Context: an optimization exercise on an open-source flow, tuned for small area and a short achievable clock period. The choices shown serve that exercise and are no tape-out recipe.
At most, simulation tests tie the RTL to the original design; equivalence was not proved.
The series may have gaps, and a smaller design here may also do less where the tests do not look.
Function not checked in runs 3 to 12: the RTL went through the layout flow alone.

run_1/met1.png
Drawn at 1 px/um.
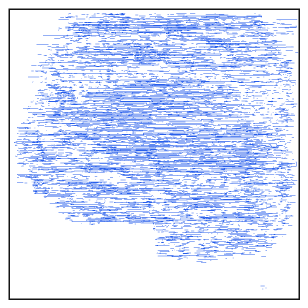
run_1/met2.png
Drawn at 1.5 px/um.
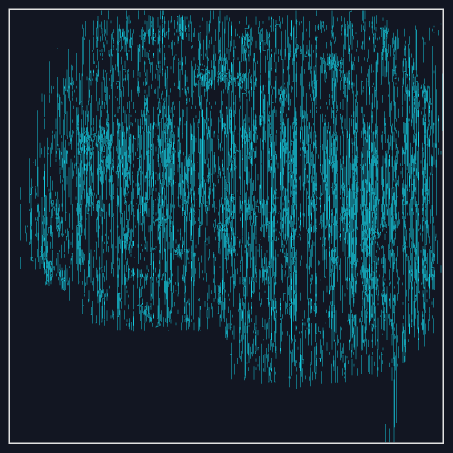
run_1/met3.png
Drawn at 3 px/um. Cells faint in the background.
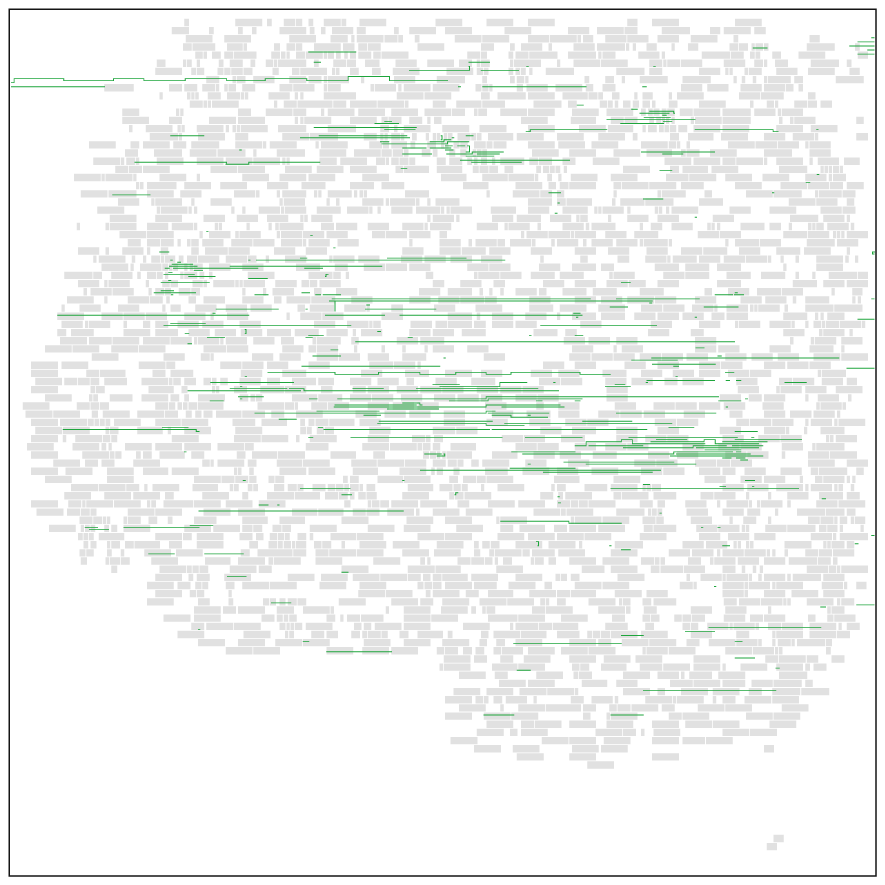
<file path="design.v">
module hb_filter(input logic clk,
                 input logic reset_n,
                 input logic signed [15:0] x_in,
                 output logic signed [15:0] y_out);
  logic signed [15:0] taps [0:25];
  always_ff @(posedge clk or negedge reset_n) begin
    if (~reset_n) begin
      for (int k = 0; k < 26; k = k + 1) taps[k] <= 16'sd0;
    end else begin
      for (int k = 25; k > 0; k = k - 1) taps[k] <= taps[k-1];
      taps[0] <= x_in;
    end
  end
  logic signed [16:0] u0_1;
  always_ff @(posedge clk) u0_1 <= taps[0] + taps[22];
  logic signed [16:0] u0_2;
  always_ff @(posedge clk) u0_2 <= ~(taps[2] + taps[20]);
  logic signed [16:0] u0_3;
  always_ff @(posedge clk) u0_3 <= ~(taps[4] + taps[18]);
  logic signed [16:0] u0_4;
  always_ff @(posedge clk) u0_4 <= ~(taps[6] + taps[16]);
  logic signed [16:0] u0_5;
  always_ff @(posedge clk) u0_5 <= ~(taps[8] + taps[14]);
  logic signed [16:0] u0_6;
  always_ff @(posedge clk) u0_6 <= taps[10] + taps[12];
  wire s1, c2;
  assign s1 = u0_1[11] ^ u0_1[6] ^ u0_2[10];
  assign c2 = (u0_1[11] & u0_1[6]) | (u0_1[11] & u0_2[10]) | (u0_1[6] & u0_2[10]);
  wire s3, c4;
  assign s3 = u0_1[12] ^ u0_1[7] ^ u0_2[11];
  assign c4 = (u0_1[12] & u0_1[7]) | (u0_1[12] & u0_2[11]) | (u0_1[7] & u0_2[11]);
  wire s5, c6;
  assign s5 = u0_2[8] ^ u0_2[4] ^ u0_3[12];
  assign c6 = (u0_2[8] & u0_2[4]) | (u0_2[8] & u0_3[12]) | (u0_2[4] & u0_3[12]);
  wire s7, c8;
  assign s7 = u0_1[13] ^ u0_1[8] ^ u0_2[12];
  assign c8 = (u0_1[13] & u0_1[8]) | (u0_1[13] & u0_2[12]) | (u0_1[8] & u0_2[12]);
  wire s9, c10;
  assign s9 = u0_2[9] ^ u0_2[5] ^ u0_3[13];
  assign c10 = (u0_2[9] & u0_2[5]) | (u0_2[9] & u0_3[13]) | (u0_2[5] & u0_3[13]);
  wire s11, c12;
  assign s11 = u0_3[6] ^ u0_3[3];
  assign c12 = u0_3[6] & u0_3[3];
  wire s13, c14;
  assign s13 = u0_1[14] ^ u0_1[9] ^ u0_2[13];
  assign c14 = (u0_1[14] & u0_1[9]) | (u0_1[14] & u0_2[13]) | (u0_1[9] & u0_2[13]);
  wire s15, c16;
  assign s15 = u0_2[10] ^ u0_2[6] ^ u0_3[14];
  assign c16 = (u0_2[10] & u0_2[6]) | (u0_2[10] & u0_3[14]) | (u0_2[6] & u0_3[14]);
  wire s17, c18;
  assign s17 = u0_3[7] ^ u0_3[4] ^ u0_4[14];
  assign c18 = (u0_3[7] & u0_3[4]) | (u0_3[7] & u0_4[14]) | (u0_3[4] & u0_4[14]);
  wire s19, c20;
  assign s19 = u0_4[12] ^ u0_4[10];
  assign c20 = u0_4[12] & u0_4[10];
  wire s21, c22;
  assign s21 = u0_1[15] ^ u0_1[10] ^ u0_2[14];
  assign c22 = (u0_1[15] & u0_1[10]) | (u0_1[15] & u0_2[14]) | (u0_1[10] & u0_2[14]);
  wire s23, c24;
  assign s23 = u0_2[11] ^ u0_2[7] ^ u0_3[15];
  assign c24 = (u0_2[11] & u0_2[7]) | (u0_2[11] & u0_3[15]) | (u0_2[7] & u0_3[15]);
  wire s25, c26;
  assign s25 = u0_3[8] ^ u0_3[5] ^ u0_4[15];
  assign c26 = (u0_3[8] & u0_3[5]) | (u0_3[8] & u0_4[15]) | (u0_3[5] & u0_4[15]);
  wire s27, c28;
  assign s27 = u0_4[13] ^ u0_4[11] ^ u0_4[7];
  assign c28 = (u0_4[13] & u0_4[11]) | (u0_4[13] & u0_4[7]) | (u0_4[11] & u0_4[7]);
  wire s29, c30;
  assign s29 = u0_1[11] ^ u0_2[15] ^ u0_2[12];
  assign c30 = (u0_1[11] & u0_2[15]) | (u0_1[11] & u0_2[12]) | (u0_2[15] & u0_2[12]);
  wire s31, c32;
  assign s31 = u0_2[8] ^ u0_3[9] ^ u0_3[6];
  assign c32 = (u0_2[8] & u0_3[9]) | (u0_2[8] & u0_3[6]) | (u0_3[9] & u0_3[6]);
  wire s33, c34;
  assign s33 = u0_4[14] ^ u0_4[12] ^ u0_4[8];
  assign c34 = (u0_4[14] & u0_4[12]) | (u0_4[14] & u0_4[8]) | (u0_4[12] & u0_4[8]);
  wire s35, c36;
  assign s35 = u0_5[15] ^ u0_5[8] ^ u0_5[4];
  assign c36 = (u0_5[15] & u0_5[8]) | (u0_5[15] & u0_5[4]) | (u0_5[8] & u0_5[4]);
  wire s37, c38;
  assign s37 = u0_6[15] ^ u0_6[13];
  assign c38 = u0_6[15] & u0_6[13];
  wire s39, c40;
  assign s39 = u0_1[12] ^ u0_2[13] ^ u0_2[9];
  assign c40 = (u0_1[12] & u0_2[13]) | (u0_1[12] & u0_2[9]) | (u0_2[13] & u0_2[9]);
  wire s41, c42;
  assign s41 = u0_3[10] ^ u0_3[7] ^ u0_4[15];
  assign c42 = (u0_3[10] & u0_3[7]) | (u0_3[10] & u0_4[15]) | (u0_3[7] & u0_4[15]);
  wire s43, c44;
  assign s43 = u0_4[13] ^ u0_4[9] ^ u0_5[9];
  assign c44 = (u0_4[13] & u0_4[9]) | (u0_4[13] & u0_5[9]) | (u0_4[9] & u0_5[9]);
  wire s45, c46;
  assign s45 = u0_1[16] ^ u0_1[13];
  assign c46 = u0_1[16] & u0_1[13];
  wire s47, c48;
  assign s47 = u0_1[7] ^ u0_1[2];
  assign c48 = u0_1[7] & u0_1[2];
  wire s49, c50;
  assign s49 = u0_1[8] ^ u0_1[3] ^ u0_2[7];
  assign c50 = (u0_1[8] & u0_1[3]) | (u0_1[8] & u0_2[7]) | (u0_1[3] & u0_2[7]);
  wire s51, c52;
  assign s51 = u0_2[4] ^ u0_2[0] ^ u0_3[8];
  assign c52 = (u0_2[4] & u0_2[0]) | (u0_2[4] & u0_3[8]) | (u0_2[0] & u0_3[8]);
  wire s53, c54;
  assign s53 = u0_3[1] ^ u0_4[8];
  assign c54 = u0_3[1] & u0_4[8];
  wire s55, c56;
  assign s55 = u0_1[9] ^ u0_1[4] ^ u0_2[8];
  assign c56 = (u0_1[9] & u0_1[4]) | (u0_1[9] & u0_2[8]) | (u0_1[4] & u0_2[8]);
  wire s57, c58;
  assign s57 = u0_2[5] ^ u0_2[1] ^ u0_3[9];
  assign c58 = (u0_2[5] & u0_2[1]) | (u0_2[5] & u0_3[9]) | (u0_2[1] & u0_3[9]);
  wire s59, c60;
  assign s59 = u0_3[2] ^ u0_4[9] ^ u0_4[7];
  assign c60 = (u0_3[2] & u0_4[9]) | (u0_3[2] & u0_4[7]) | (u0_4[9] & u0_4[7]);
  wire s61, c62;
  assign s61 = u0_4[5] ^ u0_4[1] ^ u0_5[8];
  assign c62 = (u0_4[5] & u0_4[1]) | (u0_4[5] & u0_5[8]) | (u0_4[1] & u0_5[8]);
  wire s63, c64;
  assign s63 = u0_1[10] ^ u0_1[5] ^ u0_2[9];
  assign c64 = (u0_1[10] & u0_1[5]) | (u0_1[10] & u0_2[9]) | (u0_1[5] & u0_2[9]);
  wire s65, c66;
  assign s65 = u0_2[6] ^ u0_2[2] ^ u0_3[10];
  assign c66 = (u0_2[6] & u0_2[2]) | (u0_2[6] & u0_3[10]) | (u0_2[2] & u0_3[10]);
  wire s67, c68;
  assign s67 = u0_3[3] ^ u0_3[0] ^ u0_4[10];
  assign c68 = (u0_3[3] & u0_3[0]) | (u0_3[3] & u0_4[10]) | (u0_3[0] & u0_4[10]);
  wire s69, c70;
  assign s69 = u0_4[8] ^ u0_4[6] ^ u0_4[2];
  assign c70 = (u0_4[8] & u0_4[6]) | (u0_4[8] & u0_4[2]) | (u0_4[6] & u0_4[2]);
  wire s71, c72;
  assign s71 = u0_5[9] ^ u0_5[2] ^ u0_6[9];
  assign c72 = (u0_5[9] & u0_5[2]) | (u0_5[9] & u0_6[9]) | (u0_5[2] & u0_6[9]);
  wire s73, c74;
  assign s73 = u0_6[7] ^ u0_6[3] ^ taps[25][6];
  assign c74 = (u0_6[7] & u0_6[3]) | (u0_6[7] & taps[25][6]) | (u0_6[3] & taps[25][6]);
  wire s75, c76;
  assign s75 = u0_2[7] ^ u0_2[3] ^ u0_3[11];
  assign c76 = (u0_2[7] & u0_2[3]) | (u0_2[7] & u0_3[11]) | (u0_2[3] & u0_3[11]);
  wire s77, c78;
  assign s77 = u0_3[4] ^ u0_3[1] ^ u0_4[11];
  assign c78 = (u0_3[4] & u0_3[1]) | (u0_3[4] & u0_4[11]) | (u0_3[1] & u0_4[11]);
  wire s79, c80;
  assign s79 = u0_4[9] ^ u0_4[7] ^ u0_4[3];
  assign c80 = (u0_4[9] & u0_4[7]) | (u0_4[9] & u0_4[3]) | (u0_4[7] & u0_4[3]);
  wire s81, c82;
  assign s81 = u0_5[10] ^ u0_5[3] ^ u0_6[10];
  assign c82 = (u0_5[10] & u0_5[3]) | (u0_5[10] & u0_6[10]) | (u0_5[3] & u0_6[10]);
  wire s83, c84;
  assign s83 = u0_6[8] ^ u0_6[4] ^ u0_6[0];
  assign c84 = (u0_6[8] & u0_6[4]) | (u0_6[8] & u0_6[0]) | (u0_6[4] & u0_6[0]);
  wire s85, c86;
  assign s85 = u0_1[9] ^ u0_1[2] ^ u0_2[1];
  assign c86 = (u0_1[9] & u0_1[2]) | (u0_1[9] & u0_2[1]) | (u0_1[2] & u0_2[1]);
  wire s87, c88;
  assign s87 = u0_4[5] ^ u0_4[0] ^ u0_5[8];
  assign c88 = (u0_4[5] & u0_4[0]) | (u0_4[5] & u0_5[8]) | (u0_4[0] & u0_5[8]);
  wire s89, c90;
  assign s89 = taps[25][7] ^ taps[25][2];
  assign c90 = taps[25][7] & taps[25][2];
  wire s91, c92;
  assign s91 = u0_3[5] ^ u0_3[2] ^ u0_4[12];
  assign c92 = (u0_3[5] & u0_3[2]) | (u0_3[5] & u0_4[12]) | (u0_3[2] & u0_4[12]);
  wire s93, c94;
  assign s93 = u0_4[10] ^ u0_4[8] ^ u0_4[4];
  assign c94 = (u0_4[10] & u0_4[8]) | (u0_4[10] & u0_4[4]) | (u0_4[8] & u0_4[4]);
  wire s95, c96;
  assign s95 = u0_5[11] ^ u0_5[4] ^ u0_5[0];
  assign c96 = (u0_5[11] & u0_5[4]) | (u0_5[11] & u0_5[0]) | (u0_5[4] & u0_5[0]);
  wire s97, c98;
  assign s97 = u0_6[11] ^ u0_6[9] ^ u0_6[5];
  assign c98 = (u0_6[11] & u0_6[9]) | (u0_6[11] & u0_6[5]) | (u0_6[9] & u0_6[5]);
  wire s99, c100;
  assign s99 = u0_6[1] ^ taps[25][8] ^ taps[25][3];
  assign c100 = (u0_6[1] & taps[25][8]) | (u0_6[1] & taps[25][3]) | (taps[25][8] & taps[25][3]);
  wire s101, c102;
  assign s101 = u0_1[10] ^ u0_1[3] ^ u0_2[2];
  assign c102 = (u0_1[10] & u0_1[3]) | (u0_1[10] & u0_2[2]) | (u0_1[3] & u0_2[2]);
  wire s103, c104;
  assign s103 = u0_4[6] ^ u0_4[1] ^ u0_5[9];
  assign c104 = (u0_4[6] & u0_4[1]) | (u0_4[6] & u0_5[9]) | (u0_4[1] & u0_5[9]);
  wire s105, c106;
  assign s105 = u0_5[2] ^ taps[25][10] ^ taps[25][6];
  assign c106 = (u0_5[2] & taps[25][10]) | (u0_5[2] & taps[25][6]) | (taps[25][10] & taps[25][6]);
  wire s107, c108;
  assign s107 = c2 ^ s3;
  assign c108 = c2 & s3;
  wire s109, c110;
  assign s109 = u0_4[13] ^ u0_4[11] ^ u0_4[9];
  assign c110 = (u0_4[13] & u0_4[11]) | (u0_4[13] & u0_4[9]) | (u0_4[11] & u0_4[9]);
  wire s111, c112;
  assign s111 = u0_4[5] ^ u0_5[12] ^ u0_5[5];
  assign c112 = (u0_4[5] & u0_5[12]) | (u0_4[5] & u0_5[5]) | (u0_5[12] & u0_5[5]);
  wire s113, c114;
  assign s113 = u0_5[1] ^ u0_6[12] ^ u0_6[10];
  assign c114 = (u0_5[1] & u0_6[12]) | (u0_5[1] & u0_6[10]) | (u0_6[12] & u0_6[10]);
  wire s115, c116;
  assign s115 = u0_6[6] ^ u0_6[2] ^ u0_6[0];
  assign c116 = (u0_6[6] & u0_6[2]) | (u0_6[6] & u0_6[0]) | (u0_6[2] & u0_6[0]);
  wire s117, c118;
  assign s117 = u0_1[11] ^ u0_1[4] ^ u0_2[3];
  assign c118 = (u0_1[11] & u0_1[4]) | (u0_1[11] & u0_2[3]) | (u0_1[4] & u0_2[3]);
  wire s119, c120;
  assign s119 = u0_4[7] ^ u0_4[2] ^ u0_5[10];
  assign c120 = (u0_4[7] & u0_4[2]) | (u0_4[7] & u0_5[10]) | (u0_4[2] & u0_5[10]);
  wire s121, c122;
  assign s121 = u0_5[3] ^ taps[25][11] ^ taps[25][7];
  assign c122 = (u0_5[3] & taps[25][11]) | (u0_5[3] & taps[25][7]) | (taps[25][11] & taps[25][7]);
  wire s123, c124;
  assign s123 = taps[25][9] ^ taps[25][4] ^ s11;
  assign c124 = (taps[25][9] & taps[25][4]) | (taps[25][9] & s11) | (taps[25][4] & s11);
  wire s125, c126;
  assign s125 = c4 ^ c6 ^ s7;
  assign c126 = (c4 & c6) | (c4 & s7) | (c6 & s7);
  wire s127, c128;
  assign s127 = u0_4[6] ^ u0_5[13] ^ u0_5[6];
  assign c128 = (u0_4[6] & u0_5[13]) | (u0_4[6] & u0_5[6]) | (u0_5[13] & u0_5[6]);
  wire s129, c130;
  assign s129 = u0_5[2] ^ u0_6[13] ^ u0_6[11];
  assign c130 = (u0_5[2] & u0_6[13]) | (u0_5[2] & u0_6[11]) | (u0_6[13] & u0_6[11]);
  wire s131, c132;
  assign s131 = u0_6[7] ^ u0_6[3] ^ u0_6[1];
  assign c132 = (u0_6[7] & u0_6[3]) | (u0_6[7] & u0_6[1]) | (u0_6[3] & u0_6[1]);
  wire s133, c134;
  assign s133 = taps[25][10] ^ taps[25][5] ^ taps[12][0];
  assign c134 = (taps[25][10] & taps[25][5]) | (taps[25][10] & taps[12][0]) | (taps[25][5] & taps[12][0]);
  wire s135, c136;
  assign s135 = u0_1[12] ^ u0_1[5] ^ u0_2[4];
  assign c136 = (u0_1[12] & u0_1[5]) | (u0_1[12] & u0_2[4]) | (u0_1[5] & u0_2[4]);
  wire s137, c138;
  assign s137 = u0_4[8] ^ u0_4[3] ^ u0_5[11];
  assign c138 = (u0_4[8] & u0_4[3]) | (u0_4[8] & u0_5[11]) | (u0_4[3] & u0_5[11]);
  wire s139, c140;
  assign s139 = u0_5[4] ^ taps[25][12] ^ taps[25][8];
  assign c140 = (u0_5[4] & taps[25][12]) | (u0_5[4] & taps[25][8]) | (taps[25][12] & taps[25][8]);
  wire s141, c142;
  assign s141 = c12 ^ s19 ^ c8;
  assign c142 = (c12 & s19) | (c12 & c8) | (s19 & c8);
  wire s143, c144;
  assign s143 = c10 ^ s13 ^ s15;
  assign c144 = (c10 & s13) | (c10 & s15) | (s13 & s15);
  wire s145, c146;
  assign s145 = u0_5[14] ^ u0_5[7] ^ u0_5[3];
  assign c146 = (u0_5[14] & u0_5[7]) | (u0_5[14] & u0_5[3]) | (u0_5[7] & u0_5[3]);
  wire s147, c148;
  assign s147 = u0_6[14] ^ u0_6[12] ^ u0_6[8];
  assign c148 = (u0_6[14] & u0_6[12]) | (u0_6[14] & u0_6[8]) | (u0_6[12] & u0_6[8]);
  wire s149, c150;
  assign s149 = u0_6[4] ^ u0_6[2] ^ taps[25][11];
  assign c150 = (u0_6[4] & u0_6[2]) | (u0_6[4] & taps[25][11]) | (u0_6[2] & taps[25][11]);
  wire s151, c152;
  assign s151 = u0_1[13] ^ u0_1[6] ^ u0_2[5];
  assign c152 = (u0_1[13] & u0_1[6]) | (u0_1[13] & u0_2[5]) | (u0_1[6] & u0_2[5]);
  wire s153, c154;
  assign s153 = u0_4[9] ^ u0_4[4] ^ u0_5[12];
  assign c154 = (u0_4[9] & u0_4[4]) | (u0_4[9] & u0_5[12]) | (u0_4[4] & u0_5[12]);
  wire s155, c156;
  assign s155 = u0_5[5] ^ taps[25][13] ^ taps[25][9];
  assign c156 = (u0_5[5] & taps[25][13]) | (u0_5[5] & taps[25][9]) | (taps[25][13] & taps[25][9]);
  wire s157, c158;
  assign s157 = taps[25][6] ^ taps[12][1] ^ c20;
  assign c158 = (taps[25][6] & taps[12][1]) | (taps[25][6] & c20) | (taps[12][1] & c20);
  wire s159, c160;
  assign s159 = c14 ^ c16 ^ c18;
  assign c160 = (c14 & c16) | (c14 & c18) | (c16 & c18);
  wire s161, c162;
  assign s161 = s21 ^ s23 ^ s25;
  assign c162 = (s21 & s23) | (s21 & s25) | (s23 & s25);
  wire s163, c164;
  assign s163 = u0_6[9] ^ u0_6[5] ^ u0_6[3];
  assign c164 = (u0_6[9] & u0_6[5]) | (u0_6[9] & u0_6[3]) | (u0_6[5] & u0_6[3]);
  wire s165, c166;
  assign s165 = taps[25][12] ^ taps[25][7] ^ taps[12][2];
  assign c166 = (taps[25][12] & taps[25][7]) | (taps[25][12] & taps[12][2]) | (taps[25][7] & taps[12][2]);
  wire s167, c168;
  assign s167 = u0_1[16] ^ u0_1[14] ^ u0_1[7];
  assign c168 = (u0_1[16] & u0_1[14]) | (u0_1[16] & u0_1[7]) | (u0_1[14] & u0_1[7]);
  wire s169, c170;
  assign s169 = u0_2[6] ^ u0_3[16] ^ u0_4[16];
  assign c170 = (u0_2[6] & u0_3[16]) | (u0_2[6] & u0_4[16]) | (u0_3[16] & u0_4[16]);
  wire s171, c172;
  assign s171 = u0_4[10] ^ u0_4[5] ^ u0_5[13];
  assign c172 = (u0_4[10] & u0_4[5]) | (u0_4[10] & u0_5[13]) | (u0_4[5] & u0_5[13]);
  wire s173, c174;
  assign s173 = u0_5[6] ^ taps[25][14] ^ taps[25][10];
  assign c174 = (u0_5[6] & taps[25][14]) | (u0_5[6] & taps[25][10]) | (taps[25][14] & taps[25][10]);
  wire s175, c176;
  assign s175 = s37 ^ c22 ^ c24;
  assign c176 = (s37 & c22) | (s37 & c24) | (c22 & c24);
  wire s177, c178;
  assign s177 = c26 ^ c28 ^ s29;
  assign c178 = (c26 & c28) | (c26 & s29) | (c28 & s29);
  wire s179, c180;
  assign s179 = s31 ^ s33 ^ s35;
  assign c180 = (s31 & s33) | (s31 & s35) | (s33 & s35);
  wire s181, c182;
  assign s181 = u0_5[5] ^ u0_6[14] ^ u0_6[10];
  assign c182 = (u0_5[5] & u0_6[14]) | (u0_5[5] & u0_6[10]) | (u0_6[14] & u0_6[10]);
  wire s183, c184;
  assign s183 = u0_6[6] ^ u0_6[4] ^ taps[25][15];
  assign c184 = (u0_6[6] & u0_6[4]) | (u0_6[6] & taps[25][15]) | (u0_6[4] & taps[25][15]);
  wire s185, c186;
  assign s185 = taps[25][13] ^ taps[25][8] ^ taps[12][3];
  assign c186 = (taps[25][13] & taps[25][8]) | (taps[25][13] & taps[12][3]) | (taps[25][8] & taps[12][3]);
  wire s187, c188;
  assign s187 = u0_1[15] ^ u0_1[8] ^ u0_2[16];
  assign c188 = (u0_1[15] & u0_1[8]) | (u0_1[15] & u0_2[16]) | (u0_1[8] & u0_2[16]);
  wire s189, c190;
  assign s189 = u0_2[7] ^ u0_4[11] ^ u0_4[6];
  assign c190 = (u0_2[7] & u0_4[11]) | (u0_2[7] & u0_4[6]) | (u0_4[11] & u0_4[6]);
  wire s191, c192;
  assign s191 = u0_5[16] ^ u0_5[14] ^ u0_5[7];
  assign c192 = (u0_5[16] & u0_5[14]) | (u0_5[16] & u0_5[7]) | (u0_5[14] & u0_5[7]);
  wire s193, c194;
  assign s193 = c38 ^ c30 ^ c32;
  assign c194 = (c38 & c30) | (c38 & c32) | (c30 & c32);
  wire s195, c196;
  assign s195 = c34 ^ c36 ^ s39;
  assign c196 = (c34 & c36) | (c34 & s39) | (c36 & s39);
  wire s197, c198;
  assign s197 = ~u0_6[16] ^ ~taps[25][11] ^ s41;
  assign c198 = (~u0_6[16] & ~taps[25][11]) | (~u0_6[16] & s41) | (~taps[25][11] & s41);
  wire s199, c200;
  assign s199 = u0_2[14] ^ u0_2[10] ^ u0_3[11];
  assign c200 = (u0_2[14] & u0_2[10]) | (u0_2[14] & u0_3[11]) | (u0_2[10] & u0_3[11]);
  wire s201, c202;
  assign s201 = u0_3[8] ^ u0_4[14] ^ u0_4[10];
  assign c202 = (u0_3[8] & u0_4[14]) | (u0_3[8] & u0_4[10]) | (u0_4[14] & u0_4[10]);
  wire s203, c204;
  assign s203 = u0_5[10] ^ u0_5[6] ^ u0_6[15];
  assign c204 = (u0_5[10] & u0_5[6]) | (u0_5[10] & u0_6[15]) | (u0_5[6] & u0_6[15]);
  wire s205, c206;
  assign s205 = u0_6[11] ^ u0_6[7] ^ u0_6[5];
  assign c206 = (u0_6[11] & u0_6[7]) | (u0_6[11] & u0_6[5]) | (u0_6[7] & u0_6[5]);
  wire s207, c208;
  assign s207 = taps[25][14] ^ taps[25][9] ^ taps[12][4];
  assign c208 = (taps[25][14] & taps[25][9]) | (taps[25][14] & taps[12][4]) | (taps[25][9] & taps[12][4]);
  wire s209, c210;
  assign s209 = u0_1[9] ^ u0_2[8] ^ u0_4[16];
  assign c210 = (u0_1[9] & u0_2[8]) | (u0_1[9] & u0_4[16]) | (u0_2[8] & u0_4[16]);
  wire s211, c212;
  assign s211 = u0_4[12] ^ u0_4[7] ^ u0_5[15];
  assign c212 = (u0_4[12] & u0_4[7]) | (u0_4[12] & u0_5[15]) | (u0_4[7] & u0_5[15]);
  wire s213, c214;
  assign s213 = u0_5[8] ^ taps[25][12];
  assign c214 = u0_5[8] & taps[25][12];
  wire s215, c216;
  assign s215 = s45 ^ c40 ^ c42;
  assign c216 = (s45 & c40) | (s45 & c42) | (c40 & c42);
  wire s217, c218;
  assign s217 = u0_1[14] ^ u0_2[15] ^ u0_2[11];
  assign c218 = (u0_1[14] & u0_2[15]) | (u0_1[14] & u0_2[11]) | (u0_2[15] & u0_2[11]);
  wire s219, c220;
  assign s219 = u0_3[12] ^ u0_3[9] ^ u0_4[15];
  assign c220 = (u0_3[12] & u0_3[9]) | (u0_3[12] & u0_4[15]) | (u0_3[9] & u0_4[15]);
  wire s221, c222;
  assign s221 = u0_4[11] ^ u0_5[16] ^ u0_5[11];
  assign c222 = (u0_4[11] & u0_5[16]) | (u0_4[11] & u0_5[11]) | (u0_5[16] & u0_5[11]);
  wire s223, c224;
  assign s223 = u0_5[7] ^ u0_6[12] ^ u0_6[8];
  assign c224 = (u0_5[7] & u0_6[12]) | (u0_5[7] & u0_6[8]) | (u0_6[12] & u0_6[8]);
  wire s225, c226;
  assign s225 = u0_6[6] ^ taps[25][10] ^ taps[12][5];
  assign c226 = (u0_6[6] & taps[25][10]) | (u0_6[6] & taps[12][5]) | (taps[25][10] & taps[12][5]);
  wire s227, c228;
  assign s227 = u0_1[10] ^ u0_2[9] ^ u0_4[13];
  assign c228 = (u0_1[10] & u0_2[9]) | (u0_1[10] & u0_4[13]) | (u0_2[9] & u0_4[13]);
  wire s229, c230;
  assign s229 = u0_4[8] ^ u0_5[9] ^ u0_6[16];
  assign c230 = (u0_4[8] & u0_5[9]) | (u0_4[8] & u0_6[16]) | (u0_5[9] & u0_6[16]);
  wire s231, c232;
  assign s231 = u0_1[15] ^ u0_2[12] ^ u0_3[13];
  assign c232 = (u0_1[15] & u0_2[12]) | (u0_1[15] & u0_3[13]) | (u0_2[12] & u0_3[13]);
  wire s233, c234;
  assign s233 = u0_3[10] ^ u0_4[12] ^ u0_5[12];
  assign c234 = (u0_3[10] & u0_4[12]) | (u0_3[10] & u0_5[12]) | (u0_4[12] & u0_5[12]);
  wire s235, c236;
  assign s235 = u0_5[8] ^ u0_6[13] ^ u0_6[9];
  assign c236 = (u0_5[8] & u0_6[13]) | (u0_5[8] & u0_6[9]) | (u0_6[13] & u0_6[9]);
  wire s237, c238;
  assign s237 = u0_6[7] ^ taps[25][11] ^ taps[12][6];
  assign c238 = (u0_6[7] & taps[25][11]) | (u0_6[7] & taps[12][6]) | (taps[25][11] & taps[12][6]);
  wire s239, c240;
  assign s239 = ~u0_1[11] ^ ~u0_2[16];
  assign c240 = ~u0_1[11] & ~u0_2[16];
  wire s241, c242;
  assign s241 = u0_2[13] ^ u0_3[14] ^ u0_3[11];
  assign c242 = (u0_2[13] & u0_3[14]) | (u0_2[13] & u0_3[11]) | (u0_3[14] & u0_3[11]);
  wire s243, c244;
  assign s243 = u0_4[13] ^ u0_5[13] ^ u0_5[9];
  assign c244 = (u0_4[13] & u0_5[13]) | (u0_4[13] & u0_5[9]) | (u0_5[13] & u0_5[9]);
  wire s245, c246;
  assign s245 = u0_6[14] ^ u0_6[10];
  assign c246 = u0_6[14] & u0_6[10];
  wire s247, c248;
  assign s247 = u0_1[4] ^ u0_2[3] ^ u0_2[0];
  assign c248 = (u0_1[4] & u0_2[3]) | (u0_1[4] & u0_2[0]) | (u0_2[3] & u0_2[0]);
  wire s249, c250;
  assign s249 = u0_1[5] ^ u0_1[0] ^ u0_2[4];
  assign c250 = (u0_1[5] & u0_1[0]) | (u0_1[5] & u0_2[4]) | (u0_1[0] & u0_2[4]);
  wire s251, c252;
  assign s251 = u0_2[1] ^ u0_3[5] ^ u0_4[5];
  assign c252 = (u0_2[1] & u0_3[5]) | (u0_2[1] & u0_4[5]) | (u0_3[5] & u0_4[5]);
  wire s253, c254;
  assign s253 = u0_1[6] ^ u0_1[1] ^ u0_2[5];
  assign c254 = (u0_1[6] & u0_1[1]) | (u0_1[6] & u0_2[5]) | (u0_1[1] & u0_2[5]);
  wire s255, c256;
  assign s255 = u0_2[2] ^ u0_3[6] ^ u0_4[6];
  assign c256 = (u0_2[2] & u0_3[6]) | (u0_2[2] & u0_4[6]) | (u0_3[6] & u0_4[6]);
  wire s257, c258;
  assign s257 = u0_4[4] ^ u0_4[2] ^ u0_5[5];
  assign c258 = (u0_4[4] & u0_4[2]) | (u0_4[4] & u0_5[5]) | (u0_4[2] & u0_5[5]);
  wire s259, c260;
  assign s259 = u0_6[5] ^ u0_6[3];
  assign c260 = u0_6[5] & u0_6[3];
  wire s261, c262;
  assign s261 = u0_2[6] ^ u0_2[3] ^ u0_3[7];
  assign c262 = (u0_2[6] & u0_2[3]) | (u0_2[6] & u0_3[7]) | (u0_2[3] & u0_3[7]);
  wire s263, c264;
  assign s263 = u0_3[0] ^ u0_4[7] ^ u0_4[5];
  assign c264 = (u0_3[0] & u0_4[7]) | (u0_3[0] & u0_4[5]) | (u0_4[7] & u0_4[5]);
  wire s265, c266;
  assign s265 = u0_4[3] ^ u0_5[6] ^ u0_6[6];
  assign c266 = (u0_4[3] & u0_5[6]) | (u0_4[3] & u0_6[6]) | (u0_5[6] & u0_6[6]);
  wire s267, c268;
  assign s267 = u0_6[4] ^ u0_6[0] ^ taps[25][3];
  assign c268 = (u0_6[4] & u0_6[0]) | (u0_6[4] & taps[25][3]) | (u0_6[0] & taps[25][3]);
  wire s269, c270;
  assign s269 = u0_1[5] ^ u0_4[1] ^ u0_5[4];
  assign c270 = (u0_1[5] & u0_4[1]) | (u0_1[5] & u0_5[4]) | (u0_4[1] & u0_5[4]);
  wire s271, c272;
  assign s271 = u0_4[6] ^ u0_4[4] ^ u0_4[0];
  assign c272 = (u0_4[6] & u0_4[4]) | (u0_4[6] & u0_4[0]) | (u0_4[4] & u0_4[0]);
  wire s273, c274;
  assign s273 = u0_5[7] ^ u0_5[0] ^ u0_6[7];
  assign c274 = (u0_5[7] & u0_5[0]) | (u0_5[7] & u0_6[7]) | (u0_5[0] & u0_6[7]);
  wire s275, c276;
  assign s275 = u0_6[5] ^ u0_6[1] ^ taps[25][4];
  assign c276 = (u0_6[5] & u0_6[1]) | (u0_6[5] & taps[25][4]) | (u0_6[1] & taps[25][4]);
  wire s277, c278;
  assign s277 = u0_1[6] ^ u0_4[2] ^ u0_5[5];
  assign c278 = (u0_1[6] & u0_4[2]) | (u0_1[6] & u0_5[5]) | (u0_4[2] & u0_5[5]);
  wire s279, c280;
  assign s279 = taps[25][6] ^ taps[25][2];
  assign c280 = taps[25][6] & taps[25][2];
  wire s281, c282;
  assign s281 = c48 ^ s53;
  assign c282 = c48 & s53;
  wire s283, c284;
  assign s283 = u0_5[1] ^ u0_6[8] ^ u0_6[6];
  assign c284 = (u0_5[1] & u0_6[8]) | (u0_5[1] & u0_6[6]) | (u0_6[8] & u0_6[6]);
  wire s285, c286;
  assign s285 = u0_6[2] ^ taps[25][5] ^ taps[25][0];
  assign c286 = (u0_6[2] & taps[25][5]) | (u0_6[2] & taps[25][0]) | (taps[25][5] & taps[25][0]);
  wire s287, c288;
  assign s287 = u0_1[7] ^ u0_1[0] ^ u0_4[3];
  assign c288 = (u0_1[7] & u0_1[0]) | (u0_1[7] & u0_4[3]) | (u0_1[0] & u0_4[3]);
  wire s289, c290;
  assign s289 = u0_5[6] ^ taps[25][7] ^ taps[25][3];
  assign c290 = (u0_5[6] & taps[25][7]) | (u0_5[6] & taps[25][3]) | (taps[25][7] & taps[25][3]);
  wire s291, c292;
  assign s291 = c54 ^ c50 ^ c52;
  assign c292 = (c54 & c50) | (c54 & c52) | (c50 & c52);
  wire s293, c294;
  assign s293 = s55 ^ s57 ^ s59;
  assign c294 = (s55 & s57) | (s55 & s59) | (s57 & s59);
  wire s295, c296;
  assign s295 = u0_1[8] ^ u0_1[1] ^ u0_2[0];
  assign c296 = (u0_1[8] & u0_1[1]) | (u0_1[8] & u0_2[0]) | (u0_1[1] & u0_2[0]);
  wire s297, c298;
  assign s297 = u0_4[4] ^ u0_5[7] ^ u0_5[0];
  assign c298 = (u0_4[4] & u0_5[7]) | (u0_4[4] & u0_5[0]) | (u0_5[7] & u0_5[0]);
  wire s299, c300;
  assign s299 = ~taps[25][8] ^ ~taps[25][4] ^ taps[25][1];
  assign c300 = (~taps[25][8] & ~taps[25][4]) | (~taps[25][8] & taps[25][1]) | (~taps[25][4] & taps[25][1]);
  wire s301, c302;
  assign s301 = c56 ^ c58 ^ c60;
  assign c302 = (c56 & c58) | (c56 & c60) | (c58 & c60);
  wire s303, c304;
  assign s303 = c62 ^ s63 ^ s65;
  assign c304 = (c62 & s63) | (c62 & s65) | (s63 & s65);
  wire s305, c306;
  assign s305 = s67 ^ s69 ^ s71;
  assign c306 = (s67 & s69) | (s67 & s71) | (s69 & s71);
  wire s307, c308;
  assign s307 = u0_5[1] ^ taps[25][9] ^ taps[25][5];
  assign c308 = (u0_5[1] & taps[25][9]) | (u0_5[1] & taps[25][5]) | (taps[25][9] & taps[25][5]);
  wire s309, c310;
  assign s309 = s89 ^ c64 ^ c66;
  assign c310 = (s89 & c64) | (s89 & c66) | (c64 & c66);
  wire s311, c312;
  assign s311 = c68 ^ c70 ^ c72;
  assign c312 = (c68 & c70) | (c68 & c72) | (c70 & c72);
  wire s313, c314;
  assign s313 = c74 ^ s75 ^ s77;
  assign c314 = (c74 & s75) | (c74 & s77) | (s75 & s77);
  wire s315, c316;
  assign s315 = s79 ^ s81 ^ s83;
  assign c316 = (s79 & s81) | (s79 & s83) | (s81 & s83);
  wire s317, c318;
  assign s317 = s85 ^ s87;
  assign c318 = s85 & s87;
  wire s319, c320;
  assign s319 = c90 ^ c76 ^ c78;
  assign c320 = (c90 & c76) | (c90 & c78) | (c76 & c78);
  wire s321, c322;
  assign s321 = c80 ^ c82 ^ c84;
  assign c322 = (c80 & c82) | (c80 & c84) | (c82 & c84);
  wire s323, c324;
  assign s323 = c86 ^ c88;
  assign c324 = c86 & c88;
  wire s325, c326;
  assign s325 = s91 ^ s93 ^ s95;
  assign c326 = (s91 & s93) | (s91 & s95) | (s93 & s95);
  wire s327, c328;
  assign s327 = s97 ^ s99 ^ s5;
  assign c328 = (s97 & s99) | (s97 & s5) | (s99 & s5);
  wire s329, c330;
  assign s329 = s101 ^ s103 ^ s105;
  assign c330 = (s101 & s103) | (s101 & s105) | (s103 & s105);
  wire s331, c332;
  assign s331 = c92 ^ c94 ^ c96;
  assign c332 = (c92 & c94) | (c92 & c96) | (c94 & c96);
  wire s333, c334;
  assign s333 = c102 ^ c104 ^ c106;
  assign c334 = (c102 & c104) | (c102 & c106) | (c104 & c106);
  wire s335, c336;
  assign s335 = c98 ^ c100 ^ s109;
  assign c336 = (c98 & c100) | (c98 & s109) | (c100 & s109);
  wire s337, c338;
  assign s337 = s111 ^ s113 ^ s115;
  assign c338 = (s111 & s113) | (s111 & s115) | (s113 & s115);
  wire s339, c340;
  assign s339 = s117 ^ s119 ^ s121;
  assign c340 = (s117 & s119) | (s117 & s121) | (s119 & s121);
  wire s341, c342;
  assign s341 = s9 ^ c108 ^ s123;
  assign c342 = (s9 & c108) | (s9 & s123) | (c108 & s123);
  wire s343, c344;
  assign s343 = c110 ^ c112 ^ c114;
  assign c344 = (c110 & c112) | (c110 & c114) | (c112 & c114);
  wire s345, c346;
  assign s345 = c118 ^ c120 ^ c122;
  assign c346 = (c118 & c120) | (c118 & c122) | (c120 & c122);
  wire s347, c348;
  assign s347 = c116 ^ s127 ^ s129;
  assign c348 = (c116 & s127) | (c116 & s129) | (s127 & s129);
  wire s349, c350;
  assign s349 = s131 ^ s133 ^ s17;
  assign c350 = (s131 & s133) | (s131 & s17) | (s133 & s17);
  wire s351, c352;
  assign s351 = s135 ^ s137 ^ s139;
  assign c352 = (s135 & s137) | (s135 & s139) | (s137 & s139);
  wire s353, c354;
  assign s353 = c124 ^ c126 ^ s141;
  assign c354 = (c124 & c126) | (c124 & s141) | (c126 & s141);
  wire s355, c356;
  assign s355 = c128 ^ c130 ^ c132;
  assign c356 = (c128 & c130) | (c128 & c132) | (c130 & c132);
  wire s357, c358;
  assign s357 = c136 ^ c138 ^ c140;
  assign c358 = (c136 & c138) | (c136 & c140) | (c138 & c140);
  wire s359, c360;
  assign s359 = c134 ^ s145 ^ s147;
  assign c360 = (c134 & s145) | (c134 & s147) | (s145 & s147);
  wire s361, c362;
  assign s361 = s151 ^ s153 ^ s155;
  assign c362 = (s151 & s153) | (s151 & s155) | (s153 & s155);
  wire s363, c364;
  assign s363 = s149 ^ s27 ^ s157;
  assign c364 = (s149 & s27) | (s149 & s157) | (s27 & s157);
  wire s365, c366;
  assign s365 = c142 ^ c144 ^ s159;
  assign c366 = (c142 & c144) | (c142 & s159) | (c144 & s159);
  wire s367, c368;
  assign s367 = c146 ^ c148 ^ c150;
  assign c368 = (c146 & c148) | (c146 & c150) | (c148 & c150);
  wire s369, c370;
  assign s369 = c152 ^ c154 ^ c156;
  assign c370 = (c152 & c154) | (c152 & c156) | (c154 & c156);
  wire s371, c372;
  assign s371 = s167 ^ s169 ^ s171;
  assign c372 = (s167 & s169) | (s167 & s171) | (s169 & s171);
  wire s373, c374;
  assign s373 = s163 ^ s165 ^ c158;
  assign c374 = (s163 & s165) | (s163 & c158) | (s165 & c158);
  wire s375, c376;
  assign s375 = c160 ^ c162 ^ s175;
  assign c376 = (c160 & c162) | (c160 & s175) | (c162 & s175);
  wire s377, c378;
  assign s377 = ~(s177 ^ s179);
  assign c378 = s177 | s179;
  wire s379, c380;
  assign s379 = c168 ^ c170 ^ c172;
  assign c380 = (c168 & c170) | (c168 & c172) | (c170 & c172);
  wire s381, c382;
  assign s381 = c164 ^ c166 ^ s181;
  assign c382 = (c164 & c166) | (c164 & s181) | (c166 & s181);
  wire s383, c384;
  assign s383 = s183 ^ s185 ^ s43;
  assign c384 = (s183 & s185) | (s183 & s43) | (s185 & s43);
  wire s385, c386;
  assign s385 = c174 ^ s187 ^ s189;
  assign c386 = (c174 & s187) | (c174 & s189) | (s187 & s189);
  wire s387, c388;
  assign s387 = c176 ^ c178 ^ c180;
  assign c388 = (c176 & c178) | (c176 & c180) | (c178 & c180);
  wire s389, c390;
  assign s389 = s193 ^ s195 ^ s197;
  assign c390 = (s193 & s195) | (s193 & s197) | (s195 & s197);
  wire s391, c392;
  assign s391 = c182 ^ c184 ^ c186;
  assign c392 = (c182 & c184) | (c182 & c186) | (c184 & c186);
  wire s393, c394;
  assign s393 = s213 ^ c188 ^ c190;
  assign c394 = (s213 & c188) | (s213 & c190) | (c188 & c190);
  wire s395, c396;
  assign s395 = c44 ^ s199 ^ s201;
  assign c396 = (c44 & s199) | (c44 & s201) | (s199 & s201);
  wire s397, c398;
  assign s397 = s203 ^ s205 ^ s207;
  assign c398 = (s203 & s205) | (s203 & s207) | (s205 & s207);
  wire s399, c400;
  assign s399 = c192 ^ s209 ^ s211;
  assign c400 = (c192 & s209) | (c192 & s211) | (s209 & s211);
  wire s401, c402;
  assign s401 = c194 ^ c196 ^ c198;
  assign c402 = (c194 & c196) | (c194 & c198) | (c196 & c198);
  wire s403, c404;
  assign s403 = taps[25][15] ^ taps[25][13] ^ c214;
  assign c404 = (taps[25][15] & taps[25][13]) | (taps[25][15] & c214) | (taps[25][13] & c214);
  wire s405, c406;
  assign s405 = c46 ^ c200 ^ c202;
  assign c406 = (c46 & c200) | (c46 & c202) | (c200 & c202);
  wire s407, c408;
  assign s407 = c204 ^ c206 ^ c208;
  assign c408 = (c204 & c206) | (c204 & c208) | (c206 & c208);
  wire s409, c410;
  assign s409 = s217 ^ s219 ^ s221;
  assign c410 = (s217 & s219) | (s217 & s221) | (s219 & s221);
  wire s411, c412;
  assign s411 = c210 ^ c212 ^ s227;
  assign c412 = (c210 & c212) | (c210 & s227) | (c212 & s227);
  wire s413, c414;
  assign s413 = ~s223 ^ ~s225 ^ s229;
  assign c414 = (~s223 & ~s225) | (~s223 & s229) | (~s225 & s229);
  wire s415, c416;
  assign s415 = u0_2[10] ^ u0_4[16] ^ u0_4[14];
  assign c416 = (u0_2[10] & u0_4[16]) | (u0_2[10] & u0_4[14]) | (u0_4[16] & u0_4[14]);
  wire s417, c418;
  assign s417 = u0_4[9] ^ u0_5[10] ^ taps[25][14];
  assign c418 = (u0_4[9] & u0_5[10]) | (u0_4[9] & taps[25][14]) | (u0_5[10] & taps[25][14]);
  wire s419, c420;
  assign s419 = s239 ^ c218 ^ c220;
  assign c420 = (s239 & c218) | (s239 & c220) | (c218 & c220);
  wire s421, c422;
  assign s421 = c222 ^ c224 ^ c226;
  assign c422 = (c222 & c224) | (c222 & c226) | (c224 & c226);
  wire s423, c424;
  assign s423 = c228 ^ c230;
  assign c424 = c228 & c230;
  wire s425, c426;
  assign s425 = s231 ^ s233 ^ s235;
  assign c426 = (s231 & s233) | (s231 & s235) | (s233 & s235);
  wire s427, c428;
  assign s427 = u0_6[8] ^ taps[25][15] ^ taps[25][12];
  assign c428 = (u0_6[8] & taps[25][15]) | (u0_6[8] & taps[25][12]) | (taps[25][15] & taps[25][12]);
  wire s429, c430;
  assign s429 = u0_1[16] ^ u0_1[12] ^ u0_2[11];
  assign c430 = (u0_1[16] & u0_1[12]) | (u0_1[16] & u0_2[11]) | (u0_1[12] & u0_2[11]);
  wire s431, c432;
  assign s431 = u0_4[15] ^ u0_4[10] ^ u0_5[11];
  assign c432 = (u0_4[15] & u0_4[10]) | (u0_4[15] & u0_5[11]) | (u0_4[10] & u0_5[11]);
  wire s433, c434;
  assign s433 = taps[12][7] ^ c240 ^ s245;
  assign c434 = (taps[12][7] & c240) | (taps[12][7] & s245) | (c240 & s245);
  wire s435, c436;
  assign s435 = c232 ^ c234 ^ c236;
  assign c436 = (c232 & c234) | (c232 & c236) | (c234 & c236);
  wire s437, c438;
  assign s437 = c238 ^ s241 ^ s243;
  assign c438 = (c238 & s241) | (c238 & s243) | (s241 & s243);
  wire s439, c440;
  assign s439 = u0_2[14] ^ u0_3[15] ^ u0_3[12];
  assign c440 = (u0_2[14] & u0_3[15]) | (u0_2[14] & u0_3[12]) | (u0_3[15] & u0_3[12]);
  wire s441, c442;
  assign s441 = u0_4[16] ^ u0_4[14] ^ u0_5[14];
  assign c442 = (u0_4[16] & u0_4[14]) | (u0_4[16] & u0_5[14]) | (u0_4[14] & u0_5[14]);
  wire s443, c444;
  assign s443 = u0_5[10] ^ u0_6[15] ^ u0_6[11];
  assign c444 = (u0_5[10] & u0_6[15]) | (u0_5[10] & u0_6[11]) | (u0_6[15] & u0_6[11]);
  wire s445, c446;
  assign s445 = u0_6[9] ^ taps[25][13] ^ taps[12][8];
  assign c446 = (u0_6[9] & taps[25][13]) | (u0_6[9] & taps[12][8]) | (taps[25][13] & taps[12][8]);
  wire s447, c448;
  assign s447 = u0_1[13] ^ u0_2[12] ^ u0_4[11];
  assign c448 = (u0_1[13] & u0_2[12]) | (u0_1[13] & u0_4[11]) | (u0_2[12] & u0_4[11]);
  wire s449, c450;
  assign s449 = c246 ^ c242 ^ c244;
  assign c450 = (c246 & c242) | (c246 & c244) | (c242 & c244);
  wire s451, c452;
  assign s451 = u0_2[15] ^ u0_3[13] ^ u0_4[15];
  assign c452 = (u0_2[15] & u0_3[13]) | (u0_2[15] & u0_4[15]) | (u0_3[13] & u0_4[15]);
  wire s453, c454;
  assign s453 = u0_5[15] ^ u0_5[11] ^ u0_6[12];
  assign c454 = (u0_5[15] & u0_5[11]) | (u0_5[15] & u0_6[12]) | (u0_5[11] & u0_6[12]);
  wire s455, c456;
  assign s455 = u0_6[10] ^ taps[25][14] ^ taps[12][9];
  assign c456 = (u0_6[10] & taps[25][14]) | (u0_6[10] & taps[12][9]) | (taps[25][14] & taps[12][9]);
  wire s457, c458;
  assign s457 = u0_1[14] ^ u0_2[13] ^ u0_3[16];
  assign c458 = (u0_1[14] & u0_2[13]) | (u0_1[14] & u0_3[16]) | (u0_2[13] & u0_3[16]);
  wire s459, c460;
  assign s459 = u0_3[14] ^ u0_5[12] ^ u0_6[13];
  assign c460 = (u0_3[14] & u0_5[12]) | (u0_3[14] & u0_6[13]) | (u0_5[12] & u0_6[13]);
  wire s461, c462;
  assign s461 = u0_1[15] ^ u0_2[16] ^ u0_2[14];
  assign c462 = (u0_1[15] & u0_2[16]) | (u0_1[15] & u0_2[14]) | (u0_2[16] & u0_2[14]);
  wire s463, c464;
  assign s463 = u0_1[3] ^ u0_2[2] ^ u0_3[3];
  assign c464 = (u0_1[3] & u0_2[2]) | (u0_1[3] & u0_3[3]) | (u0_2[2] & u0_3[3]);
  wire s465, c466;
  assign s465 = u0_3[4] ^ u0_4[4] ^ u0_4[2];
  assign c466 = (u0_3[4] & u0_4[4]) | (u0_3[4] & u0_4[2]) | (u0_4[4] & u0_4[2]);
  wire s467, c468;
  assign s467 = u0_4[0] ^ u0_5[3] ^ u0_6[3];
  assign c468 = (u0_4[0] & u0_5[3]) | (u0_4[0] & u0_6[3]) | (u0_5[3] & u0_6[3]);
  wire s469, c470;
  assign s469 = u0_6[1] ^ taps[25][0];
  assign c470 = u0_6[1] & taps[25][0];
  wire s471, c472;
  assign s471 = u0_4[3] ^ u0_4[1] ^ u0_5[4];
  assign c472 = (u0_4[3] & u0_4[1]) | (u0_4[3] & u0_5[4]) | (u0_4[1] & u0_5[4]);
  wire s473, c474;
  assign s473 = u0_6[4] ^ u0_6[2] ^ taps[25][1];
  assign c474 = (u0_6[4] & u0_6[2]) | (u0_6[4] & taps[25][1]) | (u0_6[2] & taps[25][1]);
  wire s475, c476;
  assign s475 = u0_1[3] ^ u0_5[2] ^ taps[25][3];
  assign c476 = (u0_1[3] & u0_5[2]) | (u0_1[3] & taps[25][3]) | (u0_5[2] & taps[25][3]);
  wire s477, c478;
  assign s477 = c248 ^ s249;
  assign c478 = c248 & s249;
  wire s479, c480;
  assign s479 = u0_1[4] ^ u0_4[0] ^ u0_5[3];
  assign c480 = (u0_1[4] & u0_4[0]) | (u0_1[4] & u0_5[3]) | (u0_4[0] & u0_5[3]);
  wire s481, c482;
  assign s481 = taps[25][4] ^ taps[25][0];
  assign c482 = taps[25][4] & taps[25][0];
  wire s483, c484;
  assign s483 = taps[25][2] ^ s259 ^ c250;
  assign c484 = (taps[25][2] & s259) | (taps[25][2] & c250) | (s259 & c250);
  wire s485, c486;
  assign s485 = c252 ^ s253 ^ s255;
  assign c486 = (c252 & s253) | (c252 & s255) | (s253 & s255);
  wire s487, c488;
  assign s487 = taps[25][5] ^ taps[25][1];
  assign c488 = taps[25][5] & taps[25][1];
  wire s489, c490;
  assign s489 = c260 ^ s47 ^ c254;
  assign c490 = (c260 & s47) | (c260 & c254) | (s47 & c254);
  wire s491, c492;
  assign s491 = c256 ^ c258 ^ s261;
  assign c492 = (c256 & c258) | (c256 & s261) | (c258 & s261);
  wire s493, c494;
  assign s493 = s263 ^ s265 ^ s267;
  assign c494 = (s263 & s265) | (s263 & s267) | (s265 & s267);
  wire s495, c496;
  assign s495 = c262 ^ c264 ^ c266;
  assign c496 = (c262 & c264) | (c262 & c266) | (c264 & c266);
  wire s497, c498;
  assign s497 = c268 ^ s271 ^ s273;
  assign c498 = (c268 & s271) | (c268 & s273) | (s271 & s273);
  wire s499, c500;
  assign s499 = s275 ^ s49 ^ s51;
  assign c500 = (s275 & s49) | (s275 & s51) | (s49 & s51);
  wire s501, c502;
  assign s501 = s279 ^ c270 ^ s277;
  assign c502 = (s279 & c270) | (s279 & s277) | (c270 & s277);
  wire s503, c504;
  assign s503 = c272 ^ c274 ^ c276;
  assign c504 = (c272 & c274) | (c272 & c276) | (c274 & c276);
  wire s505, c506;
  assign s505 = s283 ^ s285 ^ s61;
  assign c506 = (s283 & s285) | (s283 & s61) | (s285 & s61);
  wire s507, c508;
  assign s507 = c280 ^ c278 ^ s287;
  assign c508 = (c280 & c278) | (c280 & s287) | (c278 & s287);
  wire s509, c510;
  assign s509 = c282 ^ s291 ^ s293;
  assign c510 = (c282 & s291) | (c282 & s293) | (s291 & s293);
  wire s511, c512;
  assign s511 = c284 ^ c286 ^ s299;
  assign c512 = (c284 & c286) | (c284 & s299) | (c286 & s299);
  wire s513, c514;
  assign s513 = c288 ^ c290 ^ s295;
  assign c514 = (c288 & c290) | (c288 & s295) | (c290 & s295);
  wire s515, c516;
  assign s515 = s73 ^ c292 ^ c294;
  assign c516 = (s73 & c292) | (s73 & c294) | (c292 & c294);
  wire s517, c518;
  assign s517 = s301 ^ s303 ^ s305;
  assign c518 = (s301 & s303) | (s301 & s305) | (s303 & s305);
  wire s519, c520;
  assign s519 = c296 ^ c298 ^ s307;
  assign c520 = (c296 & c298) | (c296 & s307) | (c298 & s307);
  wire s521, c522;
  assign s521 = c300 ^ s1 ^ c302;
  assign c522 = (c300 & s1) | (c300 & c302) | (s1 & c302);
  wire s523, c524;
  assign s523 = c304 ^ c306 ^ s309;
  assign c524 = (c304 & c306) | (c304 & s309) | (c306 & s309);
  wire s525, c526;
  assign s525 = s311 ^ s313 ^ s315;
  assign c526 = (s311 & s313) | (s311 & s315) | (s313 & s315);
  wire s527, c528;
  assign s527 = c308 ^ c318 ^ s323;
  assign c528 = (c308 & c318) | (c308 & s323) | (c318 & s323);
  wire s529, c530;
  assign s529 = s107 ^ c310 ^ c312;
  assign c530 = (s107 & c310) | (s107 & c312) | (c310 & c312);
  wire s531, c532;
  assign s531 = c314 ^ c316 ^ s319;
  assign c532 = (c314 & c316) | (c314 & s319) | (c316 & s319);
  wire s533, c534;
  assign s533 = s321 ^ s325 ^ s327;
  assign c534 = (s321 & s325) | (s321 & s327) | (s325 & s327);
  wire s535, c536;
  assign s535 = c320 ^ c322 ^ c326;
  assign c536 = (c320 & c322) | (c320 & c326) | (c322 & c326);
  wire s537, c538;
  assign s537 = c324 ^ c330 ^ s333;
  assign c538 = (c324 & c330) | (c324 & s333) | (c330 & s333);
  wire s539, c540;
  assign s539 = c328 ^ s331 ^ s335;
  assign c540 = (c328 & s331) | (c328 & s335) | (s331 & s335);
  wire s541, c542;
  assign s541 = s337 ^ s125 ^ s341;
  assign c542 = (s337 & s125) | (s337 & s341) | (s125 & s341);
  wire s543, c544;
  assign s543 = c332 ^ c336 ^ c338;
  assign c544 = (c332 & c336) | (c332 & c338) | (c336 & c338);
  wire s545, c546;
  assign s545 = c334 ^ c340 ^ s345;
  assign c546 = (c334 & c340) | (c334 & s345) | (c340 & s345);
  wire s547, c548;
  assign s547 = s343 ^ s347 ^ s349;
  assign c548 = (s343 & s347) | (s343 & s349) | (s347 & s349);
  wire s549, c550;
  assign s549 = s143 ^ c342 ^ s353;
  assign c550 = (s143 & c342) | (s143 & s353) | (c342 & s353);
  wire s551, c552;
  assign s551 = c344 ^ c348 ^ c350;
  assign c552 = (c344 & c348) | (c344 & c350) | (c348 & c350);
  wire s553, c554;
  assign s553 = c346 ^ c352 ^ s357;
  assign c554 = (c346 & c352) | (c346 & s357) | (c352 & s357);
  wire s555, c556;
  assign s555 = s355 ^ s359 ^ s161;
  assign c556 = (s355 & s359) | (s355 & s161) | (s359 & s161);
  wire s557, c558;
  assign s557 = s363 ^ c354 ^ s365;
  assign c558 = (s363 & c354) | (s363 & s365) | (c354 & s365);
  wire s559, c560;
  assign s559 = c356 ^ c360 ^ s367;
  assign c560 = (c356 & c360) | (c356 & s367) | (c360 & s367);
  wire s561, c562;
  assign s561 = s173 ^ c358 ^ c362;
  assign c562 = (s173 & c358) | (s173 & c362) | (c358 & c362);
  wire s563, c564;
  assign s563 = c364 ^ s373 ^ s377;
  assign c564 = (c364 & s373) | (c364 & s377) | (s373 & s377);
  wire s565, c566;
  assign s565 = ~s369 ^ ~s371 ^ c366;
  assign c566 = (~s369 & ~s371) | (~s369 & c366) | (~s371 & c366);
  wire s567, c568;
  assign s567 = s191 ^ c370 ^ c372;
  assign c568 = (s191 & c370) | (s191 & c372) | (c370 & c372);
  wire s569, c570;
  assign s569 = c368 ^ s381 ^ s383;
  assign c570 = (c368 & s381) | (c368 & s383) | (s381 & s383);
  wire s571, c572;
  assign s571 = c374 ^ c378 ^ c376;
  assign c572 = (c374 & c378) | (c374 & c376) | (c378 & c376);
  wire s573, c574;
  assign s573 = ~s379 ^ ~s385 ^ s387;
  assign c574 = (~s379 & ~s385) | (~s379 & s387) | (~s385 & s387);
  wire s575, c576;
  assign s575 = c382 ^ c384 ^ s391;
  assign c576 = (c382 & c384) | (c382 & s391) | (c384 & s391);
  wire s577, c578;
  assign s577 = c380 ^ c386 ^ s393;
  assign c578 = (c380 & c386) | (c380 & s393) | (c386 & s393);
  wire s579, c580;
  assign s579 = s215 ^ s395 ^ s397;
  assign c580 = (s215 & s395) | (s215 & s397) | (s395 & s397);
  wire s581, c582;
  assign s581 = c388 ^ c390 ^ s401;
  assign c582 = (c388 & c390) | (c388 & s401) | (c390 & s401);
  wire s583, c584;
  assign s583 = c392 ^ c216 ^ c396;
  assign c584 = (c392 & c216) | (c392 & c396) | (c216 & c396);
  wire s585, c586;
  assign s585 = c398 ^ s405 ^ s407;
  assign c586 = (c398 & s405) | (c398 & s407) | (s405 & s407);
  wire s587, c588;
  assign s587 = s403 ^ c394 ^ c400;
  assign c588 = (s403 & c394) | (s403 & c400) | (c394 & c400);
  wire s589, c590;
  assign s589 = s409 ^ ~s411 ^ ~s413;
  assign c590 = (s409 & ~s411) | (s409 & ~s413) | (~s411 & ~s413);
  wire s591, c592;
  assign s591 = s415 ^ s417 ^ c404;
  assign c592 = (s415 & s417) | (s415 & c404) | (s417 & c404);
  wire s593, c594;
  assign s593 = s237 ^ c406 ^ c408;
  assign c594 = (s237 & c406) | (s237 & c408) | (c406 & c408);
  wire s595, c596;
  assign s595 = c410 ^ s419 ^ s421;
  assign c596 = (c410 & s419) | (c410 & s421) | (s419 & s421);
  wire s597, c598;
  assign s597 = s423 ^ c412 ^ c414;
  assign c598 = (s423 & c412) | (s423 & c414) | (c412 & c414);
  wire s599, c600;
  assign s599 = c416 ^ c418;
  assign c600 = c416 & c418;
  wire s601, c602;
  assign s601 = s429 ^ s431 ^ c424;
  assign c602 = (s429 & s431) | (s429 & c424) | (s431 & c424);
  wire s603, c604;
  assign s603 = s427 ^ s433 ^ c420;
  assign c604 = (s427 & s433) | (s427 & c420) | (s433 & c420);
  wire s605, c606;
  assign s605 = c422 ^ c426 ^ s435;
  assign c606 = (c422 & c426) | (c422 & s435) | (c426 & s435);
  wire s607, c608;
  assign s607 = u0_5[12] ^ c430 ^ c432;
  assign c608 = (u0_5[12] & c430) | (u0_5[12] & c432) | (c430 & c432);
  wire s609, c610;
  assign s609 = c428 ^ s439 ^ s441;
  assign c610 = (c428 & s439) | (c428 & s441) | (s439 & s441);
  wire s611, c612;
  assign s611 = s443 ^ s445 ^ c434;
  assign c612 = (s443 & s445) | (s443 & c434) | (s445 & c434);
  wire s613, c614;
  assign s613 = c436 ^ c438 ^ s449;
  assign c614 = (c436 & c438) | (c436 & s449) | (c438 & s449);
  wire s615, c616;
  assign s615 = u0_4[12] ^ u0_5[13] ^ u0_6[16];
  assign c616 = (u0_4[12] & u0_5[13]) | (u0_4[12] & u0_6[16]) | (u0_5[13] & u0_6[16]);
  wire s617, c618;
  assign s617 = c440 ^ c442 ^ c444;
  assign c618 = (c440 & c442) | (c440 & c444) | (c442 & c444);
  wire s619, c620;
  assign s619 = c446 ^ s451 ^ s453;
  assign c620 = (c446 & s451) | (c446 & s453) | (s451 & s453);
  wire s621, c622;
  assign s621 = ~c448 ^ s455 ^ ~s457;
  assign c622 = (~c448 & s455) | (~c448 & ~s457) | (s455 & ~s457);
  wire s623, c624;
  assign s623 = u0_4[16] ^ u0_4[13] ^ u0_5[16];
  assign c624 = (u0_4[16] & u0_4[13]) | (u0_4[16] & u0_5[16]) | (u0_4[13] & u0_5[16]);
  wire s625, c626;
  assign s625 = ~u0_5[14] ^ u0_6[11] ^ ~taps[25][15];
  assign c626 = (~u0_5[14] & u0_6[11]) | (~u0_5[14] & ~taps[25][15]) | (u0_6[11] & ~taps[25][15]);
  wire s627, c628;
  assign s627 = taps[12][10] ^ c452 ^ c454;
  assign c628 = (taps[12][10] & c452) | (taps[12][10] & c454) | (c452 & c454);
  wire s629, c630;
  assign s629 = ~c456 ^ c458 ^ ~s459;
  assign c630 = (~c456 & c458) | (~c456 & ~s459) | (c458 & ~s459);
  wire s631, c632;
  assign s631 = u0_1[16] ^ u0_3[15] ^ u0_5[13];
  assign c632 = (u0_1[16] & u0_3[15]) | (u0_1[16] & u0_5[13]) | (u0_3[15] & u0_5[13]);
  wire s633, c634;
  assign s633 = u0_6[14] ^ u0_6[12] ^ taps[12][11];
  assign c634 = (u0_6[14] & u0_6[12]) | (u0_6[14] & taps[12][11]) | (u0_6[12] & taps[12][11]);
  wire s635, c636;
  assign s635 = u0_2[15] ^ u0_4[14] ^ u0_5[15];
  assign c636 = (u0_2[15] & u0_4[14]) | (u0_2[15] & u0_5[15]) | (u0_4[14] & u0_5[15]);
  wire s637, c638;
  assign s637 = u0_2[16] ^ u0_5[16] ^ u0_5[14];
  assign c638 = (u0_2[16] & u0_5[16]) | (u0_2[16] & u0_5[14]) | (u0_5[16] & u0_5[14]);
  wire s639, c640;
  assign s639 = u0_6[15] ^ u0_6[13];
  assign c640 = u0_6[15] & u0_6[13];
  wire s641, c642;
  assign s641 = u0_1[1] ^ u0_2[0];
  assign c642 = u0_1[1] & u0_2[0];
  wire s643, c644;
  assign s643 = u0_1[2] ^ u0_2[1] ^ u0_3[2];
  assign c644 = (u0_1[2] & u0_2[1]) | (u0_1[2] & u0_3[2]) | (u0_2[1] & u0_3[2]);
  wire s645, c646;
  assign s645 = u0_4[2] ^ u0_4[0] ^ u0_5[1];
  assign c646 = (u0_4[2] & u0_4[0]) | (u0_4[2] & u0_5[1]) | (u0_4[0] & u0_5[1]);
  wire s647, c648;
  assign s647 = u0_4[3] ^ u0_4[1] ^ u0_5[2];
  assign c648 = (u0_4[3] & u0_4[1]) | (u0_4[3] & u0_5[2]) | (u0_4[1] & u0_5[2]);
  wire s649, c650;
  assign s649 = u0_1[1] ^ u0_5[0] ^ taps[25][1];
  assign c650 = (u0_1[1] & u0_5[0]) | (u0_1[1] & taps[25][1]) | (u0_5[0] & taps[25][1]);
  wire s651, c652;
  assign s651 = u0_6[2] ^ u0_6[0];
  assign c652 = u0_6[2] & u0_6[0];
  wire s653, c654;
  assign s653 = u0_1[2] ^ u0_5[1] ^ taps[25][2];
  assign c654 = (u0_1[2] & u0_5[1]) | (u0_1[2] & taps[25][2]) | (u0_5[1] & taps[25][2]);
  wire s655, c656;
  assign s655 = s469 ^ c464 ^ s465;
  assign c656 = (s469 & c464) | (s469 & s465) | (c464 & s465);
  wire s657, c658;
  assign s657 = ~(s467 ^ s247);
  assign c658 = s467 | s247;
  wire s659, c660;
  assign s659 = c470 ^ c466 ^ c468;
  assign c660 = (c470 & c466) | (c470 & c468) | (c466 & c468);
  wire s661, c662;
  assign s661 = s471 ^ s473 ^ s251;
  assign c662 = (s471 & s473) | (s471 & s251) | (s473 & s251);
  wire s663, c664;
  assign s663 = ~(~s475 ^ s477);
  assign c664 = ~s475 | s477;
  wire s665, c666;
  assign s665 = c472 ^ c474 ^ s257;
  assign c666 = (c472 & c474) | (c472 & s257) | (c474 & s257);
  wire s667, c668;
  assign s667 = s481 ^ c476 ^ s479;
  assign c668 = (s481 & c476) | (s481 & s479) | (c476 & s479);
  wire s669, c670;
  assign s669 = c478 ^ s483 ^ s485;
  assign c670 = (c478 & s483) | (c478 & s485) | (s483 & s485);
  wire s671, c672;
  assign s671 = c482 ^ s487 ^ c480;
  assign c672 = (c482 & s487) | (c482 & c480) | (s487 & c480);
  wire s673, c674;
  assign s673 = c484 ^ c486 ^ s489;
  assign c674 = (c484 & c486) | (c484 & s489) | (c486 & s489);
  wire s675, c676;
  assign s675 = s269 ^ ~s491 ^ ~s493;
  assign c676 = (s269 & ~s491) | (s269 & ~s493) | (~s491 & ~s493);
  wire s677, c678;
  assign s677 = s281 ^ c490 ^ c492;
  assign c678 = (s281 & c490) | (s281 & c492) | (c490 & c492);
  wire s679, c680;
  assign s679 = c494 ^ s495 ^ s497;
  assign c680 = (c494 & s495) | (c494 & s497) | (s495 & s497);
  wire s681, c682;
  assign s681 = ~c488 ^ s499 ^ ~s501;
  assign c682 = (~c488 & s499) | (~c488 & ~s501) | (s499 & ~s501);
  wire s683, c684;
  assign s683 = c496 ^ c498 ^ c500;
  assign c684 = (c496 & c498) | (c496 & c500) | (c498 & c500);
  wire s685, c686;
  assign s685 = s289 ^ c502 ^ s507;
  assign c686 = (s289 & c502) | (s289 & s507) | (c502 & s507);
  wire s687, c688;
  assign s687 = s503 ^ s505 ^ s509;
  assign c688 = (s503 & s505) | (s503 & s509) | (s505 & s509);
  wire s689, c690;
  assign s689 = c504 ^ c506 ^ s511;
  assign c690 = (c504 & c506) | (c504 & s511) | (c506 & s511);
  wire s691, c692;
  assign s691 = s297 ^ c508 ^ s513;
  assign c692 = (s297 & c508) | (s297 & s513) | (c508 & s513);
  wire s693, c694;
  assign s693 = c510 ^ s515 ^ s517;
  assign c694 = (c510 & s515) | (c510 & s517) | (s515 & s517);
  wire s695, c696;
  assign s695 = s317 ^ c514 ^ s519;
  assign c696 = (s317 & c514) | (s317 & s519) | (c514 & s519);
  wire s697, c698;
  assign s697 = c512 ^ c516 ^ s521;
  assign c698 = (c512 & c516) | (c512 & s521) | (c516 & s521);
  wire s699, c700;
  assign s699 = c518 ^ s523 ^ s525;
  assign c700 = (c518 & s523) | (c518 & s525) | (s523 & s525);
  wire s701, c702;
  assign s701 = c520 ^ s329 ^ s527;
  assign c702 = (c520 & s329) | (c520 & s527) | (s329 & s527);
  wire s703, c704;
  assign s703 = c522 ^ c524 ^ s529;
  assign c704 = (c522 & c524) | (c522 & s529) | (c524 & s529);
  wire s705, c706;
  assign s705 = c526 ^ s531 ^ s533;
  assign c706 = (c526 & s531) | (c526 & s533) | (s531 & s533);
  wire s707, c708;
  assign s707 = c530 ^ c532 ^ c534;
  assign c708 = (c530 & c532) | (c530 & c534) | (c532 & c534);
  wire s709, c710;
  assign s709 = s339 ^ c528 ^ s537;
  assign c710 = (s339 & c528) | (s339 & s537) | (c528 & s537);
  wire s711, c712;
  assign s711 = s535 ^ s539 ^ s541;
  assign c712 = (s535 & s539) | (s535 & s541) | (s539 & s541);
  wire s713, c714;
  assign s713 = c536 ^ c540 ^ s543;
  assign c714 = (c536 & c540) | (c536 & s543) | (c540 & s543);
  wire s715, c716;
  assign s715 = s351 ^ c538 ^ s545;
  assign c716 = (s351 & c538) | (s351 & s545) | (c538 & s545);
  wire s717, c718;
  assign s717 = s547 ^ c542 ^ s549;
  assign c718 = (s547 & c542) | (s547 & s549) | (c542 & s549);
  wire s719, c720;
  assign s719 = c544 ^ c548 ^ s551;
  assign c720 = (c544 & c548) | (c544 & s551) | (c548 & s551);
  wire s721, c722;
  assign s721 = s361 ^ c546 ^ s553;
  assign c722 = (s361 & c546) | (s361 & s553) | (c546 & s553);
  wire s723, c724;
  assign s723 = s555 ^ c550 ^ s557;
  assign c724 = (s555 & c550) | (s555 & s557) | (c550 & s557);
  wire s725, c726;
  assign s725 = c552 ^ c556 ^ s559;
  assign c726 = (c552 & c556) | (c552 & s559) | (c556 & s559);
  wire s727, c728;
  assign s727 = ~c554 ^ ~s561 ^ s375;
  assign c728 = (~c554 & ~s561) | (~c554 & s375) | (~s561 & s375);
  wire s729, c730;
  assign s729 = s563 ^ c558 ^ s565;
  assign c730 = (s563 & c558) | (s563 & s565) | (c558 & s565);
  wire s731, c732;
  assign s731 = c560 ^ s569 ^ s389;
  assign c732 = (c560 & s569) | (c560 & s389) | (s569 & s389);
  wire s733, c734;
  assign s733 = c564 ^ c566 ^ s571;
  assign c734 = (c564 & c566) | (c564 & s571) | (c566 & s571);
  wire s735, c736;
  assign s735 = ~c562 ^ ~s567 ^ s573;
  assign c736 = (~c562 & ~s567) | (~c562 & s573) | (~s567 & s573);
  wire s737, c738;
  assign s737 = s399 ^ c568 ^ s577;
  assign c738 = (s399 & c568) | (s399 & s577) | (c568 & s577);
  wire s739, c740;
  assign s739 = c570 ^ s575 ^ s579;
  assign c740 = (c570 & s575) | (c570 & s579) | (s575 & s579);
  wire s741, c742;
  assign s741 = c572 ^ c574 ^ s581;
  assign c742 = (c572 & c574) | (c572 & s581) | (c574 & s581);
  wire s743, c744;
  assign s743 = c576 ^ c402 ^ c580;
  assign c744 = (c576 & c402) | (c576 & c580) | (c402 & c580);
  wire s745, c746;
  assign s745 = s583 ^ s585 ^ s589;
  assign c746 = (s583 & s585) | (s583 & s589) | (s585 & s589);
  wire s747, c748;
  assign s747 = ~c578 ^ ~s587 ^ c582;
  assign c748 = (~c578 & ~s587) | (~c578 & c582) | (~s587 & c582);
  wire s749, c750;
  assign s749 = s425 ^ c584 ^ c586;
  assign c750 = (s425 & c584) | (s425 & c586) | (c584 & c586);
  wire s751, c752;
  assign s751 = s593 ^ c590 ^ s595;
  assign c752 = (s593 & c590) | (s593 & s595) | (c590 & s595);
  wire s753, c754;
  assign s753 = s591 ^ c588 ^ s597;
  assign c754 = (s591 & c588) | (s591 & s597) | (c588 & s597);
  wire s755, c756;
  assign s755 = s599 ^ c592 ^ s601;
  assign c756 = (s599 & c592) | (s599 & s601) | (c592 & s601);
  wire s757, c758;
  assign s757 = s437 ^ c594 ^ c596;
  assign c758 = (s437 & c594) | (s437 & c596) | (c594 & c596);
  wire s759, c760;
  assign s759 = c598 ^ ~s603 ^ ~s605;
  assign c760 = (c598 & ~s603) | (c598 & ~s605) | (~s603 & ~s605);
  wire s761, c762;
  assign s761 = s447 ^ c600 ^ s607;
  assign c762 = (s447 & c600) | (s447 & s607) | (c600 & s607);
  wire s763, c764;
  assign s763 = s609 ^ s611 ^ c604;
  assign c764 = (s609 & s611) | (s609 & c604) | (s611 & c604);
  wire s765, c766;
  assign s765 = c602 ^ ~c606 ^ ~s613;
  assign c766 = (c602 & ~c606) | (c602 & ~s613) | (~c606 & ~s613);
  wire s767, c768;
  assign s767 = c450 ^ c610 ^ s617;
  assign c768 = (c450 & c610) | (c450 & s617) | (c610 & s617);
  wire s769, c770;
  assign s769 = s619 ^ s621 ^ c612;
  assign c770 = (s619 & s621) | (s619 & c612) | (s621 & c612);
  wire s771, c772;
  assign s771 = ~s615 ^ ~c608 ^ c614;
  assign c772 = (~s615 & ~c608) | (~s615 & c614) | (~c608 & c614);
  wire s773, c774;
  assign s773 = c616 ^ s623 ^ s461;
  assign c774 = (c616 & s623) | (c616 & s461) | (s623 & s461);
  wire s775, c776;
  assign s775 = s625 ^ c618 ^ c620;
  assign c776 = (s625 & c618) | (s625 & c620) | (c618 & c620);
  wire s777, c778;
  assign s777 = ~c622 ^ ~s627 ^ s629;
  assign c778 = (~c622 & ~s627) | (~c622 & s629) | (~s627 & s629);
  wire s779, c780;
  assign s779 = c626 ^ c460 ^ s631;
  assign c780 = (c626 & c460) | (c626 & s631) | (c460 & s631);
  wire s781, c782;
  assign s781 = c624 ^ c462 ^ s635;
  assign c782 = (c624 & c462) | (c624 & s635) | (c462 & s635);
  wire s783, c784;
  assign s783 = ~s633 ^ ~c628 ^ c630;
  assign c784 = (~s633 & ~c628) | (~s633 & c630) | (~c628 & c630);
  wire s785, c786;
  assign s785 = u0_3[16] ^ u0_4[15];
  assign c786 = u0_3[16] & u0_4[15];
  wire s787, c788;
  assign s787 = taps[12][12] ^ s639 ^ c632;
  assign c788 = (taps[12][12] & s639) | (taps[12][12] & c632) | (s639 & c632);
  wire s789, c790;
  assign s789 = ~c634 ^ c636 ^ ~s637;
  assign c790 = (~c634 & c636) | (~c634 & ~s637) | (c636 & ~s637);
  wire s791, c792;
  assign s791 = u0_4[16] ^ u0_5[15] ^ u0_6[14];
  assign c792 = (u0_4[16] & u0_5[15]) | (u0_4[16] & u0_6[14]) | (u0_5[15] & u0_6[14]);
  wire s793, c794;
  assign s793 = taps[12][13] ^ c640 ^ c638;
  assign c794 = (taps[12][13] & c640) | (taps[12][13] & c638) | (c640 & c638);
  wire s795, c796;
  assign s795 = u0_6[16];
  assign c796 = u0_6[16];
  wire s797, c798;
  assign s797 = u0_3[1] ^ u0_4[1] ^ u0_5[0];
  assign c798 = (u0_3[1] & u0_4[1]) | (u0_3[1] & u0_5[0]) | (u0_4[1] & u0_5[0]);
  wire s799, c800;
  assign s799 = ~u0_1[0] ^ u0_6[1] ^ ~taps[25][0];
  assign c800 = (~u0_1[0] & u0_6[1]) | (~u0_1[0] & ~taps[25][0]) | (u0_6[1] & ~taps[25][0]);
  wire s801, c802;
  assign s801 = c642 ^ s643;
  assign c802 = c642 & s643;
  wire s803, c804;
  assign s803 = s651 ^ c644 ^ c646;
  assign c804 = (s651 & c644) | (s651 & c646) | (c644 & c646);
  wire s805, c806;
  assign s805 = ~s647 ^ s649 ^ ~s463;
  assign c806 = (~s647 & s649) | (~s647 & ~s463) | (s649 & ~s463);
  wire s807, c808;
  assign s807 = ~c652 ^ ~c648 ^ c650;
  assign c808 = (~c652 & ~c648) | (~c652 & c650) | (~c648 & c650);
  wire s809, c810;
  assign s809 = s653 ^ ~s657 ^ ~s655;
  assign c810 = (s653 & ~s657) | (s653 & ~s655) | (~s657 & ~s655);
  wire s811, c812;
  assign s811 = c658 ^ c656 ^ s659;
  assign c812 = (c658 & c656) | (c658 & s659) | (c656 & s659);
  wire s813, c814;
  assign s813 = c654 ^ ~s661 ^ ~s663;
  assign c814 = (c654 & ~s661) | (c654 & ~s663) | (~s661 & ~s663);
  wire s815, c816;
  assign s815 = c660 ^ c662 ^ s665;
  assign c816 = (c660 & c662) | (c660 & s665) | (c662 & s665);
  wire s817, c818;
  assign s817 = s667 ^ ~c664 ^ ~s669;
  assign c818 = (s667 & ~c664) | (s667 & ~s669) | (~c664 & ~s669);
  wire s819, c820;
  assign s819 = c666 ^ ~c668 ^ ~s671;
  assign c820 = (c666 & ~c668) | (c666 & ~s671) | (~c668 & ~s671);
  wire s821, c822;
  assign s821 = ~c670 ^ ~s673 ^ s675;
  assign c822 = (~c670 & ~s673) | (~c670 & s675) | (~s673 & s675);
  wire s823, c824;
  assign s823 = c674 ^ s677 ^ s679;
  assign c824 = (c674 & s677) | (c674 & s679) | (s677 & s679);
  wire s825, c826;
  assign s825 = ~c672 ^ ~c676 ^ s681;
  assign c826 = (~c672 & ~c676) | (~c672 & s681) | (~c676 & s681);
  wire s827, c828;
  assign s827 = c678 ^ c680 ^ c682;
  assign c828 = (c678 & c680) | (c678 & c682) | (c680 & c682);
  wire s829, c830;
  assign s829 = ~s683 ^ s685 ^ ~s687;
  assign c830 = (~s683 & s685) | (~s683 & ~s687) | (s685 & ~s687);
  wire s831, c832;
  assign s831 = ~c684 ^ c686 ^ ~s689;
  assign c832 = (~c684 & c686) | (~c684 & ~s689) | (c686 & ~s689);
  wire s833, c834;
  assign s833 = s691 ^ ~c688 ^ ~s693;
  assign c834 = (s691 & ~c688) | (s691 & ~s693) | (~c688 & ~s693);
  wire s835, c836;
  assign s835 = c690 ^ ~c692 ^ ~s695;
  assign c836 = (c690 & ~c692) | (c690 & ~s695) | (~c692 & ~s695);
  wire s837, c838;
  assign s837 = s697 ^ c694 ^ s699;
  assign c838 = (s697 & c694) | (s697 & s699) | (c694 & s699);
  wire s839, c840;
  assign s839 = c698 ^ s703 ^ c700;
  assign c840 = (c698 & s703) | (c698 & c700) | (s703 & c700);
  wire s841, c842;
  assign s841 = ~c696 ^ ~s701 ^ s705;
  assign c842 = (~c696 & ~s701) | (~c696 & s705) | (~s701 & s705);
  wire s843, c844;
  assign s843 = c704 ^ c706 ^ s707;
  assign c844 = (c704 & c706) | (c704 & s707) | (c706 & s707);
  wire s845, c846;
  assign s845 = ~c702 ^ ~s709 ^ s711;
  assign c846 = (~c702 & ~s709) | (~c702 & s711) | (~s709 & s711);
  wire s847, c848;
  assign s847 = c708 ^ s713 ^ c712;
  assign c848 = (c708 & s713) | (c708 & c712) | (s713 & c712);
  wire s849, c850;
  assign s849 = ~c710 ^ ~s715 ^ s717;
  assign c850 = (~c710 & ~s715) | (~c710 & s717) | (~s715 & s717);
  wire s851, c852;
  assign s851 = ~c714 ^ c716 ^ ~s719;
  assign c852 = (~c714 & c716) | (~c714 & ~s719) | (c716 & ~s719);
  wire s853, c854;
  assign s853 = s721 ^ ~c718 ^ ~s723;
  assign c854 = (s721 & ~c718) | (s721 & ~s723) | (~c718 & ~s723);
  wire s855, c856;
  assign s855 = c720 ^ s725 ^ s727;
  assign c856 = (c720 & s725) | (c720 & s727) | (s725 & s727);
  wire s857, c858;
  assign s857 = c722 ^ ~c724 ^ ~s729;
  assign c858 = (c722 & ~c724) | (c722 & ~s729) | (~c724 & ~s729);
  wire s859, c860;
  assign s859 = c726 ^ c728 ^ s731;
  assign c860 = (c726 & c728) | (c726 & s731) | (c728 & s731);
  wire s861, c862;
  assign s861 = c730 ^ s733 ^ s735;
  assign c862 = (c730 & s733) | (c730 & s735) | (s733 & s735);
  wire s863, c864;
  assign s863 = ~c732 ^ s737 ^ ~s739;
  assign c864 = (~c732 & s737) | (~c732 & ~s739) | (s737 & ~s739);
  wire s865, c866;
  assign s865 = c734 ^ c736 ^ s741;
  assign c866 = (c734 & c736) | (c734 & s741) | (c736 & s741);
  wire s867, c868;
  assign s867 = c740 ^ s743 ^ s745;
  assign c868 = (c740 & s743) | (c740 & s745) | (s743 & s745);
  wire s869, c870;
  assign s869 = c738 ^ ~c742 ^ ~s747;
  assign c870 = (c738 & ~c742) | (c738 & ~s747) | (~c742 & ~s747);
  wire s871, c872;
  assign s871 = c744 ^ s749 ^ c746;
  assign c872 = (c744 & s749) | (c744 & c746) | (s749 & c746);
  wire s873, c874;
  assign s873 = ~s751 ^ s753 ^ ~c748;
  assign c874 = (~s751 & s753) | (~s751 & ~c748) | (s753 & ~c748);
  wire s875, c876;
  assign s875 = c750 ^ c752 ^ s757;
  assign c876 = (c750 & c752) | (c750 & s757) | (c752 & s757);
  wire s877, c878;
  assign s877 = s755 ^ c754 ^ s759;
  assign c878 = (s755 & c754) | (s755 & s759) | (c754 & s759);
  wire s879, c880;
  assign s879 = s761 ^ c756 ^ c760;
  assign c880 = (s761 & c756) | (s761 & c760) | (c756 & c760);
  wire s881, c882;
  assign s881 = ~c758 ^ ~s763 ^ s765;
  assign c882 = (~c758 & ~s763) | (~c758 & s765) | (~s763 & s765);
  wire s883, c884;
  assign s883 = s767 ^ s769 ^ c764;
  assign c884 = (s767 & s769) | (s767 & c764) | (s769 & c764);
  wire s885, c886;
  assign s885 = ~c762 ^ ~c766 ^ s771;
  assign c886 = (~c762 & ~c766) | (~c762 & s771) | (~c766 & s771);
  wire s887, c888;
  assign s887 = c768 ^ s775 ^ c770;
  assign c888 = (c768 & s775) | (c768 & c770) | (s775 & c770);
  wire s889, c890;
  assign s889 = ~s773 ^ ~s777 ^ c772;
  assign c890 = (~s773 & ~s777) | (~s773 & c772) | (~s777 & c772);
  wire s891, c892;
  assign s891 = ~c774 ^ s779 ^ ~s781;
  assign c892 = (~c774 & s779) | (~c774 & ~s781) | (s779 & ~s781);
  wire s893, c894;
  assign s893 = c776 ^ ~c778 ^ ~s783;
  assign c894 = (c776 & ~c778) | (c776 & ~s783) | (~c778 & ~s783);
  wire s895, c896;
  assign s895 = s785 ^ c782 ^ s789;
  assign c896 = (s785 & c782) | (s785 & s789) | (c782 & s789);
  wire s897, c898;
  assign s897 = ~c780 ^ ~s787 ^ c784;
  assign c898 = (~c780 & ~s787) | (~c780 & c784) | (~s787 & c784);
  wire s899, c900;
  assign s899 = ~s795 ^ c786 ^ ~s791;
  assign c900 = (~s795 & c786) | (~s795 & ~s791) | (c786 & ~s791);
  wire s901, c902;
  assign s901 = ~c788 ^ c790 ^ ~s793;
  assign c902 = (~c788 & c790) | (~c788 & ~s793) | (c790 & ~s793);
  wire s903, c904;
  assign s903 = ~c796 ^ ~u0_5[16] ^ u0_6[15];
  assign c904 = (~c796 & ~u0_5[16]) | (~c796 & u0_6[15]) | (~u0_5[16] & u0_6[15]);
  wire s905, c906;
  assign s905 = taps[12][14] ^ c792 ^ c794;
  assign c906 = (taps[12][14] & c792) | (taps[12][14] & c794) | (c792 & c794);
  wire s907, c908;
  assign s907 = u0_6[0] ^ s641;
  assign c908 = u0_6[0] & s641;
  wire s909, c910;
  assign s909 = c798 ^ s799 ^ s645;
  assign c910 = (c798 & s799) | (c798 & s645) | (s799 & s645);
  wire s911, c912;
  assign s911 = c800 ^ c802 ^ s803;
  assign c912 = (c800 & c802) | (c800 & s803) | (c802 & s803);
  wire s913, c914;
  assign s913 = c804 ^ ~c806 ^ ~s807;
  assign c914 = (c804 & ~c806) | (c804 & ~s807) | (~c806 & ~s807);
  wire s915, c916;
  assign s915 = c808 ^ c810 ^ s813;
  assign c916 = (c808 & c810) | (c808 & s813) | (c810 & s813);
  wire s917, c918;
  assign s917 = ~c812 ^ ~s815 ^ c814;
  assign c918 = (~c812 & ~s815) | (~c812 & c814) | (~s815 & c814);
  wire s919, c920;
  assign s919 = ~c816 ^ ~s819 ^ c818;
  assign c920 = (~c816 & ~s819) | (~c816 & c818) | (~s819 & c818);
  wire s921, c922;
  assign s921 = c820 ^ s823 ^ s825;
  assign c922 = (c820 & s823) | (c820 & s825) | (s823 & s825);
  wire s923, c924;
  assign s923 = c824 ^ c826 ^ s827;
  assign c924 = (c824 & c826) | (c824 & s827) | (c826 & s827);
  wire s925, c926;
  assign s925 = s831 ^ c830 ^ s833;
  assign c926 = (s831 & c830) | (s831 & s833) | (c830 & s833);
  wire s927, c928;
  assign s927 = ~c832 ^ s835 ^ ~c834;
  assign c928 = (~c832 & s835) | (~c832 & ~c834) | (s835 & ~c834);
  wire s929, c930;
  assign s929 = c836 ^ c838 ^ s839;
  assign c930 = (c836 & c838) | (c836 & s839) | (c838 & s839);
  wire s931, c932;
  assign s931 = c840 ^ c842 ^ s843;
  assign c932 = (c840 & c842) | (c840 & s843) | (c842 & s843);
  wire s933, c934;
  assign s933 = c844 ^ c846 ^ s847;
  assign c934 = (c844 & c846) | (c844 & s847) | (c846 & s847);
  wire s935, c936;
  assign s935 = s851 ^ ~c848 ^ ~c850;
  assign c936 = (s851 & ~c848) | (s851 & ~c850) | (~c848 & ~c850);
  wire s937, c938;
  assign s937 = c852 ^ s857 ^ c854;
  assign c938 = (c852 & s857) | (c852 & c854) | (s857 & c854);
  wire s939, c940;
  assign s939 = c856 ^ s859 ^ s861;
  assign c940 = (c856 & s859) | (c856 & s861) | (s859 & s861);
  wire s941, c942;
  assign s941 = c860 ^ c862 ^ s865;
  assign c942 = (c860 & c862) | (c860 & s865) | (c862 & s865);
  wire s943, c944;
  assign s943 = ~c864 ^ s867 ^ ~s869;
  assign c944 = (~c864 & s867) | (~c864 & ~s869) | (s867 & ~s869);
  wire s945, c946;
  assign s945 = ~c868 ^ ~s871 ^ c870;
  assign c946 = (~c868 & ~s871) | (~c868 & c870) | (~s871 & c870);
  wire s947, c948;
  assign s947 = ~c872 ^ ~s875 ^ s877;
  assign c948 = (~c872 & ~s875) | (~c872 & s877) | (~s875 & s877);
  wire s949, c950;
  assign s949 = c878 ^ s879 ^ s881;
  assign c950 = (c878 & s879) | (c878 & s881) | (s879 & s881);
  wire s951, c952;
  assign s951 = s883 ^ ~c880 ^ ~c882;
  assign c952 = (s883 & ~c880) | (s883 & ~c882) | (~c880 & ~c882);
  wire s953, c954;
  assign s953 = s887 ^ c884 ^ s889;
  assign c954 = (s887 & c884) | (s887 & s889) | (c884 & s889);
  wire s955, c956;
  assign s955 = s891 ^ s893 ^ c888;
  assign c956 = (s891 & s893) | (s891 & c888) | (s893 & c888);
  wire s957, c958;
  assign s957 = ~c892 ^ s895 ^ ~c894;
  assign c958 = (~c892 & s895) | (~c892 & ~c894) | (s895 & ~c894);
  wire s959, c960;
  assign s959 = s899 ^ c896 ^ s901;
  assign c960 = (s899 & c896) | (s899 & s901) | (c896 & s901);
  wire s961, c962;
  assign s961 = s903 ^ ~c900 ^ ~c902;
  assign c962 = (s903 & ~c900) | (s903 & ~c902) | (~c900 & ~c902);
  wire s963, c964;
  assign s963 = ~u0_6[16] ^ ~taps[12][15] ^ c904;
  assign c964 = (~u0_6[16] & ~taps[12][15]) | (~u0_6[16] & c904) | (~taps[12][15] & c904);
  wire s965, c966;
  assign s965 = u0_1[0] ^ u0_3[0];
  assign c966 = u0_1[0] & u0_3[0];
  wire s967, c968;
  assign s967 = ~(s797 ^ s907);
  assign c968 = s797 | s907;
  wire s969, c970;
  assign s969 = c908 ^ s801 ^ s909;
  assign c970 = (c908 & s801) | (c908 & s909) | (s801 & s909);
  wire s971, c972;
  assign s971 = ~c910 ^ s805 ^ ~s911;
  assign c972 = (~c910 & s805) | (~c910 & ~s911) | (s805 & ~s911);
  wire s973, c974;
  assign s973 = ~c912 ^ ~s913 ^ s809;
  assign c974 = (~c912 & ~s913) | (~c912 & s809) | (~s913 & s809);
  wire s975, c976;
  assign s975 = ~c914 ^ ~s811 ^ s915;
  assign c976 = (~c914 & ~s811) | (~c914 & s915) | (~s811 & s915);
  wire s977, c978;
  assign s977 = s817 ^ s917 ^ c916;
  assign c978 = (s817 & s917) | (s817 & c916) | (s917 & c916);
  wire s979, c980;
  assign s979 = c918 ^ s821 ^ s919;
  assign c980 = (c918 & s821) | (c918 & s919) | (s821 & s919);
  wire s981, c982;
  assign s981 = ~c822 ^ ~c920 ^ s921;
  assign c982 = (~c822 & ~c920) | (~c822 & s921) | (~c920 & s921);
  wire s983, c984;
  assign s983 = ~c922 ^ ~s923 ^ s829;
  assign c984 = (~c922 & ~s923) | (~c922 & s829) | (~s923 & s829);
  wire s985, c986;
  assign s985 = ~c828 ^ ~c924 ^ s925;
  assign c986 = (~c828 & ~c924) | (~c828 & s925) | (~c924 & s925);
  wire s987, c988;
  assign s987 = ~s837 ^ c926 ^ ~s927;
  assign c988 = (~s837 & c926) | (~s837 & ~s927) | (c926 & ~s927);
  wire s989, c990;
  assign s989 = s841 ^ c928 ^ s929;
  assign c990 = (s841 & c928) | (s841 & s929) | (c928 & s929);
  wire s991, c992;
  assign s991 = s845 ^ c930 ^ s931;
  assign c992 = (s845 & c930) | (s845 & s931) | (c930 & s931);
  wire s993, c994;
  assign s993 = c932 ^ s849 ^ s933;
  assign c994 = (c932 & s849) | (c932 & s933) | (s849 & s933);
  wire s995, c996;
  assign s995 = ~s853 ^ c934 ^ ~s935;
  assign c996 = (~s853 & c934) | (~s853 & ~s935) | (c934 & ~s935);
  wire s997, c998;
  assign s997 = s855 ^ ~c936 ^ ~s937;
  assign c998 = (s855 & ~c936) | (s855 & ~s937) | (~c936 & ~s937);
  wire s999, c1000;
  assign s999 = ~c858 ^ ~c938 ^ s939;
  assign c1000 = (~c858 & ~c938) | (~c858 & s939) | (~c938 & s939);
  wire s1001, c1002;
  assign s1001 = s863 ^ ~c940 ^ ~s941;
  assign c1002 = (s863 & ~c940) | (s863 & ~s941) | (~c940 & ~s941);
  wire s1003, c1004;
  assign s1003 = c866 ^ s943 ^ c942;
  assign c1004 = (c866 & s943) | (c866 & c942) | (s943 & c942);
  wire s1005, c1006;
  assign s1005 = ~s873 ^ c944 ^ ~s945;
  assign c1006 = (~s873 & c944) | (~s873 & ~s945) | (c944 & ~s945);
  wire s1007, c1008;
  assign s1007 = c874 ^ s947 ^ c946;
  assign c1008 = (c874 & s947) | (c874 & c946) | (s947 & c946);
  wire s1009, c1010;
  assign s1009 = c876 ^ ~c948 ^ ~s949;
  assign c1010 = (c876 & ~c948) | (c876 & ~s949) | (~c948 & ~s949);
  wire s1011, c1012;
  assign s1011 = ~s885 ^ ~s951 ^ c950;
  assign c1012 = (~s885 & ~s951) | (~s885 & c950) | (~s951 & c950);
  wire s1013, c1014;
  assign s1013 = c886 ^ s953 ^ c952;
  assign c1014 = (c886 & s953) | (c886 & c952) | (s953 & c952);
  wire s1015, c1016;
  assign s1015 = c890 ^ s955 ^ c954;
  assign c1016 = (c890 & s955) | (c890 & c954) | (s955 & c954);
  wire s1017, c1018;
  assign s1017 = ~s897 ^ ~s957 ^ c956;
  assign c1018 = (~s897 & ~s957) | (~s897 & c956) | (~s957 & c956);
  wire s1019, c1020;
  assign s1019 = c898 ^ s959 ^ c958;
  assign c1020 = (c898 & s959) | (c898 & c958) | (s959 & c958);
  wire s1021, c1022;
  assign s1021 = ~s905 ^ c960 ^ ~s961;
  assign c1022 = (~s905 & c960) | (~s905 & ~s961) | (c960 & ~s961);
  wire s1023, c1024;
  assign s1023 = s963 ^ c906 ^ c962;
  assign c1024 = (s963 & c906) | (s963 & c962) | (c906 & c962);
  logic r0_0_0;
  logic r0_0_1;
  logic r0_1_0;
  logic r0_1_1;
  logic r0_2_0;
  logic r0_2_1;
  logic r0_3_0;
  logic r0_3_1;
  logic r0_4_0;
  logic r0_4_1;
  logic r0_5_0;
  logic r0_5_1;
  logic r0_6_0;
  logic r0_6_1;
  logic r0_7_0;
  logic r0_7_1;
  logic r0_8_0;
  logic r0_8_1;
  logic r0_9_0;
  logic r0_9_1;
  logic r0_10_0;
  logic r0_10_1;
  logic r0_11_0;
  logic r0_11_1;
  logic r0_12_0;
  logic r0_12_1;
  logic r0_13_0;
  logic r0_13_1;
  logic r0_14_0;
  logic r0_14_1;
  logic r0_15_0;
  logic r0_15_1;
  logic r0_16_0;
  logic r0_16_1;
  logic r0_17_0;
  logic r0_17_1;
  logic r0_18_0;
  logic r0_18_1;
  logic r0_19_0;
  logic r0_19_1;
  logic r0_20_0;
  logic r0_20_1;
  logic r0_21_0;
  logic r0_21_1;
  logic r0_22_0;
  logic r0_22_1;
  logic r0_23_0;
  logic r0_23_1;
  logic r0_24_0;
  logic r0_24_1;
  logic r0_25_0;
  logic r0_25_1;
  logic r0_26_0;
  logic r0_26_1;
  logic r0_27_0;
  logic r0_27_1;
  logic r0_28_0;
  logic r0_28_1;
  logic r0_29_0;
  logic r0_29_1;
  logic r0_30_0;
  logic r0_30_1;
  always_ff @(posedge clk or negedge reset_n)
    if (~reset_n) begin
      r0_0_0 <= 1'b1;
      r0_0_1 <= 1'b1;
      r0_1_0 <= 1'b0;
      r0_1_1 <= 1'b1;
      r0_2_0 <= 1'b1;
      r0_2_1 <= 1'b0;
      r0_3_0 <= 1'b0;
      r0_3_1 <= 1'b0;
      r0_4_0 <= 1'b0;
      r0_4_1 <= 1'b1;
      r0_5_0 <= 1'b0;
      r0_5_1 <= 1'b1;
      r0_6_0 <= 1'b0;
      r0_6_1 <= 1'b1;
      r0_7_0 <= 1'b0;
      r0_7_1 <= 1'b1;
      r0_8_0 <= 1'b0;
      r0_8_1 <= 1'b0;
      r0_9_0 <= 1'b1;
      r0_9_1 <= 1'b1;
      r0_10_0 <= 1'b0;
      r0_10_1 <= 1'b1;
      r0_11_0 <= 1'b0;
      r0_11_1 <= 1'b1;
      r0_12_0 <= 1'b0;
      r0_12_1 <= 1'b0;
      r0_13_0 <= 1'b0;
      r0_13_1 <= 1'b1;
      r0_14_0 <= 1'b1;
      r0_14_1 <= 1'b0;
      r0_15_0 <= 1'b1;
      r0_15_1 <= 1'b0;
      r0_16_0 <= 1'b1;
      r0_16_1 <= 1'b0;
      r0_17_0 <= 1'b1;
      r0_17_1 <= 1'b0;
      r0_18_0 <= 1'b1;
      r0_18_1 <= 1'b1;
      r0_19_0 <= 1'b1;
      r0_19_1 <= 1'b1;
      r0_20_0 <= 1'b0;
      r0_20_1 <= 1'b1;
      r0_21_0 <= 1'b0;
      r0_21_1 <= 1'b0;
      r0_22_0 <= 1'b1;
      r0_22_1 <= 1'b1;
      r0_23_0 <= 1'b1;
      r0_23_1 <= 1'b1;
      r0_24_0 <= 1'b0;
      r0_24_1 <= 1'b0;
      r0_25_0 <= 1'b0;
      r0_25_1 <= 1'b1;
      r0_26_0 <= 1'b0;
      r0_26_1 <= 1'b1;
      r0_27_0 <= 1'b1;
      r0_27_1 <= 1'b1;
      r0_28_0 <= 1'b1;
      r0_28_1 <= 1'b0;
      r0_29_0 <= 1'b0;
      r0_29_1 <= 1'b0;
      r0_30_0 <= 1'b0;
      r0_30_1 <= 1'b1;
    end else begin
      r0_0_0 <= s965;
      r0_0_1 <= u0_4[0];
      r0_1_0 <= c966;
      r0_1_1 <= s967;
      r0_2_0 <= c968;
      r0_2_1 <= s969;
      r0_3_0 <= c970;
      r0_3_1 <= s971;
      r0_4_0 <= c972;
      r0_4_1 <= s973;
      r0_5_0 <= c974;
      r0_5_1 <= s975;
      r0_6_0 <= c976;
      r0_6_1 <= s977;
      r0_7_0 <= c978;
      r0_7_1 <= s979;
      r0_8_0 <= c980;
      r0_8_1 <= s981;
      r0_9_0 <= c982;
      r0_9_1 <= s983;
      r0_10_0 <= c984;
      r0_10_1 <= s985;
      r0_11_0 <= c986;
      r0_11_1 <= s987;
      r0_12_0 <= c988;
      r0_12_1 <= s989;
      r0_13_0 <= c990;
      r0_13_1 <= s991;
      r0_14_0 <= c992;
      r0_14_1 <= s993;
      r0_15_0 <= c994;
      r0_15_1 <= s995;
      r0_16_0 <= c996;
      r0_16_1 <= s997;
      r0_17_0 <= c998;
      r0_17_1 <= s999;
      r0_18_0 <= c1000;
      r0_18_1 <= s1001;
      r0_19_0 <= c1002;
      r0_19_1 <= s1003;
      r0_20_0 <= c1004;
      r0_20_1 <= s1005;
      r0_21_0 <= c1006;
      r0_21_1 <= s1007;
      r0_22_0 <= c1008;
      r0_22_1 <= s1009;
      r0_23_0 <= c1010;
      r0_23_1 <= s1011;
      r0_24_0 <= c1012;
      r0_24_1 <= s1013;
      r0_25_0 <= c1014;
      r0_25_1 <= s1015;
      r0_26_0 <= c1016;
      r0_26_1 <= s1017;
      r0_27_0 <= c1018;
      r0_27_1 <= s1019;
      r0_28_0 <= c1020;
      r0_28_1 <= s1021;
      r0_29_0 <= c1022;
      r0_29_1 <= s1023;
      r0_30_0 <= c1024;
      r0_30_1 <= c964;
    end
  wire s1025, c1026;
  assign s1025 = r0_17_0 ^ r0_17_1;
  assign c1026 = r0_17_0 & r0_17_1;
  wire s1027, c1028;
  assign s1027 = r0_18_0 ^ taps[0][14];
  assign c1028 = r0_18_0 & taps[0][14];
  wire s1029, c1030;
  assign s1029 = r0_6_0 ^ r0_6_1 ^ taps[0][4];
  assign c1030 = (r0_6_0 & r0_6_1) | (r0_6_0 & taps[0][4]) | (r0_6_1 & taps[0][4]);
  wire s1031, c1032;
  assign s1031 = r0_7_0 ^ r0_7_1 ^ taps[0][5];
  assign c1032 = (r0_7_0 & r0_7_1) | (r0_7_0 & taps[0][5]) | (r0_7_1 & taps[0][5]);
  wire s1033, c1034;
  assign s1033 = r0_8_0 ^ taps[0][6] ^ taps[0][2];
  assign c1034 = (r0_8_0 & taps[0][6]) | (r0_8_0 & taps[0][2]) | (taps[0][6] & taps[0][2]);
  wire s1035, c1036;
  assign s1035 = r0_9_0 ^ taps[0][5] ^ taps[0][0];
  assign c1036 = (r0_9_0 & taps[0][5]) | (r0_9_0 & taps[0][0]) | (taps[0][5] & taps[0][0]);
  wire s1037, c1038;
  assign s1037 = ~r0_9_1 ^ ~taps[0][7];
  assign c1038 = ~r0_9_1 & ~taps[0][7];
  wire s1039, c1040;
  assign s1039 = r0_10_0 ^ r0_10_1 ^ taps[0][8];
  assign c1040 = (r0_10_0 & r0_10_1) | (r0_10_0 & taps[0][8]) | (r0_10_1 & taps[0][8]);
  wire s1041, c1042;
  assign s1041 = ~taps[0][6] ^ taps[0][4] ^ ~taps[0][1];
  assign c1042 = (~taps[0][6] & taps[0][4]) | (~taps[0][6] & ~taps[0][1]) | (taps[0][4] & ~taps[0][1]);
  wire s1043, c1044;
  assign s1043 = r0_11_0 ^ r0_11_1 ^ taps[0][9];
  assign c1044 = (r0_11_0 & r0_11_1) | (r0_11_0 & taps[0][9]) | (r0_11_1 & taps[0][9]);
  wire s1045, c1046;
  assign s1045 = ~taps[0][7] ^ taps[0][5] ^ ~taps[0][2];
  assign c1046 = (~taps[0][7] & taps[0][5]) | (~taps[0][7] & ~taps[0][2]) | (taps[0][5] & ~taps[0][2]);
  wire s1047, c1048;
  assign s1047 = r0_12_1 ^ taps[0][8] ^ taps[0][3];
  assign c1048 = (r0_12_1 & taps[0][8]) | (r0_12_1 & taps[0][3]) | (taps[0][8] & taps[0][3]);
  wire s1049, c1050;
  assign s1049 = r0_12_0 ^ taps[0][10] ^ taps[0][6];
  assign c1050 = (r0_12_0 & taps[0][10]) | (r0_12_0 & taps[0][6]) | (taps[0][10] & taps[0][6]);
  wire s1051, c1052;
  assign s1051 = r0_13_0 ^ r0_13_1 ^ taps[0][9];
  assign c1052 = (r0_13_0 & r0_13_1) | (r0_13_0 & taps[0][9]) | (r0_13_1 & taps[0][9]);
  wire s1053, c1054;
  assign s1053 = ~taps[0][11] ^ ~taps[0][7] ^ taps[0][4];
  assign c1054 = (~taps[0][11] & ~taps[0][7]) | (~taps[0][11] & taps[0][4]) | (~taps[0][7] & taps[0][4]);
  wire s1055, c1056;
  assign s1055 = r0_14_0 ^ r0_14_1 ^ taps[0][10];
  assign c1056 = (r0_14_0 & r0_14_1) | (r0_14_0 & taps[0][10]) | (r0_14_1 & taps[0][10]);
  wire s1057, c1058;
  assign s1057 = ~taps[0][12] ^ ~taps[0][8] ^ taps[0][5];
  assign c1058 = (~taps[0][12] & ~taps[0][8]) | (~taps[0][12] & taps[0][5]) | (~taps[0][8] & taps[0][5]);
  wire s1059, c1060;
  assign s1059 = r0_15_0 ^ r0_15_1 ^ taps[0][11];
  assign c1060 = (r0_15_0 & r0_15_1) | (r0_15_0 & taps[0][11]) | (r0_15_1 & taps[0][11]);
  wire s1061, c1062;
  assign s1061 = ~taps[0][13] ^ ~taps[0][9] ^ taps[0][6];
  assign c1062 = (~taps[0][13] & ~taps[0][9]) | (~taps[0][13] & taps[0][6]) | (~taps[0][9] & taps[0][6]);
  wire s1063, c1064;
  assign s1063 = r0_16_0 ^ r0_16_1 ^ taps[0][12];
  assign c1064 = (r0_16_0 & r0_16_1) | (r0_16_0 & taps[0][12]) | (r0_16_1 & taps[0][12]);
  wire s1065, c1066;
  assign s1065 = ~taps[0][14] ^ ~taps[0][10] ^ taps[0][7];
  assign c1066 = (~taps[0][14] & ~taps[0][10]) | (~taps[0][14] & taps[0][7]) | (~taps[0][10] & taps[0][7]);
  wire s1067, c1068;
  assign s1067 = taps[0][15] ^ taps[0][13] ^ taps[0][8];
  assign c1068 = (taps[0][15] & taps[0][13]) | (taps[0][15] & taps[0][8]) | (taps[0][13] & taps[0][8]);
  wire s1069, c1070;
  assign s1069 = ~(~taps[0][11] ^ s1025);
  assign c1070 = ~taps[0][11] | s1025;
  wire s1071, c1072;
  assign s1071 = r0_18_1 ^ taps[0][12];
  assign c1072 = r0_18_1 & taps[0][12];
  wire s1073, c1074;
  assign s1073 = taps[0][9] ^ c1026 ^ s1027;
  assign c1074 = (taps[0][9] & c1026) | (taps[0][9] & s1027) | (c1026 & s1027);
  wire s1075, c1076;
  assign s1075 = r0_19_0 ^ taps[0][15] ^ taps[0][13];
  assign c1076 = (r0_19_0 & taps[0][15]) | (r0_19_0 & taps[0][13]) | (taps[0][15] & taps[0][13]);
  wire s1077, c1078;
  assign s1077 = r0_19_1 ^ taps[0][10] ^ c1028;
  assign c1078 = (r0_19_1 & taps[0][10]) | (r0_19_1 & c1028) | (taps[0][10] & c1028);
  wire s1079, c1080;
  assign s1079 = r0_20_0 ^ r0_20_1 ^ taps[0][11];
  assign c1080 = (r0_20_0 & r0_20_1) | (r0_20_0 & taps[0][11]) | (r0_20_1 & taps[0][11]);
  wire s1081, c1082;
  assign s1081 = taps[0][14];
  assign c1082 = taps[0][14];
  wire s1083, c1084;
  assign s1083 = r0_21_0 ^ taps[0][15] ^ taps[0][12];
  assign c1084 = (r0_21_0 & taps[0][15]) | (r0_21_0 & taps[0][12]) | (taps[0][15] & taps[0][12]);
  wire s1085, c1086;
  assign s1085 = r0_22_1 ^ taps[0][13];
  assign c1086 = r0_22_1 & taps[0][13];
  wire s1087, c1088;
  assign s1087 = r0_23_0 ^ taps[0][14];
  assign c1088 = r0_23_0 & taps[0][14];
  wire s1089, c1090;
  assign s1089 = r0_2_0 ^ r0_2_1;
  assign c1090 = r0_2_0 & r0_2_1;
  wire s1091, c1092;
  assign s1091 = ~r0_3_1 ^ ~taps[0][1];
  assign c1092 = ~r0_3_1 & ~taps[0][1];
  wire s1093, c1094;
  assign s1093 = r0_4_0 ^ r0_4_1 ^ taps[0][2];
  assign c1094 = (r0_4_0 & r0_4_1) | (r0_4_0 & taps[0][2]) | (r0_4_1 & taps[0][2]);
  wire s1095, c1096;
  assign s1095 = r0_5_0 ^ r0_5_1 ^ taps[0][3];
  assign c1096 = (r0_5_0 & r0_5_1) | (r0_5_0 & taps[0][3]) | (r0_5_1 & taps[0][3]);
  wire s1097, c1098;
  assign s1097 = taps[0][0] ^ s1029;
  assign c1098 = taps[0][0] & s1029;
  wire s1099, c1100;
  assign s1099 = taps[0][1] ^ c1030 ^ s1031;
  assign c1100 = (taps[0][1] & c1030) | (taps[0][1] & s1031) | (c1030 & s1031);
  wire s1101, c1102;
  assign s1101 = ~r0_8_1 ^ ~taps[0][4] ^ c1032;
  assign c1102 = (~r0_8_1 & ~taps[0][4]) | (~r0_8_1 & c1032) | (~taps[0][4] & c1032);
  wire s1103, c1104;
  assign s1103 = ~taps[0][3] ^ s1037 ^ ~c1034;
  assign c1104 = (~taps[0][3] & s1037) | (~taps[0][3] & ~c1034) | (s1037 & ~c1034);
  wire s1105, c1106;
  assign s1105 = ~c1038 ^ ~c1036 ^ s1039;
  assign c1106 = (~c1038 & ~c1036) | (~c1038 & s1039) | (~c1036 & s1039);
  wire s1107, c1108;
  assign s1107 = c1040 ^ c1042 ^ s1043;
  assign c1108 = (c1040 & c1042) | (c1040 & s1043) | (c1042 & s1043);
  wire s1109, c1110;
  assign s1109 = c1044 ^ c1046 ^ s1049;
  assign c1110 = (c1044 & c1046) | (c1044 & s1049) | (c1046 & s1049);
  wire s1111, c1112;
  assign s1111 = c1048 ^ s1051 ^ s1053;
  assign c1112 = (c1048 & s1051) | (c1048 & s1053) | (s1051 & s1053);
  wire s1113, c1114;
  assign s1113 = c1052 ^ c1054 ^ s1055;
  assign c1114 = (c1052 & c1054) | (c1052 & s1055) | (c1054 & s1055);
  wire s1115, c1116;
  assign s1115 = c1056 ^ c1058 ^ s1059;
  assign c1116 = (c1056 & c1058) | (c1056 & s1059) | (c1058 & s1059);
  wire s1117, c1118;
  assign s1117 = c1060 ^ c1062 ^ s1063;
  assign c1118 = (c1060 & c1062) | (c1060 & s1063) | (c1062 & s1063);
  wire s1119, c1120;
  assign s1119 = c1064 ^ c1066 ^ s1067;
  assign c1120 = (c1064 & c1066) | (c1064 & s1067) | (c1066 & s1067);
  wire s1121, c1122;
  assign s1121 = c1068 ^ c1070 ^ s1073;
  assign c1122 = (c1068 & c1070) | (c1068 & s1073) | (c1070 & s1073);
  wire s1123, c1124;
  assign s1123 = ~c1072 ^ ~s1075 ^ c1074;
  assign c1124 = (~c1072 & ~s1075) | (~c1072 & c1074) | (~s1075 & c1074);
  wire s1125, c1126;
  assign s1125 = s1081 ^ s1079 ^ c1078;
  assign c1126 = (s1081 & s1079) | (s1081 & c1078) | (s1079 & c1078);
  wire s1127, c1128;
  assign s1127 = ~c1082 ^ ~r0_21_1 ^ c1080;
  assign c1128 = (~c1082 & ~r0_21_1) | (~c1082 & c1080) | (~r0_21_1 & c1080);
  wire s1129, c1130;
  assign s1129 = ~(s1085 ^ c1084);
  assign c1130 = s1085 | c1084;
  wire s1131, c1132;
  assign s1131 = ~(c1086 ^ s1087);
  assign c1132 = c1086 | s1087;
  wire s1133, c1134;
  assign s1133 = ~r0_24_0 ^ r0_24_1 ^ ~taps[0][15];
  assign c1134 = (~r0_24_0 & r0_24_1) | (~r0_24_0 & ~taps[0][15]) | (r0_24_1 & ~taps[0][15]);
  wire s1135, c1136;
  assign s1135 = r0_25_0 ^ r0_25_1;
  assign c1136 = r0_25_0 & r0_25_1;
  wire s1137, c1138;
  assign s1137 = r0_26_0 ^ r0_26_1;
  assign c1138 = r0_26_0 & r0_26_1;
  wire s1139, c1140;
  assign s1139 = r0_27_0 ^ ~r0_27_1;
  assign c1140 = r0_27_0 & ~r0_27_1;
  wire s1141, c1142;
  assign s1141 = ~r0_28_0 ^ ~r0_28_1;
  assign c1142 = ~r0_28_0 & ~r0_28_1;
  wire s1143, c1144;
  assign s1143 = ~r0_29_0 ^ r0_29_1;
  assign c1144 = ~r0_29_0 & r0_29_1;
  wire s1145, c1146;
  assign s1145 = r0_30_0 ^ r0_30_1;
  assign c1146 = r0_30_0 & r0_30_1;
  wire s1147, c1148;
  assign s1147 = ~taps[0][0] ^ s1089;
  assign c1148 = ~taps[0][0] & s1089;
  wire s1149, c1150;
  assign s1149 = r0_3_0 ^ c1090 ^ s1091;
  assign c1150 = (r0_3_0 & c1090) | (r0_3_0 & s1091) | (c1090 & s1091);
  wire s1151, c1152;
  assign s1151 = ~taps[0][0] ^ ~c1092 ^ s1093;
  assign c1152 = (~taps[0][0] & ~c1092) | (~taps[0][0] & s1093) | (~c1092 & s1093);
  wire s1153, c1154;
  assign s1153 = taps[0][1] ^ ~c1094 ^ ~s1095;
  assign c1154 = (taps[0][1] & ~c1094) | (taps[0][1] & ~s1095) | (~c1094 & ~s1095);
  wire s1155, c1156;
  assign s1155 = taps[0][2] ^ ~c1096 ^ ~s1097;
  assign c1156 = (taps[0][2] & ~c1096) | (taps[0][2] & ~s1097) | (~c1096 & ~s1097);
  wire s1157, c1158;
  assign s1157 = taps[0][3] ^ ~c1098 ^ ~s1099;
  assign c1158 = (taps[0][3] & ~c1098) | (taps[0][3] & ~s1099) | (~c1098 & ~s1099);
  wire s1159, c1160;
  assign s1159 = s1033 ^ c1100 ^ s1101;
  assign c1160 = (s1033 & c1100) | (s1033 & s1101) | (c1100 & s1101);
  wire s1161, c1162;
  assign s1161 = ~s1035 ^ c1102 ^ ~s1103;
  assign c1162 = (~s1035 & c1102) | (~s1035 & ~s1103) | (c1102 & ~s1103);
  wire s1163, c1164;
  assign s1163 = ~s1041 ^ c1104 ^ ~s1105;
  assign c1164 = (~s1041 & c1104) | (~s1041 & ~s1105) | (c1104 & ~s1105);
  wire s1165, c1166;
  assign s1165 = s1045 ^ c1106 ^ s1107;
  assign c1166 = (s1045 & c1106) | (s1045 & s1107) | (c1106 & s1107);
  wire s1167, c1168;
  assign s1167 = s1047 ^ ~c1108 ^ ~s1109;
  assign c1168 = (s1047 & ~c1108) | (s1047 & ~s1109) | (~c1108 & ~s1109);
  wire s1169, c1170;
  assign s1169 = ~c1050 ^ ~c1110 ^ s1111;
  assign c1170 = (~c1050 & ~c1110) | (~c1050 & s1111) | (~c1110 & s1111);
  wire s1171, c1172;
  assign s1171 = s1057 ^ c1112 ^ s1113;
  assign c1172 = (s1057 & c1112) | (s1057 & s1113) | (c1112 & s1113);
  wire s1173, c1174;
  assign s1173 = s1061 ^ c1114 ^ s1115;
  assign c1174 = (s1061 & c1114) | (s1061 & s1115) | (c1114 & s1115);
  wire s1175, c1176;
  assign s1175 = s1065 ^ c1116 ^ s1117;
  assign c1176 = (s1065 & c1116) | (s1065 & s1117) | (c1116 & s1117);
  wire s1177, c1178;
  assign s1177 = s1069 ^ c1118 ^ s1119;
  assign c1178 = (s1069 & c1118) | (s1069 & s1119) | (c1118 & s1119);
  wire s1179, c1180;
  assign s1179 = s1071 ^ ~c1120 ^ ~s1121;
  assign c1180 = (s1071 & ~c1120) | (s1071 & ~s1121) | (~c1120 & ~s1121);
  wire s1181, c1182;
  assign s1181 = s1077 ^ c1122 ^ s1123;
  assign c1182 = (s1077 & c1122) | (s1077 & s1123) | (c1122 & s1123);
  wire s1183, c1184;
  assign s1183 = c1076 ^ ~c1124 ^ ~s1125;
  assign c1184 = (c1076 & ~c1124) | (c1076 & ~s1125) | (~c1124 & ~s1125);
  wire s1185, c1186;
  assign s1185 = s1083 ^ s1127 ^ c1126;
  assign c1186 = (s1083 & s1127) | (s1083 & c1126) | (s1127 & c1126);
  wire s1187, c1188;
  assign s1187 = r0_22_0 ^ ~s1129 ^ ~c1128;
  assign c1188 = (r0_22_0 & ~s1129) | (r0_22_0 & ~c1128) | (~s1129 & ~c1128);
  wire s1189, c1190;
  assign s1189 = r0_23_1 ^ ~s1131 ^ ~c1130;
  assign c1190 = (r0_23_1 & ~s1131) | (r0_23_1 & ~c1130) | (~s1131 & ~c1130);
  wire s1191, c1192;
  assign s1191 = c1088 ^ s1133 ^ c1132;
  assign c1192 = (c1088 & s1133) | (c1088 & c1132) | (s1133 & c1132);
  wire s1193, c1194;
  assign s1193 = ~(s1135 ^ c1134);
  assign c1194 = s1135 | c1134;
  wire s1195, c1196;
  assign s1195 = ~(c1136 ^ s1137);
  assign c1196 = c1136 | s1137;
  wire s1197, c1198;
  assign s1197 = ~(c1138 ^ s1139);
  assign c1198 = c1138 | s1139;
  wire s1199, c1200;
  assign s1199 = ~(c1140 ^ s1141);
  assign c1200 = c1140 | s1141;
  wire s1201, c1202;
  assign s1201 = ~(c1142 ^ s1143);
  assign c1202 = c1142 | s1143;
  wire s1203, c1204;
  assign s1203 = ~(c1144 ^ s1145);
  assign c1204 = c1144 | s1145;
  wire [30:0] ca1 = {c1202, c1200, c1198, c1196, c1194, c1192, ~c1190, ~c1188, c1186, ~c1184, c1182, ~c1180, c1178, c1176, c1174, c1172, c1170, c1168, ~c1166, c1164, ~c1162, ~c1160, c1158, c1156, c1154, ~c1152, c1150, c1148, s1147, r0_1_0, r0_0_0};
  wire [30:0] cb1 = {s1203, s1201, s1199, s1197, s1195, s1193, s1191, ~s1189, ~s1187, s1185, ~s1183, s1181, ~s1179, s1177, s1175, s1173, s1171, s1169, s1167, ~s1165, s1163, ~s1161, ~s1159, s1157, s1155, s1153, ~s1151, s1149, 1'b1, r0_1_1, r0_0_1};
  wire [30:0] cs1 = ca1 + cb1;
  always_ff @(posedge clk or negedge reset_n)
    if (~reset_n) y_out <= 16'sd0; else y_out <= cs1[30:15];
endmodule
</file>
<file path="flow/run.sh">
#!/bin/bash
# Standard layout; synthesis skips Yosys's early "abc -fast" so that the full-adder
# trees written in the RTL reach extract_fa unchanged; repair aims at a large setup margin.
set -euo pipefail
bash standard.sh SYNTH_ARGS=-noabc SETUP_SLACK_MARGIN=12 CTS_CLUSTER_SIZE=20 CTS_CLUSTER_DIAMETER=80 finish > standard.log 2>&1
</file>
<file path="standard.sh">
#!/bin/bash
# synth_recipe.tcl (not shown) runs the flow's synth.tcl, then flattens the netlist and writes it again
# the make line also repeats each setting of config.mk as NAME=value (left out here)
make -C /OpenROAD-flow-scripts/flow DESIGN_CONFIG=/design/flow/config.mk WORK_HOME=/design/flow/orfs CLKGATE_MAP_FILE= SYNTH_SCRIPT=/design/flow/synth_recipe.tcl "${@:-finish}"
</file>
<file path="config.mk">
export PLATFORM = sky130hd
export DESIGN_NAME = hb_filter
export DESIGN_NICKNAME = hb_filter
export VERILOG_FILES = /design/flow/design.v
export SDC_FILE = /design/flow/constraint.sdc
export NUM_CORES = 4
export LEC_CHECK = 0
export CAP_MARGIN = 20
export CORE_MARGIN = 2
export CORE_UTILIZATION = 40
export SLEW_MARGIN = 20
</file>
<file path="constraint.sdc">
create_clock -name core_clock -period 16.0 [get_ports {clk}]
set_input_delay 3.2000 -clock core_clock [delete_from_list [all_inputs] [get_ports {clk}]]
set_output_delay 3.2000 -clock core_clock [all_outputs]
set_load 0.01 [all_outputs]
</file>
==> results.txt, run 1 <==
area leader, netlist dfrtp_1; number of buffer cells added on primary ports 33; RSZ-0062 raised after global routing true; Worst Skew roughly 0.025 ns; final period demand of the worst path between 4 and 5 ns; H-Tree Level Count 2; outcome finished clean; initial core utilization 40.30%; commonest register cell after synthesis dfrtp_1; count of flip-flops with a built-in enable after synthesis 0; I/O pin count 34; die outline area between 80000 and 90000 um^2; final sum of negative setup slack 0 ns; number of endpoints failing setup at the final stage 0; most instantiated library cell after synthesis fa_1; clock latency reported for the late side of the worst-skew pair about 0.6 ns; via count of the first global-routing pass 19490; share of post-route cells with drive strength above 1 around a fifth; hold violation count in the final report 0; slack of the worst reg-to-reg path 11.45 ns; Longest Clk Path Bufs 3; initial antenna violation count 3; worst relative slew slack about 30%; Hold Path Class reg -> reg; cell area after synthesis roughly 32000 um^2; total DRC errors in the routed layout 0; Period Utilization, post-route about 28%; number of sinks driven by the clock tree 596; overall routing resource usage ~21%; number of instances in the synthesized netlist about 2200; first-pass GRT wire length around 120000 um; CP startpoint kind flop; area share of the leading cell type in the synthesized netlist 35.73%; routed length per placed instance between 20 and 25 um; register bit total from synthesis approximately 600; half-perimeter wire length after detailed placement about 63000 um; standard-cell row count 104; clock tree from TritonCTS yes; x dimension of the die 288.4 um; pins over their slew limit 0; part of the Yosys area used for sequential elements between 40% and 50%; required time of the critical path roughly 16 ns; average size of a mapped cell approximately 15 um^2; worst slew pin tran roughly 1.0 ns; depth of the most critical reg-to-reg path 12; root buf cell clkbuf_16; Yosys cell types 66; Floorplan Core Area ~80000 um^2; endpoint class of the critical path flop; final global-route overflow total 0; type of the setup path with the least slack reg -> reg; layout overhead on the synthesized area 13.53%; Hold Path Stages 0; iteration count of the initial detailed-routing pass 5; Max Cap Viol 0; clock slew at reported path FFs approximately 0.080 ns; final cell utilization of the core ~46%; via-per-instance ratio 4.934; total number of nets in the final design slightly above 3000; cell types occupying the most area after synthesis dfrtp_1 (36%), fa_1 (34%), ha_1 (7.0%), dfxtp_1 (6.3%), inv_1 (4.2%); Final ANT Viol Nets 0; async set-or-reset flop fraction in the synthesized netlist ~83%; Initial DRC Count 1085; die height between 200 and 300 um; highest net fanout along the worst path 4; final weighted congestion of routability-driven global placement 0.9335; YS warnings 2; arrival time at the worst endpoint 5.04 ns; leading post-synthesis cells by instance count fa_1 (548), dfrtp_1 (462), inv_1 (358); Post-Syn Nets 2927; highest achievable clock rate 219.6 MHz; final-layout fill cell count about 7000; number of CTS-inserted buffers 40; maximum number of pins on one net before global-route repair 84
Notes on met1.png above:
nets with wire on the layer = 2873
share of all routed wire = 42%
GRT met1 Usage: 27.40%
via count: 16810
overall routed net length: 80600 um

Notes on met2.png above:
longest straight run = 99.6 um
share of all routed wire = 49%
wire length on this layer = 39.5 mm
met2 track utilization from global routing: 34.16%

Notes on met3.png above:
main direction = horizontal
longest straight run = 126 um
met3 Usage GRT: 4.139%

## run 1: cells by family (layout without fill, tap and decap cells)
family	Yosys count	count (layout)	share of synthesized area (%)
other	0	1	0
adders and majority gates	728	728	40.87
xor gates and xnor gates	95	95	2.572
DFF	596	596	44.64
muxes	3	3	0.09668
and+or+nand+nor	168	168	2.815
AOI/OAI and AO/OA	224	224	4.745
buffers and inverters	367	531	4.258
## run 1: sequential cells by signal, indices dropped and copies added, names as in the netlist, 16 cells and up
signal and cells:
taps 416, u0_1 17, u0_2 17, u0_3 17
u0_4 17, u0_5 17, u0_6 17, y_out 16
## run 1: worst max-delay path, cell delays in order (launching register included)
cell,delay [ns]
dfxtp_4,0.41
ha_1,0.44
fa_2,0.39
fa_1,0.57
inv_2,0.05
fa_1,0.47
fa_1,0.50
inv_1,0.05
fa_1,0.45
fa_1,0.51
inv_2,0.04
fa_2,0.52
inv_1,0.04
## run 1: final cells by class
type	count	area (um^2)	share of cell area, %
diodes	1	2.502	0.006813
clock buffers	60	1076	2.929
clock inverters	13	172.7	0.4701
inverters	358	1348	3.669
multi-input cells	1218	17010	46.30
flip-flops and latches	596	14740	40.13
well taps	1060	1326	3.611
repair buffers	100	1060	2.885
## run 1: layer usage
metal,track usage (%),wire [um],vias up
met2,34.16,39490,465
met5,0,10,-
met1,27.40,33750,9006
met4,6.697,2783,2
met3,4.139,4561,150
li1,-,-,7182
## run 1: cells in the final DEF, fill, tap and decap left out, types with 12 or more instances in the layout
cell             synthesis  final
fa_1                   548    471
dfrtp_1                462    444
inv_1                  358    320
ha_1                   180    174
fa_2                     0     77
a21oi_1                 66     61
dfxtp_4                  0     61
xnor2_1                 58     58
clkbuf_16                0     41
xor2_1                  37     37
inv_2                    0     37
buf_4                    0     36
dfxtp_2                  0     35
dfstp_2                 32     32
nor2_1                  28     28
nand2_1                 27     27
a21o_1                  24     24
o21bai_1                21     21
buf_6                    0     21
o21ai_0                 22     20
clkbuf_1                 9     20
nor3_1                  18     18
dfrtp_2                  0     18
nand3_1                 18     16
clkdlybuf4s50_1          0     16
and3_1                  14     14
buf_2                    0     14
a31oi_1                 18     13
or3_1                   12     12
## run 1: worst paths after layout
path,end,start
setup / recovery,r0_17_1,u0_6[13]
hold / removal,taps[4][8],taps[3][8]
setup reg to reg,r0_17_1,u0_6[13]
hold reg to reg,taps[4][8],taps[3][8]
max in group asynchronous,taps[18][2],reset_n
min in group asynchronous,taps[20][8],reset_n
## run 1: through the flow
stage          worst slack [ns]  hold WS [ns]  instance area, um^2  cells
2_1_floorplan             11.65        0.3312                32460   2181
3_3_place_gp              9.554        0.3316                34140   3270
3_5_place_dp              9.408        0.3347                34140   3270
4_1_cts                   11.44        0.3350                36310   3388
5_1_grt                   11.32        0.3395                36730   3405
6_report                  11.45        0.3341                36730   3406
## run 1: what timing repair did
action,4_1_cts,5_1_grt
resized for setup,295,79
setup endpoints to repair,453,110
cloned,3,1
setup buffers,42,16
hold buffers,0,0
pin swaps,80,30
run_1/met4.png
Drawn at 2 px/um.
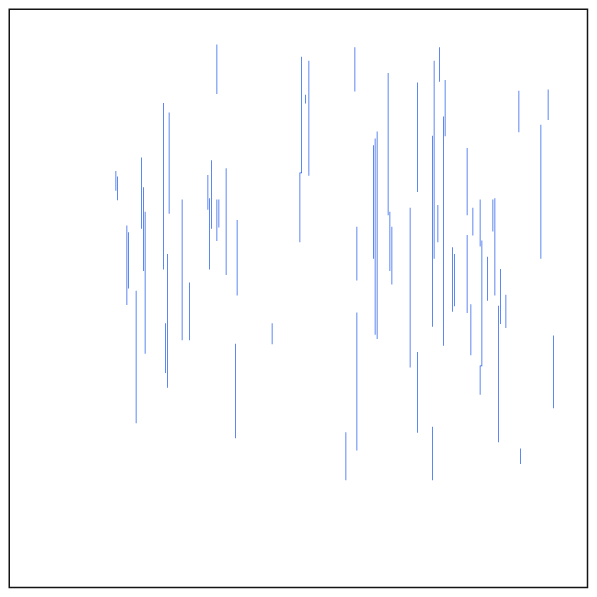

==> inputs of run 2 (changes only) <==
--- a/flow/run.sh
+++ b/flow/run.sh
@@ -4,2 +4,2 @@
 set -euo pipefail
-bash standard.sh SYNTH_ARGS=-noabc SETUP_SLACK_MARGIN=12 CTS_CLUSTER_SIZE=20 CTS_CLUSTER_DIAMETER=80 finish > standard.log 2>&1
+bash standard.sh SYNTH_ARGS=-noabc SETUP_SLACK_MARGIN=12 CTS_CLUSTER_SIZE=30 CTS_CLUSTER_DIAMETER=100 finish > standard.log 2>&1
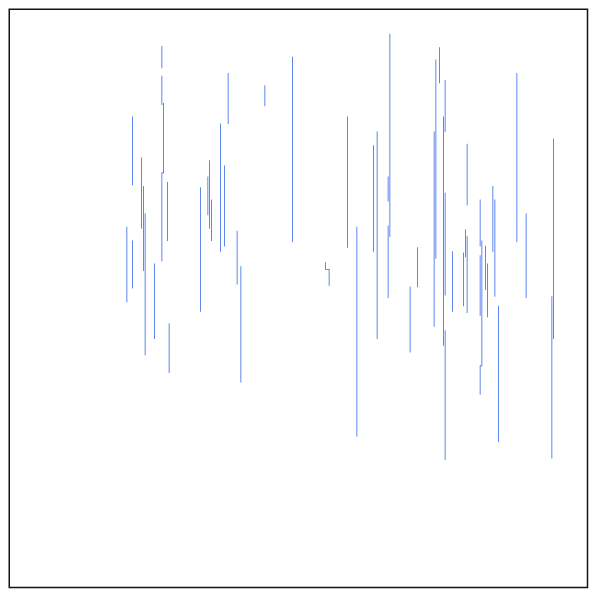
run_2/met4.png
Drawn at 2 px/um.
wire length on this layer = 2680 um
share of all routed wire = 3.3%
nets with wire on the layer = 44
via count: 16810
overall routed net length: 80580 um

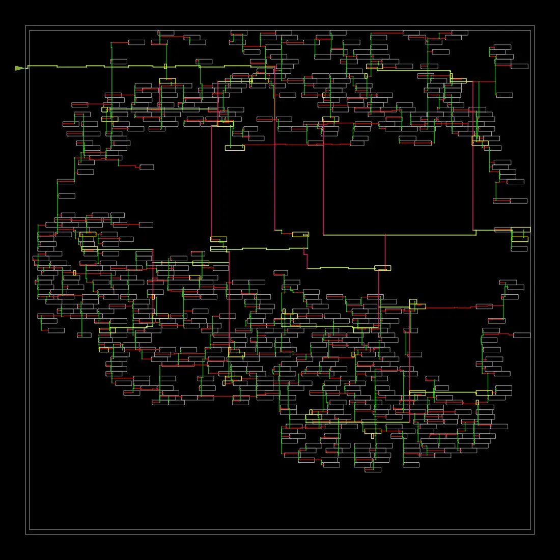
run_2/final_clocks.png
number of sequential cells: 596
clock latency reported for the late side of the worst-skew pair: 0.63 ns
number of sinks driven by the clock tree: 596
number of clock buffers in the layout: 42

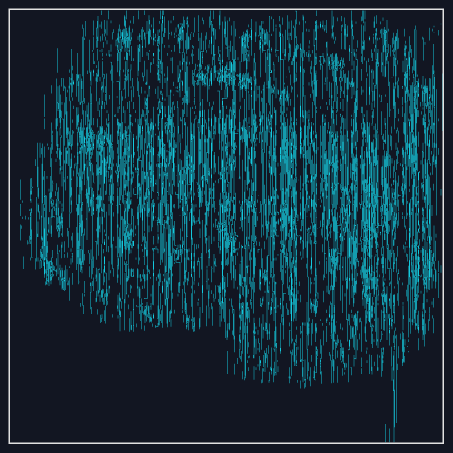
run_2/met2.png
Drawn at 1.5 px/um.
wire length on this layer = 39.6 mm
nets with wire on the layer = 2731
met2 track utilization from global routing: 34.03%

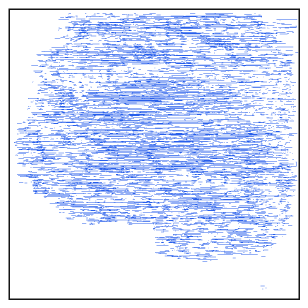
run_2/met1.png
Drawn at 1 px/um.
nets with wire on the layer = 2874
wire length on this layer = 33.5 mm
longest straight run = 83.0 um
share of all routed wire = 42%
GRT met1 Usage: 27.16%

==> results.txt, run 2 <==
final period demand of the worst path 4.535 ns (was 4.553 ns); final-layout fill cell count 7061 (was 7009); max reg flops 416 (unchanged); maximum number of pins on one net before global-route repair 106 (was 84); Period Utilization, post-route 28.34% (was 28.46%); area leader, netlist dfrtp_1 (unchanged); number of CTS-inserted buffers 26 (was 40); outcome finished clean (unchanged); part of the Yosys area used for sequential elements 44.64% (unchanged); Floorplan Core Area 80290 um^2 (unchanged); area share of the leading cell type in the synthesized netlist 35.73% (unchanged); delay contributed by the slowest stage of the critical path 0.54 ns (was 0.57 ns); I/O pin count 34 (unchanged); hold violation count in the final report 0 (unchanged); clock tree from TritonCTS yes (unchanged); Post-Syn Nets 2927 (unchanged); Max Cap Viol 0 (unchanged); Yosys cell types 66 (unchanged); x dimension of the die 288.4 um (unchanged); final sum of negative setup slack 0 ns (unchanged); YS warnings 2 (unchanged); sequential cell area 14720 um^2 (was 14740 um^2); commonest non-fill, non-tap cell in the layout fa_1 (unchanged); number of instances in the synthesized netlist 2181 (unchanged); Final ANT Viol Nets 0 (unchanged); Initial DRC Count 1264 (was 1085); via-per-instance ratio 4.955 (was 4.934); critical path cell sequence buf_6, fa_2, fa_2, fa_1, inv_2, fa_1, fa_1, inv_1, fa_1, fa_1, inv_2, fa_2, inv_1 (was ha_1, fa_2, fa_1, inv_2, fa_1, fa_1, inv_1, fa_1, fa_1, inv_2, fa_2, inv_1); first-pass GRT wire length 122000 um (was 122900 um); Hold Path Class reg -> reg (unchanged); arrival time at the worst endpoint 5.07 ns (was 5.04 ns); die height 288.4 um (unchanged); commonest non-fill, non-tap cells in the layout fa_1 (470), dfrtp_1 (441), inv_1 (321) (was fa_1 (471), dfrtp_1 (444), inv_1 (320)); number of standard cells in the layout, taps in and fillers out 3392 (was 3406); final instance area 36470 um^2 (was 36730 um^2); average size of a mapped cell 14.83 um^2 (unchanged); final hold slack 0.3139 ns (was 0.3341 ns); family with the most delay on the worst path adder cells (unchanged); iteration count of the initial detailed-routing pass 5 (unchanged); pins over their slew limit 0 (unchanged); routed length per placed instance 23.76 um (was 23.66 um); total placed instance area 34140 um^2 (unchanged); Worst Path Buf+Inv 5 (was 4); H-Tree Level Count 1 (was 2); endpoint class of the critical path flop (unchanged); most instantiated library cell after synthesis fa_1 (unchanged); type of the setup path with the least slack reg -> reg (unchanged); clock slew at reported path FFs 0.11 ns (was 0.08 ns); root buf cell clkbuf_16 (unchanged); cell type of the slowest stage on the worst timing path fa_1 (unchanged); count of flip-flops with a built-in enable after synthesis 0 (unchanged); Most Frequent Cell on Critical Path fa_1 (unchanged); initial antenna violation count 3 (unchanged); half-perimeter wire length after detailed placement 63130 um (unchanged); number of buffer cells added on primary ports 33 (unchanged); commonest register cell after synthesis dfrtp_1 (unchanged); total number of nets in the final design 3056 (was 3060); register bit total from synthesis 596 (unchanged); largest reg by FF count taps (unchanged); initial core utilization 40.30% (unchanged); cell types occupying the most area after synthesis dfrtp_1 (36%), fa_1 (34%), ha_1 (7.0%), dfxtp_1 (6.3%), inv_1 (4.2%) (unchanged); placed cell count 3270 (unchanged); die outline area 83170 um^2 (unchanged); pre-CTS setup slack 9.408 ns (unchanged); required time of the critical path 16.54 ns (was 16.48 ns); cell area after synthesis 32350 um^2 (unchanged); CP startpoint kind flop (unchanged); Worst Skew 0.05076 ns (was 0.02509 ns); final worst setup slack 11.47 ns (was 11.45 ns); number of endpoints failing setup at the final stage 0 (unchanged); layout overhead on the synthesized area 12.73% (was 13.53%); async set-or-reset flop fraction in the synthesized netlist 82.89% (unchanged); area used by multi-input combinational logic 17050 um^2 (was 17010 um^2); Longest Clk Path Bufs 3 (unchanged); final global-route overflow total 0 (unchanged)
==> run 2: cell counts after synthesis <==
Identical to the previous run, type by type.
==> run 2: final timing paths <==
kind	startpoint	end	slack [ns]	depth (start not counted)
min in group asynchronous	reset_n	taps[24][13]	2.45	1
min	taps[17][8]	taps[18][8]	0.31	0
min reg2reg	taps[17][8]	taps[18][8]	0.31	0
max	u0_4[15]	r0_17_1	11.47	13
max reg2reg	u0_4[15]	r0_17_1	11.47	13
max in group asynchronous	reset_n	taps[11][1]	12.36	4
==> run 2: logic make-up (layout without fill, tap and decap cells) <==
logic type,after synthesis,after routing,synth area share (%)
xor+xnor,95,95,2.572
other cells,0,2,0
compound gates,224,224,4.745
flops,596,596,44.64
fa+ha+maj,728,728,40.87
simple gates,168,168,2.815
mux,3,3,0.09668
buf+inv,367,516,4.258
==> run 2: what timing repair did <==
item	CTS	global route
setup endpoints to repair	452	250
hold buffers	0	0
setup buffers	40	27
resized for setup	280	91
gates cloned	3	2
pin swaps	79	64
==> run 2: routing by layer <==
metal | GRT usage [%] | up-vias | wire length [um]
met3 | 3.934 | 126 | 4823
met1 | 27.16 | 9093 | 33480
li1 | - | 7156 | -
met5 | 0 | - | 7
met4 | 5.946 | 2 | 2676
met2 | 34.03 | 430 | 39600
==> run 2: final cells by class <==
| cell class | instances | area share, % |
|---|---|---|
| Multi-Input combinational cell | 1218 | 46.74 |
| Sequential cell | 596 | 40.36 |
| Inverter | 358 | 3.695 |
| Tap cell | 1060 | 3.636 |
| Timing Repair Buffer | 110 | 3.218 |
| Clock buffer | 42 | 2.034 |
| Clock inverter | 6 | 0.2950 |
| Antenna cell | 2 | 0.01372 |
run_2/met3.png
Drawn at 3 px/um. Cells faint in the background.
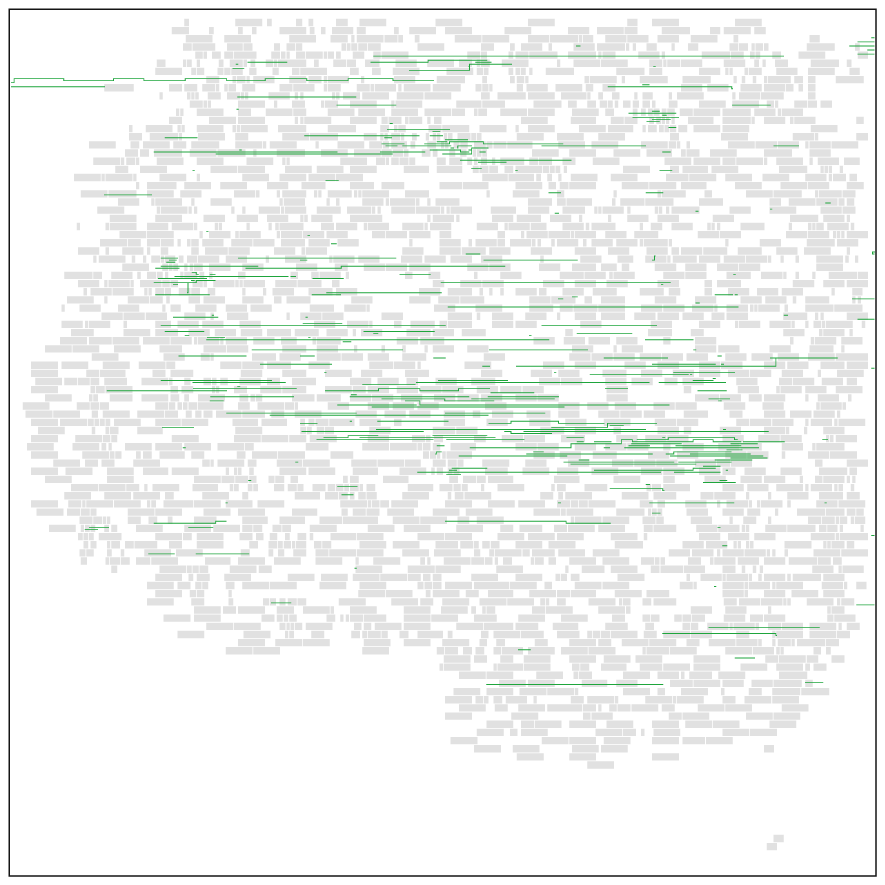

## Run 3: files that changed since run 2, shown whole
removed: flow/run.sh
removed: standard.sh
==> design.v <==
module hb_filter(input logic clk,
		 input logic reset_n,
		 input logic signed [15:0] x_in,    
		 output logic signed [15:0] y_out
		 );
	logic signed [15:0] taps [26:0];   
	logic signed [30:0] sum;
	logic signed [30:0] p[0:6];       
	function automatic logic signed [15:0] w(input int i);
		case (i)
			0: w =   460;
			1: w =  -483;
			2: w =   750;
			3: w = -1153;
			4: w =  1835;
			5: w = -3322;
			default: w = 10378;
		endcase
	endfunction
	localparam logic signed [15:0] w13=16384;
	always_ff @(posedge clk or negedge reset_n) begin
		if (~reset_n) begin
		  for (int k = 0; k < 27; k = k+1)
		    taps[k] <= 16'b0000000000000000;
		end else begin
		  for (int k = 26; k > 0; k = k-1)
		    taps[k] <= taps[k-1];
		  taps[0] <= x_in;
		end
	end
  always_comb begin
	for (int i = 0; i < 7; i = i+1)
		p[i] = w(i) * (taps[i*2] + taps[26-i*2]);
    sum = p[0] + p[1] + p[2] + p[3] + p[4] + p[5] + p[6] + w13*taps[13];  
  end
    always_ff @(posedge clk or negedge reset_n) begin
		if (~reset_n) 
			y_out <=0;
		else 
			y_out <= sum >>> 15;    
	end
endmodule
==> run.sh <==
#!/bin/bash
# synth_recipe.tcl (not shown) runs the flow's synth.tcl, then flattens the netlist and writes it again
# the make line also repeats each setting of config.mk as NAME=value (left out here)
make -C /OpenROAD-flow-scripts/flow DESIGN_CONFIG=/design/flow/config.mk WORK_HOME=/design/flow/orfs CLKGATE_MAP_FILE= SYNTH_SCRIPT=/design/flow/synth_recipe.tcl finish
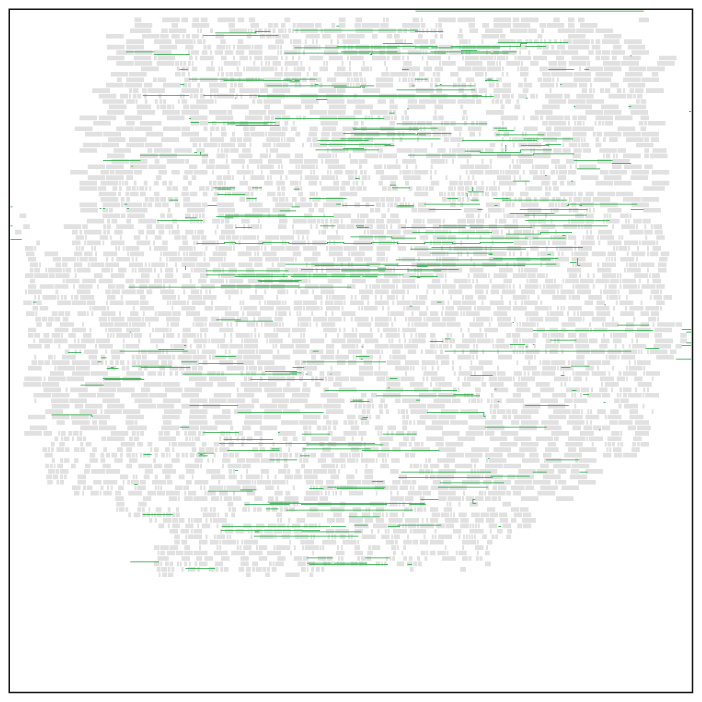
run_3/met3.png
Drawn at 2 px/um. Cells faint in the background.
longest straight run = 139 um
main direction = horizontal
share of all routed wire = 5.9%
nets with wire on the layer = 235
met3 Usage GRT: 3.866%
overall routed net length: 108800 um
via count: 27440

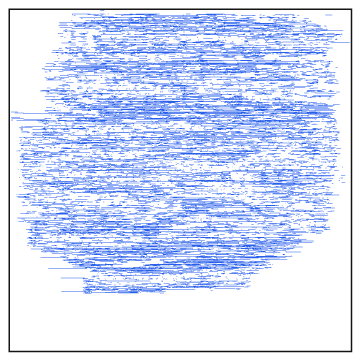
run_3/met1.png
Drawn at 1 px/um.
longest straight run = 98.9 um
wire length on this layer = 51.8 mm
share of all routed wire = 48%
GRT met1 Usage: 29.40%

==> results.txt, run 3 <==
Hold Path Class reg -> reg (unchanged); share of synthesized area spent on multiplexers 0.3032% (was 0.09668%); average size of a mapped cell 11.15 um^2 (was 14.83 um^2); endpoint class of the critical path flop (unchanged); register bit total from synthesis 448 (was 596); Worst Skew 0.03630 ns (was 0.05076 ns); overall routing resource usage 19.72% (was 20.37%); number of endpoints failing setup at the final stage 0 (unchanged); clock tree from TritonCTS yes (unchanged); YS warnings 3 (was 2); iteration count of the initial detailed-routing pass 5 (unchanged); required time of the critical path 16.49 ns (was 16.54 ns); number of sinks driven by the clock tree 448 (was 596); die height 340.9 um (was 288.4 um); arrival time at the worst endpoint 14.39 ns (was 5.07 ns); share of the synthesized area in compound gates (AO/OA/AOI/OAI) 6.886% (was 4.745%); leading post-synthesis cells by instance count inv_1 (1092), fa_1 (698), ha_1 (666) (was fa_1 (548), dfrtp_1 (462), inv_1 (358)); worst slew pin tran 1.099 ns (was 1.001 ns); maximum number of pins on one net before global-route repair 87 (was 106); Post-Syn Nets 5453 (was 2927); synthesized-area fraction occupied by adder cells 49.14% (was 40.87%); worst relative slew slack 26.24% (was 32.55%); final period demand of the worst path 13.90 ns (was 4.535 ns); combinational family with the most area after synthesis adder cells (unchanged); CTS Hold Buffers Added 0 (unchanged); Period Utilization, post-route 86.85% (was 28.34%); final-layout fill cell count 10470 (was 7061); cell types occupying the most area after synthesis fa_1 (31%), dfrtp_1 (25%), ha_1 (18%), inv_1 (9.0%), xnor2_1 (3.6%) (was dfrtp_1 (36%), fa_1 (34%), ha_1 (7.0%), dfxtp_1 (6.3%), inv_1 (4.2%)); Floorplan Core Area 112500 um^2 (was 80290 um^2); die outline area 116200 um^2 (was 83170 um^2); total placed instance area 47850 um^2 (was 34140 um^2); initial core utilization 40.35% (was 40.30%); half-perimeter wire length after detailed placement 94480 um (was 63130 um); via-per-instance ratio 4.798 (was 4.955); Synth Area in XOR/XNOR 5.080% (was 2.572%); sequential cell area 11210 um^2 (was 14720 um^2); max reg flops 432 (was 416); most instantiated library cell after synthesis inv_1 (was fa_1); hold violation count in the final report 0 (unchanged); number of CTS-inserted buffers 46 (was 26); area share of and/or/nand/nor cells after synthesis 4.777% (was 2.815%); Longest Clk Path Bufs 3 (unchanged); launch point of the worst reg-to-reg path taps[4][1] (was u0_4[15]); clock slew at reported path FFs 0.07 ns (was 0.11 ns); x dimension of the die 340.9 um (was 288.4 um); via count of the first global-routing pass 28520 (was 19250); layout overhead on the synthesized area 9.220% (was 12.73%); first-pass GRT wire length 172000 um (was 122000 um); Hold Path Stages 0 (unchanged); cell area after synthesis 45390 um^2 (was 32350 um^2); Worst Path Buf+Inv 8 (was 5); number of instances in the synthesized netlist 4071 (was 2181); commonest register cell after synthesis dfrtp_1 (unchanged); initial antenna violation count 3 (unchanged); async set-or-reset flop fraction in the synthesized netlist 100.0% (was 82.89%); Initial DRC Count 1551 (was 1264); final instance area 49580 um^2 (was 36470 um^2); CP startpoint kind flop (unchanged); delay contributed by the slowest stage of the critical path 0.66 ns (was 0.54 ns); clock latency reported for the late side of the worst-skew pair 0.62 ns (was 0.63 ns); pins over their slew limit 0 (unchanged); Final ANT Viol Nets 0 (unchanged); Setup Fix Bufs, Post-CTS 0 (was 40); reg-to-reg critical path endpoint y_out[15] (was r0_17_1); Most Frequent Cell on Critical Path fa_1 (unchanged); post-cts gate resize count 0 (was 280); number of buffer cells added on primary ports 33 (unchanged); family with the most delay on the worst path adder cells (unchanged); commonest non-fill, non-tap cell in the layout inv_1 (was fa_1); routed length per placed instance 19.02 um (was 23.76 um); Max Cap Viol 0 (unchanged); area leader, netlist fa_1 (was dfrtp_1); count of flip-flops with a built-in enable after synthesis 0 (unchanged); standard-cell row count 123 (was 104); depth of the most critical reg-to-reg path 44 (was 13); commonest non-fill, non-tap cells in the layout inv_1 (1092), fa_1 (698), ha_1 (666) (was fa_1 (470), dfrtp_1 (441), inv_1 (321)); highest achievable clock rate 71.96 MHz (was 220.5 MHz); area used by multi-input combinational logic 30050 um^2 (was 17050 um^2); highest net fanout along the worst path 7 (was 3); outcome finished clean (unchanged); final global-route overflow total 0 (unchanged); type of the setup path with the least slack reg -> reg (unchanged)
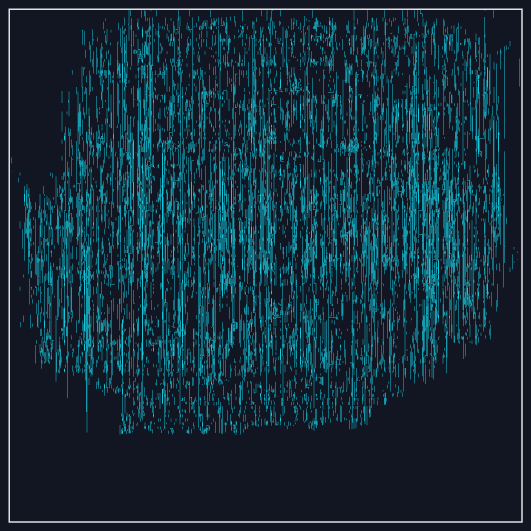
run_3/met2.png
Drawn at 1.5 px/um.
main direction = vertical
share of all routed wire = 43%
longest straight run = 136 um
wire length on this layer = 46.7 mm
met2 track utilization from global routing: 28.82%

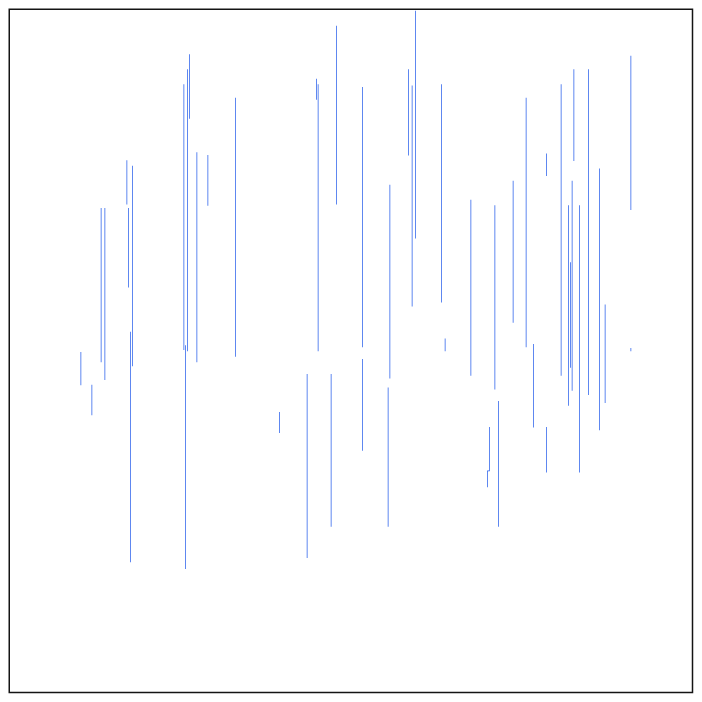
run_3/met4.png
Drawn at 2 px/um.
share of all routed wire = 3.5%
wire length on this layer = 3820 um
main direction = vertical

-- run 3: cell types whose count changed after synthesis, moves of 22 or more --
cell and change:
xor2_1 +35, nand2_1 +43, nor2_1 +80, nand3_1 +22, ha_1 +486, fa_1 +150, o21a_1 +25, xnor2_1 +127
dfxtp_1 -102, o21ai_0 +47, inv_1 +734, a21oi_1 +81, nor3_1 +31, dfstp_2 -32
-- run 3: final cells by class --
| type | count | share of cell area (%) |
|---|---|---|
| diodes | 1 | 0.005047 |
| clock buffers | 58 | 2.597 |
| clock inverters | 26 | 0.8656 |
| inverters | 1093 | 8.280 |
| multi-input cells | 2523 | 60.61 |
| flip-flops and latches | 448 | 22.61 |
| well taps | 1500 | 3.786 |
| repair buffers | 70 | 1.244 |
-- run 3: logic make-up after synthesis --
kind of cell / after synthesis
and+or+nand+nor: 426
buffers and inverters: 1100
muxes: 13
adders and majority gates: 1364
xor gates and xnor gates: 260
DFF: 448
AOI/OAI and AO/OA: 460
-- run 3: layer usage --
layer / track usage, % / part of all wire, %
met5: 0 / 0.0064
met4: 6.250 / 3.5
met3: 3.866 / 5.9
met2: 28.82 / 43
met1: 29.40 / 48
-- run 3: worst reg2reg max path, delay by kind of cell (launching register included) --
family / cells / cell delay (ns)
XOR/XNOR: 2 / 0.68
buffers and inverters: 8 / 0.61
AO/OA/AOI/OAI: 18 / 5.23
AND/OR/NAND/NOR: 1 / 0.10
adder cells (fa/ha/maj): 15 / 6.79
flip-flops: 1 / 0.40
-- run 3: stage by stage --
stage | std cells | hold WS, ns | worst slack (ns) | util (%)
floorplan | 4071 | 0.3312 | 4.057 | -
global placement | 5634 | 0.3313 | 2.508 | 42.53
detailed placement | 5634 | 0.3347 | 2.281 | 42.53
CTS | 5718 | 0.3445 | 2.218 | 44.06
global route | 5718 | 0.3510 | 1.408 | 44.07
finish | 5719 | 0.3427 | 2.104 | 44.07
-- run 3: worst max path at each step --
| stage | to | start | depth (start not counted) |
|---|---|---|---|
| after floorplan | y_out[15] | taps[4][0] | 48 |
| after CTS | y_out[15] | taps[4][0] | 48 |
| final | y_out[15] | taps[4][1] | 44 |
| after global routing | y_out[15] | taps[22][0] | 48 |
| after global placement | y_out[15] | taps[4][0] | 48 |
| after detailed placement | y_out[15] | taps[4][1] | 44 |
run_3/final_clocks.png
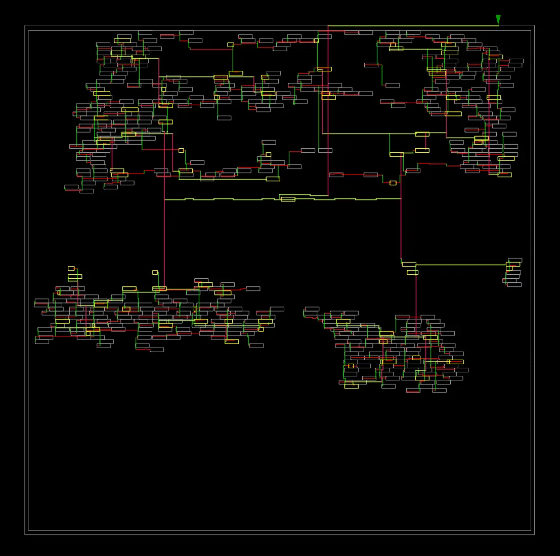

## Run 4: large edit since run 3, in outline
design.v: 42 -> 1888 lines; modules unchanged: 0
  hb_filter: edited, 42 -> 1888 lines
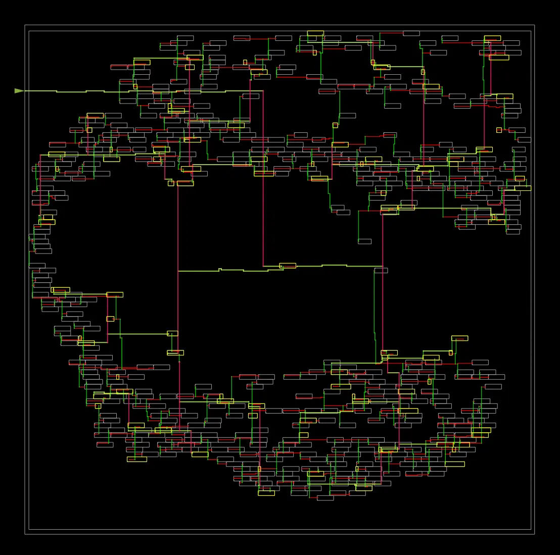
run_4/final_clocks.png
number of sequential cells: 492
clock latency reported for the late side of the worst-skew pair: 0.62 ns
number of CTS-inserted buffers: 54
number of clock buffers in the layout: 73

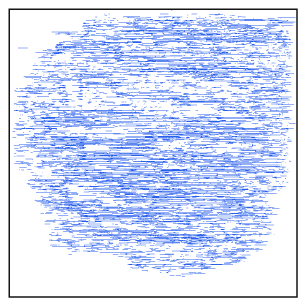
run_4/met1.png
Drawn at 1 px/um.
share of all routed wire = 45%
nets with wire on the layer = 3279
wire length on this layer = 36.2 mm
via count: 17280
overall routed net length: 80900 um
GRT met1 Usage: 29.23%

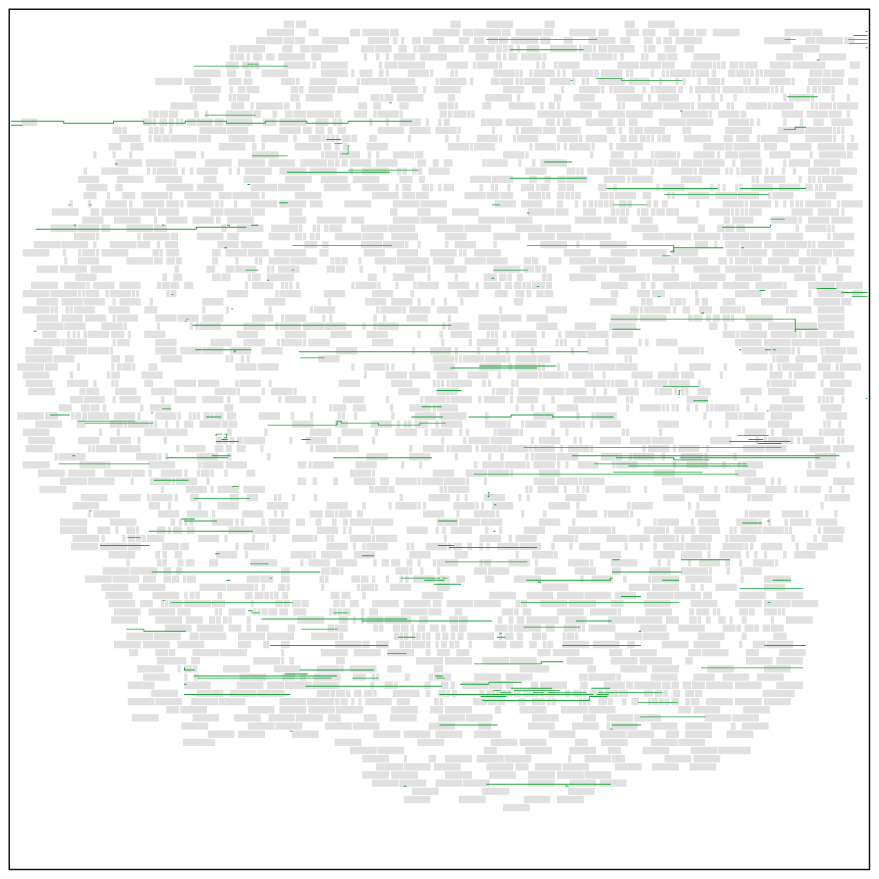
run_4/met3.png
Drawn at 3 px/um. Cells faint in the background.
nets with wire on the layer = 126
main direction = horizontal
longest straight run = 96.1 um
met3 Usage GRT: 3.291%

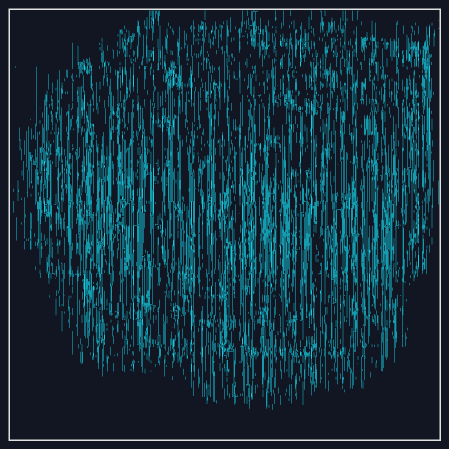
run_4/met2.png
Drawn at 1.5 px/um.
nets with wire on the layer = 2896
longest straight run = 131 um
main direction = vertical
wire length on this layer = 38.4 mm
met2 track utilization from global routing: 34.46%

==> results.txt, run 4 <==
number of instances in the synthesized netlist 2562 (was 4071); worst slew pin tran 1.052 ns (was 1.099 ns); CP startpoint kind flop (unchanged); peak-usage layer in the global routing report met2 (was met1); share of post-route cells with drive strength above 1 5.141% (was 4.030%); iteration count of the initial detailed-routing pass 5 (unchanged); Longest Clk Path Bufs 3 (unchanged); final weighted congestion of routability-driven global placement 0.9337 (was 0.9368); required time of the critical path 16.52 ns (was 16.49 ns); placed cell count 3653 (was 5634); highest achievable clock rate 127.0 MHz (was 71.96 MHz); overall routing resource usage 21.21% (was 19.72%); arrival time at the worst endpoint 8.39 ns (was 14.39 ns); most instantiated library cell after synthesis inv_1 (unchanged); YS warnings 2 (was 3); maximum number of pins on one net before global-route repair 104 (was 87); number of buffer cells added on primary ports 33 (unchanged); Setup Fix Bufs, Post-CTS 0 (unchanged); slack of the worst reg-to-reg path 8.12 ns (was 2.10 ns); type of the setup path with the least slack reg -> reg (unchanged); first-pass GRT wire length 126200 um (was 172000 um); average size of a mapped cell 12.44 um^2 (was 11.15 um^2); Post-Syn Nets 3286 (was 5453); final antenna diode count 0 (was 1); count of flip-flops with a built-in enable after synthesis 0 (unchanged); largest reg by FF count taps (unchanged); via-per-instance ratio 4.603 (was 4.798); commonest non-fill, non-tap cells in the layout inv_1 (773), fa_1 (535), dfrtp_1 (445) (was inv_1 (1092), fa_1 (698), ha_1 (666)); routed length per placed instance 21.55 um (was 19.02 um); part of the Yosys area used for sequential elements 37.89% (was 24.70%); root buf cell clkbuf_16 (unchanged); Hold Path Stages 0 (unchanged); launch point of the worst reg-to-reg path taps[23][1] (was taps[4][1]); die outline area 81960 um^2 (was 116200 um^2); reg-to-reg critical path endpoint sreg1[27] (was y_out[15]); final period demand of the worst path 7.877 ns (was 13.90 ns); depth of the most critical reg-to-reg path 20 (was 44); total DRC errors in the routed layout 0 (unchanged); post-cts gate resize count 0 (unchanged); async set-or-reset flop fraction in the synthesized netlist 90.45% (was 100.0%); half-perimeter wire length after detailed placement 68840 um (was 94480 um); worst relative slew slack 29.34% (was 26.24%); number of endpoints failing setup at the final stage 0 (unchanged); area leader, netlist dfrtp_1 (was fa_1); number of sinks driven by the clock tree 492 (was 448); outcome finished clean (unchanged); area share of the leading cell type in the synthesized netlist 34.94% (was 30.78%); initial antenna violation count 1 (was 3); hold path start taps[22][9] (was taps[11][1]); final global-route overflow total 0 (unchanged); Final ANT Viol Nets 0 (unchanged); max reg flops 400 (was 432); clock tree from TritonCTS yes (unchanged); H-Tree Level Count 2 (unchanged); x dimension of the die 286.3 um (was 340.9 um); Max Cap Viol 0 (unchanged); die height 286.3 um (was 340.9 um); endpoint class of the critical path flop (unchanged); highest net fanout along the worst path 4 (was 7); commonest register cell after synthesis dfrtp_1 (unchanged); layout overhead on the synthesized area 11.26% (was 9.220%); Yosys cell types 69 (was 92); Regs by FF count taps: 400 flops, sreg1: 29 flops, y_out: 16 flops (was taps: 432 flops, y_out: 16 flops); Period Utilization, post-route 49.23% (was 86.85%); cell area after synthesis 31870 um^2 (was 45390 um^2); Initial DRC Count 1021 (was 1551); RSZ-0062 raised after global routing false (unchanged); total number of nets in the final design 3383 (was 5564); final sum of negative setup slack 0 ns (unchanged); leading post-synthesis cells by instance count inv_1 (773), fa_1 (535), dfrtp_1 (445) (was inv_1 (1092), fa_1 (698), ha_1 (666)); Hold Path Class reg -> reg (unchanged); Worst Skew 0.03100 ns (was 0.03630 ns); register bit total from synthesis 492 (was 448); initial core utilization 40.35% (about the same); number of standard cells in the layout, taps in and fillers out 3754 (was 5719); via count of the first global-routing pass 19860 (was 28520); I/O pin count 34 (unchanged); Floorplan Core Area 79000 um^2 (was 112500 um^2); pins over their slew limit 0 (unchanged); hold violation count in the final report 0 (unchanged); commonest non-fill, non-tap cell in the layout inv_1 (unchanged); standard-cell row count 103 (was 123); worst hold endpoint taps[23][9] (was taps[12][1]); cell types occupying the most area after synthesis dfrtp_1 (35%), fa_1 (34%), inv_1 (9.1%), ha_1 (6.7%), dfxtp_1 (3.0%) (was fa_1 (31%), dfrtp_1 (25%), ha_1 (18%), inv_1 (9.0%), xnor2_1 (3.6%)); clock slew at reported path FFs 0.06 ns (was 0.07 ns); CTS Hold Buffers Added 0 (unchanged)
## run 4: changes by cell type in the layout (fill, tap and decap cells not counted), sizes merged, moves of 19 or more
cell and change:
o21ai -35, nor2 -51, nor3 -24, nand3 -24, a21oi -80, dfxtp +47
fa -163, ha -495, a21o -25, nand2 -37, buf -27, xnor2 -97
inv -323, and3 -19
## run 4: cell type report
| cell class | instances | area [um^2] |
|---|---|---|
| inverter | 774 | 2905 |
| sequential | 492 | 12080 |
| tap | 1050 | 1314 |
| clock buffer | 73 | 1483 |
| fill | 7214 | 43540 |
| clock inverter | 28 | 385.4 |
| timing repair buffer | 43 | 410.4 |
| multi-input combinational | 1294 | 16890 |
## run 4: cell families after synthesis
| family | share of synthesized area [%] |
|---|---|
| adders and majority gates | 40.42 |
| DFF | 37.89 |
| and+or+nand+nor | 3.180 |
| buffers and inverters | 9.150 |
| AOI/OAI and AO/OA | 5.178 |
| xor gates and xnor gates | 4.188 |
## run 4: worst max-delay path by stage
| stage | startpoint | end | slack (ns) | cells after the start |
|---|---|---|---|---|
| 2_1_floorplan | taps[8][0] | r0_20_0 | 9.21 | 23 |
| 3_3_place_gp | taps[6][1] | r0_20_0 | 8.27 | 20 |
| 3_5_place_dp | taps[14][0] | r0_20_0 | 8.24 | 21 |
| 4_1_cts | taps[23][1] | sreg1[27] | 8.21 | 20 |
| 5_1_grt | taps[23][1] | sreg1[27] | 7.74 | 20 |
| 6_report | taps[23][1] | sreg1[27] | 8.12 | 20 |
## run 4: critical path: stages, from the launching register on
cell	delay (ns)
dfrtp_1	0.44
ha_1	0.31
a21oi_1	0.22
a2bb2oi_1	0.40
a211oi_1	0.19
o31ai_1	0.66
xnor2_1	0.48
fa_1	0.58
fa_1	0.51
fa_1	0.43
fa_1	0.46
fa_1	0.46
fa_1	0.61
and4_1	0.22
nand2_1	0.06
o21bai_1	0.22
a31oi_1	0.18
o21bai_1	0.41
a21boi_0	0.31
or4_1	0.52
o2111ai_1	0.11
## run 4: stage by stage
stage	hold slack (ns)	utilization, %	area (um^2)	setup WS, ns
after global placement	0.3314	42.52	33590	8.268
after CTS	0.3229	44.88	35460	8.211
after global routing	0.3491	44.89	35460	7.742
final	0.3230	44.89	35460	8.123
after floorplan	0.3312	-	31870	9.206
after detailed placement	0.3347	42.52	33590	8.241
## run 4: routing by layer
| metal | vias to the layer above | part of all wire (%) |
|---|---|---|
| met5 | - | 0.0099 |
| met4 | 2 | 3.8 |
| met3 | 117 | 4.1 |
| met2 | 321 | 47 |
| met1 | 9064 | 45 |
| li1 | 7777 | - |
run_4/met4.png
Drawn at 2 px/um.
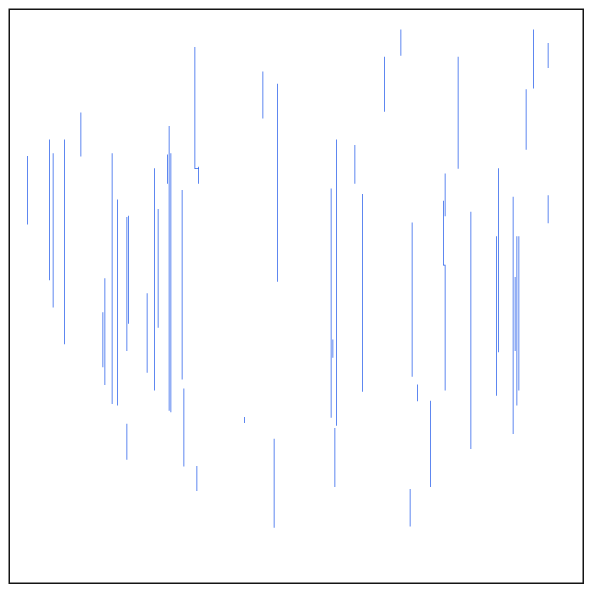

==> run 5: too many edits to list; what changed since run 4 <==
design.v: 1888 -> 1888 lines; modules unchanged: 0
  hb_filter: edited, 1888 -> 1888 lines
==> flow/run.sh (new file) <==
#!/bin/bash
# Standard layout; synthesis skips Yosys's early "abc -fast" so that the full-adder
# trees written in the RTL reach extract_fa unchanged.
set -euo pipefail
bash standard.sh SYNTH_ARGS=-noabc finish > standard.log 2>&1
==> standard.sh (new file) <==
#!/bin/bash
# synth_recipe.tcl (not shown) runs the flow's synth.tcl, then flattens the netlist and writes it again
# the make line also repeats each setting of config.mk as NAME=value (left out here)
make -C /OpenROAD-flow-scripts/flow DESIGN_CONFIG=/design/flow/config.mk WORK_HOME=/design/flow/orfs CLKGATE_MAP_FILE= SYNTH_SCRIPT=/design/flow/synth_recipe.tcl "${@:-finish}"
removed: run.sh
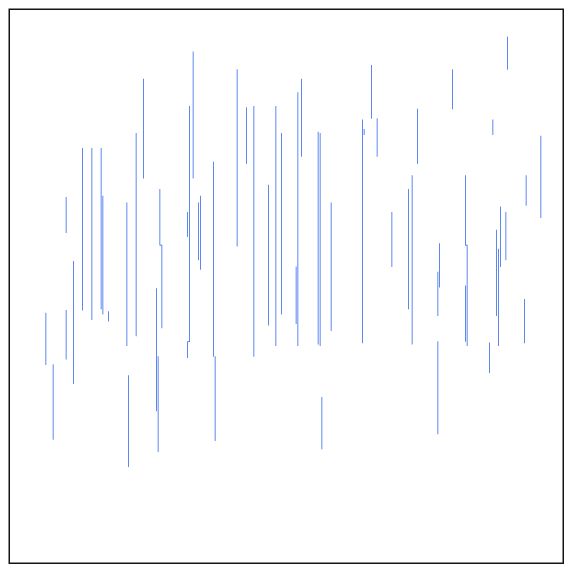
run_5/met4.png
Drawn at 2 px/um.
share of all routed wire = 4.4%
main direction = vertical
wire length on this layer = 3190 um
nets with wire on the layer = 42
longest straight run = 127 um
overall routed net length: 73200 um
via count: 15580

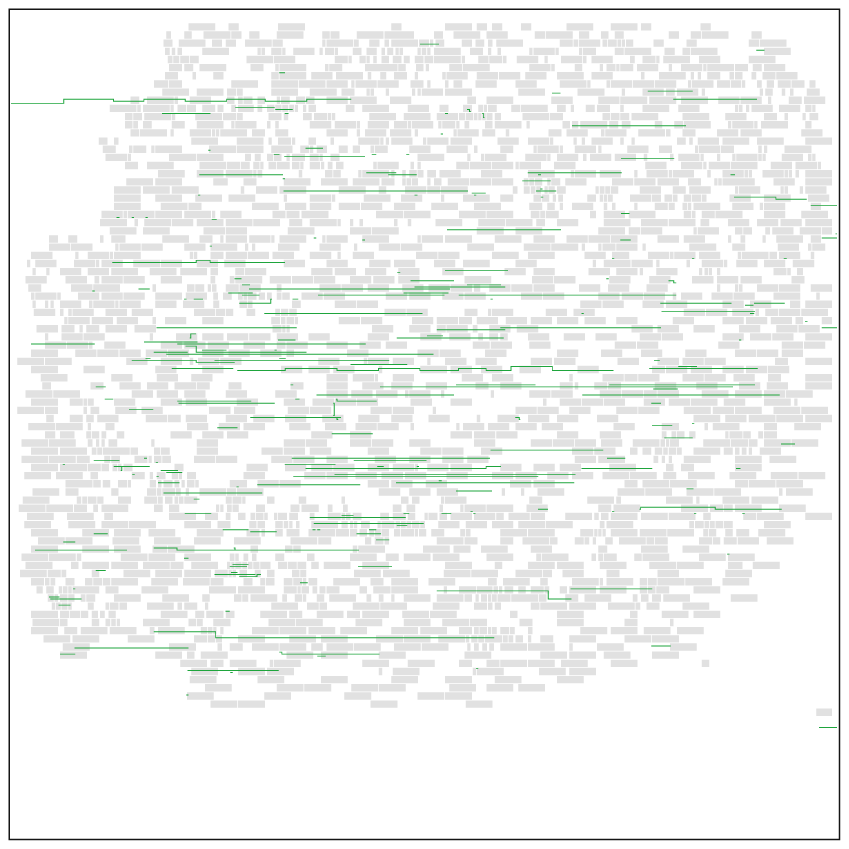
run_5/met3.png
Drawn at 3 px/um. Cells faint in the background.
share of all routed wire = 4.8%
nets with wire on the layer = 128
longest straight run = 117 um
wire length on this layer = 3510 um
main direction = horizontal
met3 Usage GRT: 3.912%

==> results.txt, run 5 <==
final hold slack 0.3361 ns (was 0.3230 ns); commonest non-fill, non-tap cells in the layout fa_1 (548), dfrtp_1 (445), inv_1 (256) (was inv_1 (773), fa_1 (535), dfrtp_1 (445)); number of CTS-inserted buffers 51 (was 54); register bit total from synthesis 492 (unchanged); most instantiated library cell after synthesis fa_1 (was inv_1); layout overhead on the synthesized area 12.29% (was 11.26%); Floorplan Core Area 73210 um^2 (was 79000 um^2); total placed instance area 31620 um^2 (was 33590 um^2); Setup Fix Bufs, Post-CTS 0 (unchanged); CP startpoint kind flop (unchanged); Yosys cell types 65 (was 69); max reg flops 400 (unchanged); iteration count of the initial detailed-routing pass 6 (was 5); initial antenna violation count 0 (was 1); sequential cell area 12080 um^2 (unchanged); Worst Skew 0.02200 ns (was 0.03100 ns); YS warnings 2 (unchanged); worst relative slew slack 14.30% (was 29.34%); standard-cell row count 99 (was 103); Max Cap Viol 0 (unchanged); highest achievable clock rate 117.3 MHz (was 127.0 MHz); area share of the leading cell type in the synthesized netlist 37.56% (was 34.94%); via-per-instance ratio 4.961 (was 4.603); number of buffer cells added on primary ports 33 (unchanged); highest net fanout along the worst path 5 (was 4); part of the Yosys area used for sequential elements 40.73% (was 37.89%); H-Tree Level Count 2 (unchanged); final weighted congestion of routability-driven global placement 0.9244 (was 0.9337); leading post-synthesis cells by instance count fa_1 (548), dfrtp_1 (445), inv_1 (256) (was inv_1 (773), fa_1 (535), dfrtp_1 (445)); number of instances in the synthesized netlist 2007 (was 2562); cell area after synthesis 29650 um^2 (was 31870 um^2); area used by multi-input combinational logic 16680 um^2 (was 16890 um^2); pins over their slew limit 0 (unchanged); area leader, netlist dfrtp_1 (unchanged); Final ANT Viol Nets 0 (unchanged); hold violation count in the final report 0 (unchanged); half-perimeter wire length after detailed placement 59880 um (was 68840 um); type of the setup path with the least slack reg -> reg (unchanged); first-pass GRT wire length 115500 um (was 126200 um); initial core utilization 40.50% (was 40.35%); post-cts gate resize count 0 (unchanged); x dimension of the die 276.3 um (was 286.3 um); final-layout fill cell count 6428 (was 7214); share of post-route cells with drive strength above 1 7.474% (was 5.141%); hold path start taps[22][10] (was taps[22][9]); commonest non-fill, non-tap cell in the layout fa_1 (was inv_1); worst slew pin tran 1.276 ns (was 1.052 ns); final worst setup slack 7.475 ns (was 8.123 ns); required time of the critical path 16.47 ns (was 16.52 ns); commonest register cell after synthesis dfrtp_1 (unchanged); I/O pin count 34 (unchanged); final instance area 33290 um^2 (was 35460 um^2); final sum of negative setup slack 0 ns (unchanged); Period Utilization, post-route 53.28% (was 49.23%); overall routing resource usage 20.67% (was 21.21%); clock tree from TritonCTS yes (unchanged); arrival time at the worst endpoint 9.00 ns (was 8.39 ns); clock slew at reported path FFs 0.06 ns (about the same); largest reg by FF count taps (unchanged); total number of nets in the final design 2865 (was 3383); outcome finished clean (unchanged); endpoint class of the critical path flop (unchanged); total DRC errors in the routed layout 0 (unchanged); launch point of the worst reg-to-reg path taps[12][0] (was taps[23][1]); CTS Hold Buffers Added 0 (unchanged); Regs by FF count taps: 400 flops, sreg1: 29 flops, y_out: 16 flops (unchanged); number of endpoints failing setup at the final stage 0 (unchanged); Longest Clk Path Bufs 3 (unchanged); final period demand of the worst path 8.525 ns (was 7.877 ns); root buf cell clkbuf_16 (unchanged); async set-or-reset flop fraction in the synthesized netlist 90.45% (unchanged); Hold Path Class reg -> reg (unchanged); RSZ-0062 raised after global routing false (unchanged); die outline area 76310 um^2 (was 81960 um^2); via count of the first global-routing pass 18080 (was 19860); pre-CTS setup slack 7.569 ns (was 8.241 ns); Initial DRC Count 1031 (was 1021); average size of a mapped cell 14.77 um^2 (was 12.44 um^2); Post-Syn Nets 2734 (was 3286); source of the critical timing path taps[12][0] (was taps[23][1]); final cell utilization of the core 45.48% (was 44.89%); die height 276.3 um (was 286.3 um); maximum number of pins on one net before global-route repair 86 (was 104); final antenna diode count 0 (unchanged); count of flip-flops with a built-in enable after synthesis 0 (unchanged); cell types occupying the most area after synthesis dfrtp_1 (38%), fa_1 (37%), ha_1 (6.8%), inv_1 (3.2%), dfxtp_1 (3.2%) (was dfrtp_1 (35%), fa_1 (34%), inv_1 (9.1%), ha_1 (6.7%), dfxtp_1 (3.0%)); final global-route overflow total 0 (unchanged); routed length per placed instance 23.31 um (was 21.55 um)
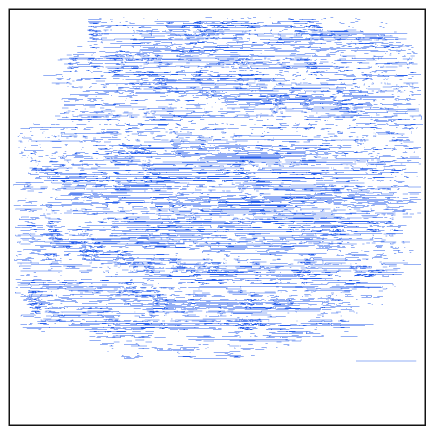
run_5/met1.png
Drawn at 1.5 px/um.
longest straight run = 68.5 um
wire length on this layer = 32.1 mm
share of all routed wire = 44%
GRT met1 Usage: 28.67%

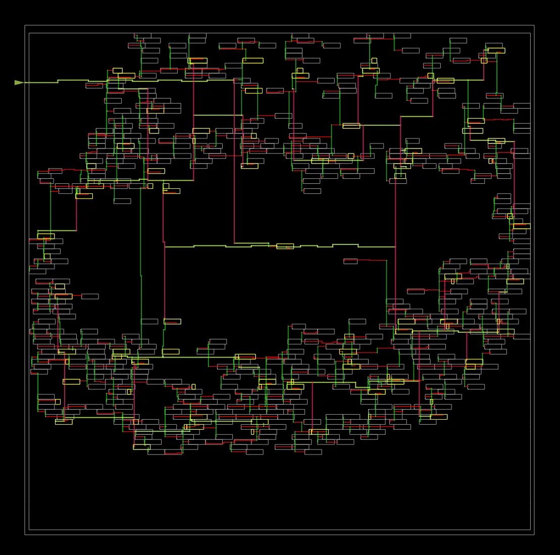
run_5/final_clocks.png
clock latency reported for the late side of the worst-skew pair: 0.60 ns
number of sinks driven by the clock tree: 492

==> run 5: changes by cell type after synthesis, moves of 10 or more <==
cell,delta
a21o_1,+21
xnor2_1,-12
nor3_1,-11
xor2_1,-17
inv_1,-517
fa_1,+13
a21oi_1,+12
ha_1,-10
==> run 5: layout make-up <==
type / instances / area share [%]
Timing Repair Buffer: 81 / 2.112
Inverter: 256 / 2.886
Clock buffer: 73 / 4.356
Clock inverter: 23 / 0.6614
Multi-Input combinational cell: 1256 / 50.11
Tap cell: 959 / 3.604
Sequential cell: 492 / 36.27
==> run 5: kinds of logic (layout without fill, tap and decap cells) <==
family | Yosys count | after routing | share of synthesized area, %
XOR/XNOR | 116 | 116 | 3.427
flip-flops | 492 | 492 | 40.73
AO/OA/AOI/OAI | 250 | 250 | 5.575
AND/OR/NAND/NOR | 176 | 176 | 3.022
buffers and inverters | 259 | 433 | 3.279
adder cells (fa/ha/maj) | 710 | 710 | 43.83
multiplexers | 4 | 4 | 0.1350
==> run 5: worst paths after layout <==
kind,to,slack [ns],depth (start not counted)
min reg2reg,taps[23][10],0.34,0
max,r0_27_0,7.48,25
min,taps[23][10],0.34,0
min in group asynchronous,taps[5][3],2.54,1
max in group asynchronous,taps[22][10],11.23,3
max reg2reg,r0_27_0,7.48,25
==> run 5: metal layers <==
metal	up-vias	wire length [um]	track usage [%]
met2	355	34380	32.37
met1	8395	32120	28.67
met4	0	3191	8.239
li1	6691	-	-
met3	137	3506	3.912
met5	-	0	0
==> run 5: critical path, stage by stage, from the launching register on <==
cell and delay [ns]:
dfrtp_1 0.40, ha_1 0.23, fa_1 0.44, a21oi_1 0.22, o21ai_0 0.19, a2111oi_0 0.56, buf_4 0.21, o32ai_1 0.14
nor4_1 0.22, nor3_1 0.11, xnor2_1 0.67, fa_1 0.58, fa_1 0.41, fa_1 0.49, fa_1 0.41, fa_1 0.52
inv_1 0.06, fa_1 0.39, inv_1 0.09, fa_1 0.41, inv_1 0.08, fa_1 0.19, inv_1 0.07, fa_1 0.42
fa_1 0.43, fa_1 0.45
==> run 5: stage by stage <==
stage	std cells
after floorplan	2007
after global placement	3044
after detailed placement	3044
after CTS	3140
after global routing	3140
final	3140
run_5/met2.png
Drawn at 1.5 px/um.
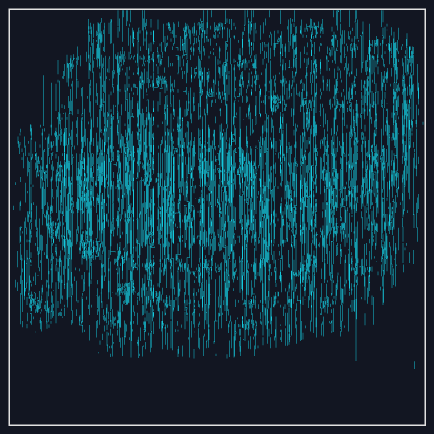

==> inputs of run 6 (changes only) <==
==> flow/run.sh (replaced) <==
#!/bin/bash
# Standard layout; synthesis skips Yosys's early "abc -fast" so that the full-adder
# trees written in the RTL reach extract_fa unchanged; repair aims at a large setup margin.
set -euo pipefail
bash standard.sh SYNTH_ARGS=-noabc SETUP_SLACK_MARGIN=11 finish > standard.log 2>&1
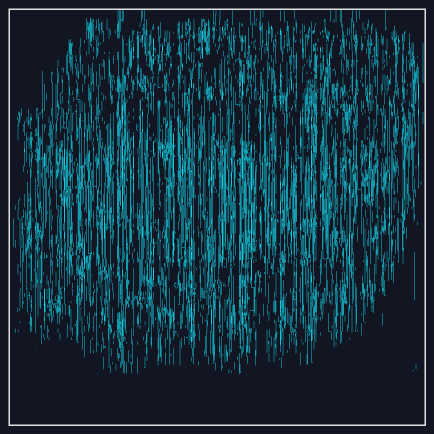
run_6/met2.png
Drawn at 1.5 px/um.
share of all routed wire = 49%
main direction = vertical
met2 track utilization from global routing: 35.78%
overall routed net length: 78760 um
via count: 16090

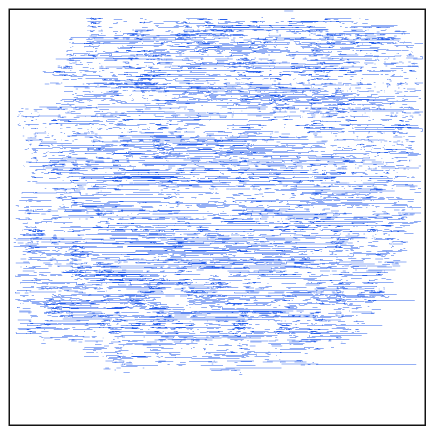
run_6/met1.png
Drawn at 1.5 px/um.
main direction = horizontal
share of all routed wire = 43%
longest straight run = 71.8 um
GRT met1 Usage: 30.25%

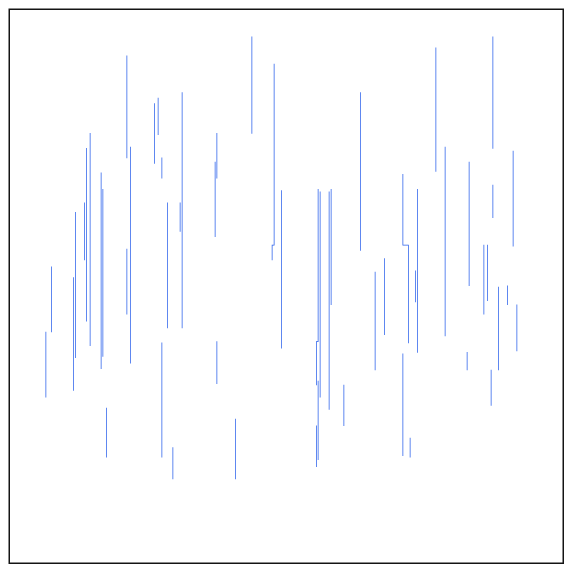
run_6/met4.png
Drawn at 2 px/um.
nets with wire on the layer = 37
share of all routed wire = 3.6%
longest straight run = 118 um
wire length on this layer = 2840 um

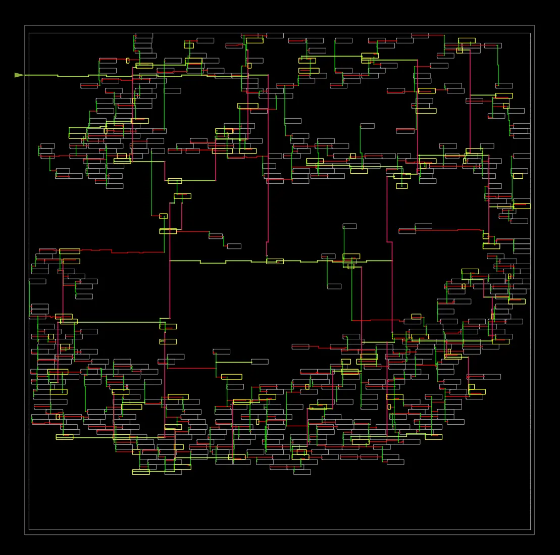
run_6/final_clocks.png
clock latency reported for the late side of the worst-skew pair: 0.62 ns

==> results.txt, run 6 <==
outcome finished clean (unchanged); hold violation count in the final report 0 (unchanged); initial antenna violation count 4 (was 0); Period Utilization, post-route 44.26% (was 53.28%); via count of the first global-routing pass 18840 (was 18080); async set-or-reset flop fraction in the synthesized netlist 90.45% (unchanged); half-perimeter wire length after detailed placement 61660 um (was 59880 um); Worst Path Buf+Inv 2 (was 5); sequential cell area 12090 um^2 (was 12080 um^2); family with the most delay on the worst path adder cells (unchanged); die outline area 76310 um^2 (unchanged); Longest Clk Path Bufs 3 (unchanged); register bit total from synthesis 492 (unchanged); routed length per placed instance 24.26 um (was 23.31 um); Max Cap Viol 0 (unchanged); maximum number of pins on one net before global-route repair 105 (was 86); number of buffer cells added on primary ports 33 (unchanged); CP startpoint kind flop (unchanged); max reg flops 400 (unchanged); initial core utilization 40.50% (unchanged); die height 276.3 um (unchanged); number of endpoints failing setup at the final stage 0 (unchanged); required time of the critical path 16.52 ns (was 16.47 ns); number of sinks driven by the clock tree 492 (unchanged); total DRC errors in the routed layout 0 (unchanged); I/O pin count 34 (unchanged); delay contributed by the slowest stage of the critical path 0.55 ns (was 0.67 ns); highest net fanout along the worst path 3 (was 5); iteration count of the initial detailed-routing pass 5 (was 6); arrival time at the worst endpoint 7.60 ns (was 9.00 ns); Initial DRC Count 920 (was 1031); number of instances in the synthesized netlist 2007 (unchanged); via-per-instance ratio 4.956 (was 4.961); final hold slack 0.3424 ns (was 0.3361 ns); leading post-synthesis cells by instance count fa_1 (548), dfrtp_1 (445), inv_1 (256) (unchanged); H-Tree Level Count 2 (unchanged); most instantiated library cell after synthesis fa_1 (unchanged); critical path cell sequence ha_4, fa_2, a211oi_4, o211ai_1, a31oi_2, a21oi_4, a311o_1, a21oi_2, xnor2_4, fa_2, fa_1, fa_1, fa_1, fa_2, fa_1, inv_2, fa_2, fa_2, fa_2, inv_1; type of the setup path with the least slack reg -> reg (unchanged); final period demand of the worst path 7.082 ns (was 8.525 ns); area share of the leading cell type in the synthesized netlist 37.56% (unchanged); Floorplan Core Area 73210 um^2 (unchanged); Final ANT Viol Nets 0 (unchanged); first-pass GRT wire length 121900 um (was 115500 um); RSZ-0062 raised after global routing true (was false); area leader, netlist dfrtp_1 (unchanged); worst slew pin tran 1.020 ns (was 1.276 ns); Hold Path Class reg -> reg (unchanged); CTS Hold Buffers Added 0 (unchanged); share of post-route cells with drive strength above 1 26.97% (was 7.474%); Yosys cell types 65 (unchanged); x dimension of the die 276.3 um (unchanged); worst relative slew slack 31.50% (was 14.30%); overall routing resource usage 22.01% (was 20.67%); part of the Yosys area used for sequential elements 40.73% (unchanged); Post-Syn Nets 2734 (unchanged); Regs by FF count taps: 400 flops, sreg1: 29 flops, y_out: 16 flops (unchanged); Worst Skew 0.02557 ns (was 0.02200 ns); final-layout fill cell count 6163 (was 6428); endpoint class of the critical path flop (unchanged); total number of nets in the final design 2972 (was 2865); standard-cell row count 99 (unchanged); number of CTS-inserted buffers 53 (was 51); clock tree from TritonCTS yes (unchanged); commonest register cell after synthesis dfrtp_1 (unchanged); area used by multi-input combinational logic 18580 um^2 (was 16680 um^2); count of flip-flops with a built-in enable after synthesis 0 (unchanged); Most Frequent Cell on Critical Path fa_2 (was fa_1); cell types occupying the most area after synthesis dfrtp_1 (38%), fa_1 (37%), ha_1 (6.8%), inv_1 (3.2%), dfxtp_1 (3.2%) (unchanged); average size of a mapped cell 14.77 um^2 (unchanged); YS warnings 2 (unchanged); highest achievable clock rate 141.2 MHz (was 117.3 MHz); pins over their slew limit 0 (unchanged); clock slew at reported path FFs 0.07 ns (was 0.06 ns); final global-route overflow total 0 (unchanged); cell area after synthesis 29650 um^2 (unchanged); commonest non-fill, non-tap cells in the layout fa_1 (433), dfrtp_1 (433), inv_1 (202) (was fa_1 (548), dfrtp_1 (445), inv_1 (256)); final antenna diode count 0 (unchanged); largest reg by FF count taps (unchanged); final weighted congestion of routability-driven global placement 0.8905 (was 0.9244); layout overhead on the synthesized area 22.88% (was 12.29%); root buf cell clkbuf_16 (unchanged); final sum of negative setup slack 0 ns (unchanged); cell type of the slowest stage on the worst timing path fa_1 (was xnor2_1)
==> run 6: metal layers <==
layer | global-route usage, % | vias to the layer above | part of all wire, %
met3 | 3.912 | 132 | 4.8
li1 | - | 6912 | -
met4 | 7.020 | 4 | 3.6
met5 | 0 | - | 0.034
met2 | 35.78 | 333 | 49
met1 | 30.25 | 8712 | 43
==> run 6: logic make-up (layout without fill, tap and decap cells) <==
kind of cell | Yosys count | count (layout) | share of synthesized area [%]
adders and majority gates | 710 | 710 | 43.83
DFF | 492 | 492 | 40.73
buffers and inverters | 259 | 540 | 3.279
AOI/OAI and AO/OA | 250 | 250 | 5.575
and+or+nand+nor | 176 | 176 | 3.022
xor gates and xnor gates | 116 | 116 | 3.427
muxes | 4 | 4 | 0.1350
==> run 6: cell type report <==
class	count	area share, %
Inverter	256	2.638
Clock inverter	25	1.212
Multi-Input combinational cell	1256	50.99
Timing Repair Buffer	186	4.526
Tap cell	959	3.293
Sequential cell	492	33.19
Clock buffer	73	4.152
==> run 6: timing repair <==
item / in CTS / in global routing
gates resized for setup: 189 / 82
pin swaps: 91 / 93
setup endpoints to repair: 144 / 219
buffers inserted: 73 / 50
==> run 6: worst paths after layout <==
kind	startpoint	endpoint	slack, ns	cells after the start
min in group asynchronous	reset_n	taps[6][6]	2.63	1
hold reg to reg	taps[22][12]	taps[23][12]	0.34	0
setup / recovery	taps[4][0]	r0_20_0	8.92	20
hold / removal	taps[22][12]	taps[23][12]	0.34	0
max in group asynchronous	reset_n	taps[20][12]	11.46	3
setup reg to reg	taps[4][0]	r0_20_0	8.92	20
==> run 6: through the flow <==
stage,area (um^2),utilization [%],instances,setup slack [ns]
floorplan,30400,-,2007,9.150
global placement,32190,43.98,3026,8.372
detailed placement,32200,43.99,3026,8.343
CTS,35690,48.75,3197,8.791
global route,36430,49.77,3247,8.688
finish,36430,49.77,3247,8.918
run_6/met3.png
Drawn at 3 px/um. Cells faint in the background.
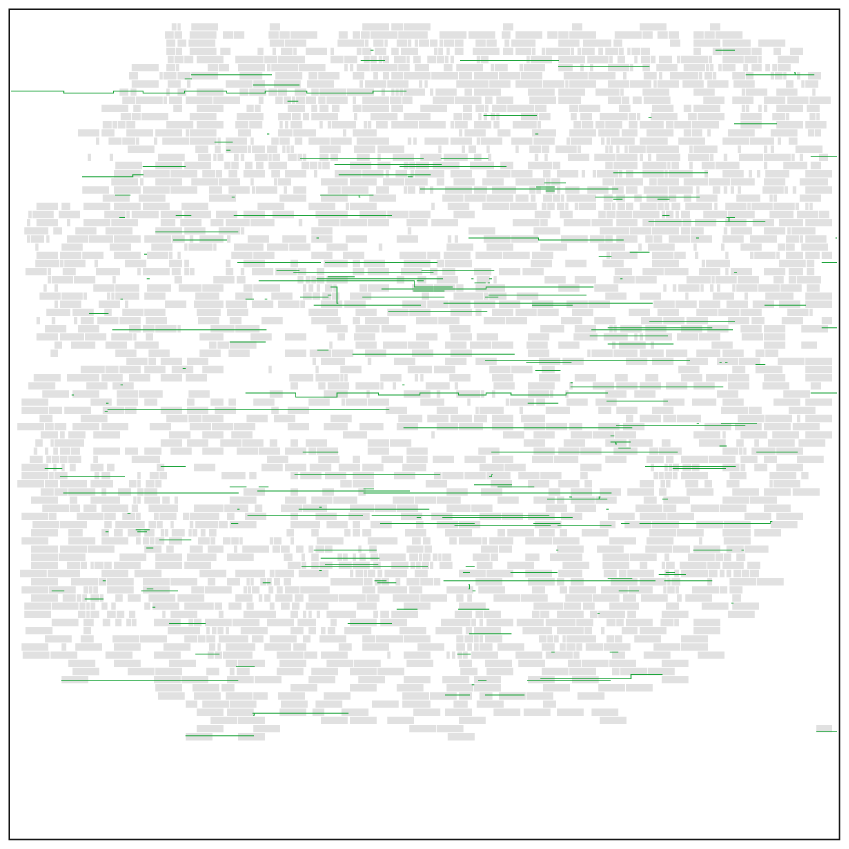

--- run 7: outline of the changes from run 6 ---
design.v: 1888 -> 2328 lines; modules unchanged: 0
  hb_filter: edited, 1888 -> 2328 lines
==> flow/run.sh (replaced) <==
#!/bin/bash
# Standard layout; synthesis skips Yosys's early "abc -fast" so that the full-adder
# trees written in the RTL reach extract_fa unchanged.
set -euo pipefail
bash standard.sh SYNTH_ARGS=-noabc finish > standard.log 2>&1
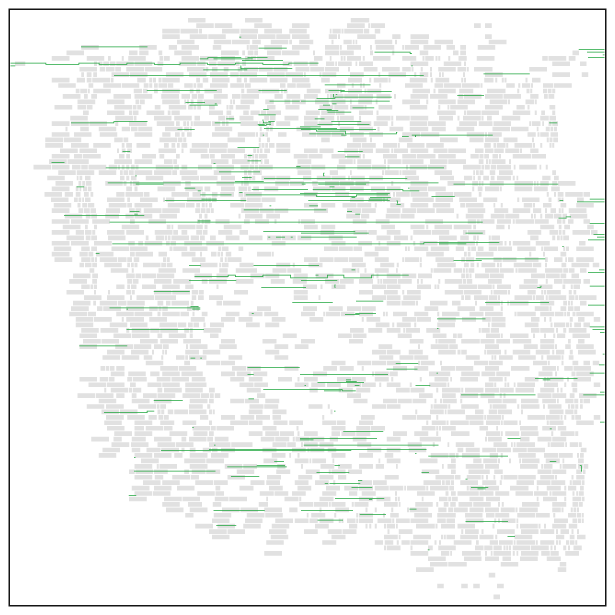
run_7/met3.png
Drawn at 2 px/um. Cells faint in the background.
share of all routed wire = 5.2%
nets with wire on the layer = 148
main direction = horizontal
longest straight run = 186 um
met3 Usage GRT: 3.506%
via count: 17870
overall routed net length: 84040 um

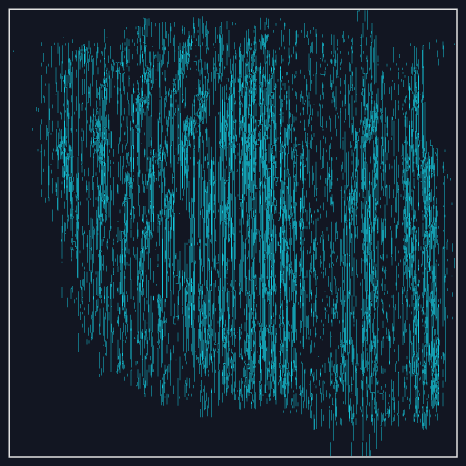
run_7/met2.png
Drawn at 1.5 px/um.
wire length on this layer = 40.1 mm
longest straight run = 96.2 um
met2 track utilization from global routing: 32.62%

==> results.txt, run 7 <==
outcome finished clean (unchanged); cell types occupying the most area after synthesis dfrtp_1 (35%), fa_1 (32%), ha_1 (7.8%), dfxtp_1 (5.9%), inv_1 (4.5%) (was dfrtp_1 (38%), fa_1 (37%), ha_1 (6.8%), inv_1 (3.2%), dfxtp_1 (3.2%)); number of buffer cells added on primary ports 33 (unchanged); I/O pin count 34 (unchanged); final weighted congestion of routability-driven global placement 0.9202 (was 0.8905); commonest non-fill, non-tap cells in the layout fa_1 (547), dfrtp_1 (487), inv_1 (412) (was fa_1 (433), dfrtp_1 (433), inv_1 (202)); overall routing resource usage 19.92% (was 22.01%); required time of the critical path 16.60 ns (was 16.52 ns); area used by multi-input combinational logic 17280 um^2 (was 18580 um^2); final antenna diode count 0 (unchanged); area share of the leading cell type in the synthesized netlist 35.36% (was 37.56%); Worst Skew 0.05065 ns (was 0.02557 ns); iteration count of the initial detailed-routing pass 5 (unchanged); CTS Hold Buffers Added 0 (unchanged); total number of nets in the final design 3247 (was 2972); hold violation count in the final report 0 (unchanged); via-per-instance ratio 4.872 (was 4.956); average size of a mapped cell 14.58 um^2 (was 14.77 um^2); worst relative slew slack 35.34% (was 31.50%); die outline area 88520 um^2 (was 76310 um^2); YS warnings 2 (unchanged); Post-Syn Nets 3144 (was 2734); area leader, netlist dfrtp_1 (unchanged); total DRC errors in the routed layout 0 (unchanged); most instantiated library cell after synthesis fa_1 (unchanged); delay contributed by the slowest stage of the critical path 0.78 ns (was 0.55 ns); max reg flops 400 (unchanged); type of the setup path with the least slack in -> async (was reg -> reg); commonest non-fill, non-tap cell in the layout fa_1; Max Cap Viol 0 (unchanged); worst slew pin tran 0.9699 ns (was 1.020 ns); highest achievable clock rate 178.7 MHz (was 141.2 MHz); initial core utilization 40.41% (was 40.50%); part of the Yosys area used for sequential elements 45.25% (was 40.73%); leading post-synthesis cells by instance count fa_1 (547), dfrtp_1 (487), inv_1 (412) (was fa_1 (548), dfrtp_1 (445), inv_1 (256)); endpoint class of the critical path asynchronous set/reset pin (was flop); number of CTS-inserted buffers 69 (was 53); number of endpoints failing setup at the final stage 0 (unchanged); root buf cell clkbuf_16 (unchanged); highest net fanout along the worst path 135 (was 3); count of flip-flops with a built-in enable after synthesis 0 (unchanged); largest reg by FF count taps (unchanged); Initial DRC Count 1122 (was 920); arrival time at the worst endpoint 6.19 ns (was 7.60 ns); via count of the first global-routing pass 20440 (was 18840); final hold slack 0.3434 ns (was 0.3424 ns); sequential cell area 15600 um^2 (was 12090 um^2); x dimension of the die 297.5 um (was 276.3 um); RSZ-0062 raised after global routing false (was true); final sum of negative setup slack 0 ns (unchanged); Period Utilization, post-route 34.97% (was 44.26%); initial antenna violation count 7 (was 4); commonest register cell after synthesis dfrtp_1 (unchanged); final-layout fill cell count 7479 (was 6163); final global-route overflow total 0 (unchanged); maximum number of pins on one net before global-route repair 136 (was 105); CP startpoint kind input pin (was flop); share of post-route cells with drive strength above 1 7.610% (was 26.97%); Yosys cell types 66 (was 65); Setup Fix Bufs, Post-CTS 0 (was 73); register bit total from synthesis 641 (was 492); pins over their slew limit 0 (unchanged); Longest Clk Path Bufs 3 (unchanged); async set-or-reset flop fraction in the synthesized netlist 84.09% (was 90.45%); standard-cell row count 107 (was 99); clock slew at reported path FFs 0.06 ns (was 0.07 ns); Final ANT Viol Nets 0 (unchanged); half-perimeter wire length after detailed placement 68350 um (was 61660 um); H-Tree Level Count 3 (was 2); clock tree from TritonCTS yes (unchanged); layout overhead on the synthesized area 12.34% (was 22.88%); post-cts gate resize count 0 (was 189); critical path cell sequence buf_8, buf_4, buf_4, buf_4 (was ha_4, fa_2, a211oi_4, o211ai_1, a31oi_2, a21oi_4, a311o_1, a21oi_2, xnor2_4, fa_2, fa_1, fa_1, fa_1, fa_2, fa_1, inv_2, fa_2, fa_2, fa_2, inv_1); die height 297.5 um (was 276.3 um); cell type of the slowest stage on the worst timing path buf_4 (was fa_1); number of instances in the synthesized netlist 2363 (was 2007); Hold Path Class reg -> reg (unchanged); final period demand of the worst path 5.595 ns (was 7.082 ns); first-pass GRT wire length 129000 um (was 121900 um); routed length per placed instance 22.92 um (was 24.26 um); Floorplan Core Area 85280 um^2 (was 73210 um^2); cell area after synthesis 34460 um^2 (was 29650 um^2); Most Frequent Cell on Critical Path buf_4 (was fa_2)
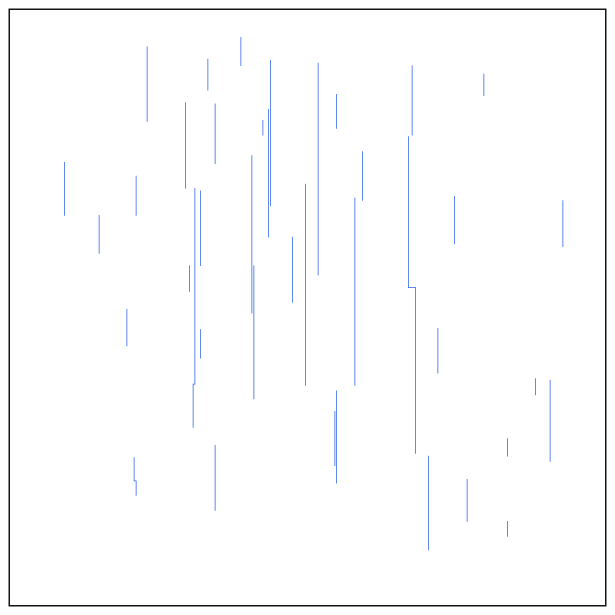
run_7/met4.png
Drawn at 2 px/um.
wire length on this layer = 1610 um
longest straight run = 106 um
nets with wire on the layer = 24
main direction = vertical
share of all routed wire = 1.9%

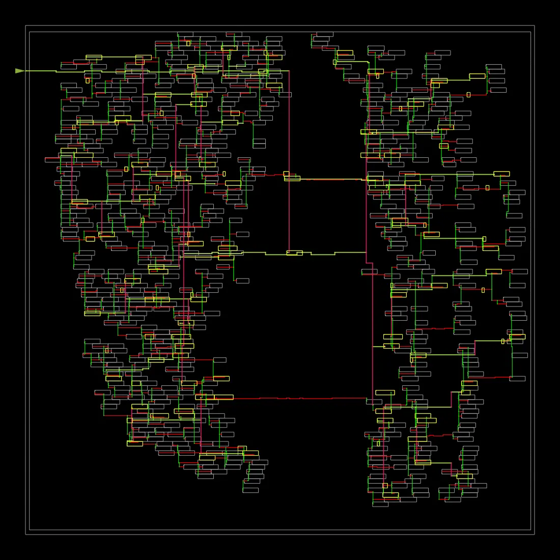
run_7/final_clocks.png
clock latency reported for the late side of the worst-skew pair: 0.64 ns
number of sequential cells: 641
number of sinks driven by the clock tree: 641
number of clock buffers in the layout: 97

run 7: cell types whose count changed after synthesis, moves of 16 or more:
cell / delta
inv_1: +156
dfxtp_1: +55
ha_1: +55
dfstp_2: +52
dfrtp_1: +42
nor2_1: -25
a21o_1: +16
run 7: routing by layer:
layer  track usage (%)  share of wire [%]
met1             27.72                 45
met5                 0                  0
met3             3.506                5.2
met4             4.774                1.9
met2             32.62                 48
run 7: kinds of logic after synthesis:
kind of cell | synth area share [%]
xor gates and xnor gates | 2.440
DFF | 45.25
and+or+nand+nor | 2.393
muxes | 0.09077
AOI/OAI and AO/OA | 5.566
adders and majority gates | 39.62
buffers and inverters | 4.640
run 7: final timing paths:
check	slack (ns)	from	to	cells after the start
hold / removal	0.34	taps[14][8]	taps[15][8]	0
max in group core_clock	11.33	y_out[12]	y_out[12]	1
setup / recovery	10.40	reset_n	r1_12_1	4
hold reg to reg	0.34	taps[14][8]	taps[15][8]	0
setup reg to reg	11.35	u0_4[6]	r0_18_1	10
min in group asynchronous	2.68	reset_n	taps[8][13]	1
run 7: layout make-up:
cell class | count | share of cell area [%]
clock buffer | 97 | 5.042
inverter | 412 | 3.995
clock inverter | 31 | 1.338
timing repair buffer | 41 | 1.021
tap | 1144 | 3.697
multi-input combinational | 1301 | 44.62
sequential | 641 | 40.28
run 7: critical path, delay by kind of cell:
kind	cells	cell delay, ns
buffers and inverters	4	2.80
run 7: metrics by stage:
step	instance area (um^2)	worst slack (ns)	std cells	utilization [%]
finish	38710	10.40	3667	45.40
global route	38710	9.791	3667	45.40
CTS	38710	10.21	3667	45.40
detailed placement	36240	9.562	3539	42.50
global placement	36240	9.655	3539	42.49
floorplan	34460	11.85	2363	-
run_7/met1.png
Drawn at 1 px/um.
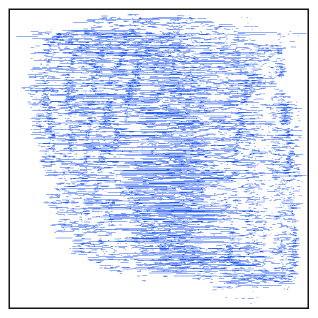

==> inputs of run 8 (changes only) <==
==> flow/run.sh (replaced) <==
#!/bin/bash
# Standard layout; synthesis skips Yosys's early "abc -fast" so that the full-adder
# trees written in the RTL reach extract_fa unchanged; repair aims at a large setup margin.
set -euo pipefail
bash standard.sh SYNTH_ARGS=-noabc SETUP_SLACK_MARGIN=11 finish > standard.log 2>&1
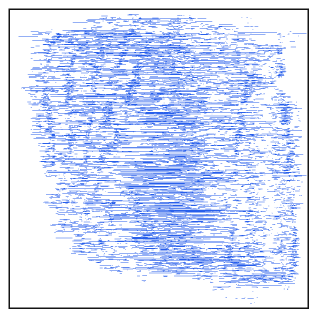
run_8/met1.png
Drawn at 1 px/um.
nets with wire on the layer = 3083
share of all routed wire = 45%
longest straight run = 92.0 um
overall routed net length: 84050 um
via count: 17870
GRT met1 Usage: 27.71%

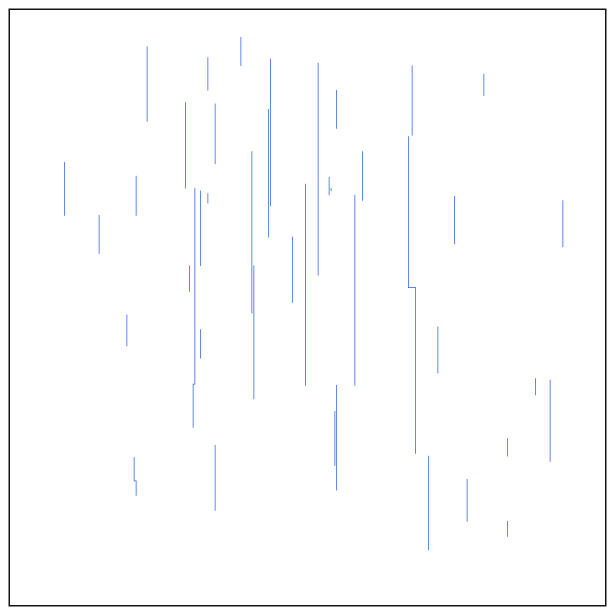
run_8/met4.png
Drawn at 2 px/um.
main direction = vertical
wire length on this layer = 1630 um
share of all routed wire = 1.9%
longest straight run = 106 um
nets with wire on the layer = 25

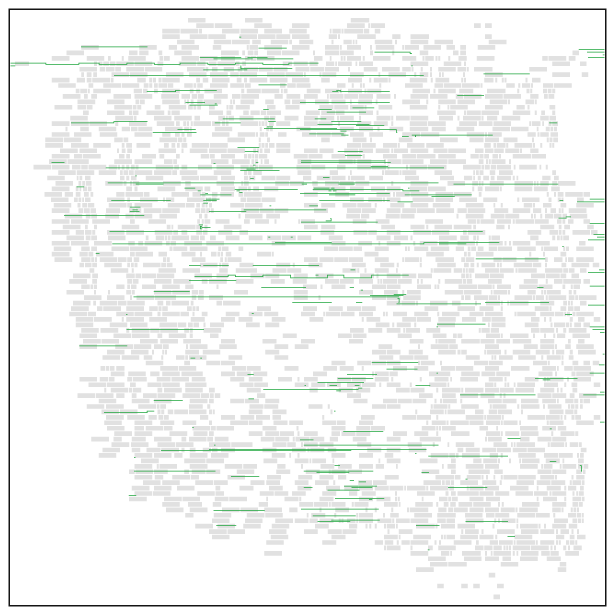
run_8/met3.png
Drawn at 2 px/um. Cells faint in the background.
share of all routed wire = 5.1%
longest straight run = 186 um
wire length on this layer = 4300 um
main direction = horizontal

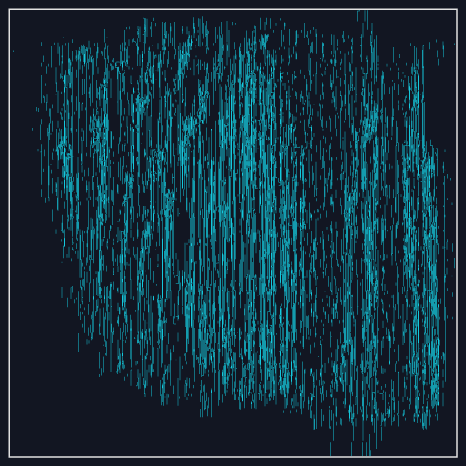
run_8/met2.png
Drawn at 1.5 px/um.
longest straight run = 96.2 um
nets with wire on the layer = 2801
wire length on this layer = 40.2 mm
main direction = vertical

==> results.txt, run 8 <==
share of post-route cells with drive strength above 1 7.610% (unchanged); leading post-synthesis cells by instance count fa_1 (547), dfrtp_1 (487), inv_1 (412) (unchanged); async set-or-reset flop fraction in the synthesized netlist 84.09% (unchanged); average size of a mapped cell 14.58 um^2 (unchanged); iteration count of the initial detailed-routing pass 7 (was 5); hold violation count in the final report 0 (unchanged); number of CTS-inserted buffers 69 (unchanged); outcome finished clean (unchanged); number of endpoints failing setup at the final stage 0 (unchanged); RSZ-0062 raised after global routing false (unchanged); register bit total from synthesis 641 (unchanged); initial antenna violation count 7 (unchanged); commonest register cell after synthesis dfrtp_1 (unchanged); Longest Clk Path Bufs 3 (unchanged); number of instances in the synthesized netlist 2363 (unchanged); die height 297.5 um (unchanged); Hold Path Class reg -> reg (unchanged); I/O pin count 34 (unchanged); maximum number of pins on one net before global-route repair 136 (unchanged); standard-cell row count 107 (unchanged); clock latency reported for the late side of the worst-skew pair 0.64 ns (about the same); routed length per placed instance 22.92 um (about the same); Worst Path Buf+Inv 1 (was 4); total number of nets in the final design 3247 (unchanged); number of sinks driven by the clock tree 641 (unchanged); Max Cap Viol 0 (unchanged); Initial DRC Count 1120 (was 1122); x dimension of the die 297.5 um (unchanged); final sum of negative setup slack 0 ns (unchanged); root buf cell clkbuf_16 (unchanged); critical path cell sequence clkdlybuf4s50_1 (was buf_8, buf_4, buf_4, buf_4); final period demand of the worst path 4.670 ns (was 5.595 ns); final antenna diode count 0 (unchanged); cell area after synthesis 34460 um^2 (unchanged); cell types occupying the most area after synthesis dfrtp_1 (35%), fa_1 (32%), ha_1 (7.8%), dfxtp_1 (5.9%), inv_1 (4.5%) (unchanged); via count of the first global-routing pass 20440 (about the same); number of buffer cells added on primary ports 33 (unchanged); first-pass GRT wire length 129000 um (unchanged); largest reg by FF count taps (unchanged); family with the most delay on the worst path buffers and inverters (unchanged); max reg flops 400 (unchanged); most instantiated library cell after synthesis fa_1 (unchanged); Final ANT Viol Nets 0 (unchanged); worst relative slew slack 39.47% (was 35.34%); YS warnings 2 (unchanged); final cell utilization of the core 45.43% (was 45.40%); Yosys cell types 66 (unchanged); highest net fanout along the worst path 1 (was 135); total DRC errors in the routed layout 0 (unchanged); H-Tree Level Count 3 (unchanged); required time of the critical path 12.80 ns (was 16.60 ns); Setup Fix Bufs, Post-CTS 0 (unchanged); half-perimeter wire length after detailed placement 68350 um (unchanged); clock slew at reported path FFs 0.06 ns (about the same); delay contributed by the slowest stage of the critical path 0.53 ns (was 0.78 ns); clock tree from TritonCTS yes (unchanged); final weighted congestion of routability-driven global placement 0.9202 (unchanged); via-per-instance ratio 4.873 (was 4.872); initial core utilization 40.41% (unchanged); final global-route overflow total 0 (unchanged); highest achievable clock rate 214.1 MHz (was 178.7 MHz); Period Utilization, post-route 29.19% (was 34.97%); CP startpoint kind flop (was input pin); Post-Syn Nets 3144 (unchanged); final-layout fill cell count 7471 (was 7479); type of the setup path with the least slack reg -> out (was in -> async); area leader, netlist dfrtp_1 (unchanged); Worst Skew 0.05022 ns (was 0.05065 ns); commonest non-fill, non-tap cell in the layout fa_1 (unchanged); commonest non-fill, non-tap cells in the layout fa_1 (547), dfrtp_1 (487), inv_1 (412) (unchanged); endpoint class of the critical path primary output (was asynchronous set/reset pin); pins over their slew limit 0 (unchanged); final hold slack 0.3430 ns (was 0.3434 ns); arrival time at the worst endpoint 1.47 ns (was 6.19 ns); count of flip-flops with a built-in enable after synthesis 0 (unchanged); Floorplan Core Area 85280 um^2 (unchanged); layout overhead on the synthesized area 12.42% (was 12.34%); part of the Yosys area used for sequential elements 45.25% (unchanged); area share of the leading cell type in the synthesized netlist 35.36% (unchanged); overall routing resource usage 19.91% (was 19.92%); cell type of the slowest stage on the worst timing path clkdlybuf4s50_1 (was buf_4); die outline area 88520 um^2 (unchanged); worst slew pin tran 0.9080 ns (was 0.9699 ns)
-- run 8: layout make-up --
| type | count | area, um^2 | area share, % |
|---|---|---|---|
| clock inverters | 31 | 518.0 | 1.337 |
| well taps | 1144 | 1431 | 3.694 |
| flip-flops and latches | 641 | 15600 | 40.25 |
| multi-input cells | 1301 | 17280 | 44.59 |
| inverters | 412 | 1546 | 3.992 |
| repair buffers | 41 | 425.4 | 1.098 |
| clock buffers | 97 | 1952 | 5.038 |
-- run 8: metrics by stage --
step | std cells | setup WS [ns] | instance area, um^2
6_report | 3667 | 11.33 | 38740
4_1_cts | 3667 | 11.17 | 38740
2_1_floorplan | 2363 | 11.85 | 34460
3_3_place_gp | 3539 | 9.655 | 36240
5_1_grt | 3667 | 11.03 | 38740
3_5_place_dp | 3539 | 9.562 | 36240
-- run 8: timing repair --
action	CTS	global route
hold buffers	0	0
gates resized for setup	6	3
endpoints found under the setup margin	148	74
-- run 8: path summary, 6_finish.rpt --
kind	start	end	slack [ns]	depth (start not counted)
worst max-delay path	y_out[12]	y_out[12]	11.33	1
worst min-delay path	taps[16][14]	taps[17][14]	0.34	0
worst max register to register	u0_4[6]	r0_18_1	11.36	10
worst min register to register	taps[16][14]	taps[17][14]	0.34	0
max in group asynchronous	reset_n	r0_12_0	11.38	4
min in group asynchronous	reset_n	taps[10][13]	2.56	1
-- run 8: kinds of logic after synthesis --
logic type,count (synthesis),share of synthesized area (%)
mux,3,0.09077
compound gates,282,5.566
flops,641,45.25
simple gates,157,2.393
buf+inv,421,4.640
fa+ha+maj,763,39.62
xor+xnor,96,2.440
-- run 8: routing by layer --
metal / wire (um) / share of wire (%) / vias to the layer above / global-route usage, %
met5: 0 / 0 / - / 0
met4: 1628 / 1.9 / 0 / 4.774
met3: 4298 / 5.1 / 104 / 3.506
met2: 40180 / 48 / 379 / 32.62
met1: 37950 / 45 / 9689 / 27.71
li1: - / - / 7699 / -
run_8/final_clocks.png
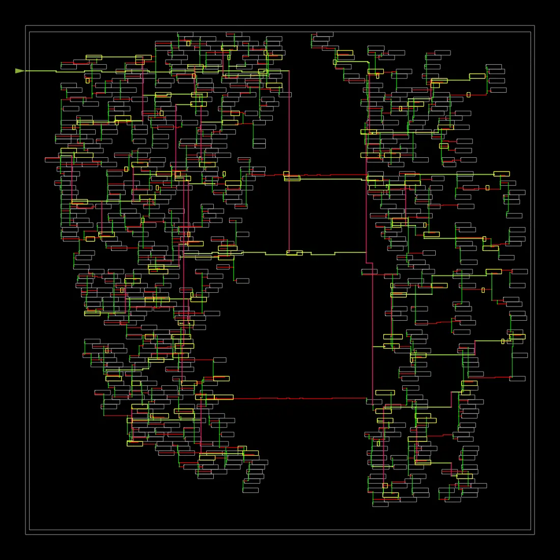

==> inputs of run 9 (changes only) <==
--- a/flow/run.sh
+++ b/flow/run.sh
@@ -4,2 +4,2 @@
 set -euo pipefail
-bash standard.sh SYNTH_ARGS=-noabc SETUP_SLACK_MARGIN=11 finish > standard.log 2>&1
+bash standard.sh SYNTH_ARGS=-noabc SETUP_SLACK_MARGIN=12 finish > standard.log 2>&1
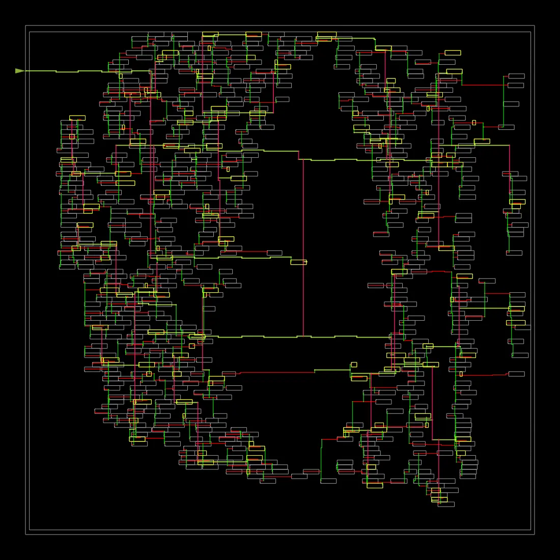
run_9/final_clocks.png
number of CTS-inserted buffers: 72
number of clock buffers in the layout: 107
clock latency reported for the late side of the worst-skew pair: 0.62 ns
Worst Skew: 0.02408 ns

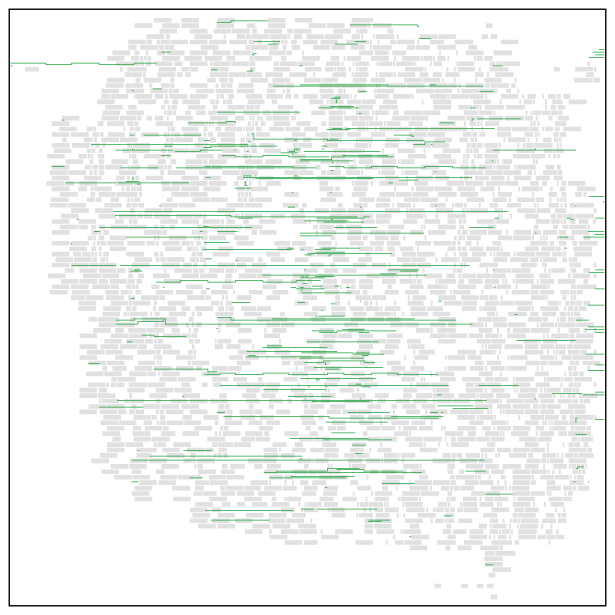
run_9/met3.png
Drawn at 2 px/um. Cells faint in the background.
main direction = horizontal
nets with wire on the layer = 177
share of all routed wire = 6.6%
met3 Usage GRT: 5.412%
via count: 18120

==> results.txt, run 9 <==
outcome finished clean (unchanged); clock tree from TritonCTS yes (unchanged); async set-or-reset flop fraction in the synthesized netlist 84.09% (unchanged); endpoint class of the critical path flop (was primary output); via count of the first global-routing pass 20700 (was 20440); Floorplan Core Area 85280 um^2 (unchanged); max reg flops 400 (unchanged); first-pass GRT wire length 129800 um (was 129000 um); root buf cell clkbuf_16 (unchanged); I/O pin count 34 (unchanged); hold violation count in the final report 0 (unchanged); Hold Path Class reg -> reg (unchanged); final worst setup slack 11.65 ns (was 11.33 ns); die outline area 88520 um^2 (unchanged); die height 297.5 um (unchanged); type of the setup path with the least slack reg -> reg (was reg -> out); leading post-synthesis cells by instance count fa_1 (547), dfrtp_1 (487), inv_1 (412) (unchanged); via-per-instance ratio 4.818 (was 4.873); standard-cell row count 107 (unchanged); Max Cap Viol 0 (unchanged); area share of the leading cell type in the synthesized netlist 35.36% (unchanged); YS warnings 2 (unchanged); CTS Hold Buffers Added 0 (unchanged); commonest non-fill, non-tap cell in the layout fa_1 (unchanged); average size of a mapped cell 14.58 um^2 (unchanged); Initial DRC Count 1134 (was 1120); Period Utilization, post-route 27.16% (was 29.19%); number of standard cells in the layout, taps in and fillers out 3762 (was 3667); number of sinks driven by the clock tree 641 (unchanged); x dimension of the die 297.5 um (unchanged); number of instances in the synthesized netlist 2363 (unchanged); layout overhead on the synthesized area 16.62% (was 12.42%); total DRC errors in the routed layout 0 (unchanged); highest net fanout along the worst path 3 (was 1); final instance area 40190 um^2 (was 38740 um^2); total number of nets in the final design 3340 (was 3247); most instantiated library cell after synthesis fa_1 (unchanged); overall routing resource usage 20.08% (was 19.91%); cell types occupying the most area after synthesis dfrtp_1 (35%), fa_1 (32%), ha_1 (7.8%), dfxtp_1 (5.9%), inv_1 (4.5%) (unchanged); final global-route overflow total 0 (unchanged); Longest Clk Path Bufs 3 (unchanged); number of buffer cells added on primary ports 33 (unchanged); final hold slack 0.3388 ns (was 0.3430 ns); required time of the critical path 16.55 ns (was 12.80 ns); arrival time at the worst endpoint 4.90 ns (was 1.47 ns); placed cell count 3536 (was 3539); highest achievable clock rate 230.1 MHz (was 214.1 MHz); maximum number of pins on one net before global-route repair 95 (was 136); worst slew pin tran 0.7887 ns (was 0.9080 ns); final period demand of the worst path 4.345 ns (was 4.670 ns); initial antenna violation count 3 (was 7); initial core utilization 40.41% (unchanged); pre-CTS setup slack 10.43 ns (was 9.562 ns); part of the Yosys area used for sequential elements 45.25% (unchanged); final-layout fill cell count 7396 (was 7471); commonest non-fill, non-tap cells in the layout fa_1 (496), dfrtp_1 (464), inv_1 (384) (was fa_1 (547), dfrtp_1 (487), inv_1 (412)); final cell utilization of the core 47.13% (was 45.43%)
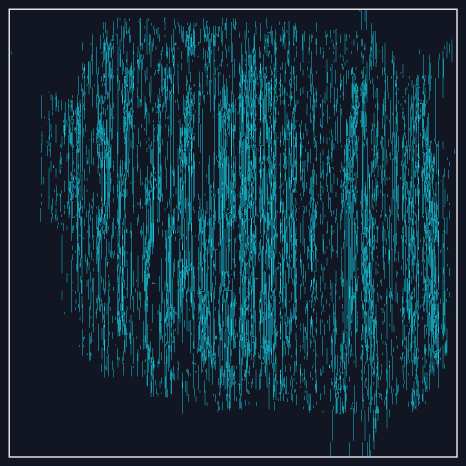
run_9/met2.png
Drawn at 1.5 px/um.
longest straight run = 108 um
main direction = vertical
share of all routed wire = 46%
overall routed net length: 85270 um
met2 track utilization from global routing: 31.91%

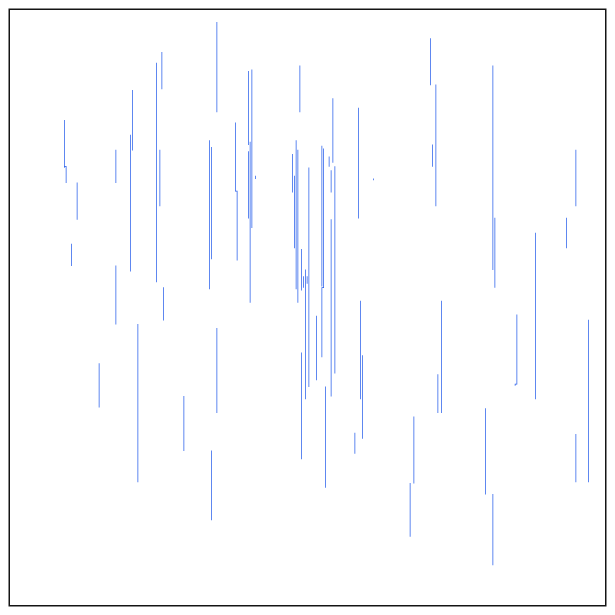
run_9/met4.png
Drawn at 2 px/um.
main direction = vertical
wire length on this layer = 2910 um
share of all routed wire = 3.4%
longest straight run = 110 um

-- run 9: cell count changes in the layout (fill, tap and decap cells not counted), sizes merged --
cell           previous run  this run
buf                       8       115
clkdlybuf4s50            32        16
clkbuf                   98       107
clkinv                   20        14
bufinv                    8         4
clkinvlp                  1         4
diode                     0         1
inv                     414       415
-- run 9: critical path, stage by stage, from the launching register on --
cell	delay, ns
dfrtp_2	0.47
fa_2	0.58
fa_1	0.43
fa_1	0.51
inv_2	0.04
fa_2	0.52
inv_2	0.04
fa_2	0.52
inv_2	0.05
fa_2	0.52
inv_2	0.04
fa_2	0.51
inv_1	0.04
-- run 9: path summary, 6_finish.rpt --
check | end | slack [ns] | from | cells past startpoint
max in group asynchronous | taps[24][5] | 12.24 | reset_n | 3
min | taps[19][7] | 0.34 | taps[18][7] | 0
max | r0_13_1 | 11.65 | taps[24][9] | 12
max reg2reg | r0_13_1 | 11.65 | taps[24][9] | 12
min in group asynchronous | taps[5][13] | 2.51 | reset_n | 1
min reg2reg | taps[19][7] | 0.34 | taps[18][7] | 0
-- run 9: final cells by class --
class	instances	area, um^2	share of cell area, %
Antenna cell	1	2.502	0.006226
Clock buffer	107	2155	5.361
Clock inverter	25	312.8	0.7783
Inverter	412	1546	3.848
Multi-Input combinational cell	1301	17700	44.05
Sequential cell	641	15870	39.48
Tap cell	1144	1431	3.562
Timing Repair Buffer	131	1172	2.917
-- run 9: timing repair --
action | 4_1_cts | 5_1_grt
setup buffers | 58 | 34
setup endpoints to repair | 443 | 130
pin swaps | 51 | 57
gates resized for setup | 254 | 92
cloned | 1 | 0
-- run 9: layer usage --
| metal | GRT usage (%) | up-vias | wire, um |
|---|---|---|---|
| li1 | - | 7897 | - |
| met1 | 26.99 | 9617 | 37110 |
| met2 | 31.91 | 447 | 39600 |
| met3 | 5.412 | 161 | 5644 |
| met4 | 6.229 | 2 | 2905 |
| met5 | 0 | - | 12 |
-- run 9: cell families after synthesis --
kind of cell,share of synthesized area (%)
buf+inv,4.640
fa+ha+maj,39.62
simple gates,2.393
compound gates,5.566
mux,0.09077
flops,45.25
xor+xnor,2.440
run_9/met1.png
Drawn at 1 px/um.
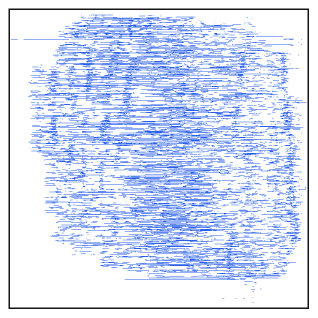

==> inputs of run 10 (changes only) <==
--- a/flow/run.sh
+++ b/flow/run.sh
@@ -4,2 +4,2 @@
 set -euo pipefail
-bash standard.sh SYNTH_ARGS=-noabc SETUP_SLACK_MARGIN=12 finish > standard.log 2>&1
+bash standard.sh SYNTH_ARGS=-noabc SETUP_SLACK_MARGIN=12 CTS_CLUSTER_SIZE=30 CTS_CLUSTER_DIAMETER=100 finish > standard.log 2>&1
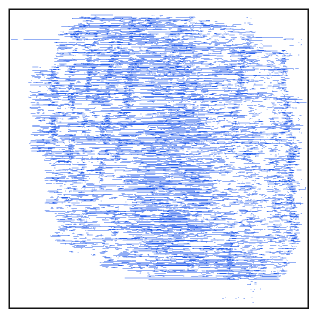
run_10/met1.png
Drawn at 1 px/um.
nets with wire on the layer = 3136
wire length on this layer = 37.4 mm
main direction = horizontal
GRT met1 Usage: 27.19%
via count: 17810

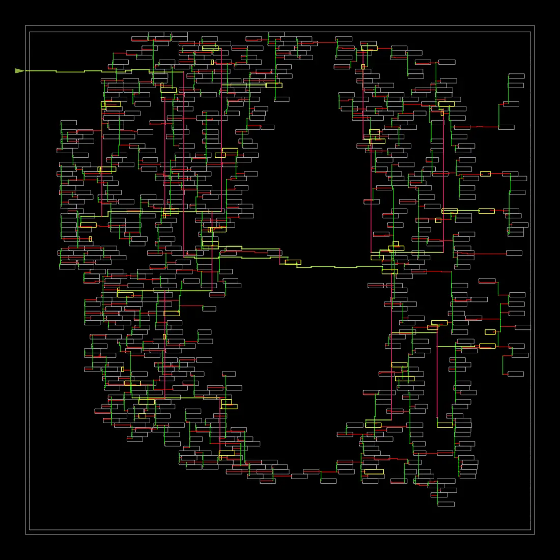
run_10/final_clocks.png
Worst Skew: 0.05999 ns
clock latency reported for the late side of the worst-skew pair: 0.65 ns
number of CTS-inserted buffers: 29

==> results.txt, run 10 <==
launch point of the worst reg-to-reg path taps[24][9] (unchanged); half-perimeter wire length after detailed placement 67090 um (unchanged); most instantiated library cell after synthesis fa_1 (unchanged); YS warnings 2 (unchanged); area share of the leading cell type in the synthesized netlist 35.36% (unchanged); Period Utilization, post-route 27.29% (was 27.16%); Floorplan Core Area 85280 um^2 (unchanged); max reg flops 400 (unchanged); RSZ-0062 raised after global routing true (unchanged); total number of nets in the final design 3309 (was 3340); layout overhead on the synthesized area 12.56% (was 16.62%); CP startpoint kind flop (unchanged); worst slew pin tran 0.7509 ns (was 0.7887 ns); final global-route overflow total 0 (unchanged); largest reg by FF count taps (unchanged); H-Tree Level Count 1 (was 3); cell area after synthesis 34460 um^2 (unchanged); via count of the first global-routing pass 20280 (was 20700); commonest non-fill, non-tap cells in the layout fa_1 (492), dfrtp_1 (463), inv_1 (385) (was fa_1 (496), dfrtp_1 (464), inv_1 (384)); clock slew at reported path FFs 0.11 ns (was 0.06 ns); final hold slack 0.3402 ns (was 0.3388 ns); Longest Clk Path Bufs 3 (unchanged); I/O pin count 34 (unchanged); register bit total from synthesis 641 (unchanged); share of post-route cells with drive strength above 1 18.27% (was 20.02%); number of endpoints failing setup at the final stage 0 (unchanged); required time of the critical path 12.80 ns (was 16.55 ns); peak-usage layer in the global routing report met2 (unchanged); placed cell count 3536 (unchanged); first-pass GRT wire length 128100 um (was 129800 um); routed length per placed instance 22.74 um (was 22.67 um); Initial DRC Count 1104 (was 1134); number of instances in the synthesized netlist 2363 (unchanged); critical path cell sequence buf_2 (was fa_2, fa_1, fa_1, inv_2, fa_2, inv_2, fa_2, inv_2, fa_2, inv_2, fa_2, inv_1); area leader, netlist dfrtp_1 (unchanged); via-per-instance ratio 4.819 (was 4.818); hold violation count in the final report 0 (unchanged); worst relative slew slack 49.40% (was 46.84%); endpoint class of the critical path primary output (was flop); Yosys cell types 66 (unchanged); final weighted congestion of routability-driven global placement 0.9100 (unchanged); x dimension of the die 297.5 um (unchanged); leading post-synthesis cells by instance count fa_1 (547), dfrtp_1 (487), inv_1 (412) (unchanged); total DRC errors in the routed layout 0 (unchanged); Worst Path Buf+Inv 1 (was 5); part of the Yosys area used for sequential elements 45.25% (unchanged); source of the critical timing path y_out[12] (was taps[24][9]); commonest register cell after synthesis dfrtp_1 (unchanged); commonest non-fill, non-tap cell in the layout fa_1 (unchanged); delay contributed by the slowest stage of the critical path 0.40 ns (was 0.58 ns); number of sinks driven by the clock tree 641 (unchanged); type of the setup path with the least slack reg -> out (was reg -> reg); count of flip-flops with a built-in enable after synthesis 0 (unchanged); highest net fanout along the worst path 1 (was 3); number of standard cells in the layout, taps in and fillers out 3696 (was 3762); Hold Path Class reg -> reg (unchanged); pins over their slew limit 0 (unchanged); average size of a mapped cell 14.58 um^2 (unchanged); initial antenna violation count 5 (was 3); Post-Syn Nets 3144 (unchanged); arrival time at the worst endpoint 1.17 ns (was 4.90 ns); hold path start taps[2][2] (was taps[18][7]); outcome finished clean (unchanged); CTS Hold Buffers Added 0 (unchanged); iteration count of the initial detailed-routing pass 5 (unchanged); cell type of the slowest stage on the worst timing path dfrtp_1 (was fa_2); family with the most delay on the worst path flip-flops (was adder cells); number of buffer cells added on primary ports 33 (unchanged); highest achievable clock rate 229.1 MHz (was 230.1 MHz); root buf cell clkbuf_16 (unchanged); final period demand of the worst path 4.366 ns (was 4.345 ns); overall routing resource usage 19.65% (was 20.08%); final sum of negative setup slack 0 ns (unchanged); maximum number of pins on one net before global-route repair 95 (unchanged); clock tree from TritonCTS yes (unchanged); cell types occupying the most area after synthesis dfrtp_1 (35%), fa_1 (32%), ha_1 (7.8%), dfxtp_1 (5.9%), inv_1 (4.5%) (unchanged); initial core utilization 40.41% (unchanged); die outline area 88520 um^2 (unchanged); die height 297.5 um (unchanged); standard-cell row count 107 (unchanged); Max Cap Viol 0 (unchanged); async set-or-reset flop fraction in the synthesized netlist 84.09% (unchanged); Final ANT Viol Nets 0 (unchanged)
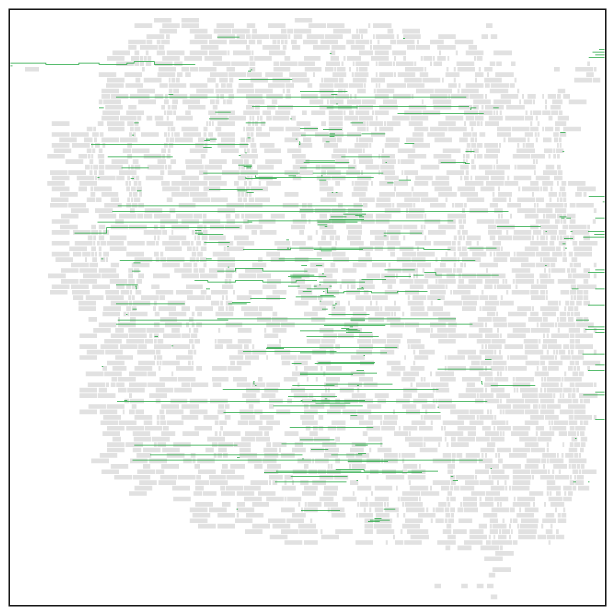
run_10/met3.png
Drawn at 2 px/um. Cells faint in the background.
wire length on this layer = 5000 um
share of all routed wire = 5.9%
nets with wire on the layer = 170
longest straight run = 198 um
main direction = horizontal
met3 Usage GRT: 4.170%
overall routed net length: 84050 um

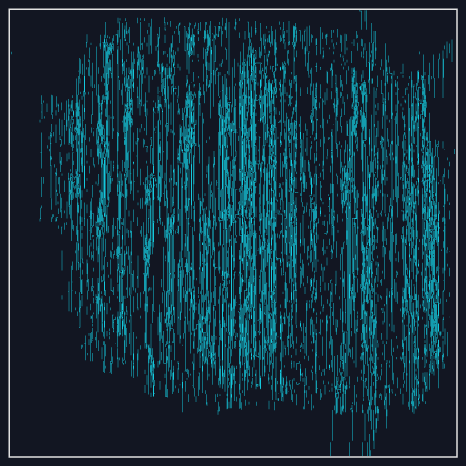
run_10/met2.png
Drawn at 1.5 px/um.
main direction = vertical
share of all routed wire = 46%
wire length on this layer = 38.9 mm
met2 track utilization from global routing: 31.61%

[run 10: kinds of logic (layout without fill, tap and decap cells)]
| family | after synthesis | in the layout | synth area share, % |
|---|---|---|---|
| and+or+nand+nor | 157 | 157 | 2.393 |
| adders and majority gates | 763 | 763 | 39.62 |
| other | 0 | 1 | 0 |
| DFF | 641 | 641 | 45.25 |
| buffers and inverters | 421 | 609 | 4.640 |
| muxes | 3 | 3 | 0.09077 |
| xor gates and xnor gates | 96 | 96 | 2.440 |
| AOI/OAI and AO/OA | 282 | 282 | 5.566 |
[run 10: final timing paths]
| path | end | slack [ns] | depth (start not counted) |
|---|---|---|---|
| worst max-delay path | y_out[12] | 11.63 | 1 |
| worst min-delay path | taps[3][2] | 0.34 | 0 |
| worst max register to register | r0_13_1 | 11.63 | 12 |
| worst min register to register | taps[3][2] | 0.34 | 0 |
| max in group asynchronous | taps[15][0] | 12.22 | 3 |
| min in group asynchronous | taps[5][13] | 2.48 | 1 |
[run 10: repair_timing]
item	4_1_cts	5_1_grt
gates resized for setup	281	66
setup buffers	66	38
pin swaps	59	56
gates cloned	1	0
setup endpoints to repair	417	129
[run 10: layout make-up]
type	instances	area, um^2
Antenna cell	1	2.502
Tap cell	1144	1431
Fill cell	7545	46490
Inverter	412	1546
Clock buffer	40	767.0
Sequential cell	641	15870
Multi-Input combinational cell	1301	17690
Timing Repair Buffer	143	1262
Clock inverter	14	217.7
[run 10: routing by layer]
metal / part of all wire [%] / vias to the layer above
met2: 46 / 408
met4: 3.2 / 2
met5: 0.014 / -
met1: 44 / 9501
li1: - / 7782
met3: 5.9 / 117
[run 10: stage by stage]
step           area [um^2]  utilization [%]  setup WS (ns)
2_1_floorplan        34510                -          11.99
3_3_place_gp         36270            42.53          10.50
3_5_place_dp         36280            42.54          10.43
4_1_cts              38270            44.88          11.58
5_1_grt              38790            45.48          11.55
6_report             38790            45.49          11.63
run_10/met4.png
Drawn at 2 px/um.
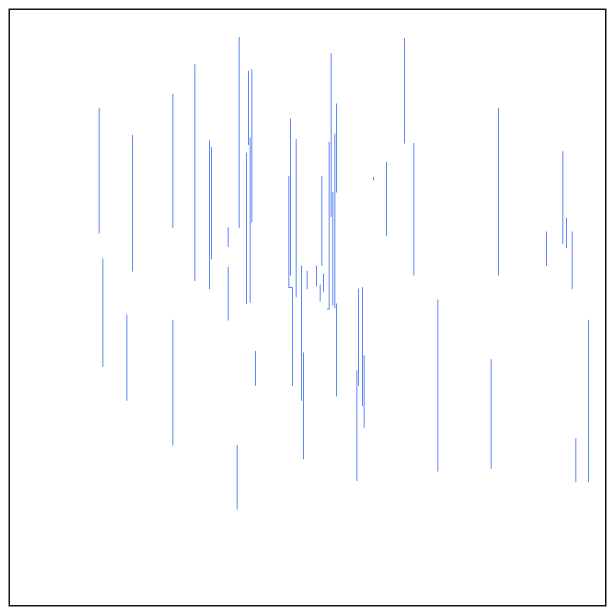

==> run 11: too many edits to list; what changed since run 10 <==
design.v: 2328 -> 1735 lines; modules unchanged: 0
  hb_filter: edited, 2328 -> 1735 lines
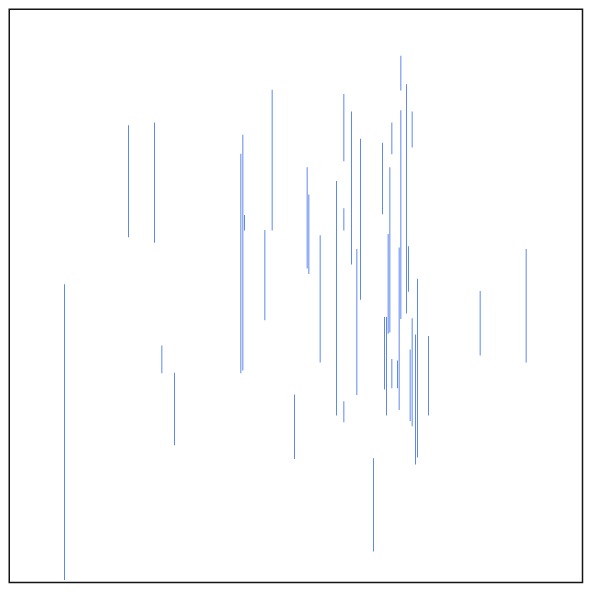
run_11/met4.png
Drawn at 2 px/um.
longest straight run = 148 um
wire length on this layer = 2320 um
via count: 16520
overall routed net length: 77090 um

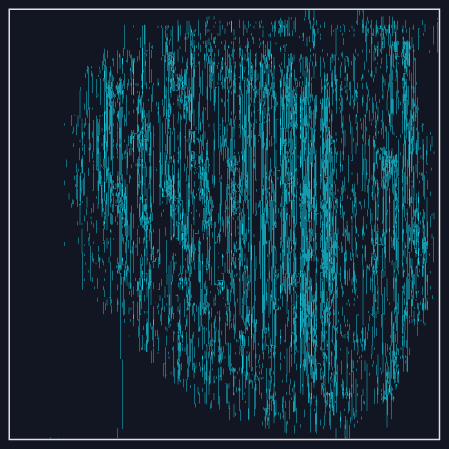
run_11/met2.png
Drawn at 1.5 px/um.
wire length on this layer = 35.3 mm
share of all routed wire = 46%
nets with wire on the layer = 2576
main direction = vertical
longest straight run = 93.3 um
met2 track utilization from global routing: 31.10%

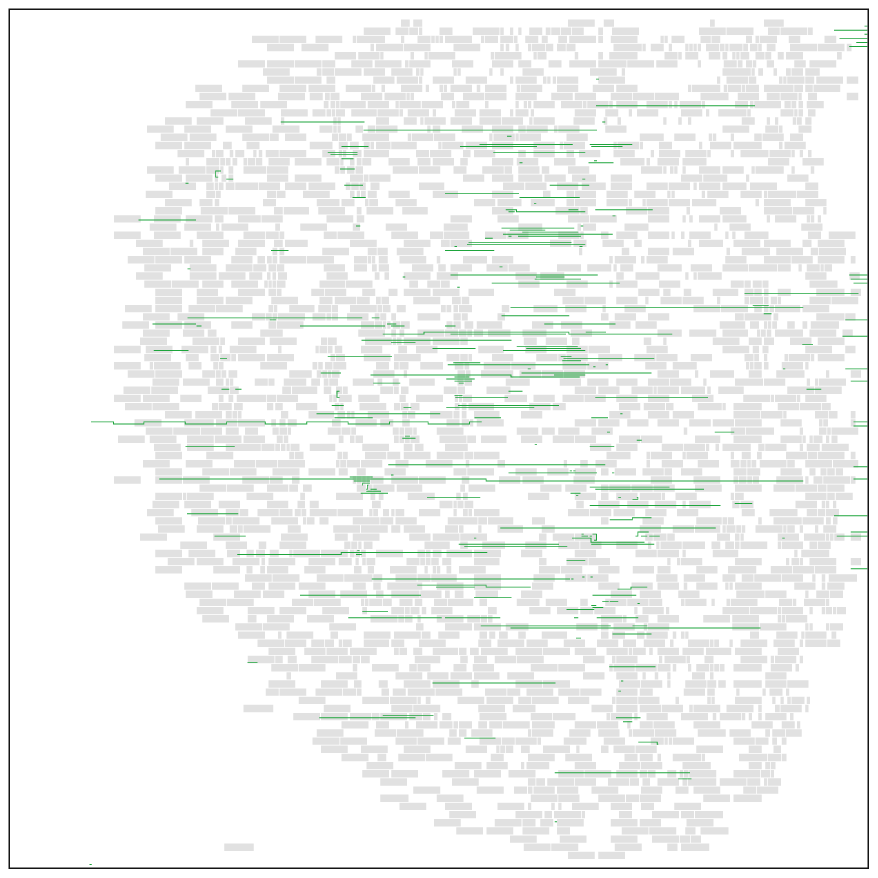
run_11/met3.png
Drawn at 3 px/um. Cells faint in the background.
wire length on this layer = 3600 um
main direction = horizontal
longest straight run = 109 um
share of all routed wire = 4.7%
nets with wire on the layer = 159
met3 Usage GRT: 2.089%

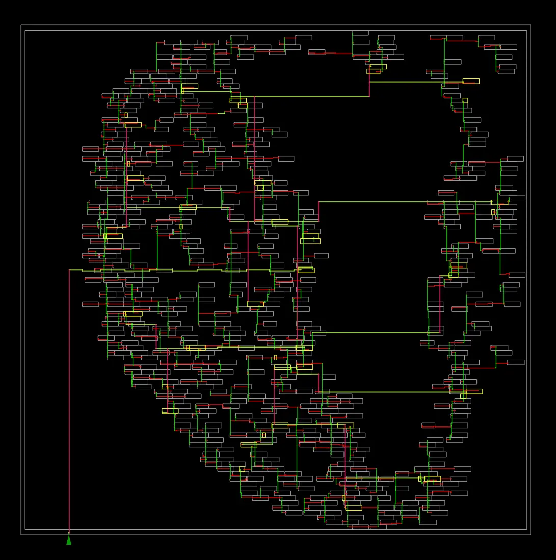
run_11/final_clocks.png
number of sequential cells: 602
number of clock buffers in the layout: 40
number of CTS-inserted buffers: 26
Worst Skew: 0.04428 ns
clock latency reported for the late side of the worst-skew pair: 0.63 ns

==> results.txt, run 11 <==
outcome finished clean (unchanged); total number of nets in the final design 3024 (was 3309); YS warnings 2 (unchanged); count of flip-flops with a built-in enable after synthesis 0 (unchanged); Yosys cell types 59 (was 66); WP depth 1 (unchanged); type of the setup path with the least slack reg -> out (unchanged); number of buffer cells added on primary ports 33 (unchanged); commonest register cell after synthesis dfrtp_1 (unchanged); required time of the critical path 12.80 ns (about the same); RSZ-0062 raised after global routing true (unchanged); worst slew pin tran 0.6514 ns (was 0.7509 ns); average size of a mapped cell 14.60 um^2 (was 14.58 um^2); leading post-synthesis cells by instance count fa_1 (500), dfrtp_1 (448), inv_1 (322) (was fa_1 (547), dfrtp_1 (487), inv_1 (412)); critical path cell sequence buf_6 (was buf_2); Period Utilization, post-route 27.17% (was 27.29%); final weighted congestion of routability-driven global placement 0.9389 (was 0.9100); initial antenna violation count 6 (was 5); number of endpoints failing setup at the final stage 0 (unchanged); source of the critical timing path y_out[11] (was y_out[12]); area leader, netlist dfrtp_1 (unchanged); hold violation count in the final report 0 (unchanged); number of instances in the synthesized netlist 2177 (was 2363); via count of the first global-routing pass 18400 (was 20280); routed length per placed instance 22.81 um (was 22.74 um); sequential cell area 14720 um^2 (was 15870 um^2); worst setup path endpoint y_out[11] (was y_out[12]); highest achievable clock rate 230.1 MHz (was 229.1 MHz); part of the Yosys area used for sequential elements 45.57% (was 45.25%); max reg flops 400 (unchanged); endpoint class of the critical path primary output (unchanged); CTS Hold Buffers Added 0 (unchanged); total placed instance area 33470 um^2 (was 36280 um^2); layout overhead on the synthesized area 11.63% (was 12.56%); first-pass GRT wire length 117400 um (was 128100 um); iteration count of the initial detailed-routing pass 5 (unchanged); area share of the leading cell type in the synthesized netlist 35.27% (was 35.36%); slack of the worst reg-to-reg path 11.67 ns (was 11.63 ns); async set-or-reset flop fraction in the synthesized netlist 79.40% (was 84.09%); delay contributed by the slowest stage of the critical path 0.41 ns (was 0.40 ns); Floorplan Core Area 78870 um^2 (was 85280 um^2); Max Cap Viol 0 (unchanged); family with the most delay on the worst path flip-flops (unchanged); arrival time at the worst endpoint 1.15 ns (was 1.17 ns); Final ANT Viol Nets 0 (unchanged); depth of the most critical reg-to-reg path 14 (was 12); share of post-route cells with drive strength above 1 14.60% (was 18.27%); H-Tree Level Count 1 (unchanged); cell types occupying the most area after synthesis dfrtp_1 (35%), fa_1 (31%), dfxtp_1 (7.8%), ha_1 (7.8%), inv_1 (3.8%) (was dfrtp_1 (35%), fa_1 (32%), ha_1 (7.8%), dfxtp_1 (5.9%), inv_1 (4.5%)); highest net fanout along the worst path 1 (unchanged); x dimension of the die 285.9 um (was 297.5 um); Longest Clk Path Bufs 3 (unchanged); clock tree from TritonCTS yes (unchanged); Initial DRC Count 1085 (was 1104); standard-cell row count 103 (was 107); final global-route overflow total 0 (unchanged); register bit total from synthesis 602 (was 641); die outline area 81720 um^2 (was 88520 um^2); cell area after synthesis 31780 um^2 (was 34460 um^2); Worst Path Buf+Inv 1 (unchanged); final hold slack 0.3339 ns (was 0.3402 ns); clock slew at reported path FFs 0.11 ns (about the same); launch point of the worst reg-to-reg path r0_18_0 (was taps[24][9]); cell type of the slowest stage on the worst timing path dfrtp_1 (unchanged); I/O pin count 34 (unchanged); Post-Syn Nets 2893 (was 3144); total DRC errors in the routed layout 0 (unchanged); maximum number of pins on one net before global-route repair 103 (was 95); area used by multi-input combinational logic 16420 um^2 (was 17690 um^2); Hold Path Class reg -> reg (unchanged); commonest non-fill, non-tap cells in the layout fa_1 (461), dfrtp_1 (432), inv_1 (317) (was fa_1 (492), dfrtp_1 (463), inv_1 (385)); reg-to-reg critical path endpoint y_out[15] (was r0_13_1); commonest non-fill, non-tap cell in the layout fa_1 (unchanged); CP startpoint kind flop (unchanged); pins over their slew limit 0 (unchanged); final-layout fill cell count 6960 (was 7545); final period demand of the worst path 4.347 ns (was 4.366 ns); Regs by FF count taps: 400 flops, w4: 20 flops, w35: 19 flops; largest reg by FF count taps (unchanged); most instantiated library cell after synthesis fa_1 (unchanged); final instance area 35480 um^2 (was 38790 um^2); initial core utilization 40.30% (was 40.41%); number of sinks driven by the clock tree 602 (was 641); overall routing resource usage 19.57% (was 19.65%); half-perimeter wire length after detailed placement 62220 um (was 67090 um); die height 285.9 um (was 297.5 um); via-per-instance ratio 4.888 (was 4.819); final sum of negative setup slack 0 ns (unchanged); worst relative slew slack 56.57% (was 49.40%); root buf cell clkbuf_16 (unchanged)
run 11: area by class of cell:
cell class | count | share of cell area (%)
repair buffers | 103 | 2.719
well taps | 1050 | 3.703
flip-flops and latches | 602 | 41.50
clock inverters | 8 | 0.2751
diodes | 2 | 0.01411
clock buffers | 40 | 2.098
multi-input cells | 1253 | 46.28
inverters | 322 | 3.407
run 11: cell families (layout without fill, tap and decap cells):
| kind of cell | count (synthesis) | in the layout | synth area share [%] |
|---|---|---|---|
| flops | 602 | 602 | 45.57 |
| buf+inv | 322 | 473 | 3.803 |
| compound gates | 264 | 264 | 5.413 |
| xor+xnor | 110 | 110 | 3.031 |
| simple gates | 180 | 180 | 2.862 |
| other cells | 0 | 2 | 0 |
| mux | 1 | 1 | 0.03543 |
| fa+ha+maj | 698 | 698 | 39.29 |
run 11: stage by stage:
stage,std cells,utilization [%],setup slack [ns]
6_report,3380,44.98,11.65
5_1_grt,3378,44.98,11.57
4_1_cts,3342,44.24,11.61
3_5_place_dp,3264,42.44,9.536
3_3_place_gp,3264,42.44,9.616
2_1_floorplan,2177,-,12.07
run 11: metal layers:
metal,GRT usage [%],part of all wire (%),up-vias
li1,-,-,7189
met1,29.11,47,8864
met2,31.10,46,374
met3,2.089,4.7,96
met4,4.647,3.0,0
met5,0,0,-
run 11: repair_timing:
action / in CTS / in global routing
pin swaps: 26 / 35
cloned: 2 / 1
setup buffers: 28 / 35
resized for setup: 233 / 77
setup endpoints to repair: 268 / 124
run 11: worst min-delay path by stage:
stage	end	cells past startpoint	slack, ns	start
final	taps[16][1]	0	0.33	taps[15][1]
after global routing	taps[14][7]	0	0.35	taps[13][7]
after CTS	taps[16][1]	0	0.34	taps[15][1]
after detailed placement	w4[1]	0	0.33	taps[24][1]
after global placement	w4[0]	0	0.33	taps[24][0]
after floorplan	r0_0_1	0	0.32	u4[0]
run_11/met1.png
Drawn at 1 px/um.
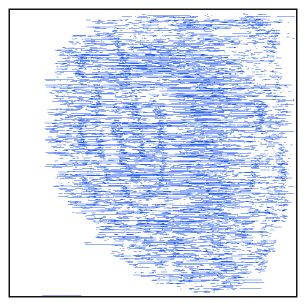

==> inputs of run 12 (changes only) <==
--- a/flow/run.sh
+++ b/flow/run.sh
@@ -4,2 +4,2 @@
 set -euo pipefail
-bash standard.sh SYNTH_ARGS=-noabc SETUP_SLACK_MARGIN=12 CTS_CLUSTER_SIZE=30 CTS_CLUSTER_DIAMETER=100 finish > standard.log 2>&1
+bash standard.sh SYNTH_ARGS=-noabc SETUP_SLACK_MARGIN=12 CTS_CLUSTER_SIZE=20 CTS_CLUSTER_DIAMETER=80 finish > standard.log 2>&1
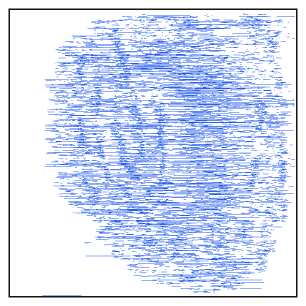
run_12/met1.png
Drawn at 1 px/um.
longest straight run = 94.8 um
share of all routed wire = 47%
wire length on this layer = 36.4 mm
overall routed net length: 77910 um
via count: 16620
GRT met1 Usage: 29.20%

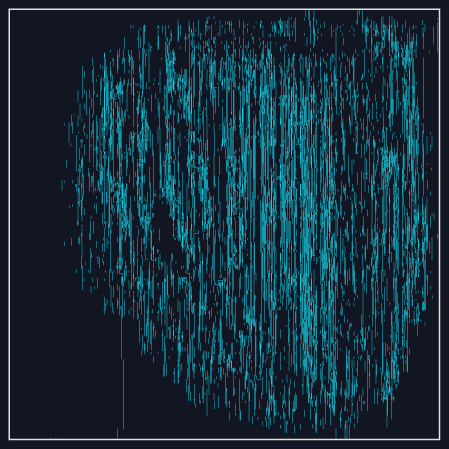
run_12/met2.png
Drawn at 1.5 px/um.
wire length on this layer = 35.4 mm
longest straight run = 91.1 um
share of all routed wire = 45%
main direction = vertical
met2 track utilization from global routing: 31.26%

==> results.txt, run 12 <==
outcome finished clean (unchanged); commonest register cell after synthesis dfrtp_1 (unchanged); commonest non-fill, non-tap cell in the layout fa_1 (unchanged); H-Tree Level Count 2 (was 1); clock latency reported for the late side of the worst-skew pair 0.62 ns (was 0.63 ns); arrival time at the worst endpoint 1.11 ns (was 1.15 ns); endpoint class of the critical path primary output (unchanged); via-per-instance ratio 4.891 (was 4.888); CP startpoint kind flop (unchanged); first-pass GRT wire length 118800 um (was 117400 um); final weighted congestion of routability-driven global placement 0.9389 (unchanged); Max Cap Viol 0 (unchanged); maximum number of pins on one net before global-route repair 103 (unchanged); YS warnings 2 (unchanged); root buf cell clkbuf_16 (unchanged); Longest Clk Path Bufs 3 (unchanged); critical path cell sequence buf_6 (unchanged); WP depth 1 (unchanged); part of the Yosys area used for sequential elements 45.57% (unchanged); Worst Path Buf+Inv 1 (unchanged); largest reg by FF count taps (unchanged); number of endpoints failing setup at the final stage 0 (unchanged); peak-usage layer in the global routing report met2 (unchanged); highest achievable clock rate 231.8 MHz (was 230.1 MHz); area share of the leading cell type in the synthesized netlist 35.27% (unchanged); family with the most delay on the worst path flip-flops (unchanged); via count of the first global-routing pass 18630 (was 18400); layout overhead on the synthesized area 12.76% (was 11.63%); worst relative slew slack 56.17% (was 56.57%); CTS Hold Buffers Added 0 (unchanged); max reg flops 400 (unchanged); total DRC errors in the routed layout 0 (unchanged); required time of the critical path 12.80 ns (about the same); final period demand of the worst path 4.315 ns (was 4.347 ns); register bit total from synthesis 602 (unchanged); clock slew at reported path FFs 0.09 ns (was 0.11 ns); half-perimeter wire length after detailed placement 62220 um (unchanged); number of buffer cells added on primary ports 33 (unchanged); cell types occupying the most area after synthesis dfrtp_1 (35%), fa_1 (31%), dfxtp_1 (7.8%), ha_1 (7.8%), inv_1 (3.8%) (unchanged); total number of nets in the final design 3035 (was 3024); initial antenna violation count 6 (unchanged); hold violation count in the final report 0 (unchanged); commonest non-fill, non-tap cells in the layout fa_1 (462), dfrtp_1 (434), inv_1 (313) (was fa_1 (461), dfrtp_1 (432), inv_1 (317)); clock tree from TritonCTS yes (unchanged); sequential cell area 14700 um^2 (was 14720 um^2); average size of a mapped cell 14.60 um^2 (unchanged); final sum of negative setup slack 0 ns (unchanged); Regs by FF count taps: 400 flops, w4: 20 flops, w35: 19 flops (unchanged); Floorplan Core Area 78870 um^2 (unchanged); die height 285.9 um (unchanged); number of instances in the synthesized netlist 2177 (unchanged); iteration count of the initial detailed-routing pass 5 (unchanged); RSZ-0062 raised after global routing true (unchanged); die outline area 81720 um^2 (unchanged); Hold Path Stages 0 (unchanged); Post-Syn Nets 2893 (unchanged); worst slew pin tran 0.6574 ns (was 0.6514 ns); x dimension of the die 285.9 um (unchanged); Hold Path Class reg -> reg (unchanged); cell area after synthesis 31780 um^2 (unchanged); delay contributed by the slowest stage of the critical path 0.40 ns (was 0.41 ns); count of flip-flops with a built-in enable after synthesis 0 (unchanged); depth of the most critical reg-to-reg path 15 (was 14); Yosys cell types 59 (unchanged); final-layout fill cell count 6930 (was 6960); pins over their slew limit 0 (unchanged); final hold slack 0.3223 ns (was 0.3339 ns); Period Utilization, post-route 26.97% (was 27.17%); initial core utilization 40.30% (unchanged); share of post-route cells with drive strength above 1 14.83% (was 14.60%); Initial DRC Count 1152 (was 1085); overall routing resource usage 19.92% (was 19.57%); leading post-synthesis cells by instance count fa_1 (500), dfrtp_1 (448), inv_1 (322) (unchanged); most instantiated library cell after synthesis fa_1 (unchanged); Final ANT Viol Nets 0 (unchanged); standard-cell row count 103 (unchanged); final global-route overflow total 0 (unchanged); I/O pin count 34 (unchanged); routed length per placed instance 22.92 um (was 22.81 um); highest net fanout along the worst path 1 (unchanged); cell type of the slowest stage on the worst timing path dfrtp_1 (unchanged); area leader, netlist dfrtp_1 (unchanged); area used by multi-input combinational logic 16430 um^2 (was 16420 um^2); type of the setup path with the least slack reg -> out (unchanged); async set-or-reset flop fraction in the synthesized netlist 79.40% (unchanged)
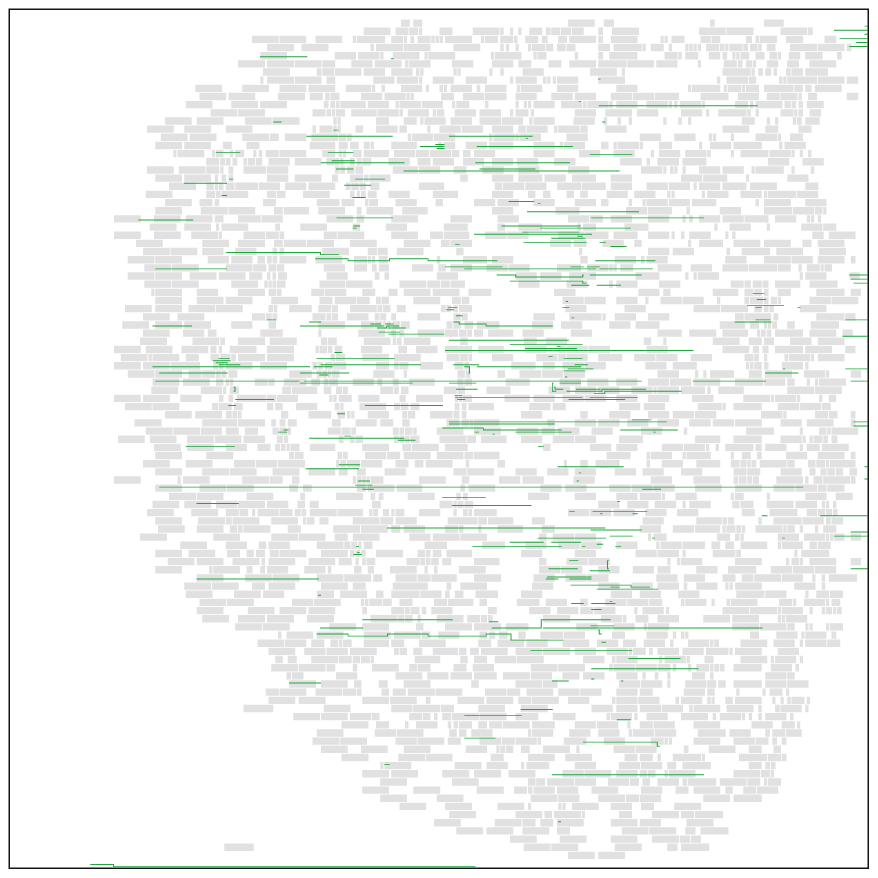
run_12/met3.png
Drawn at 3 px/um. Cells faint in the background.
nets with wire on the layer = 160
wire length on this layer = 3720 um
share of all routed wire = 4.8%
met3 Usage GRT: 2.855%

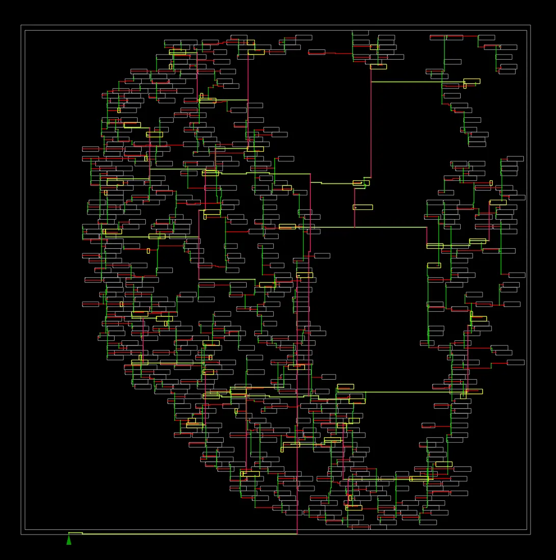
run_12/final_clocks.png
number of CTS-inserted buffers: 38
number of sinks driven by the clock tree: 602
number of clock buffers in the layout: 60
Worst Skew: 0.04890 ns

## run 12: final timing paths
kind                            slack, ns       start            to
worst max register to register      11.75     r0_18_0     y_out[15]
worst max-delay path                11.69   y_out[11]     y_out[11]
worst min-delay path                 0.32  taps[7][8]    taps[8][8]
min in group asynchronous            2.54     reset_n   taps[16][1]
max in group asynchronous           12.25     reset_n  taps[11][13]
worst min register to register       0.32  taps[7][8]    taps[8][8]
## run 12: per-layer routing
| metal | up-vias | part of all wire [%] |
|---|---|---|
| met5 | - | 0 |
| li1 | 7226 | - |
| met3 | 106 | 4.8 |
| met1 | 8890 | 47 |
| met4 | 0 | 2.9 |
| met2 | 402 | 45 |
## run 12: through the flow
| step | cell area [um^2] | setup slack [ns] | instances | utilization, % |
|---|---|---|---|---|
| floorplan | 31780 | 12.07 | 2177 | - |
| global placement | 33470 | 9.616 | 3264 | 42.44 |
| detailed placement | 33470 | 9.536 | 3264 | 42.44 |
| CTS | 35270 | 11.65 | 3360 | 44.72 |
| global route | 35830 | 11.60 | 3397 | 45.43 |
| finish | 35840 | 11.69 | 3399 | 45.44 |
## run 12: cells by family after synthesis
logic type / share of synthesized area [%]
adders and majority gates: 39.29
DFF: 45.57
buffers and inverters: 3.803
AOI/OAI and AO/OA: 5.413
and+or+nand+nor: 2.862
xor gates and xnor gates: 3.031
muxes: 0.03543
## run 12: final cells by class
cell class	instances	area share, %
Clock inverter	8	0.3491
Tap cell	1050	3.666
Inverter	322	3.373
Sequential cell	602	41.02
Clock buffer	60	2.940
Multi-Input combinational cell	1253	45.83
Timing Repair Buffer	102	2.804
Antenna cell	2	0.01397
## run 12: what timing repair did
item,CTS,global route
hold endpoints to repair,0,0
endpoints found under the setup margin,283,184
setup buffers,26,36
gates resized for setup,237,71
cloned,2,1
pin swaps,34,37

[port drivers added, routing unchanged]
In the flow no input, the clock included, has a driving cell. The finished layouts below were timed again as built, in two steps. Step 1, drivers: a clkbuf_16 drives clk and a buf_2 each remaining input, both assumed. Step 2 times the ports against the registers' clock, not the clock port: input delays grow and output delays shrink by t, the midpoint of the rising clock arrivals with the driver on. a / b / c = no drivers / after step 1 / after step 2; a / b = the first two.
run | t, ns | setup slack, ns | worst hold slack (ns) | slew at the worst register clock pin (ns) | cell pins on the clock port's net
run 1 | 0.636 | 11.447 / 11.447 / 11.447 | 0.334 / 0.334 / 0.334 | 0.09 / 0.09 | 1
run 2 | 0.668 | 11.465 / 11.465 / 11.465 | 0.314 / 0.314 / 0.314 | 0.11 / 0.11 | 1
run 3 | 0.656 | 2.104 / 2.104 / 2.104 | 0.343 / 0.343 / 0.343 | 0.07 / 0.07 | 1
run 4 | 0.671 | 8.123 / 8.123 / 8.123 | 0.323 / 0.323 / 0.323 | 0.07 / 0.07 | 1
run 5 | 0.655 | 7.475 / 7.475 / 7.475 | 0.336 / 0.336 / 0.336 | 0.07 / 0.07 | 1
run 6 | 0.666 | 8.918 / 8.918 / 8.918 | 0.342 / 0.342 / 0.342 | 0.07 / 0.07 | 1
run 7 | 0.684 | 10.405 / 10.433 / 9.749 | 0.343 / 0.343 / 0.343 | 0.08 / 0.08 | 1
run 8 | 0.683 | 11.330 / 11.259 / 10.707 | 0.343 / 0.343 / 0.343 | 0.08 / 0.08 | 1
run 9 | 0.677 | 11.655 / 11.614 / 11.565 | 0.339 / 0.339 / 0.339 | 0.06 / 0.06 | 1
run 10 | 0.685 | 11.634 / 11.569 / 11.534 | 0.340 / 0.340 / 0.340 | 0.12 / 0.12 | 1
run 11 | 0.672 | 11.653 / 11.589 / 11.564 | 0.334 / 0.334 / 0.334 | 0.12 / 0.12 | 1
run 12 | 0.653 | 11.685 / 11.623 / 11.551 | 0.322 / 0.322 / 0.322 | 0.09 / 0.09 | 1
After both steps every run listed still meets setup and hold. The setup slack of run 7, which loses most, moves by +0.028 ns with the drivers and by -0.656 ns with both steps. The worst setup slack also covers recovery checks on asynchronous resets.
